Context: an optimization exercise on an open-source flow, tuned for a short achievable clock period and few clock cycles. The choices shown serve that exercise and are no tape-out recipe. At most, simulation tests tie the RTL to the original design; equivalence was not proved. Some runs may be left out. An edit can pass the tests and still lose a function that they never use. Only the layout flow was run in runs 3 and 4; the RTL was not checked for function there. No activity file was given, so power comes from the tool's default toggle rates.

Figure 1. Wires at chosen ports, followed through buffers (run 1).
Scale: 3 px per um.
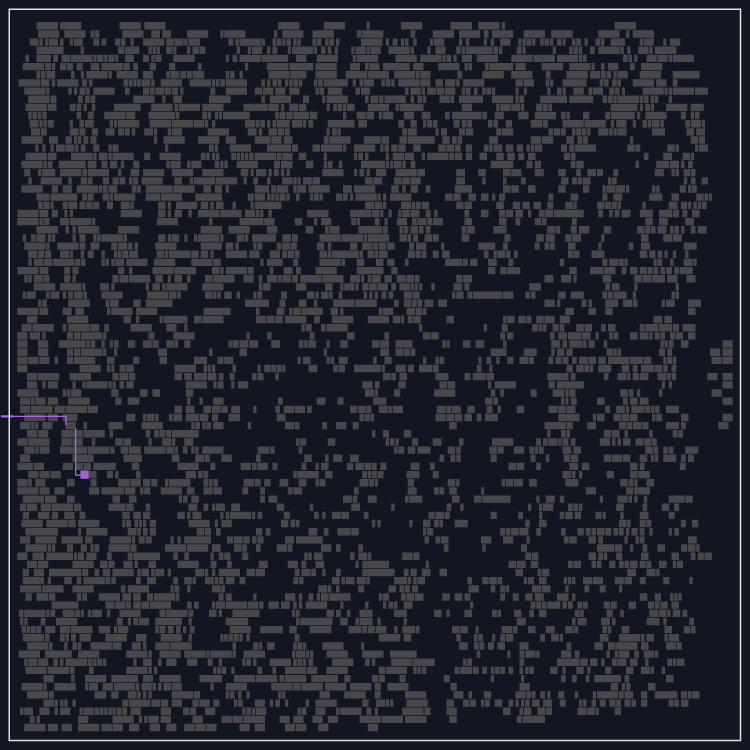
Figure 2. The routed nets (run 1).
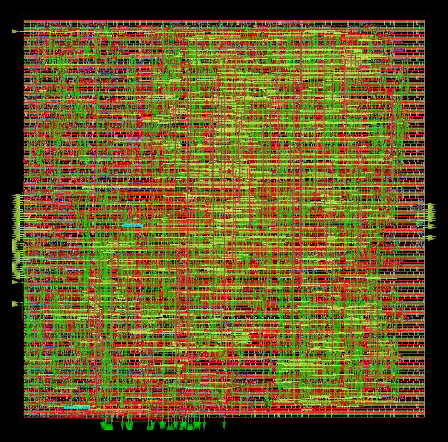
Figure 3. Drive-strength map (run 1).
Scale: 1.5 px per um.
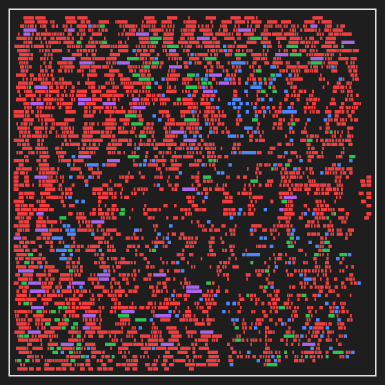
$ cat flow/constraint.sdc
create_clock -name core_clock -period 10.0 [get_ports {clock}]
set_input_delay 2.0000 -clock core_clock [delete_from_list [all_inputs] [get_ports {clock}]]
set_output_delay 2.0000 -clock core_clock [all_outputs]
set_load 0.01 [all_outputs]
$ cat flow/design.v
module ctrlSigRom(
  input  [5:0] io_sel,
  output       io_out_LD_MAR,
  output       io_out_LD_MDR,
  output       io_out_LD_IR,
  output       io_out_LD_BEN,
  output       io_out_LD_REG,
  output       io_out_LD_CC,
  output       io_out_LD_PC,
  output       io_out_LD_PRIV,
  output       io_out_LD_SAVEDSSP,
  output       io_out_LD_SAVEDUSP,
  output       io_out_LD_VECTOR,
  output       io_out_GATE_PC,
  output       io_out_GATE_MDR,
  output       io_out_GATE_ALU,
  output       io_out_GATE_MARMUX,
  output       io_out_GATE_VECTOR,
  output       io_out_GATE_PC1,
  output       io_out_GATE_PSR,
  output       io_out_GATE_SP,
  output [1:0] io_out_PC_MUX,
  output [1:0] io_out_DR_MUX,
  output [1:0] io_out_SR1_MUX,
  output       io_out_ADDR1_MUX,
  output [1:0] io_out_ADDR2_MUX,
  output [1:0] io_out_SP_MUX,
  output       io_out_MAR_MUX,
  output [1:0] io_out_VECTOR_MUX,
  output       io_out_PSR_MUX,
  output [1:0] io_out_ALUK,
  output       io_out_MIO_EN,
  output       io_out_R_W,
  output       io_out_SET_PRIV
);
  wire [38:0] _GEN_1 = 6'h1 == io_sel ? 39'h602004000 : 39'h0;
  wire [38:0] _GEN_2 = 6'h2 == io_sel ? 39'h4001001100 : _GEN_1;
  wire [38:0] _GEN_3 = 6'h3 == io_sel ? 39'h4001001100 : _GEN_2;
  wire [38:0] _GEN_4 = 6'h4 == io_sel ? 39'h408010000 : _GEN_3;
  wire [38:0] _GEN_5 = 6'h5 == io_sel ? 39'h602004008 : _GEN_4;
  wire [38:0] _GEN_6 = 6'h6 == io_sel ? 39'h4001006900 : _GEN_5;
  wire [38:0] _GEN_7 = 6'h7 == io_sel ? 39'h4001006900 : _GEN_6;
  wire [38:0] _GEN_8 = 6'h8 == io_sel ? 39'h4002008018 : _GEN_7;
  wire [38:0] _GEN_9 = 6'h9 == io_sel ? 39'h602004010 : _GEN_8;
  wire [38:0] _GEN_10 = 6'ha == io_sel ? 39'h4001001100 : _GEN_9;
  wire [38:0] _GEN_11 = 6'hb == io_sel ? 39'h4001001100 : _GEN_10;
  wire [38:0] _GEN_12 = 6'hc == io_sel ? 39'h100086000 : _GEN_11;
  wire [38:0] _GEN_13 = 6'hd == io_sel ? 39'h2090200080 : _GEN_12;
  wire [38:0] _GEN_14 = 6'he == io_sel ? 39'h601001100 : _GEN_13;
  wire [38:0] _GEN_15 = 6'hf == io_sel ? 39'h4001000000 : _GEN_14;
  wire [38:0] _GEN_16 = 6'h10 == io_sel ? 39'h6 : _GEN_15;
  wire [38:0] _GEN_17 = 6'h11 == io_sel ? 39'h0 : _GEN_16;
  wire [38:0] _GEN_18 = 6'h12 == io_sel ? 39'h4108000000 : _GEN_17;
  wire [38:0] _GEN_19 = 6'h13 == io_sel ? 39'h0 : _GEN_18;
  wire [38:0] _GEN_20 = 6'h14 == io_sel ? 39'h508096000 : _GEN_19;
  wire [38:0] _GEN_21 = 6'h15 == io_sel ? 39'h100081800 : _GEN_20;
  wire [38:0] _GEN_22 = 6'h16 == io_sel ? 39'h100081000 : _GEN_21;
  wire [38:0] _GEN_23 = 6'h17 == io_sel ? 39'h2002000018 : _GEN_22;
  wire [38:0] _GEN_24 = 6'h18 == io_sel ? 39'h2000000004 : _GEN_23;
  wire [38:0] _GEN_25 = 6'h19 == io_sel ? 39'h2000000004 : _GEN_24;
  wire [38:0] _GEN_26 = 6'h1a == io_sel ? 39'h4004000000 : _GEN_25;
  wire [38:0] _GEN_27 = 6'h1b == io_sel ? 39'h604000000 : _GEN_26;
  wire [38:0] _GEN_28 = 6'h1c == io_sel ? 39'h2408010004 : _GEN_27;
  wire [38:0] _GEN_29 = 6'h1d == io_sel ? 39'h2000000004 : _GEN_28;
  wire [38:0] _GEN_30 = 6'h1e == io_sel ? 39'h104040000 : _GEN_29;
  wire [38:0] _GEN_31 = 6'h1f == io_sel ? 39'h4004000000 : _GEN_30;
  wire [38:0] _GEN_32 = 6'h20 == io_sel ? 39'h800000000 : _GEN_31;
  wire [38:0] _GEN_33 = 6'h21 == io_sel ? 39'h2000000004 : _GEN_32;
  wire [38:0] _GEN_34 = 6'h22 == io_sel ? 39'h400128000 : _GEN_33;
  wire [38:0] _GEN_35 = 6'h23 == io_sel ? 39'h1004000000 : _GEN_34;
  wire [38:0] _GEN_36 = 6'h24 == io_sel ? 39'h2000000004 : _GEN_35;
  wire [38:0] _GEN_37 = 6'h25 == io_sel ? 39'h4400128200 : _GEN_36;
  wire [38:0] _GEN_38 = 6'h26 == io_sel ? 39'h104040000 : _GEN_37;
  wire [38:0] _GEN_39 = 6'h27 == io_sel ? 39'h4400128000 : _GEN_38;
  wire [38:0] _GEN_40 = 6'h28 == io_sel ? 39'h2000000004 : _GEN_39;
  wire [38:0] _GEN_41 = 6'h29 == io_sel ? 39'h26 : _GEN_40;
  wire [38:0] _GEN_42 = 6'h2a == io_sel ? 39'h284000000 : _GEN_41;
  wire [38:0] _GEN_43 = 6'h2b == io_sel ? 39'h2000400000 : _GEN_42;
  wire [38:0] _GEN_44 = 6'h2c == io_sel ? 39'h2090200040 : _GEN_43;
  wire [38:0] _GEN_45 = 6'h2d == io_sel ? 39'h420128400 : _GEN_44;
  wire [38:0] _GEN_46 = 6'h2e == io_sel ? 39'h0 : _GEN_45;
  wire [38:0] _GEN_47 = 6'h2f == io_sel ? 39'h4400128400 : _GEN_46;
  wire [38:0] _GEN_48 = 6'h30 == io_sel ? 39'h6 : _GEN_47;
  wire [38:0] _GEN_49 = 6'h31 == io_sel ? 39'h2090200000 : _GEN_48;
  wire [38:0] _GEN_50 = 6'h32 == io_sel ? 39'h4000800000 : _GEN_49;
  wire [38:0] _GEN_51 = 6'h33 == io_sel ? 39'h0 : _GEN_50;
  wire [38:0] _GEN_52 = 6'h34 == io_sel ? 39'h2000000004 : _GEN_51;
  wire [38:0] _GEN_53 = 6'h35 == io_sel ? 39'h0 : _GEN_52;
  wire [38:0] _GEN_54 = 6'h36 == io_sel ? 39'h104040000 : _GEN_53;
  wire [38:0] _GEN_55 = 6'h37 == io_sel ? 39'h0 : _GEN_54;
  wire [38:0] _GEN_56 = 6'h38 == io_sel ? 39'h0 : _GEN_55;
  wire [38:0] _GEN_57 = 6'h39 == io_sel ? 39'h0 : _GEN_56;
  wire [38:0] _GEN_58 = 6'h3a == io_sel ? 39'h0 : _GEN_57;
  wire [38:0] _GEN_59 = 6'h3b == io_sel ? 39'h440128600 : _GEN_58;
  wire [38:0] _GEN_60 = 6'h3c == io_sel ? 39'h0 : _GEN_59;
  wire [38:0] _GEN_61 = 6'h3d == io_sel ? 39'h0 : _GEN_60;
  wire [38:0] _GEN_62 = 6'h3e == io_sel ? 39'h0 : _GEN_61;
  wire [38:0] _GEN_63 = 6'h3f == io_sel ? 39'h0 : _GEN_62;
  assign io_out_LD_MAR = _GEN_63[38];  
  assign io_out_LD_MDR = _GEN_63[37];  
  assign io_out_LD_IR = _GEN_63[36];  
  assign io_out_LD_BEN = _GEN_63[35];  
  assign io_out_LD_REG = _GEN_63[34];  
  assign io_out_LD_CC = _GEN_63[33];  
  assign io_out_LD_PC = _GEN_63[32];  
  assign io_out_LD_PRIV = _GEN_63[31];  
  assign io_out_LD_SAVEDSSP = _GEN_63[30];  
  assign io_out_LD_SAVEDUSP = _GEN_63[29];  
  assign io_out_LD_VECTOR = _GEN_63[28];  
  assign io_out_GATE_PC = _GEN_63[27];  
  assign io_out_GATE_MDR = _GEN_63[26];  
  assign io_out_GATE_ALU = _GEN_63[25];  
  assign io_out_GATE_MARMUX = _GEN_63[24];  
  assign io_out_GATE_VECTOR = _GEN_63[23];  
  assign io_out_GATE_PC1 = _GEN_63[22];  
  assign io_out_GATE_PSR = _GEN_63[21];  
  assign io_out_GATE_SP = _GEN_63[20];  
  assign io_out_PC_MUX = _GEN_63[19:18];  
  assign io_out_DR_MUX = _GEN_63[17:16];  
  assign io_out_SR1_MUX = _GEN_63[15:14];  
  assign io_out_ADDR1_MUX = _GEN_63[13];  
  assign io_out_ADDR2_MUX = _GEN_63[12:11];  
  assign io_out_SP_MUX = _GEN_63[10:9];  
  assign io_out_MAR_MUX = _GEN_63[8];  
  assign io_out_VECTOR_MUX = _GEN_63[7:6];  
  assign io_out_PSR_MUX = _GEN_63[5];  
  assign io_out_ALUK = _GEN_63[4:3];  
  assign io_out_MIO_EN = _GEN_63[2];  
  assign io_out_R_W = _GEN_63[1];  
  assign io_out_SET_PRIV = _GEN_63[0];  
endmodule
module Controller(
  input        clock,
  input        reset,
  input  [9:0] io_in_sig,
  input        io_in_int,
  input        io_in_r,
  input  [3:0] io_in_ir,
  input        io_in_ben,
  input        io_in_psr,
  output       io_out_LD_MAR,
  output       io_out_LD_MDR,
  output       io_out_LD_IR,
  output       io_out_LD_BEN,
  output       io_out_LD_REG,
  output       io_out_LD_CC,
  output       io_out_LD_PC,
  output       io_out_LD_PRIV,
  output       io_out_LD_SAVEDSSP,
  output       io_out_LD_SAVEDUSP,
  output       io_out_LD_VECTOR,
  output       io_out_GATE_PC,
  output       io_out_GATE_MDR,
  output       io_out_GATE_ALU,
  output       io_out_GATE_MARMUX,
  output       io_out_GATE_VECTOR,
  output       io_out_GATE_PC1,
  output       io_out_GATE_PSR,
  output       io_out_GATE_SP,
  output [1:0] io_out_PC_MUX,
  output [1:0] io_out_DR_MUX,
  output [1:0] io_out_SR1_MUX,
  output       io_out_ADDR1_MUX,
  output [1:0] io_out_ADDR2_MUX,
  output [1:0] io_out_SP_MUX,
  output       io_out_MAR_MUX,
  output [1:0] io_out_VECTOR_MUX,
  output       io_out_PSR_MUX,
  output [1:0] io_out_ALUK,
  output       io_out_MIO_EN,
  output       io_out_R_W,
  output       io_out_SET_PRIV,
  input        io_work,
  input        io_end
);
  wire [5:0] ctrlSigRom_io_sel;  
  wire  ctrlSigRom_io_out_LD_MAR;  
  wire  ctrlSigRom_io_out_LD_MDR;  
  wire  ctrlSigRom_io_out_LD_IR;  
  wire  ctrlSigRom_io_out_LD_BEN;  
  wire  ctrlSigRom_io_out_LD_REG;  
  wire  ctrlSigRom_io_out_LD_CC;  
  wire  ctrlSigRom_io_out_LD_PC;  
  wire  ctrlSigRom_io_out_LD_PRIV;  
  wire  ctrlSigRom_io_out_LD_SAVEDSSP;  
  wire  ctrlSigRom_io_out_LD_SAVEDUSP;  
  wire  ctrlSigRom_io_out_LD_VECTOR;  
  wire  ctrlSigRom_io_out_GATE_PC;  
  wire  ctrlSigRom_io_out_GATE_MDR;  
  wire  ctrlSigRom_io_out_GATE_ALU;  
  wire  ctrlSigRom_io_out_GATE_MARMUX;  
  wire  ctrlSigRom_io_out_GATE_VECTOR;  
  wire  ctrlSigRom_io_out_GATE_PC1;  
  wire  ctrlSigRom_io_out_GATE_PSR;  
  wire  ctrlSigRom_io_out_GATE_SP;  
  wire [1:0] ctrlSigRom_io_out_PC_MUX;  
  wire [1:0] ctrlSigRom_io_out_DR_MUX;  
  wire [1:0] ctrlSigRom_io_out_SR1_MUX;  
  wire  ctrlSigRom_io_out_ADDR1_MUX;  
  wire [1:0] ctrlSigRom_io_out_ADDR2_MUX;  
  wire [1:0] ctrlSigRom_io_out_SP_MUX;  
  wire  ctrlSigRom_io_out_MAR_MUX;  
  wire [1:0] ctrlSigRom_io_out_VECTOR_MUX;  
  wire  ctrlSigRom_io_out_PSR_MUX;  
  wire [1:0] ctrlSigRom_io_out_ALUK;  
  wire  ctrlSigRom_io_out_MIO_EN;  
  wire  ctrlSigRom_io_out_R_W;  
  wire  ctrlSigRom_io_out_SET_PRIV;  
  reg [5:0] state;  
  wire  _T = ~io_end;  
  wire  _T_1 = io_work & _T;  
  wire  _T_2 = 6'h0 == state;  
  wire [4:0] _T_3 = io_in_ben ? 5'h16 : 5'h12;  
  wire  _T_4 = 6'h1 == state;  
  wire  _T_5 = 6'h2 == state;  
  wire  _T_6 = 6'h3 == state;  
  wire  _T_7 = 6'h4 == state;  
  wire [4:0] _T_9 = io_in_ir[0] ? 5'h15 : 5'h14;  
  wire  _T_10 = 6'h5 == state;  
  wire  _T_11 = 6'h6 == state;  
  wire  _T_12 = 6'h7 == state;  
  wire  _T_13 = 6'h8 == state;  
  wire  _T_15 = 6'h9 == state;  
  wire  _T_16 = 6'ha == state;  
  wire  _T_17 = 6'hb == state;  
  wire  _T_18 = 6'hc == state;  
  wire  _T_19 = 6'hd == state;  
  wire  _T_21 = 6'he == state;  
  wire  _T_22 = 6'hf == state;  
  wire  _T_23 = 6'h10 == state;  
  wire [4:0] _T_24 = io_in_r ? 5'h12 : 5'h10;  
  wire  _T_25 = 6'h12 == state;  
  wire  _T_27 = 6'h14 == state;  
  wire  _T_28 = 6'h15 == state;  
  wire  _T_29 = 6'h16 == state;  
  wire  _T_30 = 6'h17 == state;  
  wire  _T_31 = 6'h18 == state;  
  wire [4:0] _T_32 = io_in_r ? 5'h1a : 5'h18;  
  wire  _T_33 = 6'h19 == state;  
  wire [4:0] _T_34 = io_in_r ? 5'h1b : 5'h19;  
  wire  _T_35 = 6'h1a == state;  
  wire  _T_36 = 6'h1b == state;  
  wire  _T_37 = 6'h1c == state;  
  wire [4:0] _T_38 = io_in_r ? 5'h1e : 5'h1c;  
  wire  _T_39 = 6'h1d == state;  
  wire [4:0] _T_40 = io_in_r ? 5'h1f : 5'h1d;  
  wire  _T_41 = 6'h1e == state;  
  wire  _T_42 = 6'h1f == state;  
  wire  _T_43 = 6'h20 == state;  
  wire  _T_44 = 6'h21 == state;  
  wire  _T_46 = 6'h22 == state;  
  wire  _T_48 = 6'h23 == state;  
  wire  _T_49 = 6'h24 == state;  
  wire  _T_51 = 6'h25 == state;  
  wire  _T_52 = 6'h26 == state;  
  wire  _T_53 = 6'h27 == state;  
  wire  _T_54 = 6'h28 == state;  
  wire  _T_56 = 6'h29 == state;  
  wire  _T_58 = 6'h2a == state;  
  wire  _T_59 = 6'h2b == state;  
  wire  _T_60 = 6'h2c == state;  
  wire  _T_61 = 6'h2d == state;  
  wire  _T_62 = 6'h2f == state;  
  wire  _T_63 = 6'h30 == state;  
  wire  _T_65 = 6'h31 == state;  
  wire  _T_67 = 6'h32 == state;  
  wire  _T_68 = 6'h33 == state;  
  wire  _T_69 = 6'h34 == state;  
  wire  _T_71 = 6'h36 == state;  
  wire  _T_72 = 6'h3b == state;  
  ctrlSigRom ctrlSigRom (  
    .io_sel(ctrlSigRom_io_sel),
    .io_out_LD_MAR(ctrlSigRom_io_out_LD_MAR),
    .io_out_LD_MDR(ctrlSigRom_io_out_LD_MDR),
    .io_out_LD_IR(ctrlSigRom_io_out_LD_IR),
    .io_out_LD_BEN(ctrlSigRom_io_out_LD_BEN),
    .io_out_LD_REG(ctrlSigRom_io_out_LD_REG),
    .io_out_LD_CC(ctrlSigRom_io_out_LD_CC),
    .io_out_LD_PC(ctrlSigRom_io_out_LD_PC),
    .io_out_LD_PRIV(ctrlSigRom_io_out_LD_PRIV),
    .io_out_LD_SAVEDSSP(ctrlSigRom_io_out_LD_SAVEDSSP),
    .io_out_LD_SAVEDUSP(ctrlSigRom_io_out_LD_SAVEDUSP),
    .io_out_LD_VECTOR(ctrlSigRom_io_out_LD_VECTOR),
    .io_out_GATE_PC(ctrlSigRom_io_out_GATE_PC),
    .io_out_GATE_MDR(ctrlSigRom_io_out_GATE_MDR),
    .io_out_GATE_ALU(ctrlSigRom_io_out_GATE_ALU),
    .io_out_GATE_MARMUX(ctrlSigRom_io_out_GATE_MARMUX),
    .io_out_GATE_VECTOR(ctrlSigRom_io_out_GATE_VECTOR),
    .io_out_GATE_PC1(ctrlSigRom_io_out_GATE_PC1),
    .io_out_GATE_PSR(ctrlSigRom_io_out_GATE_PSR),
    .io_out_GATE_SP(ctrlSigRom_io_out_GATE_SP),
    .io_out_PC_MUX(ctrlSigRom_io_out_PC_MUX),
    .io_out_DR_MUX(ctrlSigRom_io_out_DR_MUX),
    .io_out_SR1_MUX(ctrlSigRom_io_out_SR1_MUX),
    .io_out_ADDR1_MUX(ctrlSigRom_io_out_ADDR1_MUX),
    .io_out_ADDR2_MUX(ctrlSigRom_io_out_ADDR2_MUX),
    .io_out_SP_MUX(ctrlSigRom_io_out_SP_MUX),
    .io_out_MAR_MUX(ctrlSigRom_io_out_MAR_MUX),
    .io_out_VECTOR_MUX(ctrlSigRom_io_out_VECTOR_MUX),
    .io_out_PSR_MUX(ctrlSigRom_io_out_PSR_MUX),
    .io_out_ALUK(ctrlSigRom_io_out_ALUK),
    .io_out_MIO_EN(ctrlSigRom_io_out_MIO_EN),
    .io_out_R_W(ctrlSigRom_io_out_R_W),
    .io_out_SET_PRIV(ctrlSigRom_io_out_SET_PRIV)
  );
  assign io_out_LD_MAR = ctrlSigRom_io_out_LD_MAR;  
  assign io_out_LD_MDR = ctrlSigRom_io_out_LD_MDR;  
  assign io_out_LD_IR = ctrlSigRom_io_out_LD_IR;  
  assign io_out_LD_BEN = ctrlSigRom_io_out_LD_BEN;  
  assign io_out_LD_REG = ctrlSigRom_io_out_LD_REG;  
  assign io_out_LD_CC = ctrlSigRom_io_out_LD_CC;  
  assign io_out_LD_PC = ctrlSigRom_io_out_LD_PC;  
  assign io_out_LD_PRIV = ctrlSigRom_io_out_LD_PRIV;  
  assign io_out_LD_SAVEDSSP = ctrlSigRom_io_out_LD_SAVEDSSP;  
  assign io_out_LD_SAVEDUSP = ctrlSigRom_io_out_LD_SAVEDUSP;  
  assign io_out_LD_VECTOR = ctrlSigRom_io_out_LD_VECTOR;  
  assign io_out_GATE_PC = ctrlSigRom_io_out_GATE_PC;  
  assign io_out_GATE_MDR = ctrlSigRom_io_out_GATE_MDR;  
  assign io_out_GATE_ALU = ctrlSigRom_io_out_GATE_ALU;  
  assign io_out_GATE_MARMUX = ctrlSigRom_io_out_GATE_MARMUX;  
  assign io_out_GATE_VECTOR = ctrlSigRom_io_out_GATE_VECTOR;  
  assign io_out_GATE_PC1 = ctrlSigRom_io_out_GATE_PC1;  
  assign io_out_GATE_PSR = ctrlSigRom_io_out_GATE_PSR;  
  assign io_out_GATE_SP = ctrlSigRom_io_out_GATE_SP;  
  assign io_out_PC_MUX = ctrlSigRom_io_out_PC_MUX;  
  assign io_out_DR_MUX = ctrlSigRom_io_out_DR_MUX;  
  assign io_out_SR1_MUX = ctrlSigRom_io_out_SR1_MUX;  
  assign io_out_ADDR1_MUX = ctrlSigRom_io_out_ADDR1_MUX;  
  assign io_out_ADDR2_MUX = ctrlSigRom_io_out_ADDR2_MUX;  
  assign io_out_SP_MUX = ctrlSigRom_io_out_SP_MUX;  
  assign io_out_MAR_MUX = ctrlSigRom_io_out_MAR_MUX;  
  assign io_out_VECTOR_MUX = ctrlSigRom_io_out_VECTOR_MUX;  
  assign io_out_PSR_MUX = ctrlSigRom_io_out_PSR_MUX;  
  assign io_out_ALUK = ctrlSigRom_io_out_ALUK;  
  assign io_out_MIO_EN = ctrlSigRom_io_out_MIO_EN;  
  assign io_out_R_W = ctrlSigRom_io_out_R_W;  
  assign io_out_SET_PRIV = ctrlSigRom_io_out_SET_PRIV;  
  assign ctrlSigRom_io_sel = state;  
  always @(posedge clock) begin
    if (reset) begin
      state <= 6'h0;
    end else if (_T_1) begin
      if (_T_2) begin
        state <= {{1'd0}, _T_3};
      end else if (_T_4) begin
        state <= 6'h12;
      end else if (_T_5) begin
        state <= 6'h19;
      end else if (_T_6) begin
        state <= 6'h17;
      end else if (_T_7) begin
        state <= {{1'd0}, _T_9};
      end else if (_T_10) begin
        state <= 6'h12;
      end else if (_T_11) begin
        state <= 6'h19;
      end else if (_T_12) begin
        state <= 6'h17;
      end else if (_T_13) begin
        if (io_in_psr) begin
          state <= 6'h2c;
        end else begin
          state <= 6'h24;
        end
      end else if (_T_15) begin
        state <= 6'h12;
      end else if (_T_16) begin
        state <= 6'h18;
      end else if (_T_17) begin
        state <= 6'h1d;
      end else if (_T_18) begin
        state <= 6'h12;
      end else if (_T_19) begin
        if (io_in_psr) begin
          state <= 6'h2d;
        end else begin
          state <= 6'h25;
        end
      end else if (_T_21) begin
        state <= 6'h12;
      end else if (_T_22) begin
        state <= 6'h1c;
      end else if (_T_23) begin
        state <= {{1'd0}, _T_24};
      end else if (_T_25) begin
        if (io_in_int) begin
          state <= 6'h31;
        end else begin
          state <= 6'h21;
        end
      end else if (_T_27) begin
        state <= 6'h12;
      end else if (_T_28) begin
        state <= 6'h12;
      end else if (_T_29) begin
        state <= 6'h12;
      end else if (_T_30) begin
        state <= 6'h10;
      end else if (_T_31) begin
        state <= {{1'd0}, _T_32};
      end else if (_T_33) begin
        state <= {{1'd0}, _T_34};
      end else if (_T_35) begin
        state <= 6'h19;
      end else if (_T_36) begin
        state <= 6'h12;
      end else if (_T_37) begin
        state <= {{1'd0}, _T_38};
      end else if (_T_39) begin
        state <= {{1'd0}, _T_40};
      end else if (_T_41) begin
        state <= 6'h12;
      end else if (_T_42) begin
        state <= 6'h17;
      end else if (_T_43) begin
        state <= {{2'd0}, io_in_ir};
      end else if (_T_44) begin
        if (io_in_r) begin
          state <= 6'h23;
        end else begin
          state <= 6'h21;
        end
      end else if (_T_46) begin
        if (io_in_psr) begin
          state <= 6'h3b;
        end else begin
          state <= 6'h33;
        end
      end else if (_T_48) begin
        state <= 6'h20;
      end else if (_T_49) begin
        if (io_in_r) begin
          state <= 6'h26;
        end else begin
          state <= 6'h24;
        end
      end else if (_T_51) begin
        state <= 6'h29;
      end else if (_T_52) begin
        state <= 6'h27;
      end else if (_T_53) begin
        state <= 6'h28;
      end else if (_T_54) begin
        if (io_in_r) begin
          state <= 6'h2a;
        end else begin
          state <= 6'h28;
        end
      end else if (_T_56) begin
        if (io_in_r) begin
          state <= 6'h2b;
        end else begin
          state <= 6'h29;
        end
      end else if (_T_58) begin
        state <= 6'h22;
      end else if (_T_59) begin
        state <= 6'h2f;
      end else if (_T_60) begin
        state <= 6'h2d;
      end else if (_T_61) begin
        state <= 6'h25;
      end else if (_T_62) begin
        state <= 6'h30;
      end else if (_T_63) begin
        if (io_in_r) begin
          state <= 6'h32;
        end else begin
          state <= 6'h30;
        end
      end else if (_T_65) begin
        if (io_in_psr) begin
          state <= 6'h2d;
        end else begin
          state <= 6'h25;
        end
      end else if (_T_67) begin
        state <= 6'h34;
      end else if (_T_68) begin
        state <= 6'h12;
      end else if (_T_69) begin
        if (io_in_r) begin
          state <= 6'h36;
        end else begin
          state <= 6'h34;
        end
      end else if (_T_71) begin
        state <= 6'h12;
      end else if (_T_72) begin
        state <= 6'h12;
      end
    end
  end
endmodule
module Regfile(
  input         clock,
  input         reset,
  input         io_wen,
  input  [2:0]  io_wAddr,
  input  [2:0]  io_r1Addr,
  input  [2:0]  io_r2Addr,
  input  [15:0] io_wData,
  output [15:0] io_r1Data,
  output [15:0] io_r2Data
);
  reg [15:0] regfile_0;  
  reg [15:0] regfile_1;  
  reg [15:0] regfile_2;  
  reg [15:0] regfile_3;  
  reg [15:0] regfile_4;  
  reg [15:0] regfile_5;  
  reg [15:0] regfile_6;  
  reg [15:0] regfile_7;  
  wire [15:0] _GEN_17 = 3'h1 == io_r1Addr ? regfile_1 : regfile_0;  
  wire [15:0] _GEN_18 = 3'h2 == io_r1Addr ? regfile_2 : _GEN_17;  
  wire [15:0] _GEN_19 = 3'h3 == io_r1Addr ? regfile_3 : _GEN_18;  
  wire [15:0] _GEN_20 = 3'h4 == io_r1Addr ? regfile_4 : _GEN_19;  
  wire [15:0] _GEN_21 = 3'h5 == io_r1Addr ? regfile_5 : _GEN_20;  
  wire [15:0] _GEN_22 = 3'h6 == io_r1Addr ? regfile_6 : _GEN_21;  
  wire [15:0] _GEN_25 = 3'h1 == io_r2Addr ? regfile_1 : regfile_0;  
  wire [15:0] _GEN_26 = 3'h2 == io_r2Addr ? regfile_2 : _GEN_25;  
  wire [15:0] _GEN_27 = 3'h3 == io_r2Addr ? regfile_3 : _GEN_26;  
  wire [15:0] _GEN_28 = 3'h4 == io_r2Addr ? regfile_4 : _GEN_27;  
  wire [15:0] _GEN_29 = 3'h5 == io_r2Addr ? regfile_5 : _GEN_28;  
  wire [15:0] _GEN_30 = 3'h6 == io_r2Addr ? regfile_6 : _GEN_29;  
  assign io_r1Data = 3'h7 == io_r1Addr ? regfile_7 : _GEN_22;  
  assign io_r2Data = 3'h7 == io_r2Addr ? regfile_7 : _GEN_30;  
  always @(posedge clock) begin
    if (reset) begin
      regfile_0 <= 16'h0;
    end else if (io_wen) begin
      if (3'h0 == io_wAddr) begin
        regfile_0 <= io_wData;
      end
    end
    if (reset) begin
      regfile_1 <= 16'h0;
    end else if (io_wen) begin
      if (3'h1 == io_wAddr) begin
        regfile_1 <= io_wData;
      end
    end
    if (reset) begin
      regfile_2 <= 16'h0;
    end else if (io_wen) begin
      if (3'h2 == io_wAddr) begin
        regfile_2 <= io_wData;
      end
    end
    if (reset) begin
      regfile_3 <= 16'h0;
    end else if (io_wen) begin
      if (3'h3 == io_wAddr) begin
        regfile_3 <= io_wData;
      end
    end
    if (reset) begin
      regfile_4 <= 16'h0;
    end else if (io_wen) begin
      if (3'h4 == io_wAddr) begin
        regfile_4 <= io_wData;
      end
    end
    if (reset) begin
      regfile_5 <= 16'h0;
    end else if (io_wen) begin
      if (3'h5 == io_wAddr) begin
        regfile_5 <= io_wData;
      end
    end
    if (reset) begin
      regfile_6 <= 16'h0;
    end else if (io_wen) begin
      if (3'h6 == io_wAddr) begin
        regfile_6 <= io_wData;
      end
    end
    if (reset) begin
      regfile_7 <= 16'h0;
    end else if (io_wen) begin
      if (3'h7 == io_wAddr) begin
        regfile_7 <= io_wData;
      end
    end
  end
endmodule
module ALU(
  input  [15:0] io_ina,
  input  [15:0] io_inb,
  input  [1:0]  io_op,
  output [15:0] io_out
);
  wire  _T = 2'h0 == io_op;  
  wire [16:0] result = io_ina + io_inb;  
  wire  _T_4 = 2'h1 == io_op;  
  wire [15:0] _T_5 = io_ina & io_inb;  
  wire  _T_6 = 2'h2 == io_op;  
  wire [15:0] _T_7 = ~io_ina;  
  wire [15:0] _GEN_1 = _T_6 ? _T_7 : io_ina;  
  wire [15:0] _GEN_2 = _T_4 ? _T_5 : _GEN_1;  
  assign io_out = _T ? result[15:0] : _GEN_2;  
endmodule
module SimpleBus(
  input  [7:0]  io_GateSig,
  input  [15:0] io_GateData_0,
  input  [15:0] io_GateData_1,
  input  [15:0] io_GateData_2,
  input  [15:0] io_GateData_3,
  input  [15:0] io_GateData_5,
  input  [15:0] io_GateData_7,
  output [15:0] io_out
);
  wire  _T = io_GateSig == 8'h0;  
  wire [7:0] _T_4 = {{4'd0}, io_GateSig[7:4]};  
  wire [7:0] _T_6 = {io_GateSig[3:0], 4'h0};  
  wire [7:0] _T_8 = _T_6 & 8'hf0;  
  wire [7:0] _T_9 = _T_4 | _T_8;  
  wire [7:0] _GEN_8 = {{2'd0}, _T_9[7:2]};  
  wire [7:0] _T_14 = _GEN_8 & 8'h33;  
  wire [7:0] _T_16 = {_T_9[5:0], 2'h0};  
  wire [7:0] _T_18 = _T_16 & 8'hcc;  
  wire [7:0] _T_19 = _T_14 | _T_18;  
  wire [7:0] _GEN_9 = {{1'd0}, _T_19[7:1]};  
  wire [7:0] _T_24 = _GEN_9 & 8'h55;  
  wire [7:0] _T_26 = {_T_19[6:0], 1'h0};  
  wire [7:0] _T_28 = _T_26 & 8'haa;  
  wire [7:0] _T_29 = _T_24 | _T_28;  
  wire  _T_32 = |_T_29[7:4];  
  wire [3:0] _T_33 = _T_29[7:4] | _T_29[3:0];  
  wire  _T_36 = |_T_33[3:2];  
  wire [1:0] _T_37 = _T_33[3:2] | _T_33[1:0];  
  wire [2:0] _T_40 = {_T_32,_T_36,_T_37[1]};  
  wire [15:0] _GEN_1 = 3'h1 == _T_40 ? io_GateData_1 : io_GateData_0;  
  wire [15:0] _GEN_2 = 3'h2 == _T_40 ? io_GateData_2 : _GEN_1;  
  wire [15:0] _GEN_3 = 3'h3 == _T_40 ? io_GateData_3 : _GEN_2;  
  wire [15:0] _GEN_4 = 3'h4 == _T_40 ? 16'h2 : _GEN_3;  
  wire [15:0] _GEN_5 = 3'h5 == _T_40 ? io_GateData_5 : _GEN_4;  
  wire [15:0] _GEN_6 = 3'h6 == _T_40 ? 16'h0 : _GEN_5;  
  wire [15:0] _GEN_7 = 3'h7 == _T_40 ? io_GateData_7 : _GEN_6;  
  assign io_out = _T ? 16'h0 : _GEN_7;  
endmodule
module DataPath(
  input         clock,
  input         reset,
  input         io_signal_LD_MAR,
  input         io_signal_LD_MDR,
  input         io_signal_LD_IR,
  input         io_signal_LD_BEN,
  input         io_signal_LD_REG,
  input         io_signal_LD_CC,
  input         io_signal_LD_PC,
  input         io_signal_LD_PRIV,
  input         io_signal_LD_SAVEDSSP,
  input         io_signal_LD_SAVEDUSP,
  input         io_signal_LD_VECTOR,
  input         io_signal_GATE_PC,
  input         io_signal_GATE_MDR,
  input         io_signal_GATE_ALU,
  input         io_signal_GATE_MARMUX,
  input         io_signal_GATE_VECTOR,
  input         io_signal_GATE_PC1,
  input         io_signal_GATE_PSR,
  input         io_signal_GATE_SP,
  input  [1:0]  io_signal_PC_MUX,
  input  [1:0]  io_signal_DR_MUX,
  input  [1:0]  io_signal_SR1_MUX,
  input         io_signal_ADDR1_MUX,
  input  [1:0]  io_signal_ADDR2_MUX,
  input  [1:0]  io_signal_SP_MUX,
  input         io_signal_MAR_MUX,
  input  [1:0]  io_signal_VECTOR_MUX,
  input         io_signal_PSR_MUX,
  input  [1:0]  io_signal_ALUK,
  input         io_signal_MIO_EN,
  input         io_signal_R_W,
  input         io_signal_SET_PRIV,
  output [15:0] io_mem_raddr,
  input  [15:0] io_mem_rdata,
  output [15:0] io_mem_waddr,
  output [15:0] io_mem_wdata,
  output        io_mem_wen,
  input         io_mem_R,
  output [9:0]  io_out_sig,
  output        io_out_int,
  output        io_out_r,
  output [3:0]  io_out_ir,
  output        io_out_ben,
  output        io_out_psr,
  input         io_initPC_valid,
  input  [15:0] io_initPC_bits,
  output        io_uartRx_ready,
  input         io_uartRx_valid,
  input  [7:0]  io_uartRx_bits,
  input         io_uartTx_ready,
  output        io_uartTx_valid,
  output [7:0]  io_uartTx_bits,
  output        io_end
);
  wire  regfile_clock;  
  wire  regfile_reset;  
  wire  regfile_io_wen;  
  wire [2:0] regfile_io_wAddr;  
  wire [2:0] regfile_io_r1Addr;  
  wire [2:0] regfile_io_r2Addr;  
  wire [15:0] regfile_io_wData;  
  wire [15:0] regfile_io_r1Data;  
  wire [15:0] regfile_io_r2Data;  
  wire [15:0] alu_io_ina;  
  wire [15:0] alu_io_inb;  
  wire [1:0] alu_io_op;  
  wire [15:0] alu_io_out;  
  wire [7:0] bus_io_GateSig;  
  wire [15:0] bus_io_GateData_0;  
  wire [15:0] bus_io_GateData_1;  
  wire [15:0] bus_io_GateData_2;  
  wire [15:0] bus_io_GateData_3;  
  wire [15:0] bus_io_GateData_5;  
  wire [15:0] bus_io_GateData_7;  
  wire [15:0] bus_io_out;  
  reg [63:0] time_;  
  wire [63:0] _T_1 = time_ + 64'h1;  
  reg  BEN;  
  reg  N;  
  reg  P;  
  reg  Z;  
  reg [15:0] PC;  
  reg [15:0] RESET_PC;  
  reg [15:0] IR;  
  reg [15:0] MAR_REG;  
  reg [15:0] MDR;  
  reg [15:0] KBDR;  
  reg [15:0] KBSR;  
  reg [15:0] DDR;  
  reg [15:0] DSR;  
  reg [15:0] PRE_IR;  
  reg  END;  
  wire  _T_2 = IR == 16'h0;  
  wire  _T_3 = PRE_IR != 16'h0;  
  wire  _T_4 = _T_2 & _T_3;  
  wire  _GEN_2 = _T_4 | END;  
  wire [2:0] baseR = IR[8:6];  
  wire  isImm = IR[5];  
  wire [2:0] dst = IR[11:9];  
  wire [10:0] _T_8 = IR[4] ? 11'h7ff : 11'h0;  
  wire [15:0] offset5 = {_T_8,IR[4:0]};  
  wire [9:0] _T_12 = IR[5] ? 10'h3ff : 10'h0;  
  wire [15:0] offset6 = {_T_12,IR[5:0]};  
  wire [6:0] _T_16 = IR[8] ? 7'h7f : 7'h0;  
  wire [15:0] offset9 = {_T_16,IR[8:0]};  
  wire [4:0] _T_20 = IR[10] ? 5'h1f : 5'h0;  
  wire [15:0] offset11 = {_T_20,IR[10:0]};  
  wire [15:0] offset8 = {8'h0,IR[7:0]};  
  wire [15:0] ADDR1MUX = io_signal_ADDR1_MUX ? regfile_io_r1Data : PC;  
  wire  _T_22 = 2'h1 == io_signal_ADDR2_MUX;  
  wire [15:0] _T_23 = _T_22 ? offset6 : 16'h0;  
  wire  _T_24 = 2'h2 == io_signal_ADDR2_MUX;  
  wire [15:0] _T_25 = _T_24 ? offset9 : _T_23;  
  wire  _T_26 = 2'h3 == io_signal_ADDR2_MUX;  
  wire [15:0] ADDR2MUX = _T_26 ? offset11 : _T_25;  
  wire [15:0] addrOut = ADDR1MUX + ADDR2MUX;  
  wire  _T_28 = PC == 16'h0;  
  wire [15:0] _T_30 = PC + 16'h1;  
  wire  _T_32 = 2'h0 == io_signal_PC_MUX;  
  wire  _T_34 = 2'h1 == io_signal_PC_MUX;  
  wire [15:0] BUSOUT = bus_io_out;  
  wire  _T_36 = 2'h2 == io_signal_PC_MUX;  
  wire  _T_39 = 2'h0 == io_signal_DR_MUX;  
  wire [2:0] _T_40 = _T_39 ? dst : dst;  
  wire  _T_41 = 2'h1 == io_signal_DR_MUX;  
  wire [2:0] _T_42 = _T_41 ? 3'h7 : _T_40;  
  wire  _T_43 = 2'h2 == io_signal_DR_MUX;  
  wire  _T_47 = 2'h0 == io_signal_SR1_MUX;  
  wire [2:0] _T_48 = _T_47 ? dst : dst;  
  wire  _T_49 = 2'h1 == io_signal_SR1_MUX;  
  wire [2:0] _T_50 = _T_49 ? baseR : _T_48;  
  wire  _T_51 = 2'h2 == io_signal_SR1_MUX;  
  wire [15:0] _T_53 = regfile_io_r1Data + 16'h1;  
  wire [15:0] _T_57 = regfile_io_r1Data - 16'h1;  
  wire  _T_58 = 2'h1 == io_signal_SP_MUX;  
  wire [15:0] _T_59 = _T_58 ? _T_57 : _T_53;  
  wire  _T_60 = 2'h2 == io_signal_SP_MUX;  
  wire [15:0] _T_61 = _T_60 ? 16'h6 : _T_59;  
  wire  _T_62 = 2'h3 == io_signal_SP_MUX;  
  wire  _T_69 = ~io_signal_R_W;  
  wire  MEM_RD = io_signal_MIO_EN & _T_69;  
  wire [15:0] MAR = io_signal_LD_MAR ? BUSOUT : MAR_REG;  
  wire  _T_70 = MAR < 16'hfe00;  
  wire  MEM_EN = io_signal_MIO_EN & _T_70;  
  wire  _T_71 = MAR == 16'hfe00;  
  wire  _T_72 = MEM_RD & _T_71;  
  wire  _T_73 = MAR == 16'hfe02;  
  wire  _T_74 = MEM_RD & _T_73;  
  wire  _T_75 = MAR == 16'hfe04;  
  wire  _T_76 = MEM_RD & _T_75;  
  wire [15:0] _T_80 = _T_76 ? DSR : io_mem_rdata;  
  wire [15:0] _T_81 = _T_74 ? KBDR : _T_80;  
  wire [15:0] IN_MUX = _T_72 ? KBSR : _T_81;  
  wire  _T_85 = io_uartRx_ready & io_uartRx_valid;  
  wire [15:0] _T_86 = {8'h0,io_uartRx_bits};  
  wire  _T_89 = _T_71 & io_signal_MIO_EN;  
  wire  LD_KBSR = _T_89 & io_signal_R_W;  
  wire  _T_91 = _T_75 & io_signal_MIO_EN;  
  wire  LD_DSR = _T_91 & io_signal_R_W;  
  wire  _T_92 = MAR == 16'hfe06;  
  wire  _T_93 = _T_92 & io_signal_MIO_EN;  
  wire  LD_DDR = _T_93 & io_signal_R_W;  
  wire [15:0] _T_94 = {io_uartTx_ready,15'h0};  
  reg  _T_95;  
  wire [3:0] _T_100 = {io_signal_GATE_VECTOR,io_signal_GATE_PC1,io_signal_GATE_PSR,io_signal_GATE_SP};  
  wire [3:0] _T_103 = {io_signal_GATE_PC,io_signal_GATE_MDR,io_signal_GATE_ALU,io_signal_GATE_MARMUX};  
  wire  _T_112 = IR[11] & N;  
  wire  _T_114 = IR[10] & Z;  
  wire  _T_115 = _T_112 | _T_114;  
  wire  _T_117 = IR[9] & P;  
  wire  _T_118 = _T_115 | _T_117;  
  wire  _T_119 = time_ == 64'h0;  
  wire  _T_120 = io_signal_LD_PC | _T_119;  
  wire [15:0] dstData = regfile_io_wData;
  wire  _T_122 = |dstData;  
  wire  _T_123 = ~_T_122;  
  wire  _T_125 = ~dstData[15];  
  wire  _T_127 = _T_125 & _T_122;  
  wire  _GEN_11 = io_signal_LD_CC ? _T_123 : Z;  
  wire [15:0] in_mux = IN_MUX;  
  wire [15:0] mem_en = {{15'd0}, MEM_EN};  
  Regfile regfile (  
    .clock(regfile_clock),
    .reset(regfile_reset),
    .io_wen(regfile_io_wen),
    .io_wAddr(regfile_io_wAddr),
    .io_r1Addr(regfile_io_r1Addr),
    .io_r2Addr(regfile_io_r2Addr),
    .io_wData(regfile_io_wData),
    .io_r1Data(regfile_io_r1Data),
    .io_r2Data(regfile_io_r2Data)
  );
  ALU alu (  
    .io_ina(alu_io_ina),
    .io_inb(alu_io_inb),
    .io_op(alu_io_op),
    .io_out(alu_io_out)
  );
  SimpleBus bus (  
    .io_GateSig(bus_io_GateSig),
    .io_GateData_0(bus_io_GateData_0),
    .io_GateData_1(bus_io_GateData_1),
    .io_GateData_2(bus_io_GateData_2),
    .io_GateData_3(bus_io_GateData_3),
    .io_GateData_5(bus_io_GateData_5),
    .io_GateData_7(bus_io_GateData_7),
    .io_out(bus_io_out)
  );
  assign io_mem_raddr = io_signal_LD_MAR ? BUSOUT : MAR_REG;  
  assign io_mem_waddr = io_signal_LD_MAR ? BUSOUT : MAR_REG;  
  assign io_mem_wdata = MDR;  
  assign io_mem_wen = io_signal_MIO_EN & io_signal_R_W;  
  assign io_out_sig = 10'h0;
  assign io_out_int = 1'h0;  
  assign io_out_r = io_mem_R;  
  assign io_out_ir = IR[15:12];  
  assign io_out_ben = BEN;  
  assign io_out_psr = 1'h0;  
  assign io_uartRx_ready = ~KBSR[15];  
  assign io_uartTx_valid = _T_95;  
  assign io_uartTx_bits = DDR[7:0];  
  assign io_end = END;  
  assign regfile_clock = clock;
  assign regfile_reset = reset;
  assign regfile_io_wen = io_signal_LD_REG;  
  assign regfile_io_wAddr = _T_43 ? 3'h6 : _T_42;  
  assign regfile_io_r1Addr = _T_51 ? 3'h6 : _T_50;  
  assign regfile_io_r2Addr = IR[2:0];  
  assign regfile_io_wData = bus_io_out;  
  assign alu_io_ina = regfile_io_r1Data;  
  assign alu_io_inb = isImm ? offset5 : regfile_io_r2Data;  
  assign alu_io_op = io_signal_ALUK;  
  assign bus_io_GateSig = {_T_103,_T_100};  
  assign bus_io_GateData_0 = PC;  
  assign bus_io_GateData_1 = MDR;  
  assign bus_io_GateData_2 = alu_io_out;  
  assign bus_io_GateData_3 = io_signal_MAR_MUX ? addrOut : offset8;  
  assign bus_io_GateData_5 = PC - 16'h1;  
  assign bus_io_GateData_7 = _T_62 ? 16'h6 : _T_61;  
  always @(posedge clock) begin
    if (reset) begin
      time_ <= 64'h0;
    end else begin
      time_ <= _T_1;
    end
    if (reset) begin
      BEN <= 1'h0;
    end else if (io_signal_LD_BEN) begin
      BEN <= _T_118;
    end
    if (reset) begin
      N <= 1'h0;
    end else if (io_signal_LD_CC) begin
      N <= dstData[15];
    end
    if (reset) begin
      P <= 1'h0;
    end else if (io_signal_LD_CC) begin
      P <= _T_127;
    end
    Z <= reset | _GEN_11;
    if (reset) begin
      PC <= 16'h3000;
    end else if (_T_120) begin
      if (_T_36) begin
        PC <= addrOut;
      end else if (_T_34) begin
        PC <= BUSOUT;
      end else if (_T_32) begin
        if (_T_28) begin
          PC <= RESET_PC;
        end else begin
          PC <= _T_30;
        end
      end else begin
        PC <= RESET_PC;
      end
    end else if (io_initPC_valid) begin
      PC <= io_initPC_bits;
    end
    if (reset) begin
      RESET_PC <= 16'h3000;
    end else if (io_initPC_valid) begin
      RESET_PC <= io_initPC_bits;
    end
    if (reset) begin
      IR <= 16'h0;
    end else if (io_signal_LD_IR) begin
      IR <= MDR;
    end
    if (reset) begin
      MAR_REG <= 16'h0;
    end else if (io_signal_LD_MAR) begin
      MAR_REG <= BUSOUT;
    end
    if (reset) begin
      MDR <= 16'h0;
    end else if (io_signal_LD_MDR) begin
      if (io_signal_MIO_EN) begin
        if (_T_72) begin
          MDR <= KBSR;
        end else if (_T_74) begin
          MDR <= KBDR;
        end else if (_T_76) begin
          MDR <= DSR;
        end else begin
          MDR <= io_mem_rdata;
        end
      end else begin
        MDR <= BUSOUT;
      end
    end
    if (reset) begin
      KBDR <= 16'h0;
    end else if (_T_85) begin
      KBDR <= _T_86;
    end
    if (reset) begin
      KBSR <= 16'h0;
    end else if (LD_KBSR) begin
      KBSR <= MDR;
    end else if (_T_85) begin
      KBSR <= 16'h8000;
    end
    if (reset) begin
      DDR <= 16'h0;
    end else if (LD_DDR) begin
      DDR <= MDR;
    end
    if (reset) begin
      DSR <= 16'h0;
    end else if (LD_DSR) begin
      DSR <= MDR;
    end else begin
      DSR <= _T_94;
    end
    PRE_IR <= IR;
    if (reset) begin
      END <= 1'h0;
    end else begin
      END <= _GEN_2;
    end
    _T_95 <= _T_93 & io_signal_R_W;
  end
endmodule
module LC3Core(
  input         clock,
  input         reset,
  output [15:0] io_mem_raddr,
  input  [15:0] io_mem_rdata,
  output [15:0] io_mem_waddr,
  output [15:0] io_mem_wdata,
  output        io_mem_wen,
  output        io_kb_ready,
  input         io_kb_valid,
  input  [7:0]  io_kb_bits,
  input         io_disp_ready,
  output        io_disp_valid,
  output [7:0]  io_disp_bits,
  output        io_end
);
  wire  c_LD_MAR, c_LD_MDR, c_LD_IR, c_LD_BEN, c_LD_REG, c_LD_CC, c_LD_PC, c_LD_PRIV;
  wire  c_LD_SAVEDSSP, c_LD_SAVEDUSP, c_LD_VECTOR;
  wire  c_GATE_PC, c_GATE_MDR, c_GATE_ALU, c_GATE_MARMUX, c_GATE_VECTOR, c_GATE_PC1, c_GATE_PSR, c_GATE_SP;
  wire [1:0] c_PC_MUX, c_DR_MUX, c_SR1_MUX, c_ADDR2_MUX, c_SP_MUX, c_VECTOR_MUX, c_ALUK;
  wire  c_ADDR1_MUX, c_MAR_MUX, c_PSR_MUX, c_MIO_EN, c_R_W, c_SET_PRIV;
  wire [9:0] d_sig;
  wire  d_int, d_r, d_ben, d_psr, d_end;
  wire [3:0] d_ir;
  Controller controller (
    .clock(clock), .reset(reset),
    .io_in_sig(d_sig), .io_in_int(d_int), .io_in_r(d_r), .io_in_ir(d_ir),
    .io_in_ben(d_ben), .io_in_psr(d_psr),
    .io_out_LD_MAR(c_LD_MAR), .io_out_LD_MDR(c_LD_MDR), .io_out_LD_IR(c_LD_IR),
    .io_out_LD_BEN(c_LD_BEN), .io_out_LD_REG(c_LD_REG), .io_out_LD_CC(c_LD_CC),
    .io_out_LD_PC(c_LD_PC), .io_out_LD_PRIV(c_LD_PRIV), .io_out_LD_SAVEDSSP(c_LD_SAVEDSSP),
    .io_out_LD_SAVEDUSP(c_LD_SAVEDUSP), .io_out_LD_VECTOR(c_LD_VECTOR),
    .io_out_GATE_PC(c_GATE_PC), .io_out_GATE_MDR(c_GATE_MDR), .io_out_GATE_ALU(c_GATE_ALU),
    .io_out_GATE_MARMUX(c_GATE_MARMUX), .io_out_GATE_VECTOR(c_GATE_VECTOR),
    .io_out_GATE_PC1(c_GATE_PC1), .io_out_GATE_PSR(c_GATE_PSR), .io_out_GATE_SP(c_GATE_SP),
    .io_out_PC_MUX(c_PC_MUX), .io_out_DR_MUX(c_DR_MUX), .io_out_SR1_MUX(c_SR1_MUX),
    .io_out_ADDR1_MUX(c_ADDR1_MUX), .io_out_ADDR2_MUX(c_ADDR2_MUX), .io_out_SP_MUX(c_SP_MUX),
    .io_out_MAR_MUX(c_MAR_MUX), .io_out_VECTOR_MUX(c_VECTOR_MUX), .io_out_PSR_MUX(c_PSR_MUX),
    .io_out_ALUK(c_ALUK), .io_out_MIO_EN(c_MIO_EN), .io_out_R_W(c_R_W),
    .io_out_SET_PRIV(c_SET_PRIV),
    .io_work(1'h1), .io_end(d_end)
  );
  DataPath dataPath (
    .clock(clock), .reset(reset),
    .io_signal_LD_MAR(c_LD_MAR), .io_signal_LD_MDR(c_LD_MDR), .io_signal_LD_IR(c_LD_IR),
    .io_signal_LD_BEN(c_LD_BEN), .io_signal_LD_REG(c_LD_REG), .io_signal_LD_CC(c_LD_CC),
    .io_signal_LD_PC(c_LD_PC), .io_signal_LD_PRIV(c_LD_PRIV),
    .io_signal_LD_SAVEDSSP(c_LD_SAVEDSSP), .io_signal_LD_SAVEDUSP(c_LD_SAVEDUSP),
    .io_signal_LD_VECTOR(c_LD_VECTOR),
    .io_signal_GATE_PC(c_GATE_PC), .io_signal_GATE_MDR(c_GATE_MDR), .io_signal_GATE_ALU(c_GATE_ALU),
    .io_signal_GATE_MARMUX(c_GATE_MARMUX), .io_signal_GATE_VECTOR(c_GATE_VECTOR),
    .io_signal_GATE_PC1(c_GATE_PC1), .io_signal_GATE_PSR(c_GATE_PSR), .io_signal_GATE_SP(c_GATE_SP),
    .io_signal_PC_MUX(c_PC_MUX), .io_signal_DR_MUX(c_DR_MUX), .io_signal_SR1_MUX(c_SR1_MUX),
    .io_signal_ADDR1_MUX(c_ADDR1_MUX), .io_signal_ADDR2_MUX(c_ADDR2_MUX), .io_signal_SP_MUX(c_SP_MUX),
    .io_signal_MAR_MUX(c_MAR_MUX), .io_signal_VECTOR_MUX(c_VECTOR_MUX), .io_signal_PSR_MUX(c_PSR_MUX),
    .io_signal_ALUK(c_ALUK), .io_signal_MIO_EN(c_MIO_EN), .io_signal_R_W(c_R_W),
    .io_signal_SET_PRIV(c_SET_PRIV),
    .io_mem_raddr(io_mem_raddr), .io_mem_rdata(io_mem_rdata), .io_mem_waddr(io_mem_waddr),
    .io_mem_wdata(io_mem_wdata), .io_mem_wen(io_mem_wen), .io_mem_R(1'h1),
    .io_out_sig(d_sig), .io_out_int(d_int), .io_out_r(d_r), .io_out_ir(d_ir),
    .io_out_ben(d_ben), .io_out_psr(d_psr),
    .io_initPC_valid(1'h0), .io_initPC_bits(16'h0),
    .io_uartRx_ready(io_kb_ready), .io_uartRx_valid(io_kb_valid), .io_uartRx_bits(io_kb_bits),
    .io_uartTx_ready(io_disp_ready), .io_uartTx_valid(io_disp_valid), .io_uartTx_bits(io_disp_bits),
    .io_end(d_end)
  );
  assign io_end = d_end;
endmodule
$ cat flow/config.mk
export PLATFORM = sky130hd
export DESIGN_NAME = LC3Core
export DESIGN_NICKNAME = LC3Core
export VERILOG_FILES = /design/flow/design.v
export SDC_FILE = /design/flow/constraint.sdc
export NUM_CORES = 4
export LEC_CHECK = 0
export CAP_MARGIN = 20
export CORE_MARGIN = 2
export CORE_UTILIZATION = 40
export SLEW_MARGIN = 20
$ cat flow/run.sh
#!/bin/bash
# synth_recipe.tcl (not shown) runs the flow's synth.tcl, then flattens the netlist and writes it again
# the make line also repeats each setting of config.mk as NAME=value (left out here)
make -C /OpenROAD-flow-scripts/flow DESIGN_CONFIG=/design/flow/config.mk WORK_HOME=/design/flow/orfs CLKGATE_MAP_FILE= SYNTH_SCRIPT=/design/flow/synth_recipe.tcl finish
==> impl_metrics.toml, run 1 <==
[logic_synthesis]
ys_seq_area_share_pct = 29.02
synth.distinct_cells = 109
synthesis.nets = 3123
synthArstFlopShare_pct = 0
syn_inst = 3042

[clocking]
ctsHoldBuffers = 0
htree_levels = 2
clock_sinks = 332

[timing]
tightestPinTransition_ps = 1259
fin_crit_ps = 9714
rsz0062_at_grt = "no"

[die]
core_area_mm2 = 0.05650

[place]
io_buffers = 87

[detailed_routing]
ant_nets = 0
dr.pass1.iters = 6

[setup_path]
path_class = "register to output port"
critPathArrivalTime_ps = 7710

[cells_and_area]
syn_to_final_growth_pct = 15.45
num-nonclk-buffers = 261
multi_input_area_share_pct = 57.03
final_cell_mix = "nand2_1, nor2_1, dfxtp_1, a21oi_1, buf_4"
inv_count = 61
n_antenna_cell = 2
final_nets = 3188
drive_gt1_share_pct = 11.71
layout_commonest_cell = "nand2_1"

[status]
status = "timing/DRC/antenna clean"

[grt]
overflow = 0

[min_path]
min-delay-path-class = "register to register"
Testbench counts for the RTL of run 1, summed over its fixed seeds: cycles 173,742.
Back to the opening pictures, Figure 1:
- purple: `io_disp_ready` (bits 1; direction input; edge west; end cells 1; buffers 1; wire 39.0 um)

Back to the opening pictures, Figure 2:
top routing layer used: met5
Vias: 24,840
length of routed met3 wiring: 12.40 mm
met1 WL: 47.90 mm
Routed WL per cell: 28.63 um

Back to the opening pictures, Figure 3:
- purple: _6 and larger (cells 57; share 1.8%)
- red: _0 and _1 cells (cells 2,767; share 88%)
- green: _2 cells (cells 114; share 3.6%)
- blue: _3 and _4 cells (cells 196; share 6.3%)

-- run 1: metal layers --
layer	track usage (%)	up-vias	share of wire, %
met5	0	-	0.021
li1	-	11160	-
met4	13.53	4	4.2
met2	53.57	1441	42
met3	9.540	262	11
met1	50.43	11970	43
-- run 1: cell families after synthesis --
family / after synthesis / share of synthesized area (%)
AOI/OAI and AO/OA: 857 / 25.30
xor gates and xnor gates: 107 / 4.092
adders and majority gates: 53 / 2.961
buffers and inverters: 299 / 5.857
DFF: 332 / 29.02
muxes: 141 / 7.114
and+or+nand+nor: 1253 / 25.65
-- run 1: cell usage after synthesis (10+ instances only) --
| library cell | number | area, um2 |
|---|---|---|
| o221ai_1 | 13 | 113.9 |
| a211o_1 | 11 | 96.34 |
| dfxtp_1 | 332 | 6646 |
| a211oi_1 | 78 | 585.6 |
| nand2b_1 | 25 | 156.4 |
| ha_1 | 51 | 638.1 |
| mux4_2 | 15 | 337.8 |
| o22ai_1 | 28 | 175.2 |
| a31oi_1 | 28 | 175.2 |
| nand4_1 | 26 | 162.7 |
| a21o_1 | 33 | 247.7 |
| xnor2_1 | 46 | 402.9 |
| nor3_1 | 83 | 415.4 |
| o21ai_1 | 21 | 105.1 |
| nor4_1 | 45 | 281.5 |
| inv_1 | 58 | 217.7 |
| o211a_1 | 10 | 100.1 |
| o21ai_0 | 139 | 695.7 |
| xor2_1 | 61 | 534.3 |
| buf_6 | 11 | 123.9 |
| clkbuf_1 | 150 | 563.0 |
| or4_1 | 11 | 82.58 |
| or3_1 | 38 | 237.7 |
| and3_1 | 26 | 162.7 |
| mux2i_1 | 111 | 1111 |
| o211ai_1 | 30 | 225.2 |
| nand3_2 | 11 | 110.1 |
| nand2_1 | 392 | 1471 |
| buf_2 | 36 | 180.2 |
| o21a_1 | 24 | 180.2 |
| a221oi_1 | 17 | 148.9 |
| a2111oi_0 | 21 | 183.9 |
| a22oi_1 | 11 | 82.58 |
| o31a_1 | 12 | 105.1 |
| buf_4 | 24 | 180.2 |
| mux2_2 | 14 | 157.7 |
| a21oi_1 | 241 | 1206 |
| nor2_1 | 391 | 1468 |
| nor2b_1 | 23 | 143.9 |
| and2_1 | 54 | 337.8 |
| or2_2 | 12 | 75.07 |
| nand3_1 | 76 | 380.4 |
| o31ai_1 | 13 | 97.59 |
| buf_1 | 16 | 60.06 |
-- run 1: metrics by stage --
stage	area [um2]	instances	setup slack [ps]
after CTS	26410	3888	264.9
after global routing	26430	3890	6.419
after floorplan	22900	3042	2453
after global placement	25050	3820	1036
after detailed placement	25080	3820	920.2
final	26440	3892	286.4
-- run 1: path summary, 6_finish.rpt --
| check | startpoint | to | slack (ps) | cells after the start |
|---|---|---|---|---|
| worst min register to register | dataPath.IR[14] | dataPath.PRE_IR[14] | 450 | 0 |
| worst min-delay path | dataPath.IR[14] | dataPath.PRE_IR[14] | 450 | 0 |
| worst max register to register | controller.state[3] | dataPath.MDR[15] | 1360 | 28 |
| worst max-delay path | controller.state[1] | io_mem_raddr[15] | 290 | 27 |
-- run 1: critical path, stage by stage, from the launching register on --
cell	delay, ps
dfxtp_1	710
buf_4	270
nor3b_1	80
a2bb2oi_1	280
buf_4	230
nand2_1	60
buf_4	180
a21oi_4	350
buf_4	230
buf_4	200
mux2i_1	100
a211oi_1	600
and2_1	330
buf_4	200
ha_1	270
nor3_1	100
nor3b_1	270
nor2_1	80
o41ai_1	360
buf_4	250
xor2_1	170
nor3_1	70
a311o_1	300
nor3_1	280
o311ai_1	200
and2_1	200
inv_1	160
clkdlybuf4s50_1	580
-- run 1: power breakdown --
part	leakage, nW	total (W)	switching (W)	internal (W)
combinational	6.42	0.00534	0.00356	0.00178
sequential	2.69	0.00158	0.000169	0.00141
clock	0.641	0.00149	0.000620	0.000868
total	9.75	0.00841	0.00435	0.00406
-- run 1: registers in the layout, summed over array words and instances (netlist names), 6 cells and up --
signal,flops
dataPath.DDR,8
dataPath.KBDR,8
controller.state,6
dataPath.PC,16
dataPath.time_,64
dataPath.PRE_IR,16
dataPath.DSR,16
dataPath.MDR,16
dataPath.regfile.regfile_4,16
dataPath.regfile.regfile_1,16
dataPath.regfile.regfile_2,16
dataPath.regfile.regfile_0,16
dataPath.MAR_REG,16
dataPath.IR,16
dataPath.regfile.regfile_6,16
dataPath.regfile.regfile_5,16
dataPath.regfile.regfile_7,16
dataPath.regfile.regfile_3,16
dataPath.KBSR,16
Figure 4. Clock distribution (run 1).
Scale: 2 px per um.
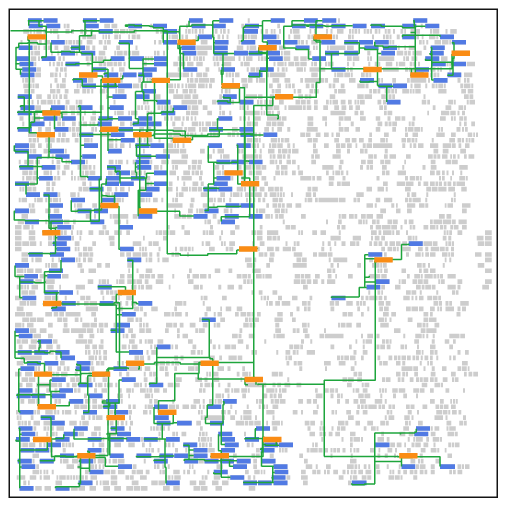

## Run 2: files that changed since run 1, shown whole
==> flow/design.v <==
module LC3Core(
  input         clock,
  input         reset,
  output [15:0] io_mem_raddr,
  input  [15:0] io_mem_rdata,
  output [15:0] io_mem_waddr,
  output [15:0] io_mem_wdata,
  output        io_mem_wen,
  output        io_kb_ready,
  input         io_kb_valid,
  input  [7:0]  io_kb_bits,
  input         io_disp_ready,
  output        io_disp_valid,
  output [7:0]  io_disp_bits,
  output        io_end
);
  localparam [3:0] S_RUN     = 4'd0,   
                   S_SKIP    = 4'd1,   
                   S_LD_BUF  = 4'd2,   
                   S_LD_DATA = 4'd3,   
                   S_LDI_BUF = 4'd4,   
                   S_LDI_PTR = 4'd5,   
                   S_LDI_W   = 4'd6,   
                   S_STI_W   = 4'd7,   
                   S_STI_PTR = 4'd8,   
                   S_TRAP_W  = 4'd9,   
                   S_TRAP_V  = 4'd10;  
  reg  [3:0]  state;
  reg  [15:0] fa;         
  reg  [15:0] fa_prev;    
  reg  [15:0] pc;         
  reg  [15:0] pcn;        
  reg  [15:0] bir;        
  reg         bstale;     
  reg  [2:0]  pend_dst;   
  reg         dev_q;      
  reg  [15:0] dev_val;
  reg  [15:0] ccv;        
  reg         prev_nz;    
  reg         end1, end2;
  reg         hit_q;      
  reg  [15:0] R0, R1, R2, R3, R4, R5, R6, R7;
  reg  [15:0] waddr_q, wdata_q;
  reg         wen_q;
  reg  [15:0] KBSR, KBDR, DDR, DSR;
  reg         disp_v;
  wire [15:0] rdata_eff = dev_q ? dev_val : io_mem_rdata;    
  wire        ld_data   = (state == S_LD_DATA);
  wire        word_stale = hit_q | (wen_q & (waddr_q == fa_prev));
  wire        from_buf = (state == S_LD_DATA);
  wire [15:0] inst     = from_buf ? bir : io_mem_rdata;
  wire        inst_ok  = (state == S_RUN) | (state == S_LD_DATA);
  wire        stale    = from_buf ? bstale : word_stale;
  wire        ex       = inst_ok & ~stale & ~end1;
  wire        refetch  = inst_ok & stale & ~end1;
  wire [3:0]  op = inst[15:12];
  wire [2:0]  iA = inst[8:6];
  wire [2:0]  iB = inst[2:0];
  wire [2:0]  iC = inst[11:9];
  function [15:0] rsel(input [2:0] i, input [15:0] r0, input [15:0] r1, input [15:0] r2,
                       input [15:0] r3, input [15:0] r4, input [15:0] r5, input [15:0] r6,
                       input [15:0] r7);
    case (i)
      3'd0: rsel = r0; 3'd1: rsel = r1; 3'd2: rsel = r2; 3'd3: rsel = r3;
      3'd4: rsel = r4; 3'd5: rsel = r5; 3'd6: rsel = r6; default: rsel = r7;
    endcase
  endfunction
  wire [15:0] rA = (ld_data & (iA == pend_dst)) ? rdata_eff : rsel(iA, R0, R1, R2, R3, R4, R5, R6, R7);
  wire [15:0] rB = (ld_data & (iB == pend_dst)) ? rdata_eff : rsel(iB, R0, R1, R2, R3, R4, R5, R6, R7);
  wire [15:0] rC = (ld_data & (iC == pend_dst)) ? rdata_eff : rsel(iC, R0, R1, R2, R3, R4, R5, R6, R7);
  wire [15:0] off5  = {{11{inst[4]}}, inst[4:0]};
  wire [15:0] off6  = {{10{inst[5]}}, inst[5:0]};
  wire [15:0] off9  = {{7{inst[8]}}, inst[8:0]};
  wire [15:0] pcoff = pcn + off9;
  wire [15:0] boff  = rA + off6;
  wire [15:0] opb   = inst[5] ? off5 : rB;
  wire [15:0] alu   = (op == 4'h1) ? (rA + opb) :
                      (op == 4'h5) ? (rA & opb) : ~rA;
  wire [15:0] ccs = ld_data ? rdata_eff : ccv;
  wire        cN  = ccs[15];
  wire        cZ  = ~|ccs;
  wire        cP  = ~cN & ~cZ;
  wire        taken = (op == 4'h0) & ((inst[11] & cN) | (inst[10] & cZ) | (inst[9] & cP));
  wire is_alu = (op == 4'h1) | (op == 4'h5) | (op == 4'h9);
  wire is_lea = (op == 4'hE);
  wire is_lnk = (op == 4'h4) | (op == 4'hF);
  wire is_ld  = (op == 4'h2) | (op == 4'h6);
  wire is_ldi = (op == 4'hA);
  wire is_st  = (op == 4'h3) | (op == 4'h7);
  wire is_sti = (op == 4'hB);
  wire is_jmp = (op == 4'hC) | (op == 4'h4);
  wire is_trp = (op == 4'hF);
  wire is_end = (inst == 16'h0) & prev_nz;
  wire        wr_ex  = ex & ~is_end & (is_alu | is_lea | is_lnk);
  wire [2:0]  wr_dst = is_lnk ? 3'd7 : iC;
  wire [15:0] wr_val = is_alu ? alu : is_lea ? pcoff : pcn;
  wire        cc_ex  = ex & ~is_end & (is_alu | is_lea);
  reg  [3:0]  state_n;
  reg  [15:0] fa_n;
  always @(*) begin
    state_n = state;
    fa_n    = fa;
    case (state)
      S_SKIP:    begin state_n = S_RUN; fa_n = fa + 16'd1; end
      S_LD_BUF:  begin state_n = S_LD_DATA; fa_n = pcn; end
      S_LDI_BUF: begin state_n = S_LDI_PTR; end
      S_LDI_PTR: begin state_n = S_LDI_W; fa_n = rdata_eff; end
      S_LDI_W:   begin state_n = S_LD_DATA; fa_n = pcn; end
      S_STI_W:   begin state_n = S_STI_PTR; fa_n = pc; end
      S_STI_PTR: begin state_n = S_RUN; fa_n = fa + 16'd1; end
      S_TRAP_W:  begin state_n = S_TRAP_V; end
      S_TRAP_V:  begin state_n = S_SKIP; fa_n = io_mem_rdata; end
      default:   begin state_n = S_RUN; end
    endcase
    if (refetch) begin
      state_n = S_SKIP; fa_n = pc;
    end else if (ex) begin
      state_n = S_RUN; fa_n = fa + 16'd1;
      if (is_end) begin
        state_n = S_RUN;
      end else if (taken) begin
        state_n = S_SKIP; fa_n = pcoff;
      end else if (is_jmp) begin
        state_n = S_SKIP; fa_n = rA;
      end else if (is_ld) begin
        state_n = S_LD_BUF; fa_n = (op == 4'h2) ? pcoff : boff;
      end else if (is_ldi) begin
        state_n = S_LDI_BUF; fa_n = pcoff;
      end else if (is_sti) begin
        state_n = S_STI_W; fa_n = pcoff;
      end else if (is_trp) begin
        state_n = S_TRAP_W; fa_n = {8'h0, inst[7:0]};
      end
    end
  end
  wire seq_adv = ex & ~is_end & ~taken & ~is_jmp & ~is_trp;    
  always @(posedge clock) begin
    if (reset) begin
      state    <= S_SKIP;
      fa       <= 16'h3001;
      fa_prev  <= 16'h3001;
      pc       <= 16'h3001;
      pcn      <= 16'h3002;
      bir      <= 16'h0;
      bstale   <= 1'b0;
      pend_dst <= 3'd0;
      dev_q    <= 1'b0;
      dev_val  <= 16'h0;
      ccv      <= 16'h0;
      prev_nz  <= 1'b0;
      end1     <= 1'b0;
      end2     <= 1'b0;
      hit_q    <= 1'b0;
      wen_q    <= 1'b0;
      waddr_q  <= 16'h0;
      wdata_q  <= 16'h0;
    end else begin
      state   <= state_n;
      fa      <= fa_n;
      fa_prev <= fa;
      hit_q   <= wen_q & (waddr_q == fa);
      if (state == S_SKIP) begin
        pc  <= fa;
        pcn <= fa + 16'd1;
      end else if (seq_adv) begin
        pc  <= pcn;
        pcn <= pcn + 16'd1;
      end
      if (state == S_LD_BUF || state == S_LDI_BUF) begin
        bir    <= io_mem_rdata;
        bstale <= word_stale;
      end
      if (ex & (is_ld | is_ldi)) pend_dst <= iC;
      dev_q   <= (fa == 16'hFE00) | (fa == 16'hFE02) | (fa == 16'hFE04);
      dev_val <= (fa == 16'hFE00) ? KBSR : (fa == 16'hFE02) ? KBDR : DSR;
      if (cc_ex) ccv <= wr_val;
      else if (ld_data) ccv <= rdata_eff;
      if (ex) prev_nz <= (inst != 16'h0);
      if (ex & is_end) end1 <= 1'b1;
      end2 <= end1;
      wen_q <= 1'b0;
      if (ex & is_st) begin
        wen_q   <= 1'b1;
        waddr_q <= (op == 4'h3) ? pcoff : boff;
        wdata_q <= rC;
      end else if (ex & is_sti) begin
        wdata_q <= rC;
      end else if (state == S_STI_PTR) begin
        wen_q   <= 1'b1;
        waddr_q <= rdata_eff;
      end
    end
  end
  wire ld_w = ld_data;
  always @(posedge clock) begin
    if (reset) begin
      R0 <= 16'h0; R1 <= 16'h0; R2 <= 16'h0; R3 <= 16'h0;
      R4 <= 16'h0; R5 <= 16'h0; R6 <= 16'h0; R7 <= 16'h0;
    end else begin
      if (wr_ex & (wr_dst == 3'd0)) R0 <= wr_val; else if (ld_w & (pend_dst == 3'd0)) R0 <= rdata_eff;
      if (wr_ex & (wr_dst == 3'd1)) R1 <= wr_val; else if (ld_w & (pend_dst == 3'd1)) R1 <= rdata_eff;
      if (wr_ex & (wr_dst == 3'd2)) R2 <= wr_val; else if (ld_w & (pend_dst == 3'd2)) R2 <= rdata_eff;
      if (wr_ex & (wr_dst == 3'd3)) R3 <= wr_val; else if (ld_w & (pend_dst == 3'd3)) R3 <= rdata_eff;
      if (wr_ex & (wr_dst == 3'd4)) R4 <= wr_val; else if (ld_w & (pend_dst == 3'd4)) R4 <= rdata_eff;
      if (wr_ex & (wr_dst == 3'd5)) R5 <= wr_val; else if (ld_w & (pend_dst == 3'd5)) R5 <= rdata_eff;
      if (wr_ex & (wr_dst == 3'd6)) R6 <= wr_val; else if (ld_w & (pend_dst == 3'd6)) R6 <= rdata_eff;
      if (wr_ex & (wr_dst == 3'd7)) R7 <= wr_val; else if (ld_w & (pend_dst == 3'd7)) R7 <= rdata_eff;
    end
  end
  wire kb_fire = io_kb_valid & ~KBSR[15];
  always @(posedge clock) begin
    if (reset) begin
      KBSR   <= 16'h0;
      KBDR   <= 16'h0;
      DDR    <= 16'h0;
      DSR    <= 16'h0;
      disp_v <= 1'b0;
    end else begin
      if (kb_fire) KBDR <= {8'h0, io_kb_bits};
      if (wen_q & (waddr_q == 16'hFE00)) KBSR <= wdata_q;
      else if (kb_fire) KBSR <= 16'h8000;
      if (wen_q & (waddr_q == 16'hFE06)) DDR <= wdata_q;
      disp_v <= wen_q & (waddr_q == 16'hFE06);
      DSR <= {io_disp_ready, 15'h0};
    end
  end
  assign io_mem_raddr  = fa;
  assign io_mem_waddr  = waddr_q;
  assign io_mem_wdata  = wdata_q;
  assign io_mem_wen    = wen_q;
  assign io_kb_ready   = ~KBSR[15];
  assign io_disp_valid = disp_v;
  assign io_disp_bits  = DDR[7:0];
  assign io_end        = end2;
endmodule
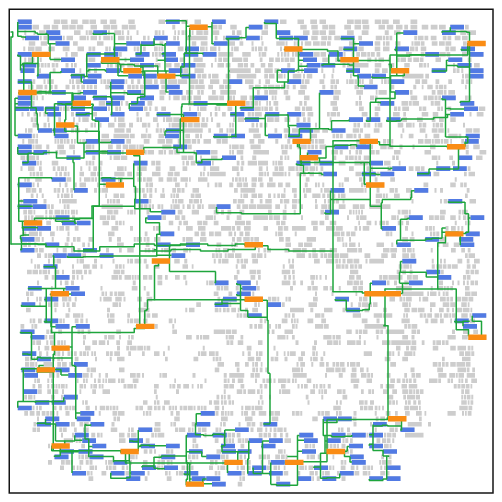
Figure 5: run 2, clock distribution.
Scale: 2 px per um.
- blue: flip-flops (count 320)
- orange: clock drivers (count 40)
- green: clock wires (length 5,080 um)
- flops lie: all over the die

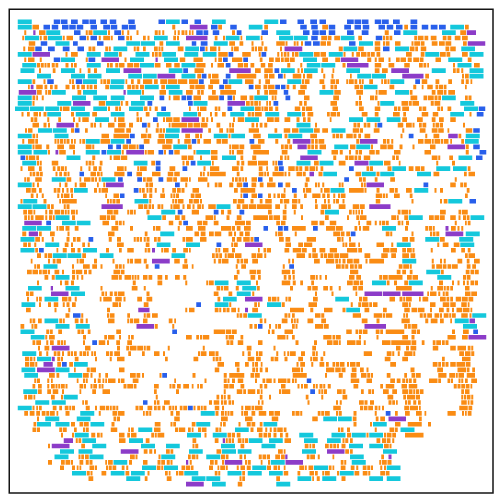
Figure 6: run 2, placed cells, one colour a class.
Scale: 2 px per um.
- orange: combinational and other logic (cells 2,435; share of their area 61%)
- blue: other buffers and delay cells (cells 188; share of their area 6.6%)
- cyan: flops (cells 320; share of their area 26%)
- purple: clock drivers and dummy loads (cells 73; share of their area 6.0%)

==> run 2 against run 1 <==
  * Clock power grew 11%
  * Final cell count shrank 3.2%
  * Cell area shrank 3.2%
  * Maximum frequency grew 22%
  * Area after synthesis shrank 1.8%
  * Hold slack gained 1.0 ps
  * Setup slack gained 1800 ps
  * Register-to-register slack gained 760 ps
  * Routed wire length grew 11%
  * First-iteration DRC count grew 17%
  * Largest power group unchanged
  * Highest routed layer unchanged
==> impl_metrics.toml, run 2 <==
[status]
status = "timing/DRC/antenna clean"

[detailed_routing]
vias_per_cell = 6.832
dr.pass1.iters = 8
ant_nets = 0
routedWlPerCell_um = 32.75

[logic_synthesis]
yosysMostFrequentCell = "nand2_1"
synthesis.nets = 3086
synthTopCellsByCount = "nand2_1, dfxtp_1, nor2_1"
syn_inst = 3014
synthTopCellsByArea = "dfxtp_1, nand2_1, a21oi_1"
synth.distinct_cells = 98
ys_seq_area_share_pct = 28.48
synth_area_leader_cell = "dfxtp_1"
synthArstFlopShare_pct = 0

[setup_path]
path_class = "primary input to register"
critPathArrivalTime_ps = 8380
critPathLaunch = "io_mem_rdata[8]"

[cells_and_area]
drive_gt1_share_pct = 9.317
layout_commonest_cell = "nand2_1"
final_nets = 3057
final_cell_mix = "nand2_1, dfxtp_1, nor2_1, a21oi_1, o21ai_0"
syn_to_final_growth_pct = 13.83

[clocking]
cts.path.max_buffers = 3
ctsHoldBuffers = 0

[place]
pre_cts_ws_ps = 1784
gp_congestion = 1.054
io_buffers = 87

[die]
core_area_mm2 = 0.05531

[timing]
timing.final.ws_setup_ps = 2065
rsz0062_at_grt = "no"
tightestPinTransition_ps = 1253

[grt]
overflow = 0

[min_path]
min-delay-path-class = "register to register"
hold_path_startpoint = "KBSR[10]"
Testbench counts for the RTL of run 2, summed over its fixed seeds: cycles 45,382.
## run 2: cell count changes in the layout (fill, tap and decap cells not counted), moves of 21 or more
cell      before  now
o21ai_0      137  238
nor3_1        79   50
and2_1        54   17
a211oi_1      78   53
a21oi_1      238  284
buf_4        172  101
inv_1         58   24
xnor2_1       46   75
nor2_1       386  293
nor4_1        43   16
o22ai_1       28  108
o211ai_1      30   92
a21o_1        33   12
## run 2: critical path, cell delays in order
cell and delay (ps):
clkdlybuf4s50_1 720, mux2i_2 880, buf_4 430, nand2_1 270, o21ai_0 680, nor2_1 120
o22ai_1 380, ha_1 370, o21ai_0 180, o21bai_1 100, or3_1 360, a211o_1 330
a31oi_1 240, o21ai_0 180, xor2_1 200, a221oi_4 740, o22ai_1 180
## run 2: layer usage
layer / track usage (%) / wire [um] / up-vias / share of wire, %
met4: 26.90 / 9006 / 2 / 7.3
met2: 62.33 / 52770 / 1795 / 43
met3: 9.814 / 13370 / 429 / 11
li1: - / - / 11090 / -
met5: 0 / 13 / - / 0.011
met1: 53.30 / 48240 / 12430 / 39
## run 2: final timing paths
| kind | to | slack, ps | cells after the start |
|---|---|---|---|
| min | dev_val[10] | 450 | 1 |
| max reg2reg | R7[15] | 2120 | 18 |
| max | R7[15] | 2070 | 17 |
| min reg2reg | dev_val[10] | 450 | 1 |
## run 2: layout make-up
type                       count  area, um2
antenna                        4      10.01
clock buffer                  53       1110
clock inverter                20      357.8
fill                        5581      29700
inverter                      27      101.3
multi-input combinational   2408      15050
sequential                   320       6406
tap                          748      935.9
timing repair buffer         188       1630
## run 2: metrics by stage
stage / instances / hold slack [ps] / cell area (um2)
6_report: 3768 / 450.7 / 25600
5_1_grt: 3764 / 472.4 / 25590
4_1_cts: 3763 / 452.4 / 25580
3_5_place_dp: 3690 / 439.1 / 24110
3_3_place_gp: 3690 / 435.0 / 24100
2_1_floorplan: 3014 / 429.4 / 22490
## run 2: cells by family after synthesis
family / after synthesis / share of synthesized area (%)
DFF: 320 / 28.48
and+or+nand+nor: 1031 / 21.10
xor gates and xnor gates: 117 / 4.617
AOI/OAI and AO/OA: 1061 / 30.48
muxes: 153 / 7.242
buffers and inverters: 286 / 5.451
adders and majority gates: 46 / 2.637
## run 2: report_power, final
| group | internal [W] | total [W] | switching [W] |
|---|---|---|---|
| clock network | 0.000998 | 0.00165 | 0.000649 |
| logic | 0.00139 | 0.00431 | 0.00292 |
| registers | 0.00149 | 0.00191 | 0.000414 |
| total | 0.00388 | 0.00787 | 0.00399 |
Figure 7. The routed nets (run 2).
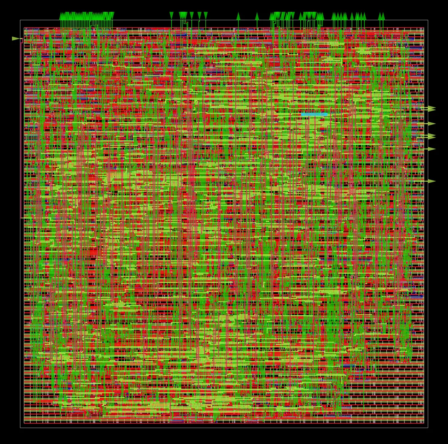

==> run 3: a larger rewrite; changed files in full <==
==> flow/design.v <==
module LC3Core(
  input         clock,
  input         reset,
  output [15:0] io_mem_raddr,
  input  [15:0] io_mem_rdata,
  output [15:0] io_mem_waddr,
  output [15:0] io_mem_wdata,
  output        io_mem_wen,
  output        io_kb_ready,
  input         io_kb_valid,
  input  [7:0]  io_kb_bits,
  input         io_disp_ready,
  output        io_disp_valid,
  output [7:0]  io_disp_bits,
  output        io_end
);
  localparam [2:0] T_NONE  = 3'd0,
                   T_INSTR = 3'd1,    
                   T_LDATA = 3'd2,    
                   T_LPTR  = 3'd3,    
                   T_SPTR  = 3'd4,    
                   T_TVEC  = 3'd5;    
  reg  [15:0] ra;           
  reg  [2:0]  tag_p;        
  reg         pt_p;         
  reg  [1:0]  bi_p;         
  reg  [15:0] ra_a;         
  reg  [2:0]  tag_a;
  reg         pt_a;
  reg  [1:0]  bi_a;
  reg         dev_a;        
  reg  [15:0] dev_val;
  reg  [15:0] fp;           
  reg  [2:0]  qv;
  reg  [15:0] qi0, qi1, qi2;    
  reg  [15:0] qa0, qa1, qa2;    
  reg  [15:0] qn0, qn1, qn2;    
  reg  [2:0]  qt;               
  reg  [1:0]  qb0, qb1, qb2;    
  reg  [3:0]  bv;
  reg  [15:0] btag0, btag1, btag2, btag3;
  reg  [15:0] btgt0, btgt1, btgt2, btgt3;
  reg  [1:0]  brr;
  reg  [15:0] R0, R1, R2, R3, R4, R5, R6, R7;
  reg  [15:0] ccv;         
  reg  [15:0] xpc;         
  reg         ldp;         
  reg  [2:0]  pend_dst;
  reg         stip;        
  reg         tvp;         
  reg         prev_nz;     
  reg         end1;
  reg  [15:0] waddr_q, wdata_q;
  reg         wen_q;
  reg  [15:0] KBSR, KBDR, DDR, DSR;
  reg         disp_v;
  wire [15:0] rdata_eff = dev_a ? dev_val : io_mem_rdata;
  wire        arr_instr = (tag_a == T_INSTR);
  wire        arr_ldata = (tag_a == T_LDATA);
  wire [15:0] inst = qi0;
  wire [3:0]  op   = inst[15:12];
  wire [2:0]  iA   = inst[8:6];
  wire [2:0]  iB   = inst[2:0];
  wire [2:0]  iC   = inst[11:9];
  function [15:0] rsel(input [2:0] i, input [15:0] r0, input [15:0] r1, input [15:0] r2,
                       input [15:0] r3, input [15:0] r4, input [15:0] r5, input [15:0] r6,
                       input [15:0] r7);
    case (i)
      3'd0: rsel = r0; 3'd1: rsel = r1; 3'd2: rsel = r2; 3'd3: rsel = r3;
      3'd4: rsel = r4; 3'd5: rsel = r5; 3'd6: rsel = r6; default: rsel = r7;
    endcase
  endfunction
  wire [15:0] rA = rsel(iA, R0, R1, R2, R3, R4, R5, R6, R7);
  wire [15:0] rB = rsel(iB, R0, R1, R2, R3, R4, R5, R6, R7);
  wire [15:0] rC = rsel(iC, R0, R1, R2, R3, R4, R5, R6, R7);
  wire [15:0] off5   = {{11{inst[4]}}, inst[4:0]};
  wire [15:0] off6   = {{10{inst[5]}}, inst[5:0]};
  wire [15:0] off9   = {{7{inst[8]}}, inst[8:0]};
  wire [15:0] pcn    = qn0;
  wire [15:0] pcoff  = qn0 + off9;
  wire [16:0] pcoff1w = {qn0, 1'b1} + {off9, 1'b1};
  wire [15:0] pcoff1 = pcoff1w[16:1];
  wire [15:0] pcn1   = qn0 + 16'd1;
  wire [15:0] rA1    = rA + 16'd1;
  wire [15:0] boff   = rA + off6;
  wire [15:0] opb    = inst[5] ? off5 : rB;
  wire [15:0] alu    = (op == 4'h1) ? (rA + opb) :
                       (op == 4'h5) ? (rA & opb) : ~rA;
  wire        cN = ccv[15];
  wire        cZ = ~|ccv;
  wire        cP = ~cN & ~cZ;
  wire        is_br  = (op == 4'h0);
  wire        taken  = is_br & ((inst[11] & cN) | (inst[10] & cZ) | (inst[9] & cP));
  wire is_alu  = (op == 4'h1) | (op == 4'h5) | (op == 4'h9);
  wire is_lea  = (op == 4'hE);
  wire is_lnk  = (op == 4'h4) | (op == 4'hF);
  wire is_ld   = (op == 4'h2) | (op == 4'h6);
  wire is_ldi  = (op == 4'hA);
  wire is_st   = (op == 4'h3) | (op == 4'h7);
  wire is_sti  = (op == 4'hB);
  wire is_jmp  = (op == 4'hC) | (op == 4'h4);
  wire is_trp  = (op == 4'hF);
  wire is_zero = (inst == 16'h0);
  wire is_end  = is_zero & prev_nz;
  wire is_mem  = is_ld | is_ldi | is_st | is_sti | is_trp | is_zero;
  wire uses_A = is_alu | (op == 4'h6) | (op == 4'h7) | is_jmp;
  wire uses_B = ((op == 4'h1) | (op == 4'h5)) & ~inst[5];
  wire uses_C = is_st | is_sti;
  wire dep_ld = (uses_A & (iA == pend_dst)) | (uses_B & (iB == pend_dst)) |
                (uses_C & (iC == pend_dst)) | is_br;
  reg  sm_hit;
  wire sm_flush = sm_hit;
  wire pt_bad   = qt[0] & ~is_br;      
  wire ld_block  = ldp & ~(arr_ldata & ~dep_ld);
  wire sti_block = stip;
  wire ex        = qv[0] & ~end1 & ~ld_block & ~sti_block & ~sm_flush & ~pt_bad;
  wire refetch   = ~end1 & (sm_flush | (qv[0] & pt_bad));
  wire ex_end    = ex & is_end;
  wire ex_live   = ex & ~is_end;
  wire mispred   = is_br & (taken ^ qt[0]);
  wire redirect  = ex_live & (mispred | is_jmp);
  wire [15:0] rd_tgt  = taken ? pcoff  : is_jmp ? rA  : pcn;
  wire [15:0] rd_tgt1 = taken ? pcoff1 : is_jmp ? rA1 : pcn1;
  wire ex_trap   = ex_live & is_trp;
  wire ex_dreq   = ex_live & (is_ld | is_ldi | is_sti | is_trp);
  wire [15:0] daddr = is_trp ? {8'h0, inst[7:0]} : (op == 4'h6) ? boff : pcoff;
  wire [2:0]  dtag  = is_trp ? T_TVEC : is_sti ? T_SPTR : is_ldi ? T_LPTR : T_LDATA;
  wire flush_q   = refetch | redirect | ex_trap;
  wire        wr_ex  = ex_live & (is_alu | is_lea | is_lnk);
  wire [2:0]  wr_dst = is_lnk ? 3'd7 : iC;
  wire [15:0] wr_val = is_alu ? alu : is_lea ? pcoff : pcn;
  wire        cc_ex  = ex_live & (is_alu | is_lea);
  wire h0 = bv[0] & (btag0 == fp);
  wire h1 = bv[1] & (btag1 == fp);
  wire h2 = bv[2] & (btag2 == fp);
  wire h3 = bv[3] & (btag3 == fp);
  wire bhit = h0 | h1 | h2 | h3;
  wire [1:0]  bidx = h3 ? 2'd3 : h2 ? 2'd2 : h1 ? 2'd1 : 2'd0;
  wire [15:0] btgt = h3 ? btgt3 : h2 ? btgt2 : h1 ? btgt1 : btgt0;
  wire [1:0] qcnt = {1'b0, qv[0]} + {1'b0, qv[1]} + {1'b0, qv[2]};
  wire [2:0] occ  = {1'b0, qcnt} + {2'b0, arr_instr} + {2'b0, (tag_p == T_INSTR)};
  wire room = (occ < 3'd3) | ((occ == 3'd3) & ex);
  reg  [15:0] ra_n, fp_n;
  reg  [2:0]  tag_n;
  reg         pt_n;
  reg  [1:0]  bi_n;
  always @(*) begin
    ra_n  = ra;
    tag_n = T_NONE;
    pt_n  = 1'b0;
    bi_n  = 2'd0;
    fp_n  = refetch ? xpc : fp;
    if (tag_a == T_LPTR) begin
      ra_n = rdata_eff; tag_n = T_LDATA;
    end else if (tag_a == T_TVEC) begin
      ra_n = rdata_eff; tag_n = T_INSTR; fp_n = rdata_eff + 16'd1;
    end else if (ex_dreq) begin
      ra_n = daddr; tag_n = dtag;
    end else if (refetch) begin
      ra_n = xpc; tag_n = T_INSTR; fp_n = xpc + 16'd1;
    end else if (redirect) begin
      ra_n = rd_tgt; tag_n = T_INSTR; fp_n = rd_tgt1;
    end else if (room & ~tvp & ~end1) begin
      ra_n = fp; tag_n = T_INSTR; pt_n = bhit; bi_n = bidx;
      fp_n = bhit ? btgt : fp + 16'd1;
    end
  end
  always @(posedge clock) begin
    if (reset) begin
      ra    <= 16'h3001;
      tag_p <= T_INSTR;
      pt_p  <= 1'b0;
      bi_p  <= 2'd0;
      ra_a  <= 16'h0;
      tag_a <= T_NONE;
      pt_a  <= 1'b0;
      bi_a  <= 2'd0;
      dev_a <= 1'b0;
      dev_val <= 16'h0;
      fp    <= 16'h3002;
    end else begin
      ra    <= ra_n;
      tag_p <= tag_n;
      pt_p  <= pt_n;
      bi_p  <= bi_n;
      fp    <= fp_n;
      ra_a  <= ra;
      tag_a <= (flush_q & (tag_p == T_INSTR)) ? T_NONE : tag_p;
      pt_a  <= pt_p;
      bi_a  <= bi_p;
      dev_a   <= (ra == 16'hFE00) | (ra == 16'hFE02) | (ra == 16'hFE04);
      dev_val <= (ra == 16'hFE00) ? KBSR : (ra == 16'hFE02) ? KBDR : DSR;
    end
  end
  wire [1:0] pos = qcnt - {1'b0, ex};
  wire       app = arr_instr & ~flush_q;
  always @(posedge clock) begin
    if (reset) begin
      qv <= 3'b000;
      qt <= 3'b000;
      qi0 <= 16'h0; qi1 <= 16'h0; qi2 <= 16'h0;
      qa0 <= 16'h0; qa1 <= 16'h0; qa2 <= 16'h0;
      qn0 <= 16'h0; qn1 <= 16'h0; qn2 <= 16'h0;
      qb0 <= 2'd0;  qb1 <= 2'd0;  qb2 <= 2'd0;
    end else if (flush_q) begin
      qv <= 3'b000;
    end else begin
      if (ex) begin
        qv  <= {1'b0, qv[2:1]};
        qt  <= {1'b0, qt[2:1]};
        qi0 <= qi1; qi1 <= qi2;
        qa0 <= qa1; qa1 <= qa2;
        qn0 <= qn1; qn1 <= qn2;
        qb0 <= qb1; qb1 <= qb2;
      end
      if (app) begin
        case (pos)
          2'd0: begin qv[0] <= 1'b1; qt[0] <= pt_a; qi0 <= io_mem_rdata; qa0 <= ra_a; qn0 <= ra_a + 16'd1; qb0 <= bi_a; end
          2'd1: begin qv[1] <= 1'b1; qt[1] <= pt_a; qi1 <= io_mem_rdata; qa1 <= ra_a; qn1 <= ra_a + 16'd1; qb1 <= bi_a; end
          default: begin qv[2] <= 1'b1; qt[2] <= pt_a; qi2 <= io_mem_rdata; qa2 <= ra_a; qn2 <= ra_a + 16'd1; qb2 <= bi_a; end
        endcase
      end
    end
  end
  wire [15:0] br_addr = qa0;
  always @(posedge clock) begin
    if (reset) begin
      bv  <= 4'b0000;
      brr <= 2'd0;
      btag0 <= 16'h0; btag1 <= 16'h0; btag2 <= 16'h0; btag3 <= 16'h0;
      btgt0 <= 16'h0; btgt1 <= 16'h0; btgt2 <= 16'h0; btgt3 <= 16'h0;
    end else begin
      if (wen_q) begin
        if (btag0 == waddr_q) bv[0] <= 1'b0;
        if (btag1 == waddr_q) bv[1] <= 1'b0;
        if (btag2 == waddr_q) bv[2] <= 1'b0;
        if (btag3 == waddr_q) bv[3] <= 1'b0;
      end
      if (refetch & qv[0] & qt[0]) bv[qb0] <= 1'b0;
      if (ex_live & is_br & qt[0] & ~taken) bv[qb0] <= 1'b0;
      if (ex_live & is_br & ~qt[0] & taken) begin
        brr <= brr + 2'd1;
        case (brr)
          2'd0: begin bv[0] <= 1'b1; btag0 <= br_addr; btgt0 <= pcoff; end
          2'd1: begin bv[1] <= 1'b1; btag1 <= br_addr; btgt1 <= pcoff; end
          2'd2: begin bv[2] <= 1'b1; btag2 <= br_addr; btgt2 <= pcoff; end
          default: begin bv[3] <= 1'b1; btag3 <= br_addr; btgt3 <= pcoff; end
        endcase
      end
    end
  end
  wire        st_now  = ex_live & is_st;
  wire [15:0] st_addr = (tag_a == T_SPTR) ? rdata_eff : (op == 4'h3) ? pcoff : boff;
  wire        st_hit  = (st_now | (tag_a == T_SPTR)) &
                        ((st_addr == qa0) | (st_addr == qa1) | (st_addr == qa2) |
                         (st_addr == ra_a) | (st_addr == ra) | (st_addr == fp));
  always @(posedge clock) begin
    if (reset) begin
      ccv      <= 16'h0;
      xpc      <= 16'h3001;
      ldp      <= 1'b0;
      pend_dst <= 3'd0;
      stip     <= 1'b0;
      tvp      <= 1'b0;
      prev_nz  <= 1'b0;
      end1     <= 1'b0;
      sm_hit   <= 1'b0;
      wen_q    <= 1'b0;
      waddr_q  <= 16'h0;
      wdata_q  <= 16'h0;
    end else begin
      if (cc_ex) ccv <= wr_val;
      else if (arr_ldata) ccv <= rdata_eff;
      if (ex_live) xpc <= rd_tgt;
      else if (tag_a == T_TVEC) xpc <= rdata_eff;
      if (arr_ldata) ldp <= 1'b0;
      if (ex_live & (is_ld | is_ldi)) begin
        ldp <= 1'b1;
        pend_dst <= iC;
      end
      if (tag_a == T_SPTR) stip <= 1'b0;
      if (ex_live & is_sti) stip <= 1'b1;
      if (tag_a == T_TVEC) tvp <= 1'b0;
      if (ex_trap) tvp <= 1'b1;
      if (ex) prev_nz <= ~is_zero;
      if (ex_end) end1 <= 1'b1;
      sm_hit <= st_hit;
      wen_q <= 1'b0;
      if (ex_live & is_st) begin
        wen_q   <= 1'b1;
        waddr_q <= (op == 4'h3) ? pcoff : boff;
        wdata_q <= rC;
      end else if (ex_live & is_sti) begin
        wdata_q <= rC;
      end else if (tag_a == T_SPTR) begin
        wen_q   <= 1'b1;
        waddr_q <= rdata_eff;
      end
    end
  end
  always @(posedge clock) begin
    if (reset) begin
      R0 <= 16'h0; R1 <= 16'h0; R2 <= 16'h0; R3 <= 16'h0;
      R4 <= 16'h0; R5 <= 16'h0; R6 <= 16'h0; R7 <= 16'h0;
    end else begin
      if (wr_ex & (wr_dst == 3'd0)) R0 <= wr_val; else if (arr_ldata & (pend_dst == 3'd0)) R0 <= rdata_eff;
      if (wr_ex & (wr_dst == 3'd1)) R1 <= wr_val; else if (arr_ldata & (pend_dst == 3'd1)) R1 <= rdata_eff;
      if (wr_ex & (wr_dst == 3'd2)) R2 <= wr_val; else if (arr_ldata & (pend_dst == 3'd2)) R2 <= rdata_eff;
      if (wr_ex & (wr_dst == 3'd3)) R3 <= wr_val; else if (arr_ldata & (pend_dst == 3'd3)) R3 <= rdata_eff;
      if (wr_ex & (wr_dst == 3'd4)) R4 <= wr_val; else if (arr_ldata & (pend_dst == 3'd4)) R4 <= rdata_eff;
      if (wr_ex & (wr_dst == 3'd5)) R5 <= wr_val; else if (arr_ldata & (pend_dst == 3'd5)) R5 <= rdata_eff;
      if (wr_ex & (wr_dst == 3'd6)) R6 <= wr_val; else if (arr_ldata & (pend_dst == 3'd6)) R6 <= rdata_eff;
      if (wr_ex & (wr_dst == 3'd7)) R7 <= wr_val; else if (arr_ldata & (pend_dst == 3'd7)) R7 <= rdata_eff;
    end
  end
  wire kb_fire = io_kb_valid & ~KBSR[15];
  always @(posedge clock) begin
    if (reset) begin
      KBSR   <= 16'h0;
      KBDR   <= 16'h0;
      DDR    <= 16'h0;
      DSR    <= 16'h0;
      disp_v <= 1'b0;
    end else begin
      if (kb_fire) KBDR <= {8'h0, io_kb_bits};
      if (wen_q & (waddr_q == 16'hFE00)) KBSR <= wdata_q;
      else if (kb_fire) KBSR <= 16'h8000;
      if (wen_q & (waddr_q == 16'hFE06)) DDR <= wdata_q;
      disp_v <= wen_q & (waddr_q == 16'hFE06);
      DSR <= {io_disp_ready, 15'h0};
    end
  end
  assign io_mem_raddr  = ra;
  assign io_mem_waddr  = waddr_q;
  assign io_mem_wdata  = wdata_q;
  assign io_mem_wen    = wen_q;
  assign io_kb_ready   = ~KBSR[15];
  assign io_disp_valid = disp_v;
  assign io_disp_bits  = DDR[7:0];
  assign io_end        = end1;
endmodule
==> flow/config.mk <==
export PLATFORM = sky130hd
export DESIGN_NAME = LC3Core
export DESIGN_NICKNAME = LC3Core
export VERILOG_FILES = /design/flow/design.v
export SDC_FILE = /design/flow/constraint.sdc
export NUM_CORES = 4
export LEC_CHECK = 0
export ABC_CLOCK_PERIOD_IN_PS = 3000
export CAP_MARGIN = 20
export CORE_MARGIN = 2
export CORE_UTILIZATION = 40
export SETUP_SLACK_MARGIN = 5
export SLEW_MARGIN = 20
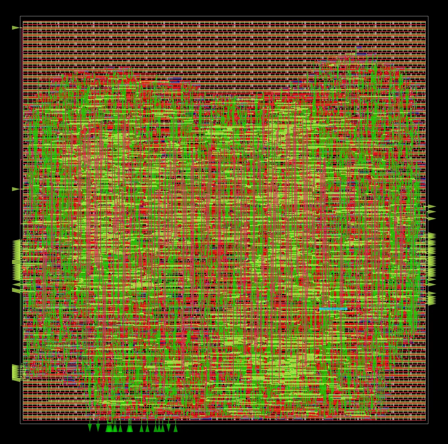
Figure 8: run 3, the routed nets.
Routed WL per cell: 28.51 um
Vias: 42,180
GR Util All Layers: 35.30%
length of routed met3 wiring: 19.55 mm
metal2 WL: 78.55 mm

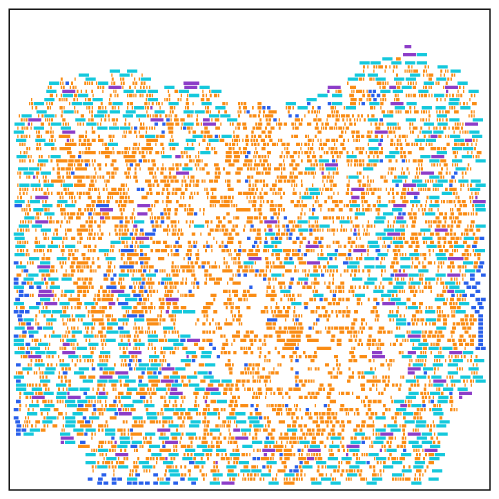
Figure 9: run 3, placed cells, one colour a class.
Scale: 1.5 px per um.
- cyan: flops (cells 603; share of their area 28%)
- orange: combinational and other logic (cells 4,277; share of their area 61%)
- purple: clock drivers and dummy loads (cells 128; share of their area 5.5%)
- blue: other buffers and delay cells (cells 282; share of their area 5.8%)

==> run 3 against run 2 <==
  * Cell area increased by 76%
  * First-iteration DRC count increased by 68%
  * Die area increased by 76%
  * Flip-flop and latch count increased by 283
  * Via count increased by 64%
  * Core utilization decreased by 0.57 points
  * Critical path depth decreased by 4
  * Register-to-register slack improved by 2800 ps
  * Clock power increased by 64%
  * Combinational power increased by about 40%
  * Routed wire length increased by 52%
  * Maximum frequency increased by 55%
  * Critical endpoint is now sm_hit
  * Largest cell class unchanged
  * Largest power group unchanged
  * Highest routed layer unchanged
==> impl_metrics.toml, run 3 <==
[clocking]
clock_sinks = 603
cts.path.max_buffers = 3
ctsHoldBuffers = 0

[setup_path]
critPathArrivalTime_ps = 5690
reg2reg_from = "qi0[8]"
endpoint = "sm_hit"
critPathLaunch = "io_mem_rdata[15]"
reg2regPathDepth = 18
reg2reg_to = "sm_hit"

[cells_and_area]
ff_latch_area_mm2 = 0.01210
drive_gt1_share_pct = 11.21

[grt]
overflow = 0
grtUsageMet1_pct = 46.02

[place]
pre_cts_ws_ps = 3702
place_area_mm2 = 0.04172

[timing]
tightestPinTransition_ps = 1196
fin_crit_ps = 5116
timing.final.ws_setup_ps = 4884

[logic_synthesis]
synth.distinct_cells = 108
yosysMostFrequentCell = "nor2_1"
synth_area_leader_cell = "dfxtp_1"
synthTopCellsByArea = "dfxtp_1, a21oi_1, nor2_1"
synthTopCellsByCount = "nor2_1, a21oi_1, nand2_1"

[detailed_routing]
dr.pass1.iters = 7
ant_nets = 0

[status]
status = "timing/DRC/antenna clean"
[run 3: cell types whose count changed after synthesis, sizes merged, moves of 115 or more]
cell,previous run,this run
a21oi,290,684
clkbuf,189,373
dfxtp,320,603
nand2,393,661
nor2,300,715
nor3,57,172
xnor2,75,237
[run 3: cell families after synthesis]
group	Yosys count	synth area share, %
multiplexers	190	5.736
XOR/XNOR	358	7.983
AND/OR/NAND/NOR	2040	23.14
buffers and inverters	582	5.915
AO/OA/AOI/OAI	1533	24.78
flip-flops	603	30.32
adder cells (fa/ha/maj)	64	2.125
[run 3: power by group]
group / internal [W] / switching (W) / leakage, nW
clock network: 0.00155 / 0.00115 / 1.16
logic: 0.00203 / 0.00402 / 9.85
registers: 0.00265 / 0.000493 / 4.89
[run 3: worst min-delay path by stage]
| stage | startpoint | end | slack (ps) | depth (start not counted) |
|---|---|---|---|---|
| after floorplan | bi_p[0] | bi_a[0] | 410 | 1 |
| after global placement | bi_p[0] | bi_a[0] | 420 | 1 |
| after detailed placement | bi_p[0] | bi_a[0] | 430 | 1 |
| after CTS | btgt0[3] | btgt0[3] | 450 | 2 |
| after global routing | pt_p | pt_a | 470 | 1 |
| final | btgt0[3] | btgt0[3] | 450 | 2 |
[run 3: critical path: stages]
cell	delay, ps
clkdlybuf4s50_1	510
mux2i_4	170
buf_4	440
xnor2_1	110
a2111oi_0	460
nand4_1	140
nor4_1	390
o21ai_0	180
a2111oi_2	340
o211ai_1	140
a2111oi_0	410
a211oi_1	150
a41oi_1	220
[run 3: layout make-up]
| class | instances | area share (%) |
|---|---|---|
| diodes | 2 | 0.01111 |
| clock buffers | 100 | 4.634 |
| clock inverters | 28 | 0.6719 |
| inverters | 86 | 0.7357 |
| multi-input cells | 4191 | 57.97 |
| flip-flops and latches | 603 | 26.84 |
| well taps | 1287 | 3.573 |
| repair buffers | 282 | 5.567 |
[run 3: through the flow]
step	utilization (%)	total power [W]	std cells	hold slack, ps
6_report	45.72	0.01189	6579	450.5
5_1_grt	45.72	0.01228	6577	468.5
4_1_cts	45.14	0.01150	6543	453.5
3_5_place_dp	42.32	0.008639	6399	430.0
3_3_place_gp	42.32	0.008631	6399	424.9
2_1_floorplan	-	0.006576	5370	413.8
[run 3: what timing repair did]
item | in CTS | in global routing
pin swaps | 9 | 11
resized for setup | 51 | 62
setup endpoints to repair | 251 | 328
cloned | 5 | 3
setup buffers | 11 | 31
[run 3: metal layers]
| layer | vias to the layer above | wire [um] | part of all wire [%] |
|---|---|---|---|
| met5 | - | 20 | 0.011 |
| met4 | 2 | 15670 | 8.4 |
| met3 | 621 | 19550 | 10 |
| met2 | 2678 | 78550 | 42 |
| met1 | 20050 | 73790 | 39 |
| li1 | 18830 | - | - |
Figure 10. Wires at chosen ports, followed through buffers (run 3).
Scale: 2 px per um.
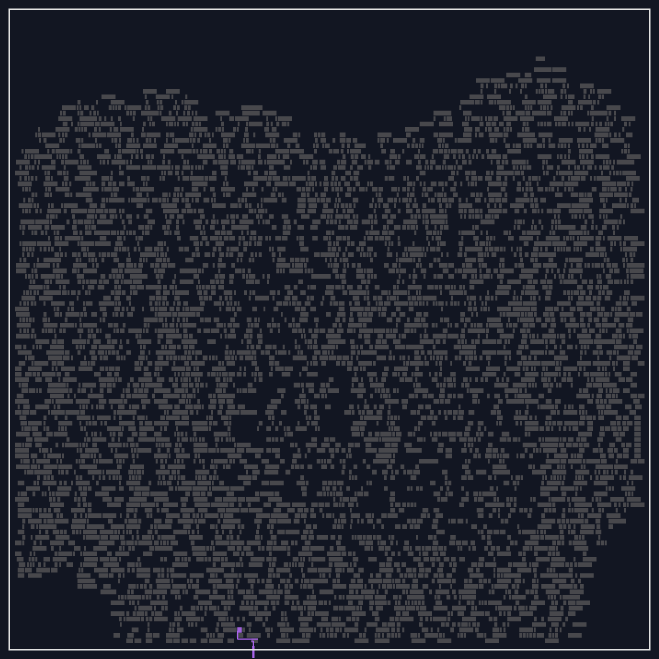

--- run 4 (changed files replaced; the others as in run 3) ---
removed: flow/run.sh
==> flow/design.v <==
module LC3Core(
  input         clock,
  input         reset,
  output [15:0] io_mem_raddr,
  input  [15:0] io_mem_rdata,
  output [15:0] io_mem_waddr,
  output [15:0] io_mem_wdata,
  output        io_mem_wen,
  output        io_kb_ready,
  input         io_kb_valid,
  input  [7:0]  io_kb_bits,
  input         io_disp_ready,
  output        io_disp_valid,
  output [7:0]  io_disp_bits,
  output        io_end
);
  localparam [2:0] T_NONE  = 3'd0,
                   T_INSTR = 3'd1,    
                   T_LDATA = 3'd2,    
                   T_LPTR  = 3'd3,    
                   T_SPTR  = 3'd4,    
                   T_TVEC  = 3'd5;    
  reg  [15:0] ra;           
  reg  [2:0]  tag_p;        
  reg         pt_p;         
  reg  [1:0]  bi_p;         
  reg  [15:0] ra_a;         
  reg  [2:0]  tag_a;
  reg         pt_a;
  reg  [1:0]  bi_a;
  reg         dev_a;        
  reg  [15:0] dev_val;
  reg  [15:0] fp;           
  reg  [2:0]  qv;
  reg  [15:0] qi0, qi1, qi2;    
  reg  [15:0] qa0, qa1, qa2;    
  reg  [15:0] qn0, qn1, qn2;    
  reg  [2:0]  qt;               
  reg  [1:0]  qb0, qb1, qb2;    
  reg  [3:0]  bv;
  reg  [15:0] btag0, btag1, btag2, btag3;
  reg  [15:0] btgt0, btgt1, btgt2, btgt3;
  reg  [1:0]  brr;
  reg  [15:0] R0, R1, R2, R3, R4, R5, R6, R7;
  reg  [15:0] ccv;         
  reg  [15:0] xpc;         
  reg         ldp;         
  reg         kill_rf;     
  reg         kill_cc;     
  reg  [2:0]  pend_dst;
  reg         stip;        
  reg         tvp;         
  reg         prev_nz;     
  reg         end1;
  reg  [15:0] waddr_q, wdata_q;
  reg         wen_q;
  reg  [15:0] KBSR, KBDR, DDR, DSR;
  reg         disp_v;
  wire [15:0] rdata_eff = dev_a ? dev_val : io_mem_rdata;
  wire        arr_instr = (tag_a == T_INSTR);
  wire        arr_ldata = (tag_a == T_LDATA);
  wire [15:0] inst = qi0;
  wire [3:0]  op   = inst[15:12];
  wire [2:0]  iA   = inst[8:6];
  wire [2:0]  iB   = inst[2:0];
  wire [2:0]  iC   = inst[11:9];
  function [15:0] rsel(input [2:0] i, input [15:0] r0, input [15:0] r1, input [15:0] r2,
                       input [15:0] r3, input [15:0] r4, input [15:0] r5, input [15:0] r6,
                       input [15:0] r7);
    case (i)
      3'd0: rsel = r0; 3'd1: rsel = r1; 3'd2: rsel = r2; 3'd3: rsel = r3;
      3'd4: rsel = r4; 3'd5: rsel = r5; 3'd6: rsel = r6; default: rsel = r7;
    endcase
  endfunction
  function [15:0] add16(input [15:0] a, input [15:0] b, input ci);
    reg [15:0] g, p, gg, pp, gn, pn;
    integer i, d;
    begin
      g = a & b;
      p = a ^ b;
      gg = g;
      gg[0] = g[0] | (p[0] & ci);
      pp = p;
      for (d = 1; d < 16; d = d * 2) begin
        gn = gg;
        pn = pp;
        for (i = d; i < 16; i = i + 1) begin
          gn[i] = gg[i] | (pp[i] & gg[i - d]);
          pn[i] = pp[i] & pp[i - d];
        end
        gg = gn;
        pp = pn;
      end
      add16 = p ^ {gg[14:0], ci};
    end
  endfunction
  function sum_eq(input [15:0] a, input [15:0] b, input [15:0] k);
    reg [15:0] p, g, c, co;
    begin
      p = a ^ b;
      g = a & b;
      c = p ^ k;                  
      co = g | (p & c);           
      sum_eq = ~c[0] & (co[14:0] == c[15:1]);
    end
  endfunction
  function [15:0] inc16(input [15:0] a);
    inc16 = add16(a, 16'h0, 1'b1);
  endfunction
  wire [15:0] rA = rsel(iA, R0, R1, R2, R3, R4, R5, R6, R7);
  wire [15:0] rB = rsel(iB, R0, R1, R2, R3, R4, R5, R6, R7);
  wire [15:0] rC = rsel(iC, R0, R1, R2, R3, R4, R5, R6, R7);
  wire [15:0] off5   = {{11{inst[4]}}, inst[4:0]};
  wire [15:0] off6   = {{10{inst[5]}}, inst[5:0]};
  wire [15:0] off9   = {{7{inst[8]}}, inst[8:0]};
  wire [15:0] pcn    = qn0;
  wire [15:0] pcoff  = add16(qn0, off9, 1'b0);
  wire [15:0] pcoff1 = add16(qn0, off9, 1'b1);
  wire [15:0] pcn1   = inc16(qn0);
  wire [15:0] rA1    = inc16(rA);
  wire [15:0] boff   = add16(rA, off6, 1'b0);
  wire [15:0] opb    = inst[5] ? off5 : rB;
  wire [15:0] alu    = (op == 4'h1) ? add16(rA, opb, 1'b0) :
                       (op == 4'h5) ? (rA & opb) : ~rA;
  wire        cN = ccv[15];
  wire        cZ = ~|ccv;
  wire        cP = ~cN & ~cZ;
  wire        is_br  = (op == 4'h0);
  wire        taken  = is_br & ((inst[11] & cN) | (inst[10] & cZ) | (inst[9] & cP));
  wire is_alu  = (op == 4'h1) | (op == 4'h5) | (op == 4'h9);
  wire is_lea  = (op == 4'hE);
  wire is_lnk  = (op == 4'h4) | (op == 4'hF);
  wire is_ld   = (op == 4'h2) | (op == 4'h6);
  wire is_ldi  = (op == 4'hA);
  wire is_st   = (op == 4'h3) | (op == 4'h7);
  wire is_sti  = (op == 4'hB);
  wire is_jmp  = (op == 4'hC) | (op == 4'h4);
  wire is_trp  = (op == 4'hF);
  wire is_zero = (inst == 16'h0);
  wire is_end  = is_zero & prev_nz;
  wire is_mem  = is_ld | is_ldi | is_st | is_sti | is_trp | is_zero;
  wire uses_A = is_alu | (op == 4'h6) | (op == 4'h7) | is_jmp;
  wire uses_B = ((op == 4'h1) | (op == 4'h5)) & ~inst[5];
  wire uses_C = is_st | is_sti;
  wire reads_pd = (uses_A & (iA == pend_dst)) | (uses_B & (iB == pend_dst)) |
                  (uses_C & (iC == pend_dst));
  wire dep_ld = (reads_pd & ~kill_rf) | (is_br & ~kill_cc);
  wire shadow_ok = (is_alu | is_lea) & ~dep_ld;
  reg  sm_hit;
  wire sm_flush = sm_hit;
  wire pt_bad   = qt[0] & ~is_br;      
  wire ld_block  = ldp & (arr_ldata ? dep_ld : ~shadow_ok);
  wire sti_block = stip;
  wire ex        = qv[0] & ~end1 & ~ld_block & ~sti_block & ~sm_flush & ~pt_bad;
  wire refetch   = ~end1 & (sm_flush | (qv[0] & pt_bad));
  wire ex_end    = ex & is_end;
  wire ex_live   = ex & ~is_end;
  wire mispred   = is_br & (taken ^ qt[0]);
  wire redirect  = ex_live & (mispred | is_jmp);
  wire [15:0] rd_tgt  = taken ? pcoff  : is_jmp ? rA  : pcn;
  wire [15:0] rd_tgt1 = taken ? pcoff1 : is_jmp ? rA1 : pcn1;
  wire ex_trap   = ex_live & is_trp;
  wire ex_dreq   = ex_live & (is_ld | is_ldi | is_sti | is_trp);
  wire [15:0] daddr = is_trp ? {8'h0, inst[7:0]} : (op == 4'h6) ? boff : pcoff;
  wire [2:0]  dtag  = is_trp ? T_TVEC : is_sti ? T_SPTR : is_ldi ? T_LPTR : T_LDATA;
  wire flush_q   = refetch | redirect | ex_trap;
  wire        wr_ex  = ex_live & (is_alu | is_lea | is_lnk);
  wire [2:0]  wr_dst = is_lnk ? 3'd7 : iC;
  wire [15:0] wr_val = is_alu ? alu : is_lea ? pcoff : pcn;
  wire        cc_ex  = ex_live & (is_alu | is_lea);
  wire h0 = bv[0] & (btag0 == fp);
  wire h1 = bv[1] & (btag1 == fp);
  wire h2 = bv[2] & (btag2 == fp);
  wire h3 = bv[3] & (btag3 == fp);
  wire bhit = h0 | h1 | h2 | h3;
  wire [1:0]  bidx = h3 ? 2'd3 : h2 ? 2'd2 : h1 ? 2'd1 : 2'd0;
  wire [15:0] btgt = h3 ? btgt3 : h2 ? btgt2 : h1 ? btgt1 : btgt0;
  wire [1:0] qcnt = {1'b0, qv[0]} + {1'b0, qv[1]} + {1'b0, qv[2]};
  wire [2:0] occ  = {1'b0, qcnt} + {2'b0, arr_instr} + {2'b0, (tag_p == T_INSTR)};
  wire room = (occ < 3'd3) | ((occ == 3'd3) & ex);
  reg  [15:0] ra_n, fp_n;
  reg  [2:0]  tag_n;
  reg         pt_n;
  reg  [1:0]  bi_n;
  always @(*) begin
    ra_n  = ra;
    tag_n = T_NONE;
    pt_n  = 1'b0;
    bi_n  = 2'd0;
    fp_n  = refetch ? xpc : fp;
    if (tag_a == T_LPTR) begin
      ra_n = rdata_eff; tag_n = T_LDATA;
    end else if (tag_a == T_TVEC) begin
      ra_n = rdata_eff; tag_n = T_INSTR; fp_n = inc16(rdata_eff);
    end else if (ex_dreq) begin
      ra_n = daddr; tag_n = dtag;
    end else if (refetch) begin
      ra_n = xpc; tag_n = T_INSTR; fp_n = inc16(xpc);
    end else if (redirect) begin
      ra_n = rd_tgt; tag_n = T_INSTR; fp_n = rd_tgt1;
    end else if (room & ~tvp & ~end1) begin
      ra_n = fp; tag_n = T_INSTR; pt_n = bhit; bi_n = bidx;
      fp_n = bhit ? btgt : inc16(fp);
    end
  end
  always @(posedge clock) begin
    if (reset) begin
      ra    <= 16'h3001;
      tag_p <= T_INSTR;
      pt_p  <= 1'b0;
      bi_p  <= 2'd0;
      ra_a  <= 16'h0;
      tag_a <= T_NONE;
      pt_a  <= 1'b0;
      bi_a  <= 2'd0;
      dev_a <= 1'b0;
      dev_val <= 16'h0;
      fp    <= 16'h3002;
    end else begin
      ra    <= ra_n;
      tag_p <= tag_n;
      pt_p  <= pt_n;
      bi_p  <= bi_n;
      fp    <= fp_n;
      ra_a  <= ra;
      tag_a <= (flush_q & (tag_p == T_INSTR)) ? T_NONE : tag_p;
      pt_a  <= pt_p;
      bi_a  <= bi_p;
      dev_a   <= (ra == 16'hFE00) | (ra == 16'hFE02) | (ra == 16'hFE04);
      dev_val <= (ra == 16'hFE00) ? KBSR : (ra == 16'hFE02) ? KBDR : DSR;
    end
  end
  wire [1:0] pos = qcnt - {1'b0, ex};
  wire       app = arr_instr & ~flush_q;
  wire [15:0] ra_a1 = inc16(ra_a);
  always @(posedge clock) begin
    if (reset) begin
      qv <= 3'b000;
      qt <= 3'b000;
      qi0 <= 16'h0; qi1 <= 16'h0; qi2 <= 16'h0;
      qa0 <= 16'h0; qa1 <= 16'h0; qa2 <= 16'h0;
      qn0 <= 16'h0; qn1 <= 16'h0; qn2 <= 16'h0;
      qb0 <= 2'd0;  qb1 <= 2'd0;  qb2 <= 2'd0;
    end else if (flush_q) begin
      qv <= 3'b000;
    end else begin
      if (ex) begin
        qv  <= {1'b0, qv[2:1]};
        qt  <= {1'b0, qt[2:1]};
        qi0 <= qi1; qi1 <= qi2;
        qa0 <= qa1; qa1 <= qa2;
        qn0 <= qn1; qn1 <= qn2;
        qb0 <= qb1; qb1 <= qb2;
      end
      if (app) begin
        case (pos)
          2'd0: begin qv[0] <= 1'b1; qt[0] <= pt_a; qi0 <= io_mem_rdata; qa0 <= ra_a; qn0 <= ra_a1; qb0 <= bi_a; end
          2'd1: begin qv[1] <= 1'b1; qt[1] <= pt_a; qi1 <= io_mem_rdata; qa1 <= ra_a; qn1 <= ra_a1; qb1 <= bi_a; end
          default: begin qv[2] <= 1'b1; qt[2] <= pt_a; qi2 <= io_mem_rdata; qa2 <= ra_a; qn2 <= ra_a1; qb2 <= bi_a; end
        endcase
      end
    end
  end
  wire [15:0] br_addr = qa0;
  always @(posedge clock) begin
    if (reset) begin
      bv  <= 4'b0000;
      brr <= 2'd0;
      btag0 <= 16'h0; btag1 <= 16'h0; btag2 <= 16'h0; btag3 <= 16'h0;
      btgt0 <= 16'h0; btgt1 <= 16'h0; btgt2 <= 16'h0; btgt3 <= 16'h0;
    end else begin
      if (wen_q) begin
        if (btag0 == waddr_q) bv[0] <= 1'b0;
        if (btag1 == waddr_q) bv[1] <= 1'b0;
        if (btag2 == waddr_q) bv[2] <= 1'b0;
        if (btag3 == waddr_q) bv[3] <= 1'b0;
      end
      if (refetch & qv[0] & qt[0]) bv[qb0] <= 1'b0;
      if (ex_live & is_br & qt[0] & ~taken) bv[qb0] <= 1'b0;
      if (ex_live & is_br & ~qt[0] & taken) begin
        brr <= brr + 2'd1;
        case (brr)
          2'd0: begin bv[0] <= 1'b1; btag0 <= br_addr; btgt0 <= pcoff; end
          2'd1: begin bv[1] <= 1'b1; btag1 <= br_addr; btgt1 <= pcoff; end
          2'd2: begin bv[2] <= 1'b1; btag2 <= br_addr; btgt2 <= pcoff; end
          default: begin bv[3] <= 1'b1; btag3 <= br_addr; btgt3 <= pcoff; end
        endcase
      end
    end
  end
  wire        st_now  = ex_live & is_st;
  wire        hit_rd = (rdata_eff == qa0) | (rdata_eff == qa1) | (rdata_eff == qa2) |
                       (rdata_eff == ra_a) | (rdata_eff == ra) | (rdata_eff == fp);
  wire        hit_pc = sum_eq(qn0, off9, qa0) | sum_eq(qn0, off9, qa1) | sum_eq(qn0, off9, qa2) |
                       sum_eq(qn0, off9, ra_a) | sum_eq(qn0, off9, ra) | sum_eq(qn0, off9, fp);
  wire        hit_b  = sum_eq(rA, off6, qa0) | sum_eq(rA, off6, qa1) | sum_eq(rA, off6, qa2) |
                       sum_eq(rA, off6, ra_a) | sum_eq(rA, off6, ra) | sum_eq(rA, off6, fp);
  wire        st_hit = ((tag_a == T_SPTR) & hit_rd) |
                       (st_now & ((op == 4'h3) ? hit_pc : hit_b));
  always @(posedge clock) begin
    if (reset) begin
      ccv      <= 16'h0;
      xpc      <= 16'h3001;
      ldp      <= 1'b0;
      kill_rf  <= 1'b0;
      kill_cc  <= 1'b0;
      pend_dst <= 3'd0;
      stip     <= 1'b0;
      tvp      <= 1'b0;
      prev_nz  <= 1'b0;
      end1     <= 1'b0;
      sm_hit   <= 1'b0;
      wen_q    <= 1'b0;
      waddr_q  <= 16'h0;
      wdata_q  <= 16'h0;
    end else begin
      if (cc_ex) ccv <= wr_val;
      else if (arr_ldata & ~kill_cc) ccv <= rdata_eff;
      if (ex_live & (is_ld | is_ldi)) begin
        kill_rf <= 1'b0;
        kill_cc <= 1'b0;
      end else if (ldp & ~arr_ldata) begin
        if (wr_ex & (wr_dst == pend_dst)) kill_rf <= 1'b1;
        if (cc_ex) kill_cc <= 1'b1;
      end
      if (ex_live) xpc <= rd_tgt;
      else if (tag_a == T_TVEC) xpc <= rdata_eff;
      if (arr_ldata) ldp <= 1'b0;
      if (ex_live & (is_ld | is_ldi)) begin
        ldp <= 1'b1;
        pend_dst <= iC;
      end
      if (tag_a == T_SPTR) stip <= 1'b0;
      if (ex_live & is_sti) stip <= 1'b1;
      if (tag_a == T_TVEC) tvp <= 1'b0;
      if (ex_trap) tvp <= 1'b1;
      if (ex) prev_nz <= ~is_zero;
      if (ex_end) end1 <= 1'b1;
      sm_hit <= st_hit;
      wen_q <= 1'b0;
      if (ex_live & is_st) begin
        wen_q   <= 1'b1;
        waddr_q <= (op == 4'h3) ? pcoff : boff;
        wdata_q <= rC;
      end else if (ex_live & is_sti) begin
        wdata_q <= rC;
      end else if (tag_a == T_SPTR) begin
        wen_q   <= 1'b1;
        waddr_q <= rdata_eff;
      end
    end
  end
  wire ld_wr = arr_ldata & ~kill_rf;
  always @(posedge clock) begin
    if (reset) begin
      R0 <= 16'h0; R1 <= 16'h0; R2 <= 16'h0; R3 <= 16'h0;
      R4 <= 16'h0; R5 <= 16'h0; R6 <= 16'h0; R7 <= 16'h0;
    end else begin
      if (wr_ex & (wr_dst == 3'd0)) R0 <= wr_val; else if (ld_wr & (pend_dst == 3'd0)) R0 <= rdata_eff;
      if (wr_ex & (wr_dst == 3'd1)) R1 <= wr_val; else if (ld_wr & (pend_dst == 3'd1)) R1 <= rdata_eff;
      if (wr_ex & (wr_dst == 3'd2)) R2 <= wr_val; else if (ld_wr & (pend_dst == 3'd2)) R2 <= rdata_eff;
      if (wr_ex & (wr_dst == 3'd3)) R3 <= wr_val; else if (ld_wr & (pend_dst == 3'd3)) R3 <= rdata_eff;
      if (wr_ex & (wr_dst == 3'd4)) R4 <= wr_val; else if (ld_wr & (pend_dst == 3'd4)) R4 <= rdata_eff;
      if (wr_ex & (wr_dst == 3'd5)) R5 <= wr_val; else if (ld_wr & (pend_dst == 3'd5)) R5 <= rdata_eff;
      if (wr_ex & (wr_dst == 3'd6)) R6 <= wr_val; else if (ld_wr & (pend_dst == 3'd6)) R6 <= rdata_eff;
      if (wr_ex & (wr_dst == 3'd7)) R7 <= wr_val; else if (ld_wr & (pend_dst == 3'd7)) R7 <= rdata_eff;
    end
  end
  wire kb_fire = io_kb_valid & ~KBSR[15];
  always @(posedge clock) begin
    if (reset) begin
      KBSR   <= 16'h0;
      KBDR   <= 16'h0;
      DDR    <= 16'h0;
      DSR    <= 16'h0;
      disp_v <= 1'b0;
    end else begin
      if (kb_fire) KBDR <= {8'h0, io_kb_bits};
      if (wen_q & (waddr_q == 16'hFE00)) KBSR <= wdata_q;
      else if (kb_fire) KBSR <= 16'h8000;
      if (wen_q & (waddr_q == 16'hFE06)) DDR <= wdata_q;
      disp_v <= wen_q & (waddr_q == 16'hFE06);
      DSR <= {io_disp_ready, 15'h0};
    end
  end
  assign io_mem_raddr  = ra;
  assign io_mem_waddr  = waddr_q;
  assign io_mem_wdata  = wdata_q;
  assign io_mem_wen    = wen_q;
  assign io_kb_ready   = ~KBSR[15];
  assign io_disp_valid = disp_v;
  assign io_disp_bits  = DDR[7:0];
  assign io_end        = end1;
endmodule
==> flow/flow/run.sh <==
#!/bin/bash
# Standard ORFS layout (standard.sh, unchanged synthesis), with the
# timing repair aiming well below the clock period: repair_timing keeps
# working until the setup slack reaches the margin given here.
set -uo pipefail
bash standard.sh SETUP_SLACK_MARGIN=6.5 finish > standard_flow.log 2>&1
==> flow/standard.sh <==
#!/bin/bash
# synth_recipe.tcl (not shown) runs the flow's synth.tcl, then flattens the netlist and writes it again
# the make line also repeats each setting of config.mk as NAME=value (left out here)
make -C /OpenROAD-flow-scripts/flow DESIGN_CONFIG=/design/flow/config.mk WORK_HOME=/design/flow/orfs CLKGATE_MAP_FILE= SYNTH_SCRIPT=/design/flow/synth_recipe.tcl "${@:-finish}"
==> flow/config.mk <==
export PLATFORM = sky130hd
export DESIGN_NAME = LC3Core
export DESIGN_NICKNAME = LC3Core
export VERILOG_FILES = /design/flow/design.v
export SDC_FILE = /design/flow/constraint.sdc
export NUM_CORES = 4
export LEC_CHECK = 0
export ABC_CLOCK_PERIOD_IN_PS = 3000
export CAP_MARGIN = 20
export CORE_MARGIN = 2
export CORE_UTILIZATION = 40
export SLEW_MARGIN = 20
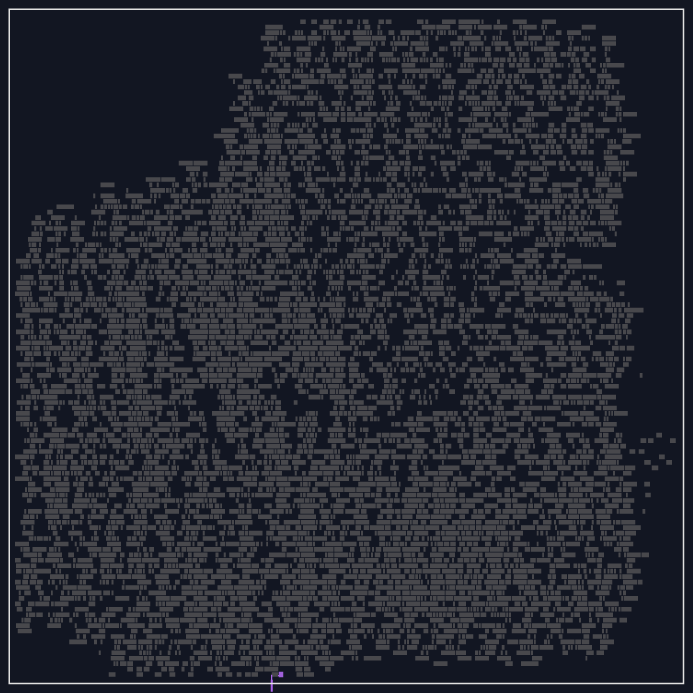
Figure 11: run 4, wires at chosen ports, followed through buffers.
Scale: 2 px per um.
- purple: `io_disp_ready` (bits 1; direction input; edge south; end cells 1; buffers 1; wire 4.00 um)

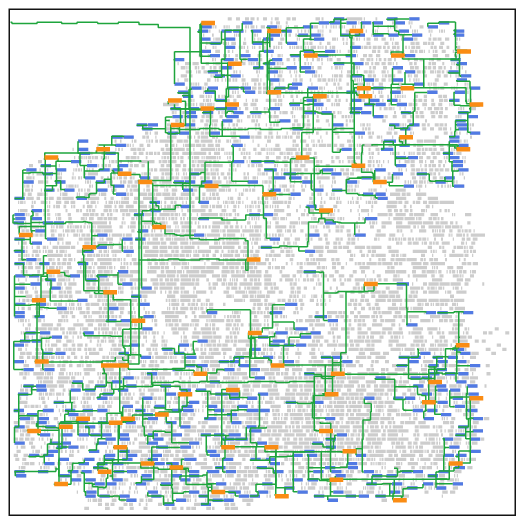
Figure 12: run 4, clock distribution.
Scale: 1.5 px per um.
- blue: flip-flops (count 605)
- orange: clock drivers (count 72)
- green: clock wires (length 9,770 um)
- routed clock nets: 73

==> run 4 against run 3 <==
  * Still clean
  * Combinational power grew 49%
  * Total power grew 27%
  * Final cell count is 13% higher
  * First-iteration DRC count rose by 36%
  * Synthesized cell count grew 6.4%
  * Clock skew grew 57 ps
  * Sequential share of layout area decreased by 5.6 points
  * Non-clock buffer count is 269 higher
  * Routed wire length rose by 26%
  * Maximum frequency grew 23%
  * Largest cell class unchanged
  * Highest routed layer unchanged
==> impl_metrics.toml, run 4 <==
[clocking]
htree_levels = 3
ctsHoldBuffers = 0
clock_sinks = 605
cts.path.max_buffers = 3

[place]
io_buffers = 87
gp_congestion = 1.047
pre_cts_ws_ps = 4134

[grt]
overflow = 0
grt_use_total_pct = 38.22

[detailed_routing]
dr.pass1.iters = 7
ant_nets = 0
vias_per_cell = 6.572
vias = 48730

[logic_synthesis]
synth-compound-area-share_pct = 20.70
synthTopCellsByArea = "dfxtp_1, fa_1, nand2_1"
synth_area_leader_cell = "dfxtp_1"
synthArstFlopShare_pct = 0
ys_seq_area_share_pct = 27.41
synthSimpleGateAreaFrac_pct = 20.66
synth_fa_ha_area_share_pct = 10.10
syn_inst = 5714
synthesis.nets = 5987
yosysMostFrequentCell = "nand2_1"
synth_top_family_by_area = "compound AO/OA/AOI/OAI gates"
synthTopCellsByCount = "nand2_1, dfxtp_1, nor2_1"
yosysTopAreaCellShare_pct = 27.41
post_synth_xor_area_fraction_pct = 11.06
synthMuxAreaShare_pct = 4.194

[cells_and_area]
final_cell_mix = "nand2_1, dfxtp_1, nor2_1, a21oi_1, xnor2_1"
fillers = 10040
final_core_util_pct = 52.85
multi_input_area_mm2 = 0.03399
ff_latch_area_mm2 = 0.01226
final_nets = 6148
syn_to_final_growth_pct = 30.57
layout_commonest_cell = "nand2_1"

[timing]
rsz0062_at_grt = "yes"
timing.final.ws_setup_ps = 5857
fin_crit_ps = 4143
tightestPinTransition_ps = 1233

[status]
status = "timing/DRC/antenna clean"

[setup_path]
path_delay_family = "compound AO/OA/AOI/OAI gates"
worst-path-buf-inv = 1
path_class = "register to register"
critPathArrivalTime_ps = 4720
cp_common_cell = "a21oi_4"
crit_slowest_cell = "o41a_1"
crit_chain = "buf_16 -> mux2_4 -> a221o_1 -> a21oi_4 -> nor2_4 -> ha_4 -> fa_2 -> a21oi_4 -> o22ai_4 -> o41a_1 -> a41oi_2 -> nor2b_4 -> xnor2_2 -> mux2i_1 -> nor3_2 -> o41ai_2 -> o21ai_1"
max_stage_delay_ps = 430

[die]
core_area_mm2 = 0.1092

[min_path]
min-delay-path-class = "register to register"
==> run 4: kinds of logic after synthesis <==
logic type               count (synthesis)
adder cells (fa/ha/maj)                245
multiplexers                           157
XOR/XNOR                               556
AO/OA/AOI/OAI                         1444
flip-flops                             605
AND/OR/NAND/NOR                       2067
buffers and inverters                  640
==> run 4: repair_timing <==
item	CTS	global route
resized for setup	503	647
pin swaps	80	225
endpoints found under the setup margin	584	437
setup buffers	143	109
hold endpoints to repair	0	0
cloned	20	37
==> run 4: worst paths after layout <==
kind	to	cells past startpoint	start	slack, ps
max	ra[12]	17	qi0[8]	5860
max reg2reg	ra[12]	17	qi0[8]	5860
min reg2reg	bi_a[1]	1	bi_p[1]	440
min	bi_a[1]	1	bi_p[1]	440
==> run 4: area by class of cell <==
class / instances / share of cell area (%)
Multi-Input combinational cell: 4477 / 58.92
Sequential cell: 605 / 21.24
Timing Repair Buffer: 551 / 10.97
Clock buffer: 101 / 3.624
Tap cell: 1476 / 3.201
Inverter: 168 / 1.219
Clock inverter: 30 / 0.7873
Antenna cell: 7 / 0.03036
==> run 4: stage by stage <==
stage,cell area [um2],cells
after floorplan,44810,5714
after global placement,47140,6967
after detailed placement,47150,6968
after CTS,53210,7262
after global routing,57670,7408
final,57690,7415
==> run 4: power by group <==
group          internal, W  switching, W
registers          0.00265      0.000493
logic              0.00349       0.00555
clock network      0.00164       0.00125
==> run 4: routing by layer <==
layer,global-route usage [%],up-vias,routed length [um]
met5,0,-,63
li1,-,20230,-
met2,54.86,3989,94000
met3,12.02,1189,35260
met4,27.52,8,22530
met1,48.19,23320,85370
Figure 13. The routed nets (run 4).
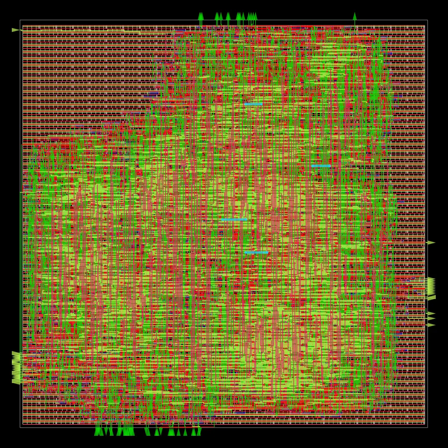

==> run 5: changes to the inputs <==
--- a/flow/design.v
+++ b/flow/design.v
@@ -31,12 +31,17 @@
   reg         dev_a;        
   reg  [15:0] dev_val;
   reg  [15:0] fp;           
-  reg  [2:0]  qv;
-  reg  [15:0] qi0, qi1, qi2;    
-  reg  [15:0] qa0, qa1, qa2;    
-  reg  [15:0] qn0, qn1, qn2;    
-  reg  [2:0]  qt;               
-  reg  [1:0]  qb0, qb1, qb2;    
+  localparam QN = 4;                
+  reg  [QN-1:0]    qv;
+  reg  [16*QN-1:0] qi;              
+  reg  [16*QN-1:0] qa;              
+  reg  [16*QN-1:0] qn;              
+  reg  [QN-1:0]    qt;              
+  reg  [2*QN-1:0]  qb;              
+  wire [15:0] qi0 = qi[15:0];
+  wire [15:0] qa0 = qa[15:0];
+  wire [15:0] qn0 = qn[15:0];
+  wire [1:0]  qb0 = qb[1:0];
   reg  [3:0]  bv;
   reg  [15:0] btag0, btag1, btag2, btag3;
   reg  [15:0] btgt0, btgt1, btgt2, btgt3;
@@ -146,13 +151,14 @@
                   (uses_C & (iC == pend_dst));
   wire dep_ld = (reads_pd & ~kill_rf) | (is_br & ~kill_cc);
   wire shadow_ok = (is_alu | is_lea) & ~dep_ld;
-  reg  sm_hit;
-  wire sm_flush = sm_hit;
+  reg  sm_hit;                                     
+  wire sm_now   = wen_q & qv[0] & (waddr_q == qa0);
+  wire sm_flush = sm_hit | sm_now;
   wire pt_bad   = qt[0] & ~is_br;      
   wire ld_block  = ldp & (arr_ldata ? dep_ld : ~shadow_ok);
   wire sti_block = stip;
   wire ex        = qv[0] & ~end1 & ~ld_block & ~sti_block & ~sm_flush & ~pt_bad;
-  wire refetch   = ~end1 & (sm_flush | (qv[0] & pt_bad));
+  wire refetch   = ~end1 & ~tvp & (sm_flush | (qv[0] & pt_bad));
   wire ex_end    = ex & is_end;
   wire ex_live   = ex & ~is_end;
   wire mispred   = is_br & (taken ^ qt[0]);
@@ -175,9 +181,14 @@
   wire bhit = h0 | h1 | h2 | h3;
   wire [1:0]  bidx = h3 ? 2'd3 : h2 ? 2'd2 : h1 ? 2'd1 : 2'd0;
   wire [15:0] btgt = h3 ? btgt3 : h2 ? btgt2 : h1 ? btgt1 : btgt0;
-  wire [1:0] qcnt = {1'b0, qv[0]} + {1'b0, qv[1]} + {1'b0, qv[2]};
-  wire [2:0] occ  = {1'b0, qcnt} + {2'b0, arr_instr} + {2'b0, (tag_p == T_INSTR)};
-  wire room = (occ < 3'd3) | ((occ == 3'd3) & ex);
+  reg  [3:0] qcnt;
+  integer ci;
+  always @(*) begin
+    qcnt = 4'd0;
+    for (ci = 0; ci < QN; ci = ci + 1) qcnt = qcnt + {3'b0, qv[ci]};
+  end
+  wire [3:0] occ  = qcnt + {3'b0, arr_instr} + {3'b0, (tag_p == T_INSTR)};
+  wire room = (occ < QN) | ((occ == QN) & ex);
   reg  [15:0] ra_n, fp_n;
   reg  [2:0]  tag_n;
   reg         pt_n;
@@ -191,7 +202,7 @@
     if (tag_a == T_LPTR) begin
       ra_n = rdata_eff; tag_n = T_LDATA;
     end else if (tag_a == T_TVEC) begin
-      ra_n = rdata_eff; tag_n = T_INSTR; fp_n = inc16(rdata_eff);
+      fp_n = rdata_eff;             
     end else if (ex_dreq) begin
       ra_n = daddr; tag_n = dtag;
     end else if (refetch) begin
@@ -230,34 +241,42 @@
       dev_val <= (ra == 16'hFE00) ? KBSR : (ra == 16'hFE02) ? KBDR : DSR;
     end
   end
-  wire [1:0] pos = qcnt - {1'b0, ex};
-  wire       app = arr_instr & ~flush_q;
+  wire [3:0]  pos = qcnt - {3'b0, ex};
+  wire        app = arr_instr & ~flush_q;
   wire [15:0] ra_a1 = inc16(ra_a);
+  integer qj;
   always @(posedge clock) begin
     if (reset) begin
-      qv <= 3'b000;
-      qt <= 3'b000;
-      qi0 <= 16'h0; qi1 <= 16'h0; qi2 <= 16'h0;
-      qa0 <= 16'h0; qa1 <= 16'h0; qa2 <= 16'h0;
-      qn0 <= 16'h0; qn1 <= 16'h0; qn2 <= 16'h0;
-      qb0 <= 2'd0;  qb1 <= 2'd0;  qb2 <= 2'd0;
+      qv <= {QN{1'b0}};
+      qt <= {QN{1'b0}};
+      qi <= {16*QN{1'b0}};
+      qa <= {16*QN{1'b0}};
+      qn <= {16*QN{1'b0}};
+      qb <= {2*QN{1'b0}};
     end else if (flush_q) begin
-      qv <= 3'b000;
+      qv <= {QN{1'b0}};
     end else begin
-      if (ex) begin
-        qv  <= {1'b0, qv[2:1]};
-        qt  <= {1'b0, qt[2:1]};
-        qi0 <= qi1; qi1 <= qi2;
-        qa0 <= qa1; qa1 <= qa2;
-        qn0 <= qn1; qn1 <= qn2;
-        qb0 <= qb1; qb1 <= qb2;
-      end
-      if (app) begin
-        case (pos)
-          2'd0: begin qv[0] <= 1'b1; qt[0] <= pt_a; qi0 <= io_mem_rdata; qa0 <= ra_a; qn0 <= ra_a1; qb0 <= bi_a; end
-          2'd1: begin qv[1] <= 1'b1; qt[1] <= pt_a; qi1 <= io_mem_rdata; qa1 <= ra_a; qn1 <= ra_a1; qb1 <= bi_a; end
-          default: begin qv[2] <= 1'b1; qt[2] <= pt_a; qi2 <= io_mem_rdata; qa2 <= ra_a; qn2 <= ra_a1; qb2 <= bi_a; end
-        endcase
+      for (qj = 0; qj < QN; qj = qj + 1) begin
+        if (app && pos == qj) begin
+          qv[qj] <= 1'b1;
+          qt[qj] <= pt_a;
+          qi[16*qj +: 16] <= io_mem_rdata;
+          qa[16*qj +: 16] <= ra_a;
+          qn[16*qj +: 16] <= ra_a1;
+          qb[2*qj +: 2]   <= bi_a;
+        end else if (ex) begin
+          if (qj == QN - 1) begin
+            qv[qj] <= 1'b0;
+            qt[qj] <= 1'b0;
+          end else begin
+            qv[qj] <= qv[qj + 1];
+            qt[qj] <= qt[qj + 1];
+            qi[16*qj +: 16] <= qi[16*(qj+1) +: 16];
+            qa[16*qj +: 16] <= qa[16*(qj+1) +: 16];
+            qn[16*qj +: 16] <= qn[16*(qj+1) +: 16];
+            qb[2*qj +: 2]   <= qb[2*(qj+1) +: 2];
+          end
+        end
       end
     end
   end
@@ -288,15 +307,14 @@
       end
     end
   end
-  wire        st_now  = ex_live & is_st;
-  wire        hit_rd = (rdata_eff == qa0) | (rdata_eff == qa1) | (rdata_eff == qa2) |
-                       (rdata_eff == ra_a) | (rdata_eff == ra) | (rdata_eff == fp);
-  wire        hit_pc = sum_eq(qn0, off9, qa0) | sum_eq(qn0, off9, qa1) | sum_eq(qn0, off9, qa2) |
-                       sum_eq(qn0, off9, ra_a) | sum_eq(qn0, off9, ra) | sum_eq(qn0, off9, fp);
-  wire        hit_b  = sum_eq(rA, off6, qa0) | sum_eq(rA, off6, qa1) | sum_eq(rA, off6, qa2) |
-                       sum_eq(rA, off6, ra_a) | sum_eq(rA, off6, ra) | sum_eq(rA, off6, fp);
-  wire        st_hit = ((tag_a == T_SPTR) & hit_rd) |
-                       (st_now & ((op == 4'h3) ? hit_pc : hit_b));
+  integer hj;
+  reg sm_other;
+  always @(*) begin
+    sm_other = (arr_instr & (waddr_q == ra_a)) | ((tag_p == T_INSTR) & (waddr_q == ra));
+    for (hj = 1; hj < QN; hj = hj + 1)
+      sm_other = sm_other | (qv[hj] & (waddr_q == qa[16*hj +: 16]));
+  end
+  wire st_hit = wen_q & sm_other;
   always @(posedge clock) begin
     if (reset) begin
       ccv      <= 16'h0;
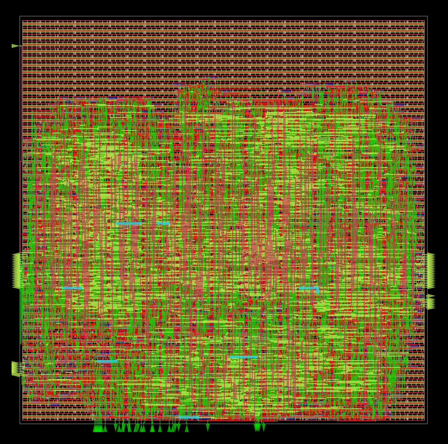
Figure 14: run 5, the routed nets.
Routed WL per cell: 30.30 um
GR Util All Layers: 35.75%
drt total wl: 206.2 mm
metal2 WL: 85.01 mm
Vias: 45,280

==> run 5 against run 4 <==
  * Setup slack improved by 85 ps
  * Hold slack improved by 9.5 ps
  * Synthesized cell count decreased by 10%
  * Non-clock buffer count increased by 128
  * Total power decreased by 16%
  * Area after synthesis decreased by 8.6%
  * Sequential share of layout area increased by 2.3 points
  * Flip-flop and latch count increased by 52
  * Core utilization increased by 3.6 points
==> impl_metrics.toml, run 5 <==
[status]
status = "timing/DRC/antenna clean"

[setup_path]
path_class = "register to register"
reg2regPathDepth = 16
reg2reg_to = "qn[61]"
reg2reg_from = "qi[12]"
rrSetupSlack_ps = 5940
critPathArrivalTime_ps = 4580

[cells_and_area]
syn_to_final_growth_pct = 39.93
final_nets = 5546
final_cell_mix = "nand2_1, dfxtp_1, nor2_1, a21oi_1, buf_4"
drive_gt1_share_pct = 29.22

[timing]
fin_crit_ps = 4058

[logic_synthesis]
synthTopCellsByCount = "nand2_1, dfxtp_1, nor2_1"
syn_inst = 5134
yosysMostFrequentCell = "nand2_1"
yosysTopAreaCellShare_pct = 32.58
synthArstFlopShare_pct = 0

[clocking]
htree_levels = 3

[place]
gp_congestion = 0.9898
io_buffers = 87
place_area_mm2 = 0.04295

[min_path]
worstHoldPathCells = 1

[detailed_routing]
vias_per_cell = 6.653
dr.pass1.iters = 6

[die]
core_area_mm2 = 0.1000
Testbench counts for the RTL of run 5, summed over its fixed seeds: cycles 44,737.
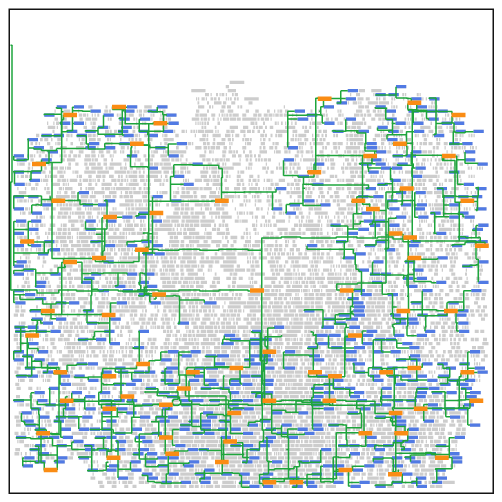
Figure 15: run 5, clock distribution.
Scale: 1.5 px per um.
- orange: clock drivers (count 73)
- green: clock wires (length 9,670 um)
- blue: flip-flops (count 657)
- routed clock nets: 74
- flops lie: all over the die

[run 5: changes by cell type in the layout (fill, tap and decap cells not counted), sizes merged, moves of 24 or more]
cell    previous run  this run
a211oi           146       170
a21oi            572       398
a311oi            56        10
buf              439       548
dfxtp            605       657
fa               186         7
inv              157        47
mux2i             97       297
nand2            921       681
nor2             589       547
nor4              89        50
o22ai             60        92
xnor2            375       192
xor2             181       156
[run 5: cell type report]
cell class / count / area [um2]
Fill cell: 8455 / 43520
Multi-Input combinational cell: 3986 / 30330
Sequential cell: 657 / 13300
Timing Repair Buffer: 679 / 8602
Clock buffer: 97 / 2051
Tap cell: 1298 / 1624
Clock inverter: 32 / 339.1
Inverter: 52 / 222.7
Antenna cell: 5 / 12.51
[run 5: metal layers]
layer / global-route usage [%] / vias up / part of all wire [%]
met5: 0 / - / 0.050
met4: 24.80 / 14 / 9.1
met3: 9.224 / 1043 / 13
met2: 52.90 / 3466 / 41
met1: 45.33 / 21570 / 37
li1: - / 19190 / -
[run 5: report_power, final]
| group | switching [W] | internal [W] |
|---|---|---|
| Clock | 0.00122 | 0.00160 |
| Combinational | 0.00371 | 0.00290 |
| Sequential | 0.000445 | 0.00286 |
[run 5: worst max path at each step]
stage / startpoint / endpoint / slack [ps] / cells past startpoint
global route: qi[13] / qn[19] / 5880 / 18
detailed placement: qi[12] / qn[47] / 3360 / 18
finish: qi[12] / qn[61] / 5940 / 16
global placement: qi[12] / qn[47] / 3490 / 18
CTS: qi[8] / ra[14] / 6180 / 16
floorplan: qi[13] / qa[60] / 6280 / 20
[run 5: through the flow]
step | setup slack (ps) | std cells | power, W | utilization (%) | hold WS (ps)
floorplan | 6281 | 5134 | 0.005706 | - | 413.8
global placement | 3490 | 6212 | 0.006819 | 42.94 | 417.7
detailed placement | 3355 | 6212 | 0.006846 | 42.95 | 427.8
CTS | 6182 | 6609 | 0.01108 | 51.49 | 433.6
global route | 5878 | 6802 | 0.01295 | 56.47 | 462.4
finish | 5942 | 6806 | 0.01273 | 56.48 | 448.1
[run 5: cells by family after synthesis]
family | Yosys count | share of synthesized area (%)
AND/OR/NAND/NOR | 1766 | 19.60
XOR/XNOR | 348 | 7.551
buffers and inverters | 508 | 4.910
adder cells (fa/ha/maj) | 69 | 2.269
AO/OA/AOI/OAI | 1414 | 23.30
multiplexers | 372 | 9.792
flip-flops | 657 | 32.58
[run 5: what timing repair did]
action,4_1_cts,5_1_grt
cloned,53,43
setup buffers,215,149
resized for setup,734,636
endpoints found under the hold margin,0,0
pin swaps,167,265
endpoints found under the setup margin,639,554
[run 5: worst max-delay path, cell delays in order, from the launching register on]
cell and delay [ps]:
dfxtp_4 350, buf_12 130, or4_4 570, a2111o_1 480
nor3_4 310, nand2_4 90, clkinv_4 60, ha_4 130
ha_4 150, xnor2_4 120, nand3_4 160, or3_4 410
nor3_4 230, buf_6 180, buf_16 160, mux2i_1 320
nor2_1 90
Figure 16. Wires at chosen ports, followed through buffers (run 5).
Scale: 2 px per um.
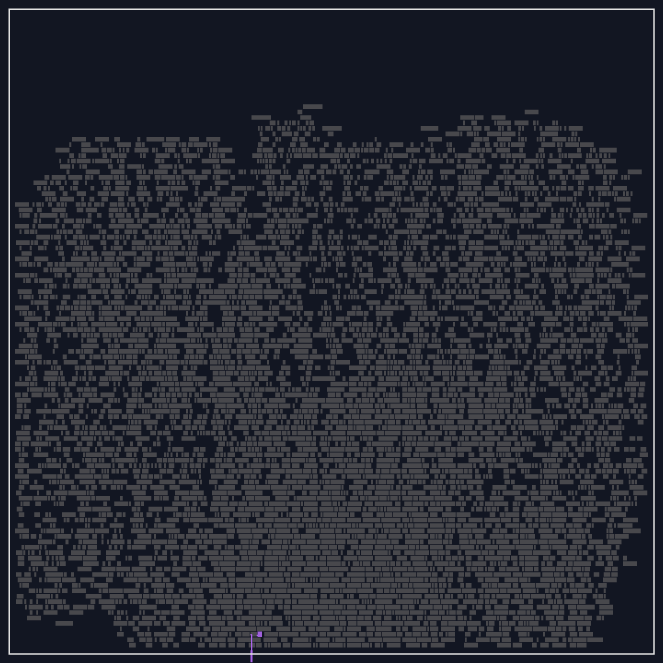

==> run 6: changes to the inputs <==
--- a/flow/design.v
+++ b/flow/design.v
@@ -61,9 +61,12 @@
   reg         wen_q;
   reg  [15:0] KBSR, KBDR, DDR, DSR;
   reg         disp_v;
+  reg  rst;
+  always @(posedge clock) rst <= reset;
   wire [15:0] rdata_eff = dev_a ? dev_val : io_mem_rdata;
   wire        arr_instr = (tag_a == T_INSTR);
   wire        arr_ldata = (tag_a == T_LDATA);
+  wire        ld_wr;
   wire [15:0] inst = qi0;
   wire [3:0]  op   = inst[15:12];
   wire [2:0]  iA   = inst[8:6];
@@ -112,9 +115,8 @@
   function [15:0] inc16(input [15:0] a);
     inc16 = add16(a, 16'h0, 1'b1);
   endfunction
-  wire [15:0] rA = rsel(iA, R0, R1, R2, R3, R4, R5, R6, R7);
-  wire [15:0] rB = rsel(iB, R0, R1, R2, R3, R4, R5, R6, R7);
-  wire [15:0] rC = rsel(iC, R0, R1, R2, R3, R4, R5, R6, R7);
+  reg  [15:0] rA, rB, rC;
+  reg         opv;         
   wire [15:0] off5   = {{11{inst[4]}}, inst[4:0]};
   wire [15:0] off6   = {{10{inst[5]}}, inst[5:0]};
   wire [15:0] off9   = {{7{inst[8]}}, inst[8:0]};
@@ -124,7 +126,7 @@
   wire [15:0] pcn1   = inc16(qn0);
   wire [15:0] rA1    = inc16(rA);
   wire [15:0] boff   = add16(rA, off6, 1'b0);
-  wire [15:0] opb    = inst[5] ? off5 : rB;
+  wire [15:0] opb    = rB;
   wire [15:0] alu    = (op == 4'h1) ? add16(rA, opb, 1'b0) :
                        (op == 4'h5) ? (rA & opb) : ~rA;
   wire        cN = ccv[15];
@@ -147,6 +149,7 @@
   wire uses_A = is_alu | (op == 4'h6) | (op == 4'h7) | is_jmp;
   wire uses_B = ((op == 4'h1) | (op == 4'h5)) & ~inst[5];
   wire uses_C = is_st | is_sti;
+  wire needs_ops = uses_A | uses_B | uses_C;
   wire reads_pd = (uses_A & (iA == pend_dst)) | (uses_B & (iB == pend_dst)) |
                   (uses_C & (iC == pend_dst));
   wire dep_ld = (reads_pd & ~kill_rf) | (is_br & ~kill_cc);
@@ -157,7 +160,7 @@
   wire pt_bad   = qt[0] & ~is_br;      
   wire ld_block  = ldp & (arr_ldata ? dep_ld : ~shadow_ok);
   wire sti_block = stip;
-  wire ex        = qv[0] & ~end1 & ~ld_block & ~sti_block & ~sm_flush & ~pt_bad;
+  wire ex        = qv[0] & (opv | ~needs_ops) & ~end1 & ~ld_block & ~sti_block & ~sm_flush & ~pt_bad;
   wire refetch   = ~end1 & ~tvp & (sm_flush | (qv[0] & pt_bad));
   wire ex_end    = ex & is_end;
   wire ex_live   = ex & ~is_end;
@@ -181,14 +184,11 @@
   wire bhit = h0 | h1 | h2 | h3;
   wire [1:0]  bidx = h3 ? 2'd3 : h2 ? 2'd2 : h1 ? 2'd1 : 2'd0;
   wire [15:0] btgt = h3 ? btgt3 : h2 ? btgt2 : h1 ? btgt1 : btgt0;
-  reg  [3:0] qcnt;
-  integer ci;
-  always @(*) begin
-    qcnt = 4'd0;
-    for (ci = 0; ci < QN; ci = ci + 1) qcnt = qcnt + {3'b0, qv[ci]};
-  end
-  wire [3:0] occ  = qcnt + {3'b0, arr_instr} + {3'b0, (tag_p == T_INSTR)};
-  wire room = (occ < QN) | ((occ == QN) & ex);
+  wire w_a = arr_instr, w_p = (tag_p == T_INSTR);
+  wire fr1 = ~qv[QN-1], fr2 = ~qv[QN-2], fr3 = ~qv[QN-3];
+  wire occ_lt = (~w_a & ~w_p & fr1) | ((w_a ^ w_p) & fr2) | (w_a & w_p & fr3);
+  wire occ_eq = (~w_a & ~w_p & ~fr1) | ((w_a ^ w_p) & fr1 & ~fr2) | (w_a & w_p & fr2 & ~fr3);
+  wire room = occ_lt | (occ_eq & ex);
   reg  [15:0] ra_n, fp_n;
   reg  [2:0]  tag_n;
   reg         pt_n;
@@ -215,7 +215,7 @@
     end
   end
   always @(posedge clock) begin
-    if (reset) begin
+    if (rst) begin
       ra    <= 16'h3001;
       tag_p <= T_INSTR;
       pt_p  <= 1'b0;
@@ -241,48 +241,52 @@
       dev_val <= (ra == 16'hFE00) ? KBSR : (ra == 16'hFE02) ? KBDR : DSR;
     end
   end
-  wire [3:0]  pos = qcnt - {3'b0, ex};
   wire        app = arr_instr & ~flush_q;
   wire [15:0] ra_a1 = inc16(ra_a);
+  wire [QN:0] qv_x = {1'b0, qv};               
+  wire [QN:0] qv_p = {qv, 1'b1};               
   integer qj;
   always @(posedge clock) begin
-    if (reset) begin
+    if (rst) begin
       qv <= {QN{1'b0}};
       qt <= {QN{1'b0}};
       qi <= {16*QN{1'b0}};
       qa <= {16*QN{1'b0}};
       qn <= {16*QN{1'b0}};
       qb <= {2*QN{1'b0}};
-    end else if (flush_q) begin
-      qv <= {QN{1'b0}};
     end else begin
       for (qj = 0; qj < QN; qj = qj + 1) begin
-        if (app && pos == qj) begin
-          qv[qj] <= 1'b1;
-          qt[qj] <= pt_a;
-          qi[16*qj +: 16] <= io_mem_rdata;
-          qa[16*qj +: 16] <= ra_a;
-          qn[16*qj +: 16] <= ra_a1;
-          qb[2*qj +: 2]   <= bi_a;
-        end else if (ex) begin
-          if (qj == QN - 1) begin
-            qv[qj] <= 1'b0;
-            qt[qj] <= 1'b0;
-          end else begin
-            qv[qj] <= qv[qj + 1];
+        if (ex) begin
+          if (qj < QN - 1 && qv_x[qj + 1]) begin
             qt[qj] <= qt[qj + 1];
             qi[16*qj +: 16] <= qi[16*(qj+1) +: 16];
             qa[16*qj +: 16] <= qa[16*(qj+1) +: 16];
             qn[16*qj +: 16] <= qn[16*(qj+1) +: 16];
             qb[2*qj +: 2]   <= qb[2*(qj+1) +: 2];
+          end else begin
+            qt[qj] <= pt_a;
+            qi[16*qj +: 16] <= io_mem_rdata;
+            qa[16*qj +: 16] <= ra_a;
+            qn[16*qj +: 16] <= ra_a1;
+            qb[2*qj +: 2]   <= bi_a;
+          end
+          qv[qj] <= ~flush_q & (qv_x[qj + 1] | (arr_instr & qv[qj]));
+        end else begin
+          if (!qv[qj]) begin
+            qt[qj] <= pt_a;
+            qi[16*qj +: 16] <= io_mem_rdata;
+            qa[16*qj +: 16] <= ra_a;
+            qn[16*qj +: 16] <= ra_a1;
+            qb[2*qj +: 2]   <= bi_a;
           end
+          qv[qj] <= ~flush_q & (qv[qj] | (arr_instr & qv_p[qj]));
         end
       end
     end
   end
   wire [15:0] br_addr = qa0;
   always @(posedge clock) begin
-    if (reset) begin
+    if (rst) begin
       bv  <= 4'b0000;
       brr <= 2'd0;
       btag0 <= 16'h0; btag1 <= 16'h0; btag2 <= 16'h0; btag3 <= 16'h0;
@@ -316,7 +320,7 @@
   end
   wire st_hit = wen_q & sm_other;
   always @(posedge clock) begin
-    if (reset) begin
+    if (rst) begin
       ccv      <= 16'h0;
       xpc      <= 16'h3001;
       ldp      <= 1'b0;
@@ -368,9 +372,38 @@
       end
     end
   end
-  wire ld_wr = arr_ldata & ~kill_rf;
+  wire [15:0] inst1 = qi[31:16];
+  wire        nxt1  = ex;
+  wire        wr_if = ~is_end & (is_alu | is_lea | is_lnk);    
+  function [15:0] opnd(input [2:0] i, input wfwd, input [15:0] r0, input [15:0] r1,
+                       input [15:0] r2, input [15:0] r3, input [15:0] r4, input [15:0] r5,
+                       input [15:0] r6, input [15:0] r7);
+    opnd = (wfwd & (wr_dst == i)) ? wr_val :
+           (ld_wr & (pend_dst == i)) ? rdata_eff : rsel(i, r0, r1, r2, r3, r4, r5, r6, r7);
+  endfunction
+  wire [15:0] fA = nxt1 ? opnd(inst1[8:6],  wr_if, R0, R1, R2, R3, R4, R5, R6, R7)
+                        : opnd(iA,          1'b0,  R0, R1, R2, R3, R4, R5, R6, R7);
+  wire [15:0] fB = nxt1 ? (inst1[5] ? {{11{inst1[4]}}, inst1[4:0]}
+                                    : opnd(inst1[2:0], wr_if, R0, R1, R2, R3, R4, R5, R6, R7))
+                        : (inst[5] ? off5 : opnd(iB, 1'b0, R0, R1, R2, R3, R4, R5, R6, R7));
+  wire [15:0] fC = nxt1 ? opnd(inst1[11:9], wr_if, R0, R1, R2, R3, R4, R5, R6, R7)
+                        : opnd(iC,          1'b0,  R0, R1, R2, R3, R4, R5, R6, R7);
+  always @(posedge clock) begin
+    if (rst) begin
+      rA  <= 16'h0;
+      rB  <= 16'h0;
+      rC  <= 16'h0;
+      opv <= 1'b0;
+    end else begin
+      rA  <= fA;
+      rB  <= fB;
+      rC  <= fC;
+      opv <= ~flush_q & (nxt1 ? qv[1] : qv[0]);
+    end
+  end
+  assign ld_wr = arr_ldata & ~kill_rf;
   always @(posedge clock) begin
-    if (reset) begin
+    if (rst) begin
       R0 <= 16'h0; R1 <= 16'h0; R2 <= 16'h0; R3 <= 16'h0;
       R4 <= 16'h0; R5 <= 16'h0; R6 <= 16'h0; R7 <= 16'h0;
     end else begin
@@ -386,7 +419,7 @@
   end
   wire kb_fire = io_kb_valid & ~KBSR[15];
   always @(posedge clock) begin
-    if (reset) begin
+    if (rst) begin
       KBSR   <= 16'h0;
       KBDR   <= 16'h0;
       DDR    <= 16'h0;
@@ -405,7 +438,7 @@
   assign io_mem_waddr  = waddr_q;
   assign io_mem_wdata  = wdata_q;
   assign io_mem_wen    = wen_q;
-  assign io_kb_ready   = ~KBSR[15];
+  assign io_kb_ready   = ~KBSR[15] & ~rst;
   assign io_disp_valid = disp_v;
   assign io_disp_bits  = DDR[7:0];
   assign io_end        = end1;
==> flow/flow/run.sh (replaced) <==
#!/bin/bash
# Standard ORFS layout (standard.sh, unchanged synthesis), with the
# timing repair aiming well below the clock period: repair_timing keeps
# working until the setup slack reaches the margin given here.
set -uo pipefail
bash standard.sh SETUP_SLACK_MARGIN=7 finish > standard_flow.log 2>&1
--- a/flow/config.mk
+++ b/flow/config.mk
@@ -8,5 +8,5 @@
 export ABC_CLOCK_PERIOD_IN_PS = 3000
 export CAP_MARGIN = 20
 export CORE_MARGIN = 2
-export CORE_UTILIZATION = 40
+export CORE_UTILIZATION = 50
 export SLEW_MARGIN = 20
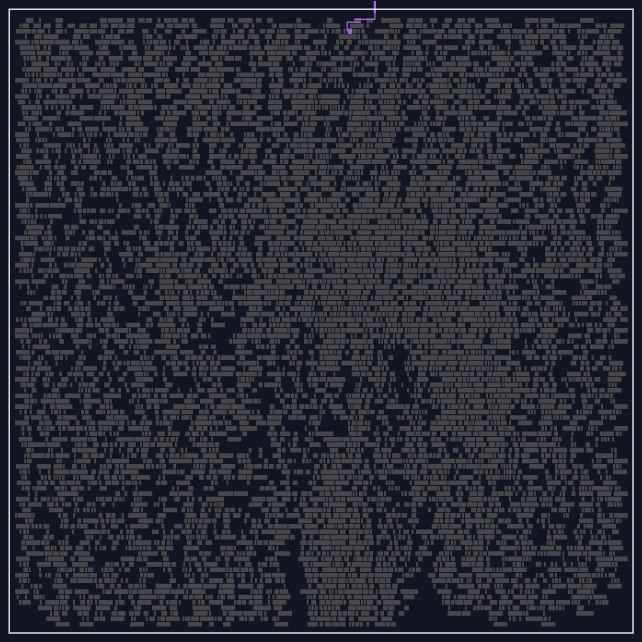
Figure 17: run 6, wires at chosen ports, followed through buffers.
Scale: 2 px per um.
- purple: `io_disp_ready` (bits 1; direction input; edge north; end cells 1; buffers 1; wire 26.7 um)

==> run 6 against run 5 <==
  * Clock skew up 10 ps
  * Die area fell by 6.4%
  * Sequential power increased by 7.6%
  * Hold slack got worse by 20 ps
  * Cell area up 9.3%
  * Critical path depth decreased by 14
  * Register-to-register slack better by 760 ps
==> impl_metrics.toml, run 6 <==
[logic_synthesis]
synthTopCellsByArea = "dfxtp_1, nand2_1, a21oi_1"
yosysMostFrequentCell = "nand2_1"
synthArstFlopShare_pct = 0
syn_inst = 6254
synth.distinct_cells = 112
synthesis.nets = 6344

[setup_path]
max_stage_delay_ps = 360
critPathArrivalTime_ps = 1310
crit_slowest_cell = "dfxtp_4"
crit_chain = "buf_12 -> buf_6"

[place]
io_buffers = 87
gp_congestion = 1.016

[cells_and_area]
final_core_util_pct = 66.05
reg.largest.list = "qa x64, qi x64, qn x64"
fillers = 7933
syn_to_final_growth_pct = 30.85
final_cell_mix = "nand2_1, nor2_1, dfxtp_1, a21oi_1, buf_4"

[die]
core_area_mm2 = 0.09347

[detailed_routing]
vias_per_cell = 7.021
drt_wl_total_mm = 254.3
dr.pass1.iters = 9
ant_nets = 0

[clocking]
ctsHoldBuffers = 0
htree_levels = 3

[power]
switchingPower_w = 0.005194
p_sw_share_pct = 42.33
finalPower_w = 0.01227
clockPowerShare_pct = 25.6

[grt]
overflow = 0

[timing]
holdWs_ps = 428.1
fin_crit_ps = 3314

[status]
status = "timing/DRC/antenna clean"

[min_path]
min-delay-path-class = "register to register"
Testbench counts for the RTL of run 6, summed over its fixed seeds: cycles 46,135.
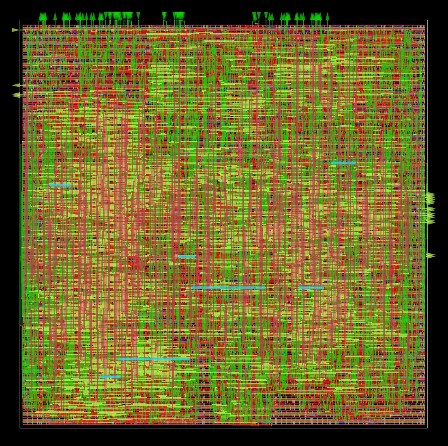
Figure 18: run 6, the routed nets.
met1 WL: 87.64 mm
Routed WL per cell: 32.31 um
GR Util All Layers: 47.70%
metal2 WL: 103.1 mm

==> run 6: layout make-up <==
cell class                 instances  area [um2]  area share, %
tap                             1254        1569          2.541
clock inverter                    33       295.3         0.4783
multi-input combinational       4942       34020          55.10
timing repair buffer             765        8716          14.12
sequential                       707       14470          23.44
antenna                            9       22.52        0.03648
clock buffer                     118        2450          3.968
inverter                          43       192.7         0.3121
==> run 6: worst max-delay path: cells and delay by family, from the launching register on <==
kind / cells / cell delay [ps]
buf+inv: 2 / 250
flops: 1 / 360
==> run 6: repair_timing <==
action / in CTS / in global routing
gates resized for setup: 925 / 588
setup buffers: 235 / 230
pin swaps: 102 / 242
gates cloned: 30 / 31
endpoints found under the setup margin: 724 / 566
==> run 6: final timing paths <==
check             startpoint               to  slack, ps  depth (start not counted)
hold reg to reg       rC[15]      wdata_q[15]        430                          2
hold / removal        rC[15]      wdata_q[15]        430                          2
setup reg to reg      ccv[8]            ra[2]       6700                         10
setup / recovery  waddr_q[1]  io_mem_waddr[1]       6690                          2
==> run 6: through the flow <==
stage | instances | cell area, um2 | worst slack, ps
6_report | 7871 | 61740 | 6686
2_1_floorplan | 6254 | 47300 | 6933
4_1_cts | 7600 | 56600 | 6708
3_3_place_gp | 7183 | 48760 | 4856
5_1_grt | 7863 | 61720 | 6575
3_5_place_dp | 7184 | 48780 | 4758
==> run 6: cells by family (layout without fill, tap and decap cells) <==
family / after synthesis / count (layout) / synth area share [%]
and+or+nand+nor: 2256 / 2274 / 21.30
AOI/OAI and AO/OA: 1878 / 1882 / 25.63
DFF: 707 / 707 / 30.00
buffers and inverters: 627 / 959 / 5.529
muxes: 368 / 368 / 9.223
xor gates and xnor gates: 355 / 355 / 6.590
adders and majority gates: 63 / 63 / 1.729
other: 0 / 9 / 0
==> run 6: power groups by stage <==
stage	sequential [W]	clock (W)	combinational (W)
detailed placement	0.00356	0	0.00355
global placement	0.00355	0	0.00354
CTS	0.00349	0.00312	0.00445
global route	0.00354	0.00323	0.00568
finish	0.00355	0.00314	0.00558
floorplan	0.00325	0	0.00245
==> run 6: per-layer routing <==
layer  GRT usage (%)  wire length [um]  vias to the layer above
li1                -                 -                    23220
met1           57.42             87640                    25790
met2           69.69            103100                     4645
met3           13.64             34370                     1589
met4           41.16             28990                       14
met5               0               178                        -
--- run 7 (changed files replaced; the others as in run 6) ---
==> flow/design.v <==
module LC3Core(
  input         clock,
  input         reset,
  output [15:0] io_mem_raddr,
  input  [15:0] io_mem_rdata,
  output [15:0] io_mem_waddr,
  output [15:0] io_mem_wdata,
  output        io_mem_wen,
  output        io_kb_ready,
  input         io_kb_valid,
  input  [7:0]  io_kb_bits,
  input         io_disp_ready,
  output        io_disp_valid,
  output [7:0]  io_disp_bits,
  output        io_end
);
  localparam [2:0] T_NONE  = 3'd0,
                   T_INSTR = 3'd1,    
                   T_LDATA = 3'd2,    
                   T_LPTR  = 3'd3,    
                   T_SPTR  = 3'd4,    
                   T_TVEC  = 3'd5;    
  reg  [15:0] ra;           
  reg  [2:0]  tag_p;        
  reg         pt_p;         
  reg  [1:0]  bi_p;         
  reg  [15:0] pp_p;         
  reg  [15:0] ra_a;         
  reg  [2:0]  tag_a;
  reg         pt_a;
  reg  [1:0]  bi_a;
  reg  [15:0] pp_a;
  reg         dev_a;        
  reg  [15:0] dev_val;
  reg  [15:0] fp;           
  localparam QN = 4;                
  reg  [QN-1:0]    qv;
  reg  [16*QN-1:0] qi;              
  reg  [16*QN-1:0] qa;              
  reg  [16*QN-1:0] qn;              
  reg  [QN-1:0]    qt;              
  reg  [2*QN-1:0]  qb;              
  reg  [16*QN-1:0] qp;              
  wire [15:0] qi0 = qi[15:0];
  wire [15:0] qa0 = qa[15:0];
  wire [15:0] qn0 = qn[15:0];
  wire [1:0]  qb0 = qb[1:0];
  wire [15:0] qp0 = qp[15:0];
  reg  [3:0]  bv;
  reg  [15:0] btag0, btag1, btag2, btag3;
  reg  [15:0] btgt0, btgt1, btgt2, btgt3;
  reg  [1:0]  brr;
  reg  [3:0]  bret;        
  reg  [15:0] ras0, ras1;  
  reg  [15:0] R0, R1, R2, R3, R4, R5, R6, R7;
  reg  [15:0] ccv;         
  reg  [15:0] xpc;         
  reg         ldp;         
  reg         ldip;        
  reg         kill_rf;     
  reg         kill_cc;     
  reg  [2:0]  pend_dst;
  reg         stip;        
  reg         tvp;         
  reg         prev_nz;     
  reg         end1;
  reg  [15:0] waddr_q, wdata_q;
  reg         wen_q;
  reg  [15:0] KBSR, KBDR, DDR, DSR;
  reg         disp_v;
  reg  rst;
  always @(posedge clock) rst <= reset;
  wire [15:0] rdata_eff = dev_a ? dev_val : io_mem_rdata;
  wire        arr_instr = (tag_a == T_INSTR);
  wire        arr_ldata = (tag_a == T_LDATA);
  wire        ld_wr;
  wire [15:0] inst = qi0;
  wire [3:0]  op   = inst[15:12];
  wire [2:0]  iA   = inst[8:6];
  wire [2:0]  iB   = inst[2:0];
  wire [2:0]  iC   = inst[11:9];
  function [15:0] rsel(input [2:0] i, input [15:0] r0, input [15:0] r1, input [15:0] r2,
                       input [15:0] r3, input [15:0] r4, input [15:0] r5, input [15:0] r6,
                       input [15:0] r7);
    case (i)
      3'd0: rsel = r0; 3'd1: rsel = r1; 3'd2: rsel = r2; 3'd3: rsel = r3;
      3'd4: rsel = r4; 3'd5: rsel = r5; 3'd6: rsel = r6; default: rsel = r7;
    endcase
  endfunction
  function [15:0] add16(input [15:0] a, input [15:0] b, input ci);
    reg [15:0] g, p, gg, pp, gn, pn;
    integer i, d;
    begin
      g = a & b;
      p = a ^ b;
      gg = g;
      gg[0] = g[0] | (p[0] & ci);
      pp = p;
      for (d = 1; d < 16; d = d * 2) begin
        gn = gg;
        pn = pp;
        for (i = d; i < 16; i = i + 1) begin
          gn[i] = gg[i] | (pp[i] & gg[i - d]);
          pn[i] = pp[i] & pp[i - d];
        end
        gg = gn;
        pp = pn;
      end
      add16 = p ^ {gg[14:0], ci};
    end
  endfunction
  function sum_eq(input [15:0] a, input [15:0] b, input [15:0] k);
    reg [15:0] p, g, c, co;
    begin
      p = a ^ b;
      g = a & b;
      c = p ^ k;                  
      co = g | (p & c);           
      sum_eq = ~c[0] & (co[14:0] == c[15:1]);
    end
  endfunction
  function [15:0] inc16(input [15:0] a);
    inc16 = add16(a, 16'h0, 1'b1);
  endfunction
  reg  [15:0] rA, rB, rC;
  reg         opv;         
  wire [15:0] off5   = {{11{inst[4]}}, inst[4:0]};
  wire [15:0] off6   = {{10{inst[5]}}, inst[5:0]};
  wire [15:0] off9   = {{7{inst[8]}}, inst[8:0]};
  wire [15:0] pcn    = qn0;
  wire [15:0] pcoff  = add16(qn0, off9, 1'b0);
  wire [15:0] pcoff1 = add16(qn0, off9, 1'b1);
  wire [15:0] pcn1   = inc16(qn0);
  wire [15:0] rA1    = inc16(rA);
  wire [15:0] boff   = add16(rA, off6, 1'b0);
  wire [15:0] opb    = rB;
  wire [15:0] alu    = (op == 4'h1) ? add16(rA, opb, 1'b0) :
                       (op == 4'h5) ? (rA & opb) : ~rA;
  wire        cN = ccv[15];
  wire        cZ = ~|ccv;
  wire        cP = ~cN & ~cZ;
  wire        is_br  = (op == 4'h0);
  wire        taken  = is_br & ((inst[11] & cN) | (inst[10] & cZ) | (inst[9] & cP));
  wire is_alu  = (op == 4'h1) | (op == 4'h5) | (op == 4'h9);
  wire is_lea  = (op == 4'hE);
  wire is_lnk  = (op == 4'h4) | (op == 4'hF);
  wire is_ld   = (op == 4'h2) | (op == 4'h6);
  wire is_ldi  = (op == 4'hA);
  wire is_st   = (op == 4'h3) | (op == 4'h7);
  wire is_sti  = (op == 4'hB);
  wire is_jmp  = (op == 4'hC) | (op == 4'h4);
  wire is_trp  = (op == 4'hF);
  wire is_ret  = (op == 4'hC) & (iA == 3'd7);
  wire is_zero = (inst == 16'h0);
  wire is_end  = is_zero & prev_nz;
  wire is_mem  = is_ld | is_ldi | is_st | is_sti | is_trp | is_zero;
  wire uses_A = is_alu | (op == 4'h6) | (op == 4'h7) | is_jmp;
  wire uses_B = ((op == 4'h1) | (op == 4'h5)) & ~inst[5];
  wire uses_C = is_st | is_sti;
  wire needs_ops = uses_A | uses_B | uses_C;
  wire reads_pd = (uses_A & (iA == pend_dst)) | (uses_B & (iB == pend_dst)) |
                  (uses_C & (iC == pend_dst));
  wire dep_ld = (reads_pd & ~kill_rf) | (is_br & ~kill_cc);
  wire shadow_ok = (is_alu | is_lea | (is_st & ~ldip)) & ~dep_ld;
  reg  sm_hit;                                     
  wire sm_now   = wen_q & qv[0] & (waddr_q == qa0);
  wire sm_flush = sm_hit | sm_now;
  wire pt_bad   = qt[0] & ~is_br & ~is_ret;      
  wire ld_block  = ldp & (arr_ldata ? dep_ld : ~shadow_ok);
  wire sti_ok    = is_alu | is_lea | (is_br & ~is_zero);
  wire sti_block = stip & ~sti_ok;
  reg         u1v, u1w, u1c, u2v, u2w, u2c;
  reg  [15:0] u1a, u1o, u1co, u2a, u2o, u2co;
  reg  [2:0]  u1d, u2d;
  reg         stiw_q;      
  reg  [1:0]  rs;          
  wire undo_hit = stiw_q & ((u1v & (u1a == waddr_q)) | (u2v & (u2a == waddr_q)));
  wire ex        = qv[0] & (opv | ~needs_ops) & ~end1 & ~ld_block & ~sti_block & ~sm_flush & ~pt_bad & ~undo_hit;
  wire refetch   = ~end1 & ~tvp & (sm_flush | (qv[0] & pt_bad) | undo_hit);
  wire [15:0] rf_tgt = undo_hit ? u1a : xpc;
  wire ex_end    = ex & is_end;
  wire ex_live   = ex & ~is_end;
  wire mispred   = is_br & (taken ^ qt[0]);
  wire ret_ok    = is_ret & qt[0] & (rA == qp0);    
  wire redirect  = ex_live & (mispred | (is_jmp & ~ret_ok));
  wire [15:0] rd_tgt  = taken ? pcoff  : is_jmp ? rA  : pcn;
  wire [15:0] rd_tgt1 = taken ? pcoff1 : is_jmp ? rA1 : pcn1;
  wire ex_trap   = ex_live & is_trp;
  wire ex_dreq   = ex_live & (is_ld | is_ldi | is_sti | is_trp);
  wire [15:0] daddr = is_trp ? {8'h0, inst[7:0]} : (op == 4'h6) ? boff : pcoff;
  wire [2:0]  dtag  = is_trp ? T_TVEC : is_sti ? T_SPTR : is_ldi ? T_LPTR : T_LDATA;
  wire flush_q   = refetch | redirect | ex_trap;
  wire        wr_ex  = ex_live & (is_alu | is_lea | is_lnk);
  wire [2:0]  wr_dst = is_lnk ? 3'd7 : iC;
  wire [15:0] wr_val = is_alu ? alu : is_lea ? pcoff : pcn;
  wire        cc_if  = is_alu | is_lea;
  wire        cc_ex  = ex_live & cc_if;
  wire h0 = bv[0] & (btag0 == fp);
  wire h1 = bv[1] & (btag1 == fp);
  wire h2 = bv[2] & (btag2 == fp);
  wire h3 = bv[3] & (btag3 == fp);
  wire bhit = h0 | h1 | h2 | h3;
  wire [1:0]  bidx = h3 ? 2'd3 : h2 ? 2'd2 : h1 ? 2'd1 : 2'd0;
  wire        bisr = h3 ? bret[3] : h2 ? bret[2] : h1 ? bret[1] : bret[0];
  wire [15:0] btgt = bisr ? ras0 : h3 ? btgt3 : h2 ? btgt2 : h1 ? btgt1 : btgt0;
  wire w_a = arr_instr, w_p = (tag_p == T_INSTR);
  wire fr1 = ~qv[QN-1], fr2 = ~qv[QN-2], fr3 = ~qv[QN-3];
  wire occ_lt = (~w_a & ~w_p & fr1) | ((w_a ^ w_p) & fr2) | (w_a & w_p & fr3);
  wire occ_eq = (~w_a & ~w_p & ~fr1) | ((w_a ^ w_p) & fr1 & ~fr2) | (w_a & w_p & fr2 & ~fr3);
  wire room = occ_lt | (occ_eq & ex);
  reg  [15:0] ra_n, fp_n;
  reg  [2:0]  tag_n;
  reg         pt_n;
  reg  [1:0]  bi_n;
  reg  [15:0] pp_n;
  always @(*) begin
    ra_n  = ra;
    tag_n = T_NONE;
    pt_n  = 1'b0;
    bi_n  = 2'd0;
    pp_n  = 16'h0;
    fp_n  = refetch ? rf_tgt : fp;
    if (tag_a == T_LPTR) begin
      ra_n = rdata_eff; tag_n = T_LDATA;
    end else if (tag_a == T_TVEC) begin
      fp_n = rdata_eff;             
    end else if (ex_dreq) begin
      ra_n = daddr; tag_n = dtag;
    end else if (refetch) begin
      ra_n = rf_tgt; tag_n = T_INSTR; fp_n = inc16(rf_tgt);
    end else if (redirect) begin
      ra_n = rd_tgt; tag_n = T_INSTR; fp_n = rd_tgt1;
    end else if (room & ~tvp & ~end1) begin
      ra_n = fp; tag_n = T_INSTR; pt_n = bhit; bi_n = bidx; pp_n = btgt;
      fp_n = bhit ? btgt : inc16(fp);
    end
  end
  always @(posedge clock) begin
    if (rst) begin
      ra    <= 16'h3001;
      tag_p <= T_INSTR;
      pt_p  <= 1'b0;
      bi_p  <= 2'd0;
      pp_p  <= 16'h0;
      ra_a  <= 16'h0;
      tag_a <= T_NONE;
      pt_a  <= 1'b0;
      bi_a  <= 2'd0;
      pp_a  <= 16'h0;
      dev_a <= 1'b0;
      dev_val <= 16'h0;
      fp    <= 16'h3002;
    end else begin
      ra    <= ra_n;
      tag_p <= tag_n;
      pt_p  <= pt_n;
      bi_p  <= bi_n;
      pp_p  <= pp_n;
      fp    <= fp_n;
      ra_a  <= ra;
      tag_a <= (flush_q & (tag_p == T_INSTR)) ? T_NONE : tag_p;
      pt_a  <= pt_p;
      bi_a  <= bi_p;
      pp_a  <= pp_p;
      dev_a   <= (ra == 16'hFE00) | (ra == 16'hFE02) | (ra == 16'hFE04);
      dev_val <= (ra == 16'hFE00) ? KBSR : (ra == 16'hFE02) ? KBDR : DSR;
    end
  end
  wire        app = arr_instr & ~flush_q;
  wire [15:0] ra_a1 = inc16(ra_a);
  wire [QN:0] qv_x = {1'b0, qv};               
  wire [QN:0] qv_p = {qv, 1'b1};               
  integer qj;
  always @(posedge clock) begin
    if (rst) begin
      qv <= {QN{1'b0}};
      qt <= {QN{1'b0}};
      qi <= {16*QN{1'b0}};
      qa <= {16*QN{1'b0}};
      qn <= {16*QN{1'b0}};
      qb <= {2*QN{1'b0}};
      qp <= {16*QN{1'b0}};
    end else begin
      for (qj = 0; qj < QN; qj = qj + 1) begin
        if (ex) begin
          if (qj < QN - 1 && qv_x[qj + 1]) begin
            qt[qj] <= qt[qj + 1];
            qi[16*qj +: 16] <= qi[16*(qj+1) +: 16];
            qa[16*qj +: 16] <= qa[16*(qj+1) +: 16];
            qn[16*qj +: 16] <= qn[16*(qj+1) +: 16];
            qb[2*qj +: 2]   <= qb[2*(qj+1) +: 2];
            qp[16*qj +: 16] <= qp[16*(qj+1) +: 16];
          end else begin
            qt[qj] <= pt_a;
            qi[16*qj +: 16] <= io_mem_rdata;
            qa[16*qj +: 16] <= ra_a;
            qn[16*qj +: 16] <= ra_a1;
            qb[2*qj +: 2]   <= bi_a;
            qp[16*qj +: 16] <= pp_a;
          end
          qv[qj] <= ~flush_q & (qv_x[qj + 1] | (arr_instr & qv[qj]));
        end else begin
          if (!qv[qj]) begin
            qt[qj] <= pt_a;
            qi[16*qj +: 16] <= io_mem_rdata;
            qa[16*qj +: 16] <= ra_a;
            qn[16*qj +: 16] <= ra_a1;
            qb[2*qj +: 2]   <= bi_a;
            qp[16*qj +: 16] <= pp_a;
          end
          qv[qj] <= ~flush_q & (qv[qj] | (arr_instr & qv_p[qj]));
        end
      end
    end
  end
  wire [15:0] br_addr = qa0;
  always @(posedge clock) begin
    if (rst) begin
      bv  <= 4'b0000;
      bret <= 4'b0000;
      ras0 <= 16'h0;
      ras1 <= 16'h0;
      brr <= 2'd0;
      btag0 <= 16'h0; btag1 <= 16'h0; btag2 <= 16'h0; btag3 <= 16'h0;
      btgt0 <= 16'h0; btgt1 <= 16'h0; btgt2 <= 16'h0; btgt3 <= 16'h0;
    end else begin
      if (wen_q) begin
        if (btag0 == waddr_q) bv[0] <= 1'b0;
        if (btag1 == waddr_q) bv[1] <= 1'b0;
        if (btag2 == waddr_q) bv[2] <= 1'b0;
        if (btag3 == waddr_q) bv[3] <= 1'b0;
      end
      if (refetch & qv[0] & qt[0]) bv[qb0] <= 1'b0;
      if (ex_live & is_br & qt[0] & ~taken) bv[qb0] <= 1'b0;
      if (ex_live & ((is_br & taken) | is_ret) & ~qt[0]) begin
        brr <= brr + 2'd1;
        bret[brr] <= is_ret;
        case (brr)
          2'd0: begin bv[0] <= 1'b1; btag0 <= br_addr; btgt0 <= pcoff; end
          2'd1: begin bv[1] <= 1'b1; btag1 <= br_addr; btgt1 <= pcoff; end
          2'd2: begin bv[2] <= 1'b1; btag2 <= br_addr; btgt2 <= pcoff; end
          default: begin bv[3] <= 1'b1; btag3 <= br_addr; btgt3 <= pcoff; end
        endcase
      end
      if (ex_live & ((op == 4'h4) | is_trp)) begin
        ras0 <= pcn;
        ras1 <= ras0;
      end else if (ex_live & is_ret) begin
        ras0 <= ras1;
      end
    end
  end
  integer hj;
  reg sm_other;
  always @(*) begin
    sm_other = (arr_instr & (waddr_q == ra_a)) | ((tag_p == T_INSTR) & (waddr_q == ra));
    for (hj = 1; hj < QN; hj = hj + 1)
      sm_other = sm_other | (qv[hj] & (waddr_q == qa[16*hj +: 16]));
  end
  wire st_hit = wen_q & sm_other;
  always @(posedge clock) begin
    if (rst) begin
      ccv      <= 16'h0;
      xpc      <= 16'h3001;
      ldp      <= 1'b0;
      ldip     <= 1'b0;
      kill_rf  <= 1'b0;
      kill_cc  <= 1'b0;
      pend_dst <= 3'd0;
      stip     <= 1'b0;
      tvp      <= 1'b0;
      prev_nz  <= 1'b0;
      end1     <= 1'b0;
      sm_hit   <= 1'b0;
      wen_q    <= 1'b0;
      waddr_q  <= 16'h0;
      wdata_q  <= 16'h0;
    end else begin
      if (cc_ex) ccv <= wr_val;
      else if (arr_ldata & ~kill_cc) ccv <= rdata_eff;
      else if (rs_cc) ccv <= rs_ccv;
      if (ex_live & (is_ld | is_ldi)) begin
        kill_rf <= 1'b0;
        kill_cc <= 1'b0;
      end else if (ldp & ~arr_ldata) begin
        if (wr_ex & (wr_dst == pend_dst)) kill_rf <= 1'b1;
        if (cc_ex) kill_cc <= 1'b1;
      end
      if (undo_hit) xpc <= u1a;
      else if (ex_live) xpc <= rd_tgt;
      else if (tag_a == T_TVEC) xpc <= rdata_eff;
      if (arr_ldata) ldp <= 1'b0;
      if (ex_live & (is_ld | is_ldi)) begin
        ldp <= 1'b1;
        ldip <= is_ldi;
        pend_dst <= iC;
      end
      if (tag_a == T_SPTR) stip <= 1'b0;
      if (ex_live & is_sti) stip <= 1'b1;
      if (tag_a == T_TVEC) tvp <= 1'b0;
      if (ex_trap) tvp <= 1'b1;
      if (ex) prev_nz <= ~is_zero;
      if (ex_end) end1 <= 1'b1;
      sm_hit <= st_hit;
      wen_q <= 1'b0;
      if (ex_live & is_st) begin
        wen_q   <= 1'b1;
        waddr_q <= (op == 4'h3) ? pcoff : boff;
        wdata_q <= rC;
      end else if (ex_live & is_sti) begin
        wdata_q <= rC;
      end else if (tag_a == T_SPTR) begin
        wen_q   <= 1'b1;
        waddr_q <= rdata_eff;
      end
    end
  end
  wire sh_ex = ex_live & stip;
  always @(posedge clock) begin
    if (rst) begin
      u1v <= 1'b0; u2v <= 1'b0; stiw_q <= 1'b0; rs <= 2'd0;
      u1w <= 1'b0; u1c <= 1'b0; u2w <= 1'b0; u2c <= 1'b0;
      u1a <= 16'h0; u1o <= 16'h0; u1co <= 16'h0; u1d <= 3'd0;
      u2a <= 16'h0; u2o <= 16'h0; u2co <= 16'h0; u2d <= 3'd0;
    end else begin
      stiw_q <= (tag_a == T_SPTR);
      if (sh_ex & ~u1v) begin
        u1v <= 1'b1; u1a <= qa0; u1w <= wr_if; u1d <= wr_dst; u1o <= rC; u1c <= cc_if; u1co <= ccv;
      end else if (sh_ex) begin
        u2v <= 1'b1; u2a <= qa0; u2w <= wr_if; u2d <= wr_dst; u2o <= rC; u2c <= cc_if; u2co <= ccv;
      end
      if (stiw_q) begin
        if (undo_hit) rs <= 2'd2;
        else begin u1v <= 1'b0; u2v <= 1'b0; end
      end else if (rs == 2'd2) begin
        rs <= 2'd1; u2v <= 1'b0;
      end else if (rs == 2'd1) begin
        rs <= 2'd0; u1v <= 1'b0;
      end
    end
  end
  wire        rs_wr  = ((rs == 2'd2) & u2v & u2w) | ((rs == 2'd1) & u1v & u1w);
  wire [2:0]  rs_dst = (rs == 2'd2) ? u2d : u1d;
  wire [15:0] rs_val = (rs == 2'd2) ? u2o : u1o;
  wire        rs_cc  = ((rs == 2'd2) & u2v & u2c) | ((rs == 2'd1) & u1v & u1c);
  wire [15:0] rs_ccv = (rs == 2'd2) ? u2co : u1co;
  wire        lw_en  = ld_wr | rs_wr;
  wire [2:0]  lw_dst = rs_wr ? rs_dst : pend_dst;
  wire [15:0] lw_val = rs_wr ? rs_val : rdata_eff;
  wire [15:0] inst1 = qi[31:16];
  wire        nxt1  = ex;
  wire        wr_if = ~is_end & (is_alu | is_lea | is_lnk);    
  function [15:0] opnd(input [2:0] i, input wfwd, input [15:0] r0, input [15:0] r1,
                       input [15:0] r2, input [15:0] r3, input [15:0] r4, input [15:0] r5,
                       input [15:0] r6, input [15:0] r7);
    opnd = (wfwd & (wr_dst == i)) ? wr_val :
           (lw_en & (lw_dst == i)) ? lw_val : rsel(i, r0, r1, r2, r3, r4, r5, r6, r7);
  endfunction
  wire [15:0] ird = io_mem_rdata;
  function [15:0] immb(input [15:0] w);      
    immb = {{11{w[4]}}, w[4:0]};
  endfunction
  wire [15:0] fA = nxt1 ? (qv[1] ? opnd(inst1[8:6], wr_if, R0, R1, R2, R3, R4, R5, R6, R7)
                                 : opnd(ird[8:6],   wr_if, R0, R1, R2, R3, R4, R5, R6, R7))
                        : (qv[0] ? opnd(iA,         1'b0,  R0, R1, R2, R3, R4, R5, R6, R7)
                                 : opnd(ird[8:6],   1'b0,  R0, R1, R2, R3, R4, R5, R6, R7));
  wire [15:0] fB = nxt1 ? (qv[1] ? (inst1[5] ? immb(inst1) : opnd(inst1[2:0], wr_if, R0, R1, R2, R3, R4, R5, R6, R7))
                                 : (ird[5]   ? immb(ird)   : opnd(ird[2:0],   wr_if, R0, R1, R2, R3, R4, R5, R6, R7)))
                        : (qv[0] ? (inst[5]  ? immb(inst)  : opnd(iB,         1'b0,  R0, R1, R2, R3, R4, R5, R6, R7))
                                 : (ird[5]   ? immb(ird)   : opnd(ird[2:0],   1'b0,  R0, R1, R2, R3, R4, R5, R6, R7)));
  wire [15:0] fC = nxt1 ? (qv[1] ? opnd(inst1[11:9], wr_if, R0, R1, R2, R3, R4, R5, R6, R7)
                                 : opnd(ird[11:9],   wr_if, R0, R1, R2, R3, R4, R5, R6, R7))
                        : (qv[0] ? opnd(iC,          1'b0,  R0, R1, R2, R3, R4, R5, R6, R7)
                                 : opnd(ird[11:9],   1'b0,  R0, R1, R2, R3, R4, R5, R6, R7));
  always @(posedge clock) begin
    if (rst) begin
      rA  <= 16'h0;
      rB  <= 16'h0;
      rC  <= 16'h0;
      opv <= 1'b0;
    end else begin
      rA  <= fA;
      rB  <= fB;
      rC  <= fC;
      opv <= ~flush_q & ((nxt1 ? qv[1] : qv[0]) | arr_instr);
    end
  end
  assign ld_wr = arr_ldata & ~kill_rf;
  always @(posedge clock) begin
    if (rst) begin
      R0 <= 16'h0; R1 <= 16'h0; R2 <= 16'h0; R3 <= 16'h0;
      R4 <= 16'h0; R5 <= 16'h0; R6 <= 16'h0; R7 <= 16'h0;
    end else begin
      if (wr_ex & (wr_dst == 3'd0)) R0 <= wr_val; else if (lw_en & (lw_dst == 3'd0)) R0 <= lw_val;
      if (wr_ex & (wr_dst == 3'd1)) R1 <= wr_val; else if (lw_en & (lw_dst == 3'd1)) R1 <= lw_val;
      if (wr_ex & (wr_dst == 3'd2)) R2 <= wr_val; else if (lw_en & (lw_dst == 3'd2)) R2 <= lw_val;
      if (wr_ex & (wr_dst == 3'd3)) R3 <= wr_val; else if (lw_en & (lw_dst == 3'd3)) R3 <= lw_val;
      if (wr_ex & (wr_dst == 3'd4)) R4 <= wr_val; else if (lw_en & (lw_dst == 3'd4)) R4 <= lw_val;
      if (wr_ex & (wr_dst == 3'd5)) R5 <= wr_val; else if (lw_en & (lw_dst == 3'd5)) R5 <= lw_val;
      if (wr_ex & (wr_dst == 3'd6)) R6 <= wr_val; else if (lw_en & (lw_dst == 3'd6)) R6 <= lw_val;
      if (wr_ex & (wr_dst == 3'd7)) R7 <= wr_val; else if (lw_en & (lw_dst == 3'd7)) R7 <= lw_val;
    end
  end
  reg  kbr;
  wire kb_fire = io_kb_valid & kbr;
  wire [15:0] kbsr_n = rst ? 16'h0 : (wen_q & (waddr_q == 16'hFE00)) ? wdata_q :
                       kb_fire ? 16'h8000 : KBSR;
  always @(posedge clock) kbr <= ~reset & ~kbsr_n[15];
  always @(posedge clock) begin
    KBSR <= kbsr_n;
    if (rst) begin
      KBDR   <= 16'h0;
      DDR    <= 16'h0;
      DSR    <= 16'h0;
      disp_v <= 1'b0;
    end else begin
      if (kb_fire) KBDR <= {8'h0, io_kb_bits};
      if (wen_q & (waddr_q == 16'hFE06)) DDR <= wdata_q;
      disp_v <= wen_q & (waddr_q == 16'hFE06);
      DSR <= {io_disp_ready, 15'h0};
    end
  end
  assign io_mem_raddr  = ra;
  assign io_mem_waddr  = waddr_q;
  assign io_mem_wdata  = wdata_q;
  assign io_mem_wen    = wen_q;
  assign io_kb_ready   = kbr;
  assign io_disp_valid = disp_v;
  assign io_disp_bits  = DDR[7:0];
  assign io_end        = end1;
endmodule
==> run 7 against run 6 <==
  * The run now fails in 5_1_grt
  * Area after synthesis grew 33%
  * Synthesized cell count rose by 32%
==> impl_metrics.toml, run 7 <==
[status]
status = "stopped before the end"
haltStage = "5_1_grt"
error_line = "[ERROR GRT-0116] Global routing finished with congestion. Check the congestion regions in the DRC Viewer."

[logic_synthesis]
synthesis.nets = 8333
syn_inst = 8243
ys.flop_type = "dfxtp_1"
synth-seq-cells = 952
ys_seq_area_share_pct = 30.33
synth_edf_count = 0
avgSynthCellArea_um2 = 7.623
yosys_warnings = 7
synthArstFlopShare_pct = 0
synthTopCellsByCount = "nand2_1, dfxtp_1, nor2_1"
syn_area_mm2 = 0.06284
yosysTopAreaCellShare_pct = 30.33
synth.distinct_cells = 104
synthTopCellsByArea = "dfxtp_1, nand2_1, mux2i_1"
yosysMostFrequentCell = "nand2_1"
synth_area_leader_cell = "dfxtp_1"

[clocking]
htree_levels = 3
cts_buffers = 105
ctsHoldBuffers = 0
clock_sinks = 952
cts.path.max_buffers = 3
cts_root_buf = "clkbuf_16"

[place]
dp_hpwl_mm = 208.1
dp_cells = 9301
io_buffers = 87
gp_congestion = 1.135

[die]
initial_utilization_pct = 50.17
dieWidth_um = 358.5
die_y_um = 358.5
ioPinCount = 88
num_rows = 130

[grt]
grt_use_total_pct = 65.29
grt_max_degree = 213
grt_pass1_wl_mm = 608.9
overflow = 32
grt_pass1_vias = 77670
Testbench counts for the RTL of run 7, summed over its fixed seeds: cycles 43,710.
## run 7: cell types whose count changed after synthesis, sizes merged, moves of 67 or more
cell / delta
clkbuf: +292
o21ai: +114
dfxtp: +245
nor2: +134
a211oi: +179
o211ai: -96
mux2i: +153
nand2: +269
xor2: +67
## run 7: routing by layer
metal / GRT overflow / track usage, %
met5: 2 / 18.85
met4: 10 / 58.95
met3: 0 / 45.73
met2: 20 / 82.15
met1: 0 / 70.03
## run 7: power groups by stage
stage | logic, W | clock network (W) | registers [W]
CTS | 0.00803 | 0.00427 | 0.00458
global placement | 0.00500 | 0 | 0.00469
floorplan | 0.00335 | 0 | 0.00433
detailed placement | 0.00503 | 0 | 0.00469
## run 7: stage by stage
| stage | hold WS [ps] | cell area (um2) | setup slack (ps) |
|---|---|---|---|
| floorplan | 413.8 | 64030 | 6339 |
| global placement | 415.0 | 64630 | 4430 |
| detailed placement | 426.9 | 64660 | 4198 |
| CTS | 435.4 | 87280 | 6576 |
## run 7: repair_timing
action	in CTS
setup buffers	691
endpoints found under the setup margin	919
resized for setup	2299
cloned	177
pin swaps	638
endpoints found under the hold margin	0
## run 7: how the worst max path moves through the flow
stage | from | to | slack [ps] | cells after the start
after floorplan | io_mem_rdata[1] | rB[3] | 6340 | 10
after CTS | waddr_q[6] | io_mem_waddr[6] | 6580 | 2
after detailed placement | qi[12] | u1o[8] | 4200 | 10
after global placement | qi[12] | qn[48] | 4430 | 11
## run 7: logic make-up after synthesis
kind of cell / synth area share, %
and+or+nand+nor: 20.28
AOI/OAI and AO/OA: 24.13
muxes: 11.32
adders and majority gates: 1.282
xor gates and xnor gates: 6.245
buffers and inverters: 6.422
DFF: 30.33
==> run 8: changes to the inputs <==
--- a/flow/design.v
+++ b/flow/design.v
@@ -154,27 +154,28 @@
   wire is_zero = (inst == 16'h0);
   wire is_end  = is_zero & prev_nz;
   wire is_mem  = is_ld | is_ldi | is_st | is_sti | is_trp | is_zero;
-  wire uses_A = is_alu | (op == 4'h6) | (op == 4'h7) | is_jmp;
-  wire uses_B = ((op == 4'h1) | (op == 4'h5)) & ~inst[5];
-  wire uses_C = is_st | is_sti;
-  wire needs_ops = uses_A | uses_B | uses_C;
+  reg  [8:0]  hd;
+  wire uses_A = hd[0];
+  wire uses_B = hd[1];
+  wire uses_C = hd[2];
+  wire needs_ops = hd[0] | hd[1] | hd[2];
   wire reads_pd = (uses_A & (iA == pend_dst)) | (uses_B & (iB == pend_dst)) |
                   (uses_C & (iC == pend_dst));
-  wire dep_ld = (reads_pd & ~kill_rf) | (is_br & ~kill_cc);
-  wire shadow_ok = (is_alu | is_lea | (is_st & ~ldip)) & ~dep_ld;
+  wire dep_ld = (reads_pd & ~kill_rf) | (hd[3] & ~kill_cc);
+  wire shadow_ok = (hd[4] | (hd[5] & ~ldip)) & ~dep_ld;
   reg  sm_hit;                                     
-  wire sm_now   = wen_q & qv[0] & (waddr_q == qa0);
+  reg  sm_now;            
   wire sm_flush = sm_hit | sm_now;
-  wire pt_bad   = qt[0] & ~is_br & ~is_ret;      
+  wire pt_bad   = qt[0] & ~hd[3] & ~hd[7];      
   wire ld_block  = ldp & (arr_ldata ? dep_ld : ~shadow_ok);
-  wire sti_ok    = is_alu | is_lea | (is_br & ~is_zero);
+  wire sti_ok    = hd[6];
   wire sti_block = stip & ~sti_ok;
   reg         u1v, u1w, u1c, u2v, u2w, u2c;
   reg  [15:0] u1a, u1o, u1co, u2a, u2o, u2co;
   reg  [2:0]  u1d, u2d;
   reg         stiw_q;      
   reg  [1:0]  rs;          
-  wire undo_hit = stiw_q & ((u1v & (u1a == waddr_q)) | (u2v & (u2a == waddr_q)));
+  reg  undo_hit;          
   wire ex        = qv[0] & (opv | ~needs_ops) & ~end1 & ~ld_block & ~sti_block & ~sm_flush & ~pt_bad & ~undo_hit;
   wire refetch   = ~end1 & ~tvp & (sm_flush | (qv[0] & pt_bad) | undo_hit);
   wire [15:0] rf_tgt = undo_hit ? u1a : xpc;
@@ -313,7 +314,25 @@
       end
     end
   end
-  wire [15:0] br_addr = qa0;
+  reg         ins_v, ins_ret, inv_v, ras_push, ras_pop;
+  reg  [1:0]  inv_i;
+  reg  [15:0] ins_tag, ins_tgt, ras_new;
+  always @(posedge clock) begin
+    if (rst) begin
+      ins_v <= 1'b0; inv_v <= 1'b0; ras_push <= 1'b0; ras_pop <= 1'b0;
+      ins_ret <= 1'b0; inv_i <= 2'd0; ins_tag <= 16'h0; ins_tgt <= 16'h0; ras_new <= 16'h0;
+    end else begin
+      ins_v    <= ex_live & ((is_br & taken) | is_ret) & ~qt[0];
+      ins_ret  <= is_ret;
+      ins_tag  <= qa0;
+      ins_tgt  <= pcoff;
+      inv_v    <= (refetch & qv[0] & qt[0]) | (ex_live & is_br & qt[0] & ~taken);
+      inv_i    <= qb0;
+      ras_push <= ex_live & ((op == 4'h4) | is_trp);
+      ras_pop  <= ex_live & is_ret;
+      ras_new  <= pcn;
+    end
+  end
   always @(posedge clock) begin
     if (rst) begin
       bv  <= 4'b0000;
@@ -330,22 +349,22 @@
         if (btag2 == waddr_q) bv[2] <= 1'b0;
         if (btag3 == waddr_q) bv[3] <= 1'b0;
       end
-      if (refetch & qv[0] & qt[0]) bv[qb0] <= 1'b0;
-      if (ex_live & is_br & qt[0] & ~taken) bv[qb0] <= 1'b0;
-      if (ex_live & ((is_br & taken) | is_ret) & ~qt[0]) begin
+      if (inv_v) bv[inv_i] <= 1'b0;
+      if (ins_v) begin
         brr <= brr + 2'd1;
-        bret[brr] <= is_ret;
+        bret[brr] <= ins_ret;
         case (brr)
-          2'd0: begin bv[0] <= 1'b1; btag0 <= br_addr; btgt0 <= pcoff; end
-          2'd1: begin bv[1] <= 1'b1; btag1 <= br_addr; btgt1 <= pcoff; end
-          2'd2: begin bv[2] <= 1'b1; btag2 <= br_addr; btgt2 <= pcoff; end
-          default: begin bv[3] <= 1'b1; btag3 <= br_addr; btgt3 <= pcoff; end
+          2'd0: begin btag0 <= ins_tag; btgt0 <= ins_tgt; end
+          2'd1: begin btag1 <= ins_tag; btgt1 <= ins_tgt; end
+          2'd2: begin btag2 <= ins_tag; btgt2 <= ins_tgt; end
+          default: begin btag3 <= ins_tag; btgt3 <= ins_tgt; end
         endcase
+        bv[brr] <= ~(wen_q & (waddr_q == ins_tag));
       end
-      if (ex_live & ((op == 4'h4) | is_trp)) begin
-        ras0 <= pcn;
+      if (ras_push) begin
+        ras0 <= ras_new;
         ras1 <= ras0;
-      end else if (ex_live & is_ret) begin
+      end else if (ras_pop) begin
         ras0 <= ras1;
       end
     end
@@ -358,6 +377,14 @@
       sm_other = sm_other | (qv[hj] & (waddr_q == qa[16*hj +: 16]));
   end
   wire st_hit = wen_q & sm_other;
+  wire [15:0] qa1 = qa[31:16];
+  wire        st_nxt  = (ex_live & is_st) | (tag_a == T_SPTR);
+  wire [15:0] st_addr = (tag_a == T_SPTR) ? rdata_eff : (op == 4'h3) ? pcoff : boff;
+  wire        st_h0   = st_addr == (qv[0] ? qa0 : ra_a);
+  wire        st_h1   = st_addr == (qv[1] ? qa1 : ra_a);
+  wire        sm_now_n = st_nxt & (ex ? st_h1 : st_h0);
+  wire        undo_n  = (tag_a == T_SPTR) & ((u1v & (rdata_eff == u1a)) | (u2v & (rdata_eff == u2a)) |
+                                             (sh_ex & (rdata_eff == qa0)));
   always @(posedge clock) begin
     if (rst) begin
       ccv      <= 16'h0;
@@ -372,6 +399,8 @@
       prev_nz  <= 1'b0;
       end1     <= 1'b0;
       sm_hit   <= 1'b0;
+      sm_now   <= 1'b0;
+      undo_hit <= 1'b0;
       wen_q    <= 1'b0;
       waddr_q  <= 16'h0;
       wdata_q  <= 16'h0;
@@ -402,6 +431,8 @@
       if (ex) prev_nz <= ~is_zero;
       if (ex_end) end1 <= 1'b1;
       sm_hit <= st_hit;
+      sm_now <= sm_now_n & ~flush_q;
+      undo_hit <= undo_n;
       wen_q <= 1'b0;
       if (ex_live & is_st) begin
         wen_q   <= 1'b1;
@@ -485,6 +516,32 @@
       opv <= ~flush_q & ((nxt1 ? qv[1] : qv[0]) | arr_instr);
     end
   end
+  function [8:0] hdec(input [15:0] w);
+    reg [3:0] o;
+    reg alu, lea, jmp, st, sti, br, zero, ret;
+    begin
+      o    = w[15:12];
+      alu  = (o == 4'h1) | (o == 4'h5) | (o == 4'h9);
+      lea  = (o == 4'hE);
+      jmp  = (o == 4'hC) | (o == 4'h4);
+      st   = (o == 4'h3) | (o == 4'h7);
+      sti  = (o == 4'hB);
+      br   = (o == 4'h0);
+      zero = (w == 16'h0);
+      ret  = (o == 4'hC) & (w[8:6] == 3'd7);
+      hdec[0] = alu | (o == 4'h6) | (o == 4'h7) | jmp;         
+      hdec[1] = ((o == 4'h1) | (o == 4'h5)) & ~w[5];         
+      hdec[2] = st | sti;                                     
+      hdec[3] = br;
+      hdec[4] = alu | lea;
+      hdec[5] = st;
+      hdec[6] = alu | lea | (br & ~zero);
+      hdec[7] = ret;
+      hdec[8] = 1'b0;
+    end
+  endfunction
+  wire [8:0] hd_n = nxt1 ? (qv[1] ? hdec(inst1) : hdec(ird)) : (qv[0] ? hdec(inst) : hdec(ird));
+  always @(posedge clock) hd <= hd_n;
   assign ld_wr = arr_ldata & ~kill_rf;
   always @(posedge clock) begin
     if (rst) begin
--- a/flow/config.mk
+++ b/flow/config.mk
@@ -8,5 +8,5 @@
 export ABC_CLOCK_PERIOD_IN_PS = 3000
 export CAP_MARGIN = 20
 export CORE_MARGIN = 2
-export CORE_UTILIZATION = 50
+export CORE_UTILIZATION = 40
 export SLEW_MARGIN = 20
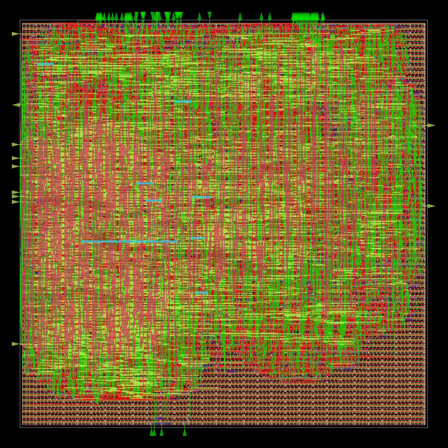
Figure 19: run 8, the routed nets.
met1 WL: 133.8 mm
GR Util All Layers: 43.54%
drt total wl: 388.5 mm
Routed WL per cell: 35.05 um
Vias: 75,720

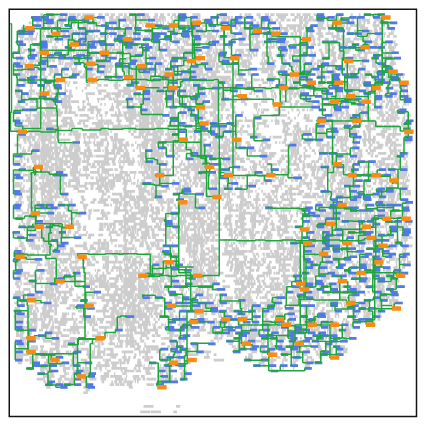
Figure 20: run 8, clock distribution.
Scale: 1 px per um.
- blue: flip-flops (count 1,017)
- green: clock wires (length 14,500 um)
- orange: clock drivers (count 114)
- flops lie: all over the die
- routed clock nets: 115

==> run 8 against run 7 <==
  * The run now finishes clean
  * Area after synthesis rose by 2.8%
  * Synthesized cell count increased by 3.2%
==> impl_metrics.toml, run 8 <==
[cells_and_area]
final_cell_mix = "nand2_1, dfxtp_1, nor2_1, a21oi_1, buf_4"
final_nets = 8907
stdcell_count = 11090
syn_to_final_growth_pct = 35.63
final_area_mm2 = 0.08762

[place]
pre_cts_ws_ps = 4817
gp_congestion = 1.045
io_buffers = 87
dp_cells = 10080
dp_hpwl_mm = 229.4

[setup_path]
reg2regPathDepth = 13
path_class = "register to register"
reg2reg_from = "qi[0]"
reg2reg_to = "sm_now"
critPathLaunch = "qi[0]"
rrSetupSlack_ps = 6410
crit_slowest_cell = "o31ai_4"
critPathArrivalTime_ps = 4300
max_stage_delay_ps = 460

[grt]
grt_pass1_vias = 67540
overflow = 0

[power]
p_int_w = 0.01015
switchingPower_w = 0.007372
pwr-share-comb_pct = 43.9
seq_power_share_pct = 29.1
clockPowerShare_pct = 26.9
p_sw_share_pct = 42.08

[status]
status = "timing/DRC/antenna clean"

[clocking]
htree_levels = 3
ctsHoldBuffers = 0
cts_buffers = 114
cts.path.max_buffers = 3
cts_root_buf = "clkbuf_16"

[die]
initial_utilization_pct = 40.28
ioPinCount = 88
num_rows = 147
dieWidth_um = 405.9
die_y_um = 405.9

[detailed_routing]
maxUsedRoutingLayer = "met5"
ant_nets = 0
dr.pass1.iters = 12

[timing]
holdWs_ps = 431.4
tightestPinTransition_ps = 1214
rsz0062_at_grt = "yes"

[logic_synthesis]
ys_seq_area_share_pct = 31.52
avgSynthCellArea_um2 = 7.595
yosys_warnings = 7
yosysTopAreaCellShare_pct = 31.52
ys.flop_type = "dfxtp_1"
yosysMostFrequentCell = "nand2_1"
synth_area_leader_cell = "dfxtp_1"
synthesis.nets = 8599
synth-seq-cells = 1017
syn_area_mm2 = 0.06460
synthTopCellsByCount = "nand2_1, dfxtp_1, nor2_1"
synthArstFlopShare_pct = 0

[min_path]
hold_path_startpoint = "pt_p"
min-delay-path-class = "register to register"
Testbench counts for the RTL of run 8, summed over its fixed seeds: cycles 43,710.
## run 8: through the flow
step,power [W],utilization (%)
2_1_floorplan,0.008018,-
3_3_place_gp,0.01011,41.90
3_5_place_dp,0.01013,41.92
4_1_cts,0.01623,51.32
5_1_grt,0.01776,54.61
6_report,0.01752,54.63
## run 8: kinds of logic after synthesis
group,Yosys count,share of synthesized area (%)
compound gates,2423,23.86
simple gates,2997,20.40
flops,1017,31.52
fa+ha+maj,65,1.305
xor+xnor,472,6.411
mux,568,10.70
buf+inv,964,5.795
## run 8: final cells by class
type                    instances  area [um2]
clock inverters                50       780.7
well taps                    2160        2703
diodes                         12       30.03
clock buffers                 165        3407
inverters                      59       292.8
multi-input cells            6542       46780
repair buffers               1080       12890
fillers                     14610       72770
flip-flops and latches       1017       20730
## run 8: layer usage
metal / vias to the layer above / track usage (%)
met1: 35910 / 50.96
li1: 31080 / -
met3: 2417 / 14.46
met5: - / 0.7434
met2: 6303 / 62.42
met4: 16 / 40.37
## run 8: how the worst min path moves through the flow
stage	slack (ps)	end
global placement	420	bi_a[0]
finish	430	pt_a
CTS	430	pt_a
detailed placement	420	pt_a
global route	450	pt_a
floorplan	410	bi_a[0]
## run 8: power by group through the flow
stage | Sequential, W | Clock, W | Combinational [W]
6_report | 0.00510 | 0.00472 | 0.00770
2_1_floorplan | 0.00470 | 0 | 0.00332
5_1_grt | 0.00509 | 0.00488 | 0.00779
4_1_cts | 0.00503 | 0.00472 | 0.00649
3_5_place_dp | 0.00515 | 0 | 0.00498
3_3_place_gp | 0.00515 | 0 | 0.00496
## run 8: what timing repair did
action	in CTS	in global routing
setup buffers	505	175
cloned	59	42
gates resized for setup	1570	670
pin swaps	271	296
endpoints found under the setup margin	877	502
## run 8: worst max-delay path: cells and delay by family (launching register included)
kind            cells  cell delay, ps
simple gates        5            1190
buf+inv             3             620
xor+xnor            1             120
flops               1             340
compound gates      4            1240
Figure 21. Wires at chosen ports, followed through buffers (run 8).
Scale: 1.5 px per um.
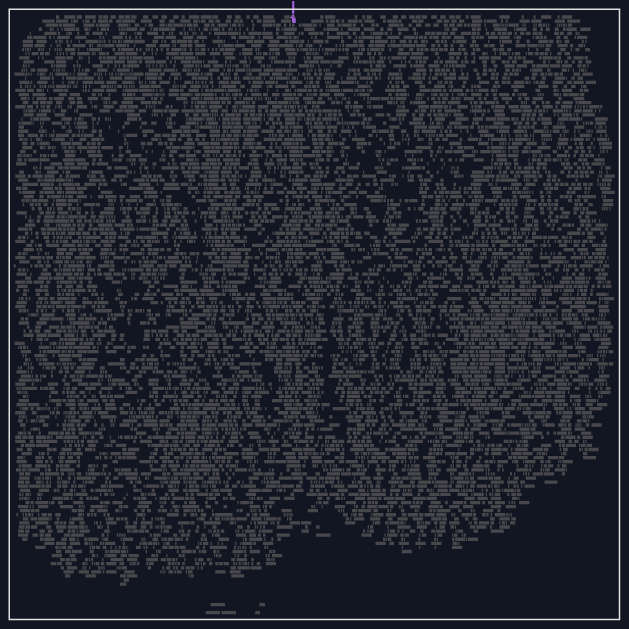

==> run 9: changes to the inputs <==
==> flow/flow/run.sh (replaced) <==
#!/bin/bash
# Standard ORFS layout (standard.sh, unchanged synthesis), with the
# timing repair aiming well below the clock period: repair_timing keeps
# working until the setup slack reaches the margin given here.
set -uo pipefail
bash standard.sh SETUP_SLACK_MARGIN=6.6 finish > standard_flow.log 2>&1
--- a/flow/config.mk
+++ b/flow/config.mk
@@ -8,5 +8,5 @@
 export ABC_CLOCK_PERIOD_IN_PS = 3000
 export CAP_MARGIN = 20
 export CORE_MARGIN = 2
-export CORE_UTILIZATION = 40
+export CORE_UTILIZATION = 45
 export SLEW_MARGIN = 20
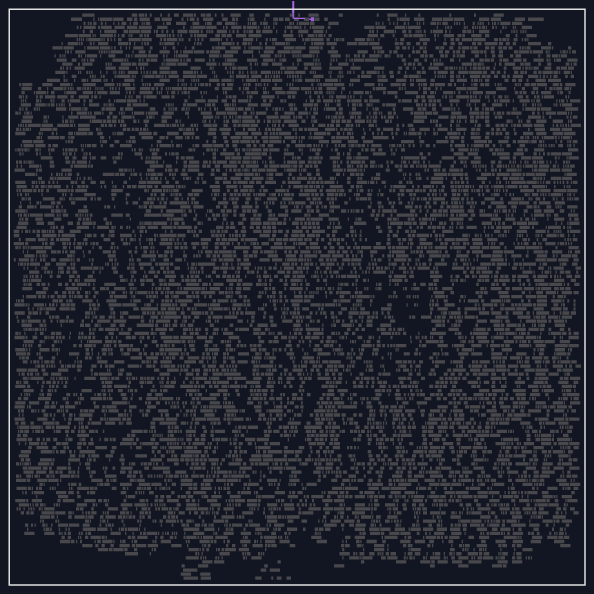
Figure 22: run 9, wires at chosen ports, followed through buffers.
Scale: 1.5 px per um.
- purple: `io_disp_ready` (bits 1; direction input; edge north; end cells 1; buffers 1; wire 14.4 um)

==> run 9 against run 8 <==
  * Still clean on timing, DRC and antenna
  * Synthesized cell count stayed put
  * Hold slack improved by 14 ps
  * Critical path depth fell by 2
  * Flip-flop and latch count did not move
  * Routed wire length down 6.2%
  * Global-route usage increased by 3.0 points
  * Area after synthesis stayed put
  * Non-clock buffer count fell by 362
  * Core utilization increased by 0.076 points
  * Clock power fell by 4.4%
  * Via count fell by 3.6%
  * Sequential power about the same
  * Critical endpoint is now rB[2]
  * Largest cell class unchanged
  * Highest routed layer unchanged
==> impl_metrics.toml, run 9 <==
[clocking]
cts_buffers = 115
htree_levels = 3
cts_root_buf = "clkbuf_16"
cts.path.max_buffers = 3

[cells_and_area]
syn_to_final_growth_pct = 21.21
drive_gt1_share_pct = 19.87
final_core_util_pct = 54.71
final_cell_mix = "nand2_1, dfxtp_1, nor2_1, a21oi_1, buf_4"
final_nets = 8536

[grt]
grt_pass1_vias = 64960
overflow = 0
grt_pass1_wl_mm = 494.7

[logic_synthesis]
avgSynthCellArea_um2 = 7.595
ys.flop_type = "dfxtp_1"
ys_seq_area_share_pct = 31.52
synthTopCellsByCount = "nand2_1, dfxtp_1, nor2_1"
syn_inst = 8506
synthArstFlopShare_pct = 0
syn_area_mm2 = 0.06460
yosysTopAreaCellShare_pct = 31.52
yosysMostFrequentCell = "nand2_1"

[place]
io_buffers = 87

[setup_path]
path_class = "primary input to register"
reg2regPathDepth = 8
reg2reg_from = "qi[2]"
cp_common_cell = "mux2_4"
critPathLaunch = "io_mem_rdata[2]"

[status]
status = "timing/DRC/antenna clean"

[die]
dieWidth_um = 382.9
initial_utilization_pct = 45.13
ioPinCount = 88

[detailed_routing]
vias_per_cell = 6.976
ant_nets = 0
routedWlPerCell_um = 34.81
drt_wl_total_mm = 364.4

[timing]
tightestPinTransition_ps = 1280
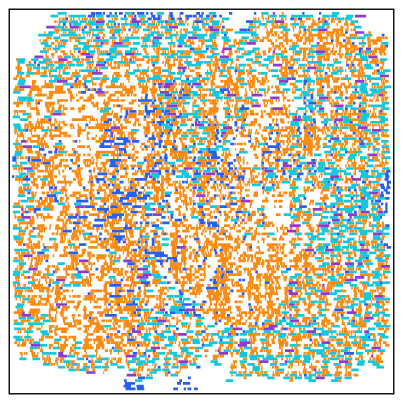
Figure 23: run 9, placed cells, one colour a class.
Scale: 1 px per um.
- purple: clock drivers and dummy loads (cells 216; share of their area 5.2%)
- orange: combinational and other logic (cells 6,591; share of their area 58%)
- blue: other buffers and delay cells (cells 718; share of their area 10%)
- cyan: flops (cells 1,017; share of their area 27%)

-- run 9: cell count changes in the layout (fill, tap and decap cells not counted), moves of 35 or more --
| cell | previous run | this run |
|---|---|---|
| buf_12 | 135 | 54 |
| o21ai_0 | 270 | 361 |
| o21ai_1 | 94 | 43 |
| a211oi_2 | 68 | 12 |
| nor2_4 | 100 | 21 |
| buf_4 | 544 | 453 |
| a211oi_1 | 228 | 299 |
| a21oi_1 | 665 | 704 |
| nor2_1 | 789 | 871 |
| buf_6 | 254 | 64 |
| dfxtp_1 | 876 | 911 |
-- run 9: worst min path at each step --
stage / to / from / depth (start not counted) / slack (ps)
final: bi_a[0] / bi_p[0] / 1 / 440
after global routing: bi_a[0] / bi_p[0] / 1 / 470
after floorplan: bi_a[0] / bi_p[0] / 1 / 410
after detailed placement: bi_a[0] / bi_p[0] / 1 / 440
after global placement: dev_val[9] / KBSR[9] / 1 / 440
after CTS: bi_a[0] / bi_p[0] / 1 / 450
-- run 9: per-layer routing --
| metal | GRT usage (%) | up-vias | wire length (um) |
|---|---|---|---|
| met4 | 42.19 | 24 | 43820 |
| met3 | 16.89 | 2223 | 48370 |
| met5 | 0.7275 | - | 316 |
| met2 | 66.24 | 5989 | 144800 |
| li1 | - | 30310 | - |
| met1 | 54.31 | 34490 | 127100 |
-- run 9: power breakdown --
group / leakage [nW] / switching (W) / internal [W]
combinational: 18.0 / 0.00419 / 0.00226
sequential: 8.31 / 0.000689 / 0.00443
clock: 1.91 / 0.00194 / 0.00256
total: 28.2 / 0.00683 / 0.00925
-- run 9: logic make-up after synthesis --
logic type	after synthesis	synth area share, %
mux	568	10.70
compound gates	2423	23.86
xor+xnor	472	6.411
fa+ha+maj	65	1.305
buf+inv	964	5.795
simple gates	2997	20.40
flops	1017	31.52
-- run 9: metrics by stage --
| step | worst slack (ps) | power, W | area [um2] | hold WS (ps) | std cells |
|---|---|---|---|---|---|
| 3_3_place_gp | 4282 | 0.01008 | 66810 | 436.5 | 9839 |
| 2_1_floorplan | 6282 | 0.007983 | 65420 | 413.8 | 8506 |
| 6_report | 6343 | 0.01607 | 78300 | 444.9 | 10470 |
| 3_5_place_dp | 4743 | 0.01011 | 66860 | 436.8 | 9842 |
| 5_1_grt | 6389 | 0.01634 | 78260 | 465.8 | 10450 |
| 4_1_cts | 6512 | 0.01504 | 74770 | 451.2 | 10230 |
-- run 9: area by class of cell --
cell class	count	area (um2)
Fill cell	13480	64830
Multi-Input combinational cell	6532	43410
Sequential cell	1017	20640
Timing Repair Buffer	718	7548
Clock buffer	167	3294
Tap cell	1903	2381
Clock inverter	49	678.2
Inverter	59	294.0
Antenna cell	24	60.06
-- run 9: repair_timing --
action / CTS / global route
hold endpoints to repair: 0 / 0
pin swaps: 66 / 128
resized for setup: 753 / 355
cloned: 25 / 24
buffers inserted: 150 / 186
setup endpoints to repair: 741 / 494
-- run 9: worst max-delay path: cells and delay by family --
family / cells / cell delay [ps]
compound gates: 5 / 1120
mux: 2 / 570
buf+inv: 4 / 610
--- run 10 (changed files replaced; the others as in run 9) ---
==> flow/design.v <==
module LC3Core(
  input         clock,
  input         reset,
  output [15:0] io_mem_raddr,
  input  [15:0] io_mem_rdata,
  output [15:0] io_mem_waddr,
  output [15:0] io_mem_wdata,
  output        io_mem_wen,
  output        io_kb_ready,
  input         io_kb_valid,
  input  [7:0]  io_kb_bits,
  input         io_disp_ready,
  output        io_disp_valid,
  output [7:0]  io_disp_bits,
  output        io_end
);
  localparam [2:0] T_NONE  = 3'd0,
                   T_INSTR = 3'd1,    
                   T_LDATA = 3'd2,    
                   T_LPTR  = 3'd3,    
                   T_SPTR  = 3'd4,    
                   T_TVEC  = 3'd5;    
  reg  [15:0] ra;           
  reg  [2:0]  tag_p;        
  reg         pt_p;         
  reg  [1:0]  bi_p;         
  reg  [15:0] ra_a;         
  reg  [2:0]  tag_a;
  reg         pt_a;
  reg  [1:0]  bi_a;
  reg         dev_a;        
  reg  [1:0]  dsel_p;       
  reg  [15:0] dev_val;
  reg  [15:0] fp;           
  localparam QN = 4;                
  reg  [QN-1:0]    qv;
  reg  [16*QN-1:0] qi;              
  reg  [16*QN-1:0] qa;              
  reg  [16*QN-1:0] qn;              
  reg  [QN-1:0]    qt;              
  reg  [2*QN-1:0]  qb;              
  wire [15:0] qi0 = qi[15:0];
  wire [15:0] qa0 = qa[15:0];
  wire [15:0] qn0 = qn[15:0];
  wire [1:0]  qb0 = qb[1:0];
  reg  [3:0]  bv;
  reg  [15:0] btag0, btag1, btag2, btag3;
  reg  [15:0] btgt0, btgt1, btgt2, btgt3;
  reg  [1:0]  brr;
  reg  [15:0] R0, R1, R2, R3, R4, R5, R6, R7;
  reg  [15:0] ccv;         
  reg  [15:0] xpc;         
  reg         ldp;         
  reg         ldip;        
  reg         kill_rf;     
  reg         kill_cc;     
  reg  [2:0]  pend_dst;
  reg         stip;        
  reg         tvp;         
  reg         prev_nz;     
  reg         end1;
  reg  [15:0] waddr_q, wdata_q;
  reg         wen_q;
  reg  [15:0] KBSR, KBDR, DDR, DSR;
  reg         disp_v;
  reg  rst;
  always @(posedge clock) rst <= reset;
  wire [15:0] rdata_eff = dev_a ? dev_val : io_mem_rdata;
  wire        arr_instr = (tag_a == T_INSTR);
  wire        arr_ldata = (tag_a == T_LDATA);
  wire        ld_wr;
  wire [15:0] inst = qi0;
  wire [3:0]  op   = inst[15:12];
  wire [2:0]  iA   = inst[8:6];
  wire [2:0]  iB   = inst[2:0];
  wire [2:0]  iC   = inst[11:9];
  function [15:0] rsel(input [2:0] i, input [15:0] r0, input [15:0] r1, input [15:0] r2,
                       input [15:0] r3, input [15:0] r4, input [15:0] r5, input [15:0] r6,
                       input [15:0] r7);
    case (i)
      3'd0: rsel = r0; 3'd1: rsel = r1; 3'd2: rsel = r2; 3'd3: rsel = r3;
      3'd4: rsel = r4; 3'd5: rsel = r5; 3'd6: rsel = r6; default: rsel = r7;
    endcase
  endfunction
  function [15:0] add16(input [15:0] a, input [15:0] b, input ci);
    reg [15:0] g, p, gg, pp, gn, pn;
    integer i, d;
    begin
      g = a & b;
      p = a ^ b;
      gg = g;
      gg[0] = g[0] | (p[0] & ci);
      pp = p;
      for (d = 1; d < 16; d = d * 2) begin
        gn = gg;
        pn = pp;
        for (i = d; i < 16; i = i + 1) begin
          gn[i] = gg[i] | (pp[i] & gg[i - d]);
          pn[i] = pp[i] & pp[i - d];
        end
        gg = gn;
        pp = pn;
      end
      add16 = p ^ {gg[14:0], ci};
    end
  endfunction
  function sum_eq(input [15:0] a, input [15:0] b, input [15:0] k);
    reg [15:0] p, g, c, co;
    begin
      p = a ^ b;
      g = a & b;
      c = p ^ k;                  
      co = g | (p & c);           
      sum_eq = ~c[0] & (co[14:0] == c[15:1]);
    end
  endfunction
  function [15:0] inc16(input [15:0] a);
    inc16 = add16(a, 16'h0, 1'b1);
  endfunction
  reg  [15:0] rA, rB, rC;
  reg         opv;         
  wire [15:0] off5   = {{11{inst[4]}}, inst[4:0]};
  wire [15:0] off6   = {{10{inst[5]}}, inst[5:0]};
  wire [15:0] off9   = {{7{inst[8]}}, inst[8:0]};
  wire [15:0] pcn    = qn0;
  wire [15:0] pcoff  = add16(qn0, off9, 1'b0);
  wire [15:0] pcoff1 = add16(qn0, off9, 1'b1);
  wire [15:0] pcn1   = inc16(qn0);
  wire [15:0] rA1    = inc16(rA);
  wire [15:0] boff   = add16(rA, off6, 1'b0);
  wire [15:0] opb    = rB;
  wire [15:0] alu    = (op == 4'h1) ? add16(rA, opb, 1'b0) :
                       (op == 4'h5) ? (rA & opb) : ~rA;
  wire        cN = ccv[15];
  wire        cZ = ~|ccv;
  wire        cP = ~cN & ~cZ;
  wire        is_br  = (op == 4'h0);
  wire        taken  = is_br & ((inst[11] & cN) | (inst[10] & cZ) | (inst[9] & cP));
  wire is_alu  = (op == 4'h1) | (op == 4'h5) | (op == 4'h9);
  wire is_lea  = (op == 4'hE);
  wire is_lnk  = (op == 4'h4) | (op == 4'hF);
  wire is_ld   = (op == 4'h2) | (op == 4'h6);
  wire is_ldi  = (op == 4'hA);
  wire is_st   = (op == 4'h3) | (op == 4'h7);
  wire is_sti  = (op == 4'hB);
  wire is_jmp  = (op == 4'hC) | (op == 4'h4);
  wire is_trp  = (op == 4'hF);
  wire is_zero = (inst == 16'h0);
  wire is_end  = is_zero & prev_nz;
  wire is_mem  = is_ld | is_ldi | is_st | is_sti | is_trp | is_zero;
  reg  [8:0]  hd;
  wire uses_A = hd[0];
  wire uses_B = hd[1];
  wire uses_C = hd[2];
  wire needs_ops = hd[0] | hd[1] | hd[2];
  wire reads_pd = (uses_A & (iA == pend_dst)) | (uses_B & (iB == pend_dst)) |
                  (uses_C & (iC == pend_dst));
  wire dep_ld = (reads_pd & ~kill_rf) | (hd[3] & ~kill_cc);
  wire shadow_ok = (hd[4] | (hd[5] & ~ldip)) & ~dep_ld;
  reg  sm_hit;                                     
  reg  sm_now;            
  wire sm_flush = sm_hit | sm_hit2 | sm_now;
  wire pt_bad   = qt[0] & ~hd[3];      
  wire ld_block  = ldp & (arr_ldata ? dep_ld : ~shadow_ok);
  wire sti_block = stip;
  wire ex        = qv[0] & (opv | ~needs_ops) & ~end1 & ~ld_block & ~sti_block & ~sm_flush & ~pt_bad;
  wire refetch   = ~end1 & ~tvp & (sm_flush | (qv[0] & pt_bad));
  wire [15:0] rf_tgt = xpc;
  wire ex_end    = ex & is_end;
  wire ex_live   = ex & ~is_end;
  wire mispred   = is_br & (taken ^ qt[0]);
  wire redirect  = ex_live & (mispred | is_jmp);
  wire [15:0] rd_tgt  = taken ? pcoff  : is_jmp ? rA  : pcn;
  wire [15:0] rd_tgt1 = taken ? pcoff1 : is_jmp ? rA1 : pcn1;
  wire ex_trap   = ex_live & is_trp;
  wire ex_dreq   = ex_live & (is_ld | is_ldi | is_sti | is_trp);
  wire [15:0] daddr = is_trp ? {8'h0, inst[7:0]} : (op == 4'h6) ? boff : pcoff;
  wire [2:0]  dtag  = is_trp ? T_TVEC : is_sti ? T_SPTR : is_ldi ? T_LPTR : T_LDATA;
  wire flush_q   = refetch | redirect | ex_trap;
  wire        wr_ex  = ex_live & (is_alu | is_lea | is_lnk);
  wire [2:0]  wr_dst = is_lnk ? 3'd7 : iC;
  wire [15:0] wr_val = is_alu ? alu : is_lea ? pcoff : pcn;
  wire        cc_if  = is_alu | is_lea;
  wire        cc_ex  = ex_live & cc_if;
  wire h0 = bv[0] & (btag0 == fp);
  wire h1 = bv[1] & (btag1 == fp);
  wire h2 = bv[2] & (btag2 == fp);
  wire h3 = bv[3] & (btag3 == fp);
  wire bhit = h0 | h1 | h2 | h3;
  wire [1:0]  bidx = h3 ? 2'd3 : h2 ? 2'd2 : h1 ? 2'd1 : 2'd0;
  wire [15:0] btgt = h3 ? btgt3 : h2 ? btgt2 : h1 ? btgt1 : btgt0;
  wire w_a = arr_instr, w_p = (tag_p == T_INSTR);
  wire fr1 = ~qv[QN-1], fr2 = ~qv[QN-2], fr3 = ~qv[QN-3];
  wire occ_lt = (~w_a & ~w_p & fr1) | ((w_a ^ w_p) & fr2) | (w_a & w_p & fr3);
  wire occ_eq = (~w_a & ~w_p & ~fr1) | ((w_a ^ w_p) & fr1 & ~fr2) | (w_a & w_p & fr2 & ~fr3);
  wire room = occ_lt | (occ_eq & ex);
  function [1:0] dsel(input [15:0] a);
    dsel = (a == 16'hFE00) ? 2'd1 : (a == 16'hFE02) ? 2'd2 : (a == 16'hFE04) ? 2'd3 : 2'd0;
  endfunction
  reg  [15:0] ra_n, fp_n;
  reg  [1:0]  dsel_n;
  reg  [2:0]  tag_n;
  reg         pt_n;
  reg  [1:0]  bi_n;
  always @(*) begin
    ra_n  = ra;
    tag_n = T_NONE;
    pt_n  = 1'b0;
    bi_n  = 2'd0;
    fp_n  = refetch ? rf_tgt : fp;
    dsel_n = 2'd0;
    if (tag_a == T_LPTR) begin
      ra_n = rdata_eff; tag_n = T_LDATA; dsel_n = dsel(rdata_eff);
    end else if (tag_a == T_TVEC) begin
      fp_n = rdata_eff;             
    end else if (ex_dreq) begin
      ra_n = daddr; tag_n = dtag; dsel_n = dsel(daddr);
    end else if (refetch) begin
      ra_n = rf_tgt; tag_n = T_INSTR; fp_n = inc16(rf_tgt);
    end else if (redirect) begin
      ra_n = rd_tgt; tag_n = T_INSTR; fp_n = rd_tgt1;
    end else if (room & ~tvp & ~end1) begin
      ra_n = fp; tag_n = T_INSTR; pt_n = bhit; bi_n = bidx;
      fp_n = bhit ? btgt : inc16(fp);
    end
  end
  always @(posedge clock) begin
    if (rst) begin
      ra    <= 16'h3001;
      tag_p <= T_INSTR;
      pt_p  <= 1'b0;
      bi_p  <= 2'd0;
      ra_a  <= 16'h0;
      tag_a <= T_NONE;
      pt_a  <= 1'b0;
      bi_a  <= 2'd0;
      dev_a <= 1'b0;
      dsel_p <= 2'd0;
      dev_val <= 16'h0;
      fp    <= 16'h3002;
    end else begin
      ra    <= ra_n;
      tag_p <= tag_n;
      pt_p  <= pt_n;
      bi_p  <= bi_n;
      fp    <= fp_n;
      ra_a  <= ra;
      tag_a <= (flush_q & (tag_p == T_INSTR)) ? T_NONE : tag_p;
      pt_a  <= pt_p;
      bi_a  <= bi_p;
      dsel_p  <= dsel_n;
      dev_a   <= (dsel_p != 2'd0);
      dev_val <= (dsel_p == 2'd1) ? KBSR : (dsel_p == 2'd2) ? KBDR : DSR;
    end
  end
  wire        app = arr_instr & ~flush_q;
  wire [15:0] ra_a1 = inc16(ra_a);
  wire [QN:0] qv_x = {1'b0, qv};               
  wire [QN:0] qv_p = {qv, 1'b1};               
  integer qj;
  always @(posedge clock) begin
    if (rst) begin
      qv <= {QN{1'b0}};
      qt <= {QN{1'b0}};
      qi <= {16*QN{1'b0}};
      qa <= {16*QN{1'b0}};
      qn <= {16*QN{1'b0}};
      qb <= {2*QN{1'b0}};
    end else begin
      for (qj = 0; qj < QN; qj = qj + 1) begin
        if (ex) begin
          if (qj < QN - 1 && qv_x[qj + 1]) begin
            qt[qj] <= qt[qj + 1];
            qi[16*qj +: 16] <= qi[16*(qj+1) +: 16];
            qa[16*qj +: 16] <= qa[16*(qj+1) +: 16];
            qn[16*qj +: 16] <= qn[16*(qj+1) +: 16];
            qb[2*qj +: 2]   <= qb[2*(qj+1) +: 2];
          end else begin
            qt[qj] <= pt_a;
            qi[16*qj +: 16] <= io_mem_rdata;
            qa[16*qj +: 16] <= ra_a;
            qn[16*qj +: 16] <= ra_a1;
            qb[2*qj +: 2]   <= bi_a;
          end
          qv[qj] <= ~flush_q & (qv_x[qj + 1] | (arr_instr & qv[qj]));
        end else begin
          if (!qv[qj]) begin
            qt[qj] <= pt_a;
            qi[16*qj +: 16] <= io_mem_rdata;
            qa[16*qj +: 16] <= ra_a;
            qn[16*qj +: 16] <= ra_a1;
            qb[2*qj +: 2]   <= bi_a;
          end
          qv[qj] <= ~flush_q & (qv[qj] | (arr_instr & qv_p[qj]));
        end
      end
    end
  end
  reg         ins_v, inv_v;
  reg  [1:0]  inv_i;
  reg  [15:0] ins_tag, ins_tgt;
  always @(posedge clock) begin
    if (rst) begin
      ins_v <= 1'b0; inv_v <= 1'b0;
      inv_i <= 2'd0; ins_tag <= 16'h0; ins_tgt <= 16'h0;
    end else begin
      ins_v    <= ex_live & is_br & taken & ~qt[0];
      ins_tag  <= qa0;
      ins_tgt  <= pcoff;
      inv_v    <= (refetch & qv[0] & qt[0]) | (ex_live & is_br & qt[0] & ~taken);
      inv_i    <= qb0;
    end
  end
  always @(posedge clock) begin
    if (rst) begin
      bv  <= 4'b0000;
      brr <= 2'd0;
      btag0 <= 16'h0; btag1 <= 16'h0; btag2 <= 16'h0; btag3 <= 16'h0;
      btgt0 <= 16'h0; btgt1 <= 16'h0; btgt2 <= 16'h0; btgt3 <= 16'h0;
    end else begin
      if (wen_q) begin
        if (btag0 == waddr_q) bv[0] <= 1'b0;
        if (btag1 == waddr_q) bv[1] <= 1'b0;
        if (btag2 == waddr_q) bv[2] <= 1'b0;
        if (btag3 == waddr_q) bv[3] <= 1'b0;
      end
      if (inv_v) bv[inv_i] <= 1'b0;
      if (ins_v) begin
        brr <= brr + 2'd1;
        case (brr)
          2'd0: begin btag0 <= ins_tag; btgt0 <= ins_tgt; end
          2'd1: begin btag1 <= ins_tag; btgt1 <= ins_tgt; end
          2'd2: begin btag2 <= ins_tag; btgt2 <= ins_tgt; end
          default: begin btag3 <= ins_tag; btgt3 <= ins_tgt; end
        endcase
        bv[brr] <= ~(wen_q & (waddr_q == ins_tag));
      end
    end
  end
  wire [15:0] qa1 = qa[31:16];
  wire        st_nxt  = (ex_live & is_st) | (tag_a == T_SPTR);
  wire [15:0] st_addr = (tag_a == T_SPTR) ? rdata_eff : (op == 4'h3) ? pcoff : boff;
  integer hj;
  reg sm_other;
  always @(*) begin
    sm_other = (st_addr == ra_a) | (st_addr == ra) | (st_addr == fp);
    for (hj = 0; hj < QN; hj = hj + 1)
      sm_other = sm_other | (st_addr == qa[16*hj +: 16]);
  end
  wire st_hit  = st_nxt & sm_other;
  wire st_hit2 = wen_q & (tag_p == T_INSTR) & (waddr_q == ra);
  reg  sm_hit2;
  reg  w_kb, w_dd;         
  wire        st_h0   = st_addr == (qv[0] ? qa0 : ra_a);
  wire        st_h1   = st_addr == (qv[1] ? qa1 : ra_a);
  wire        sm_now_n = st_nxt & (ex ? st_h1 : st_h0);
  always @(posedge clock) begin
    if (rst) begin
      ccv      <= 16'h0;
      xpc      <= 16'h3001;
      ldp      <= 1'b0;
      ldip     <= 1'b0;
      kill_rf  <= 1'b0;
      kill_cc  <= 1'b0;
      pend_dst <= 3'd0;
      stip     <= 1'b0;
      tvp      <= 1'b0;
      prev_nz  <= 1'b0;
      end1     <= 1'b0;
      sm_hit   <= 1'b0;
      sm_hit2  <= 1'b0;
      w_kb     <= 1'b0;
      w_dd     <= 1'b0;
      sm_now   <= 1'b0;
      wen_q    <= 1'b0;
      waddr_q  <= 16'h0;
      wdata_q  <= 16'h0;
    end else begin
      if (cc_ex) ccv <= wr_val;
      else if (arr_ldata & ~kill_cc) ccv <= rdata_eff;
      if (ex_live & (is_ld | is_ldi)) begin
        kill_rf <= 1'b0;
        kill_cc <= 1'b0;
      end else if (ldp & ~arr_ldata) begin
        if (wr_ex & (wr_dst == pend_dst)) kill_rf <= 1'b1;
        if (cc_ex) kill_cc <= 1'b1;
      end
      if (ex_live) xpc <= rd_tgt;
      else if (tag_a == T_TVEC) xpc <= rdata_eff;
      if (arr_ldata) ldp <= 1'b0;
      if (ex_live & (is_ld | is_ldi)) begin
        ldp <= 1'b1;
        ldip <= is_ldi;
        pend_dst <= iC;
      end
      if (tag_a == T_SPTR) stip <= 1'b0;
      if (ex_live & is_sti) stip <= 1'b1;
      if (tag_a == T_TVEC) tvp <= 1'b0;
      if (ex_trap) tvp <= 1'b1;
      if (ex) prev_nz <= ~is_zero;
      if (ex_end) end1 <= 1'b1;
      sm_hit <= st_hit;
      sm_hit2 <= st_hit2;
      w_kb <= st_nxt & (st_addr == 16'hFE00);
      w_dd <= st_nxt & (st_addr == 16'hFE06);
      sm_now <= sm_now_n & ~flush_q;
      wen_q <= 1'b0;
      if (ex_live & is_st) begin
        wen_q   <= 1'b1;
        waddr_q <= (op == 4'h3) ? pcoff : boff;
        wdata_q <= rC;
      end else if (ex_live & is_sti) begin
        wdata_q <= rC;
      end else if (tag_a == T_SPTR) begin
        wen_q   <= 1'b1;
        waddr_q <= rdata_eff;
      end
    end
  end
  wire        lw_en  = ld_wr;
  wire [2:0]  lw_dst = pend_dst;
  wire [15:0] lw_val = rdata_eff;
  wire [15:0] inst1 = qi[31:16];
  wire        nxt1  = ex;
  wire        wr_if = ~is_end & (is_alu | is_lea | is_lnk);    
  function [15:0] opnd(input [2:0] i, input wfwd, input [15:0] r0, input [15:0] r1,
                       input [15:0] r2, input [15:0] r3, input [15:0] r4, input [15:0] r5,
                       input [15:0] r6, input [15:0] r7);
    opnd = (wfwd & (wr_dst == i)) ? wr_val :
           (lw_en & (lw_dst == i)) ? lw_val : rsel(i, r0, r1, r2, r3, r4, r5, r6, r7);
  endfunction
  wire [15:0] ird = io_mem_rdata;
  function [15:0] immb(input [15:0] w);      
    immb = {{11{w[4]}}, w[4:0]};
  endfunction
  wire [15:0] fA = nxt1 ? opnd(inst1[8:6], wr_if, R0, R1, R2, R3, R4, R5, R6, R7)
                        : opnd(iA,         1'b0,  R0, R1, R2, R3, R4, R5, R6, R7);
  wire [15:0] fB = nxt1 ? (inst1[5] ? immb(inst1) : opnd(inst1[2:0], wr_if, R0, R1, R2, R3, R4, R5, R6, R7))
                        : (inst[5]  ? immb(inst)  : opnd(iB,         1'b0,  R0, R1, R2, R3, R4, R5, R6, R7));
  wire [15:0] fC = nxt1 ? opnd(inst1[11:9], wr_if, R0, R1, R2, R3, R4, R5, R6, R7)
                        : opnd(iC,          1'b0,  R0, R1, R2, R3, R4, R5, R6, R7);
  always @(posedge clock) begin
    if (rst) begin
      rA  <= 16'h0;
      rB  <= 16'h0;
      rC  <= 16'h0;
      opv <= 1'b0;
    end else begin
      rA  <= fA;
      rB  <= fB;
      rC  <= fC;
      opv <= ~flush_q & (nxt1 ? qv[1] : qv[0]);
    end
  end
  function [8:0] hdec(input [15:0] w);
    reg [3:0] o;
    reg alu, lea, jmp, st, sti, br, zero;
    begin
      o    = w[15:12];
      alu  = (o == 4'h1) | (o == 4'h5) | (o == 4'h9);
      lea  = (o == 4'hE);
      jmp  = (o == 4'hC) | (o == 4'h4);
      st   = (o == 4'h3) | (o == 4'h7);
      sti  = (o == 4'hB);
      br   = (o == 4'h0);
      zero = (w == 16'h0);
      hdec[0] = alu | (o == 4'h6) | (o == 4'h7) | jmp;         
      hdec[1] = ((o == 4'h1) | (o == 4'h5)) & ~w[5];         
      hdec[2] = st | sti;                                     
      hdec[3] = br;
      hdec[4] = alu | lea;
      hdec[5] = st;
      hdec[6] = alu | lea | (br & ~zero);
      hdec[7] = 1'b0;
      hdec[8] = 1'b0;
    end
  endfunction
  wire [8:0] hd_n = nxt1 ? (qv[1] ? hdec(inst1) : hdec(ird)) : (qv[0] ? hdec(inst) : hdec(ird));
  always @(posedge clock) hd <= hd_n;
  assign ld_wr = arr_ldata & ~kill_rf;
  always @(posedge clock) begin
    if (rst) begin
      R0 <= 16'h0; R1 <= 16'h0; R2 <= 16'h0; R3 <= 16'h0;
      R4 <= 16'h0; R5 <= 16'h0; R6 <= 16'h0; R7 <= 16'h0;
    end else begin
      if (wr_ex & (wr_dst == 3'd0)) R0 <= wr_val; else if (lw_en & (lw_dst == 3'd0)) R0 <= lw_val;
      if (wr_ex & (wr_dst == 3'd1)) R1 <= wr_val; else if (lw_en & (lw_dst == 3'd1)) R1 <= lw_val;
      if (wr_ex & (wr_dst == 3'd2)) R2 <= wr_val; else if (lw_en & (lw_dst == 3'd2)) R2 <= lw_val;
      if (wr_ex & (wr_dst == 3'd3)) R3 <= wr_val; else if (lw_en & (lw_dst == 3'd3)) R3 <= lw_val;
      if (wr_ex & (wr_dst == 3'd4)) R4 <= wr_val; else if (lw_en & (lw_dst == 3'd4)) R4 <= lw_val;
      if (wr_ex & (wr_dst == 3'd5)) R5 <= wr_val; else if (lw_en & (lw_dst == 3'd5)) R5 <= lw_val;
      if (wr_ex & (wr_dst == 3'd6)) R6 <= wr_val; else if (lw_en & (lw_dst == 3'd6)) R6 <= lw_val;
      if (wr_ex & (wr_dst == 3'd7)) R7 <= wr_val; else if (lw_en & (lw_dst == 3'd7)) R7 <= lw_val;
    end
  end
  reg  kbr;
  wire kb_fire = io_kb_valid & kbr;
  wire [15:0] kbsr_n = rst ? 16'h0 : w_kb ? wdata_q :
                       kb_fire ? 16'h8000 : KBSR;
  always @(posedge clock) kbr <= ~reset & ~kbsr_n[15];
  always @(posedge clock) begin
    KBSR <= kbsr_n;
    if (rst) begin
      KBDR   <= 16'h0;
      DDR    <= 16'h0;
      DSR    <= 16'h0;
      disp_v <= 1'b0;
    end else begin
      if (kb_fire) KBDR <= {8'h0, io_kb_bits};
      if (w_dd) DDR <= wdata_q;
      disp_v <= w_dd;
      DSR <= {io_disp_ready, 15'h0};
    end
  end
  assign io_mem_raddr  = ra;
  assign io_mem_waddr  = waddr_q;
  assign io_mem_wdata  = wdata_q;
  assign io_mem_wen    = wen_q;
  assign io_kb_ready   = kbr;
  assign io_disp_valid = disp_v;
  assign io_disp_bits  = DDR[7:0];
  assign io_end        = end1;
endmodule
==> flow/flow/run.sh <==
#!/bin/bash
# Standard ORFS layout (standard.sh, unchanged synthesis), with the
# timing repair aiming well below the clock period: repair_timing keeps
# working until the setup slack reaches the margin given here.
set -uo pipefail
bash standard.sh SETUP_SLACK_MARGIN=7 finish > standard_flow.log 2>&1
==> flow/config.mk <==
export PLATFORM = sky130hd
export DESIGN_NAME = LC3Core
export DESIGN_NICKNAME = LC3Core
export VERILOG_FILES = /design/flow/design.v
export SDC_FILE = /design/flow/constraint.sdc
export NUM_CORES = 4
export LEC_CHECK = 0
export ABC_CLOCK_PERIOD_IN_PS = 3000
export CAP_MARGIN = 20
export CORE_MARGIN = 2
export CORE_UTILIZATION = 50
export SLEW_MARGIN = 20
==> run 10 against run 9 <==
  * The run now fails in 5_1_grt
  * Synthesized cell count fell by 17%
  * Area after synthesis fell by 20%
==> impl_metrics.toml, run 10 <==
[logic_synthesis]
synth.distinct_cells = 98
avgSynthCellArea_um2 = 7.356
ys_seq_area_share_pct = 29.27
synthArstFlopShare_pct = 0
synth_edf_count = 0
synth-seq-cells = 757
synthSimpleGateAreaFrac_pct = 21.70
post_synth_xor_area_fraction_pct = 7.122
syn_area_mm2 = 0.05177
ys.flop_type = "dfxtp_1"
synthTopCellsByArea = "dfxtp_1, a21oi_1, nand2_1"
synth_top_family_by_area = "compound AO/OA/AOI/OAI gates"
yosys_warnings = 6
yosysMostFrequentCell = "nand2_1"
synthTopCellsByCount = "nand2_1, nor2_1, a21oi_1"
yosysTopAreaCellShare_pct = 29.27
synthesis.nets = 7131
synth_area_leader_cell = "dfxtp_1"
synth_fa_ha_area_share_pct = 1.629
synthMuxAreaShare_pct = 7.919
syn_inst = 7038
synth-compound-area-share_pct = 26.96

[status]
error_line = "[ERROR GRT-0232] Routing congestion too high. Check the congestion heatmap in the GUI."
status = "stopped before the end"
haltStage = "5_1_grt"

[clocking]
cts_buffers = 87
ctsHoldBuffers = 0
htree_levels = 3
cts.path.max_buffers = 3
cts_root_buf = "clkbuf_16"
clock_sinks = 757

[place]
place_area_mm2 = 0.05393
dp_cells = 8058
io_buffers = 87
dp_hpwl_mm = 177.4
gp_congestion = 1.053

[die]
dieWidth_um = 325.8
ioPinCount = 88
initial_utilization_pct = 50.24
num_rows = 118
die_y_um = 325.8

[grt]
grt_max_degree = 165
overflow = 2
grt_use_total_pct = 61.14
Testbench counts for the RTL of run 10, summed over its fixed seeds: cycles 46,103.
==> run 10: changes by cell type after synthesis, sizes merged, moves of 73 or more <==
cell | before | now
nand2 | 1283 | 970
dfxtp | 1017 | 757
clkbuf | 741 | 578
mux2i | 318 | 213
o22ai | 152 | 67
o211ai | 115 | 190
buf | 164 | 90
a211oi | 316 | 243
==> run 10: power groups by stage <==
stage | Combinational, W | Sequential [W] | Clock, W
2_1_floorplan | 0.00328 | 0.00357 | 0
3_3_place_gp | 0.00499 | 0.00392 | 0
3_5_place_dp | 0.00499 | 0.00392 | 0
4_1_cts | 0.00685 | 0.00384 | 0.00351
==> run 10: per-layer routing <==
layer  overflow  track usage, %
met4          1           52.23
met2          1           80.47
met5          0           13.80
met3          0           38.96
met1          0           66.55
==> run 10: kinds of logic after synthesis <==
logic type / Yosys count
buffers and inverters: 722
XOR/XNOR: 421
flip-flops: 757
AO/OA/AOI/OAI: 2187
multiplexers: 350
AND/OR/NAND/NOR: 2536
adder cells (fa/ha/maj): 65
==> run 10: worst max path at each step <==
stage / startpoint / endpoint / slack, ps / depth (start not counted)
2_1_floorplan: io_mem_rdata[14] / sm_hit / 5620 / 12
3_3_place_gp: io_mem_rdata[14] / sm_hit / 3740 / 13
3_5_place_dp: io_mem_rdata[14] / sm_hit / 3770 / 13
4_1_cts: io_mem_rdata[14] / sm_hit / 5720 / 13
==> run 10: what timing repair did <==
action / in CTS
gates cloned: 55
setup endpoints to repair: 615
resized for setup: 1412
pin swaps: 275
setup buffers: 377
==> run 10: through the flow <==
step	hold slack [ps]	util [%]	setup WS, ps
floorplan	413.8	-	5624
global placement	426.7	52.32	3740
detailed placement	424.9	52.33	3766
CTS	437.3	63.84	5723
==> run 11: changes to the inputs <==
--- a/flow/design.v
+++ b/flow/design.v
@@ -159,7 +159,7 @@
   wire shadow_ok = (hd[4] | (hd[5] & ~ldip)) & ~dep_ld;
   reg  sm_hit;                                     
   reg  sm_now;            
-  wire sm_flush = sm_hit | sm_hit2 | sm_now;
+  wire sm_flush = sm_hit | sm_now;
   wire pt_bad   = qt[0] & ~hd[3];      
   wire ld_block  = ldp & (arr_ldata ? dep_ld : ~shadow_ok);
   wire sti_block = stip;
@@ -194,6 +194,10 @@
   wire occ_lt = (~w_a & ~w_p & fr1) | ((w_a ^ w_p) & fr2) | (w_a & w_p & fr3);
   wire occ_eq = (~w_a & ~w_p & ~fr1) | ((w_a ^ w_p) & fr1 & ~fr2) | (w_a & w_p & fr2 & ~fr3);
   wire room = occ_lt | (occ_eq & ex);
+  function [1:0] dsel_s(input [15:0] a, input [15:0] b);    
+    dsel_s = sum_eq(a, b, 16'hFE00) ? 2'd1 : sum_eq(a, b, 16'hFE02) ? 2'd2 :
+             sum_eq(a, b, 16'hFE04) ? 2'd3 : 2'd0;
+  endfunction
   function [1:0] dsel(input [15:0] a);
     dsel = (a == 16'hFE00) ? 2'd1 : (a == 16'hFE02) ? 2'd2 : (a == 16'hFE04) ? 2'd3 : 2'd0;
   endfunction
@@ -214,7 +218,7 @@
     end else if (tag_a == T_TVEC) begin
       fp_n = rdata_eff;             
     end else if (ex_dreq) begin
-      ra_n = daddr; tag_n = dtag; dsel_n = dsel(daddr);
+      ra_n = daddr; tag_n = dtag; dsel_n = is_trp ? 2'd0 : (op == 4'h6) ? dsel_s(rA, off6) : dsel_s(qn0, off9);
     end else if (refetch) begin
       ra_n = rf_tgt; tag_n = T_INSTR; fp_n = inc16(rf_tgt);
     end else if (redirect) begin
@@ -339,20 +343,23 @@
   end
   wire [15:0] qa1 = qa[31:16];
   wire        st_nxt  = (ex_live & is_st) | (tag_a == T_SPTR);
-  wire [15:0] st_addr = (tag_a == T_SPTR) ? rdata_eff : (op == 4'h3) ? pcoff : boff;
   integer hj;
   reg sm_other;
   always @(*) begin
-    sm_other = (st_addr == ra_a) | (st_addr == ra) | (st_addr == fp);
-    for (hj = 0; hj < QN; hj = hj + 1)
-      sm_other = sm_other | (st_addr == qa[16*hj +: 16]);
-  end
-  wire st_hit  = st_nxt & sm_other;
-  wire st_hit2 = wen_q & (tag_p == T_INSTR) & (waddr_q == ra);
-  reg  sm_hit2;
+    sm_other = (arr_instr & (waddr_q == ra_a)) | ((tag_p == T_INSTR) & (waddr_q == ra));
+    for (hj = 1; hj < QN; hj = hj + 1)
+      sm_other = sm_other | (qv[hj] & (waddr_q == qa[16*hj +: 16]));
+  end
+  wire st_hit = wen_q & sm_other;
   reg  w_kb, w_dd;         
-  wire        st_h0   = st_addr == (qv[0] ? qa0 : ra_a);
-  wire        st_h1   = st_addr == (qv[1] ? qa1 : ra_a);
+  wire [15:0] st_b  = (op == 4'h3) ? qn0 : rA;
+  wire [15:0] st_o  = (op == 4'h3) ? off9 : off6;
+  wire        st_p  = (tag_a == T_SPTR);
+  function st_is(input [15:0] k, input p, input [15:0] d, input [15:0] b, input [15:0] o);
+    st_is = p ? (d == k) : sum_eq(b, o, k);
+  endfunction
+  wire        st_h0   = st_is(qv[0] ? qa0 : ra_a, st_p, rdata_eff, st_b, st_o);
+  wire        st_h1   = st_is(qv[1] ? qa1 : ra_a, st_p, rdata_eff, st_b, st_o);
   wire        sm_now_n = st_nxt & (ex ? st_h1 : st_h0);
   always @(posedge clock) begin
     if (rst) begin
@@ -368,7 +375,6 @@
       prev_nz  <= 1'b0;
       end1     <= 1'b0;
       sm_hit   <= 1'b0;
-      sm_hit2  <= 1'b0;
       w_kb     <= 1'b0;
       w_dd     <= 1'b0;
       sm_now   <= 1'b0;
@@ -400,9 +406,8 @@
       if (ex) prev_nz <= ~is_zero;
       if (ex_end) end1 <= 1'b1;
       sm_hit <= st_hit;
-      sm_hit2 <= st_hit2;
-      w_kb <= st_nxt & (st_addr == 16'hFE00);
-      w_dd <= st_nxt & (st_addr == 16'hFE06);
+      w_kb <= st_nxt & st_is(16'hFE00, st_p, rdata_eff, st_b, st_o);
+      w_dd <= st_nxt & st_is(16'hFE06, st_p, rdata_eff, st_b, st_o);
       sm_now <= sm_now_n & ~flush_q;
       wen_q <= 1'b0;
       if (ex_live & is_st) begin
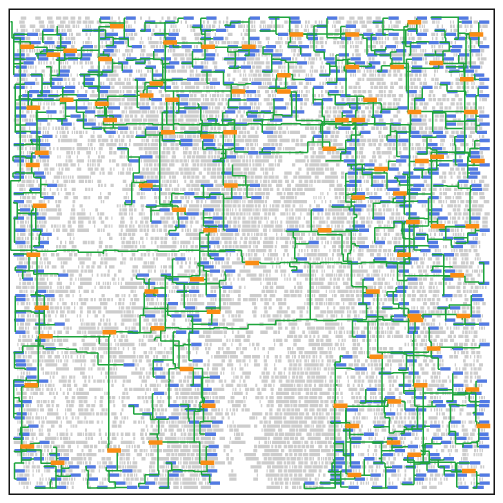
Figure 24: run 11, clock distribution.
Scale: 1.5 px per um.
- blue: flip-flops (count 756)
- orange: clock drivers (count 87)
- green: clock wires (length 11,000 um)
- flops lie: all over the die
- routed clock nets: 88

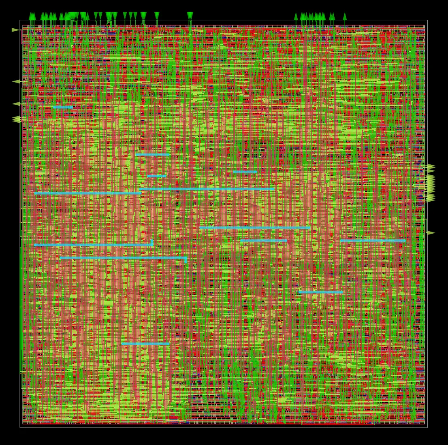
Figure 25: run 11, the routed nets.
met1 WL: 94.86 mm
drt total wl: 293.2 mm
GR Util All Layers: 52.00%
length of routed met3 wiring: 42.48 mm

==> run 11 against run 10 <==
  * Now clean on timing, DRC and antenna
  * Area after synthesis fell by 2.2%
  * Synthesized cell count is 3.0% lower
==> impl_metrics.toml, run 11 <==
[status]
status = "timing/DRC/antenna clean"

[logic_synthesis]
yosys_warnings = 6
ys.flop_type = "dfxtp_1"
syn_area_mm2 = 0.05065
syn_inst = 6827
synth-seq-cells = 756
ys_seq_area_share_pct = 29.88
synthesis.nets = 6983

[cells_and_area]
syn_to_final_growth_pct = 34.03
multi_input_area_mm2 = 0.03742
ff_latch_area_mm2 = 0.01549
reg.largest.list = "qa x64, qi x64, qn x64"
final_cell_mix = "nand2_1, nor2_1, dfxtp_1, a21oi_1, buf_4"
final_nets = 7336

[place]
gp_congestion = 1.054
io_buffers = 87
place_area_mm2 = 0.05285

[die]
num_rows = 116
core_area_mm2 = 0.1003

[setup_path]
worst-path-buf-inv = 5
crit_slowest_cell = "o211ai_1"
cp_common_cell = "buf_6"
critPathArrivalTime_ps = 4020

[power]
p_int_w = 0.008525
finalPower_w = 0.01553
clockPowerShare_pct = 23.7
pwr-share-comb_pct = 50.6
seq_power_share_pct = 25.7

[grt]
overflow = 0
grt_pass1_vias = 54130
grt_max_degree = 94
grt_pass1_wl_mm = 391.9

[clocking]
cts.path.max_buffers = 3
cts_buffers = 87
clock_sinks = 756

[detailed_routing]
ant_nets = 0
routedWlPerCell_um = 33.99
vias_per_cell = 7.088

[timing]
fin_crit_ps = 3451
Testbench counts for the RTL of run 11, summed over its fixed seeds: cycles 46,038.
run 11: cell types whose count changed after synthesis, moves of 35 or more:
| cell | delta |
|---|---|
| xor2_1 | +36 |
| nor2b_1 | -38 |
| o22ai_1 | +35 |
| buf_1 | +39 |
| a211oi_1 | -95 |
| clkbuf_1 | -94 |
| a21oi_1 | -78 |
run 11: final timing paths:
kind	endpoint	slack, ps	cells after the start
max	ra[11]	6550	13
min	wdata_q[0]	430	2
max reg2reg	ra[11]	6550	13
min reg2reg	wdata_q[0]	430	2
run 11: what timing repair did:
action / in CTS / in global routing
gates cloned: 43 / 23
resized for setup: 1146 / 622
setup endpoints to repair: 571 / 469
pin swaps: 151 / 270
setup buffers: 293 / 228
run 11: final cells by class:
| class | instances | area share [%] |
|---|---|---|
| Multi-Input combinational cell | 5393 | 55.13 |
| Sequential cell | 756 | 22.82 |
| Timing Repair Buffer | 855 | 14.05 |
| Clock buffer | 115 | 3.671 |
| Tap cell | 1357 | 2.501 |
| Clock inverter | 47 | 1.097 |
| Inverter | 83 | 0.6322 |
| Antenna cell | 16 | 0.05898 |
| Timing Repair inverter | 4 | 0.04792 |
run 11: through the flow:
stage               std cells  hold slack (ps)  setup WS, ps
finish                   8626            434.8          6549
global route             8614            458.7          6612
CTS                      8359            437.6          6679
detailed placement       7861            436.7          5224
global placement         7861            432.4          5291
floorplan                6827            413.8          6730
run 11: power groups by stage:
stage	logic (W)	registers, W	clock network [W]
2_1_floorplan	0.00350	0.00360	0
3_3_place_gp	0.00511	0.00404	0
3_5_place_dp	0.00513	0.00404	0
4_1_cts	0.00636	0.00393	0.00366
5_1_grt	0.00796	0.00398	0.00379
6_report	0.00786	0.00399	0.00368
run 11: worst min-delay path, delay by kind of cell (launching register included):
kind,cells,cell delay [ps]
DFF,1,300
and+or+nand+nor,1,50
AOI/OAI and AO/OA,1,50
run 11: logic make-up after synthesis:
| family | after synthesis | share of synthesized area (%) |
|---|---|---|
| and+or+nand+nor | 2553 | 22.29 |
| AOI/OAI and AO/OA | 1901 | 23.13 |
| DFF | 756 | 29.88 |
| buffers and inverters | 688 | 5.244 |
| xor gates and xnor gates | 453 | 7.833 |
| muxes | 348 | 7.976 |
| adders and majority gates | 128 | 3.651 |
run 11: layer usage:
metal	share of wire (%)	GRT usage, %	vias up	routed length, um
li1	-	-	24910	-
met1	32	57.17	28400	94860
met2	40	74.50	5457	116300
met3	14	21.76	2341	42480
met4	13	50.91	26	38890
met5	0.24	1.296	-	692

==> layout pictures side by side <==
Clock distribution.
image #1
Scale: 1.5 px per um.
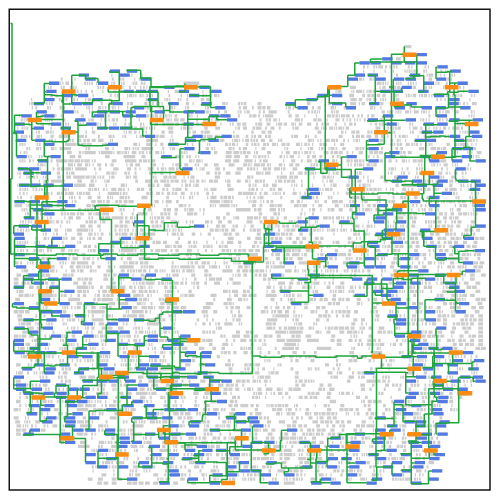
image #2
Scale: 1 px per um.
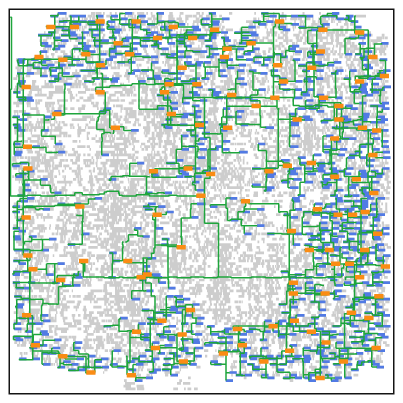
image #3
Scale: 1.5 px per um.
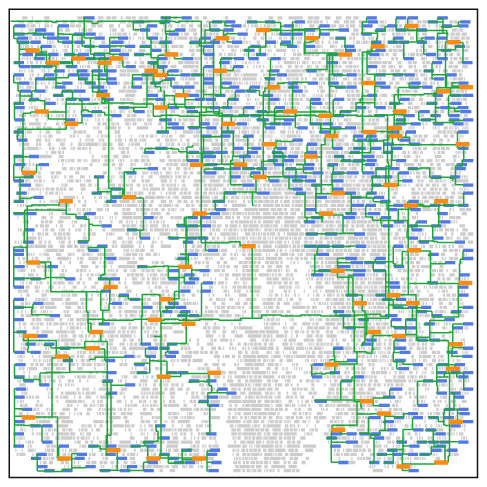
image #3 -> run 6
image #2 -> run 9
image #1 -> run 3
Of these, most sequential cells: image #2
Of these, largest die: image #2

Key to image #2:
- orange: clock drivers (count 115)
- blue: flip-flops (count 1,017)
- green: clock wires (length 14,500 um)
- flops lie: all over the die
- routed clock nets: 116


==> gallery <==
Placed cells, one colour a class.
picture 1
Scale: 2 px per um.
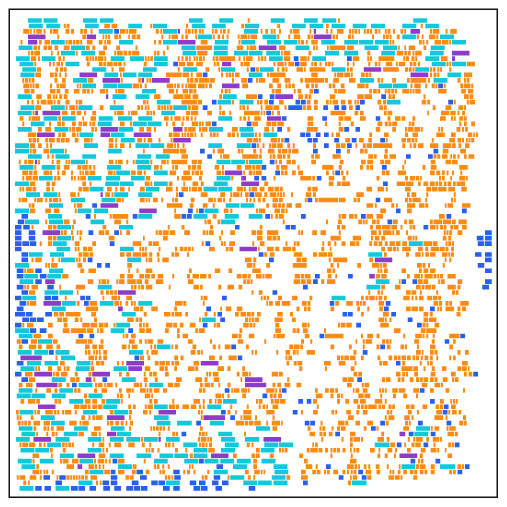
picture 2
Scale: 1.5 px per um.
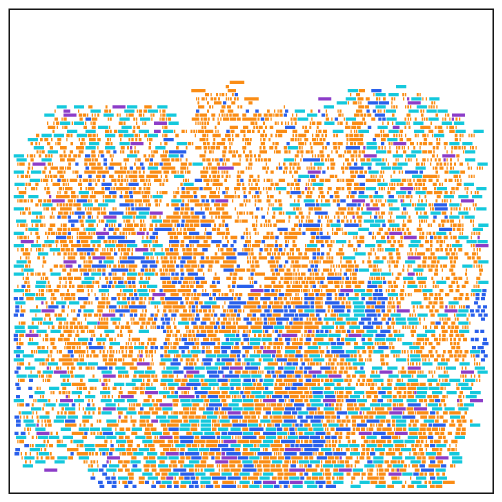
picture 3
Scale: 1 px per um.
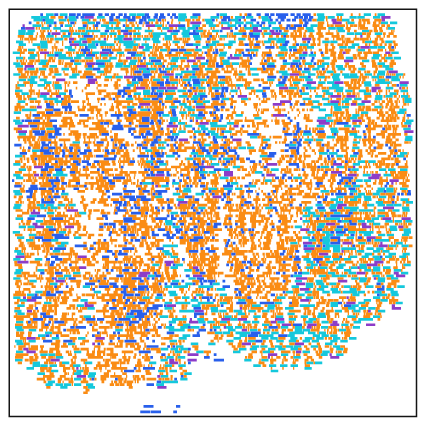
picture 4
Scale: 1.5 px per um.
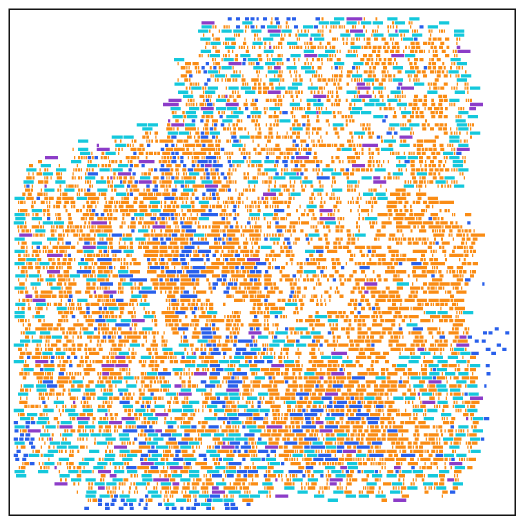
picture 5
Scale: 1.5 px per um.
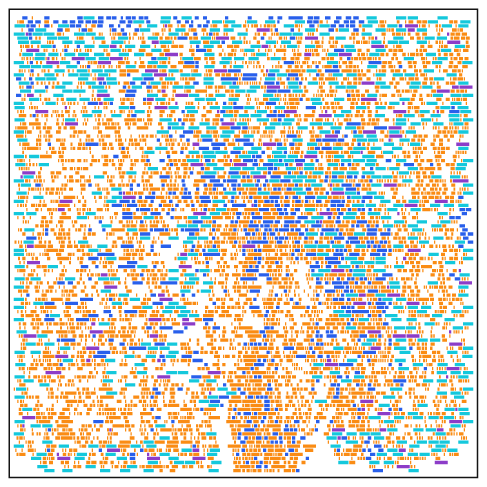
picture 6
Scale: 1.5 px per um.
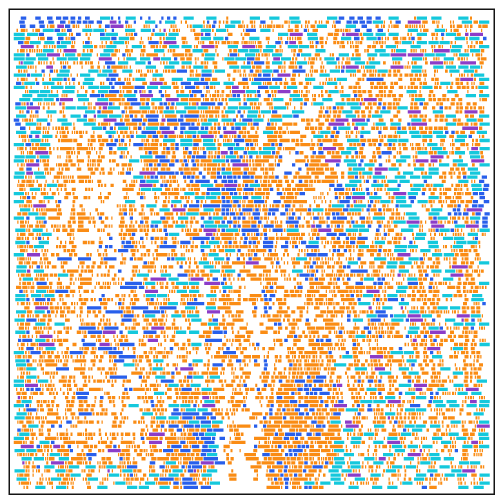
The one with the smallest die is picture 1.
run 5: picture 2
run 6: picture 5
run 11: picture 6
run 8: picture 3
run 4: picture 4
run 1: picture 1

Key to picture 4:
- purple: clock drivers and dummy loads (cells 131; share of their area 4.6%)
- cyan: flops (cells 605; share of their area 22%)
- orange: combinational and other logic (cells 4,645; share of their area 62%)
- blue: other buffers and delay cells (cells 551; share of their area 11%)

## re-timing with driven ports
How much do the figures lean on ideal ports? The routed layouts below were timed once more, with nothing changed but the port constraints.
Step 1 (the two cells are an assumption about what drives the block):
set clk [get_ports {clock}]
set_driving_cell -lib_cell sky130_fd_sc_hd__clkbuf_16 $clk
set_driving_cell -lib_cell sky130_fd_sc_hd__buf_2 [delete_from_list [all_inputs] $clk]
Step 2 times the ports against the registers' clock, not the clock port: input delays grow and output delays shrink by t, the midpoint of the rising clock arrivals with the driver on.
a / b / c = no drivers / after step 1 / after step 2; a / b = the first two.
run	t (ns)	slack for setup (ns)	hold slack, ns	clock arrival spread, ns
run 1	0.645	0.286 / 0.222 / 0.867	0.450 / 0.450 / 0.450	0.019 / 0.019
run 2	0.641	2.065 / 2.099 / 1.458	0.451 / 0.451 / 0.451	0.055 / 0.054
run 3	0.718	4.884 / 4.934 / 4.217	0.451 / 0.451 / 0.451	0.027 / 0.027
run 4	0.760	5.857 / 5.857 / 5.230	0.439 / 0.439 / 0.439	0.085 / 0.085
run 5	0.728	5.942 / 5.942 / 5.665	0.448 / 0.448 / 0.448	0.042 / 0.041
run 6	0.772	6.686 / 6.605 / 6.076	0.428 / 0.428 / 0.428	0.053 / 0.053
run 8	0.891	6.414 / 6.414 / 5.738	0.431 / 0.431 / 0.431	0.088 / 0.088
run 9	0.877	6.343 / 6.371 / 5.495	0.445 / 0.445 / 0.445	0.041 / 0.041
run 11	0.801	6.549 / 6.549 / 6.242	0.435 / 0.435 / 0.435	0.043 / 0.043
After both steps every run listed still meets setup and hold. The setup slack of run 9, which loses most, moves by +0.028 ns with the drivers and by -0.848 ns with both steps.
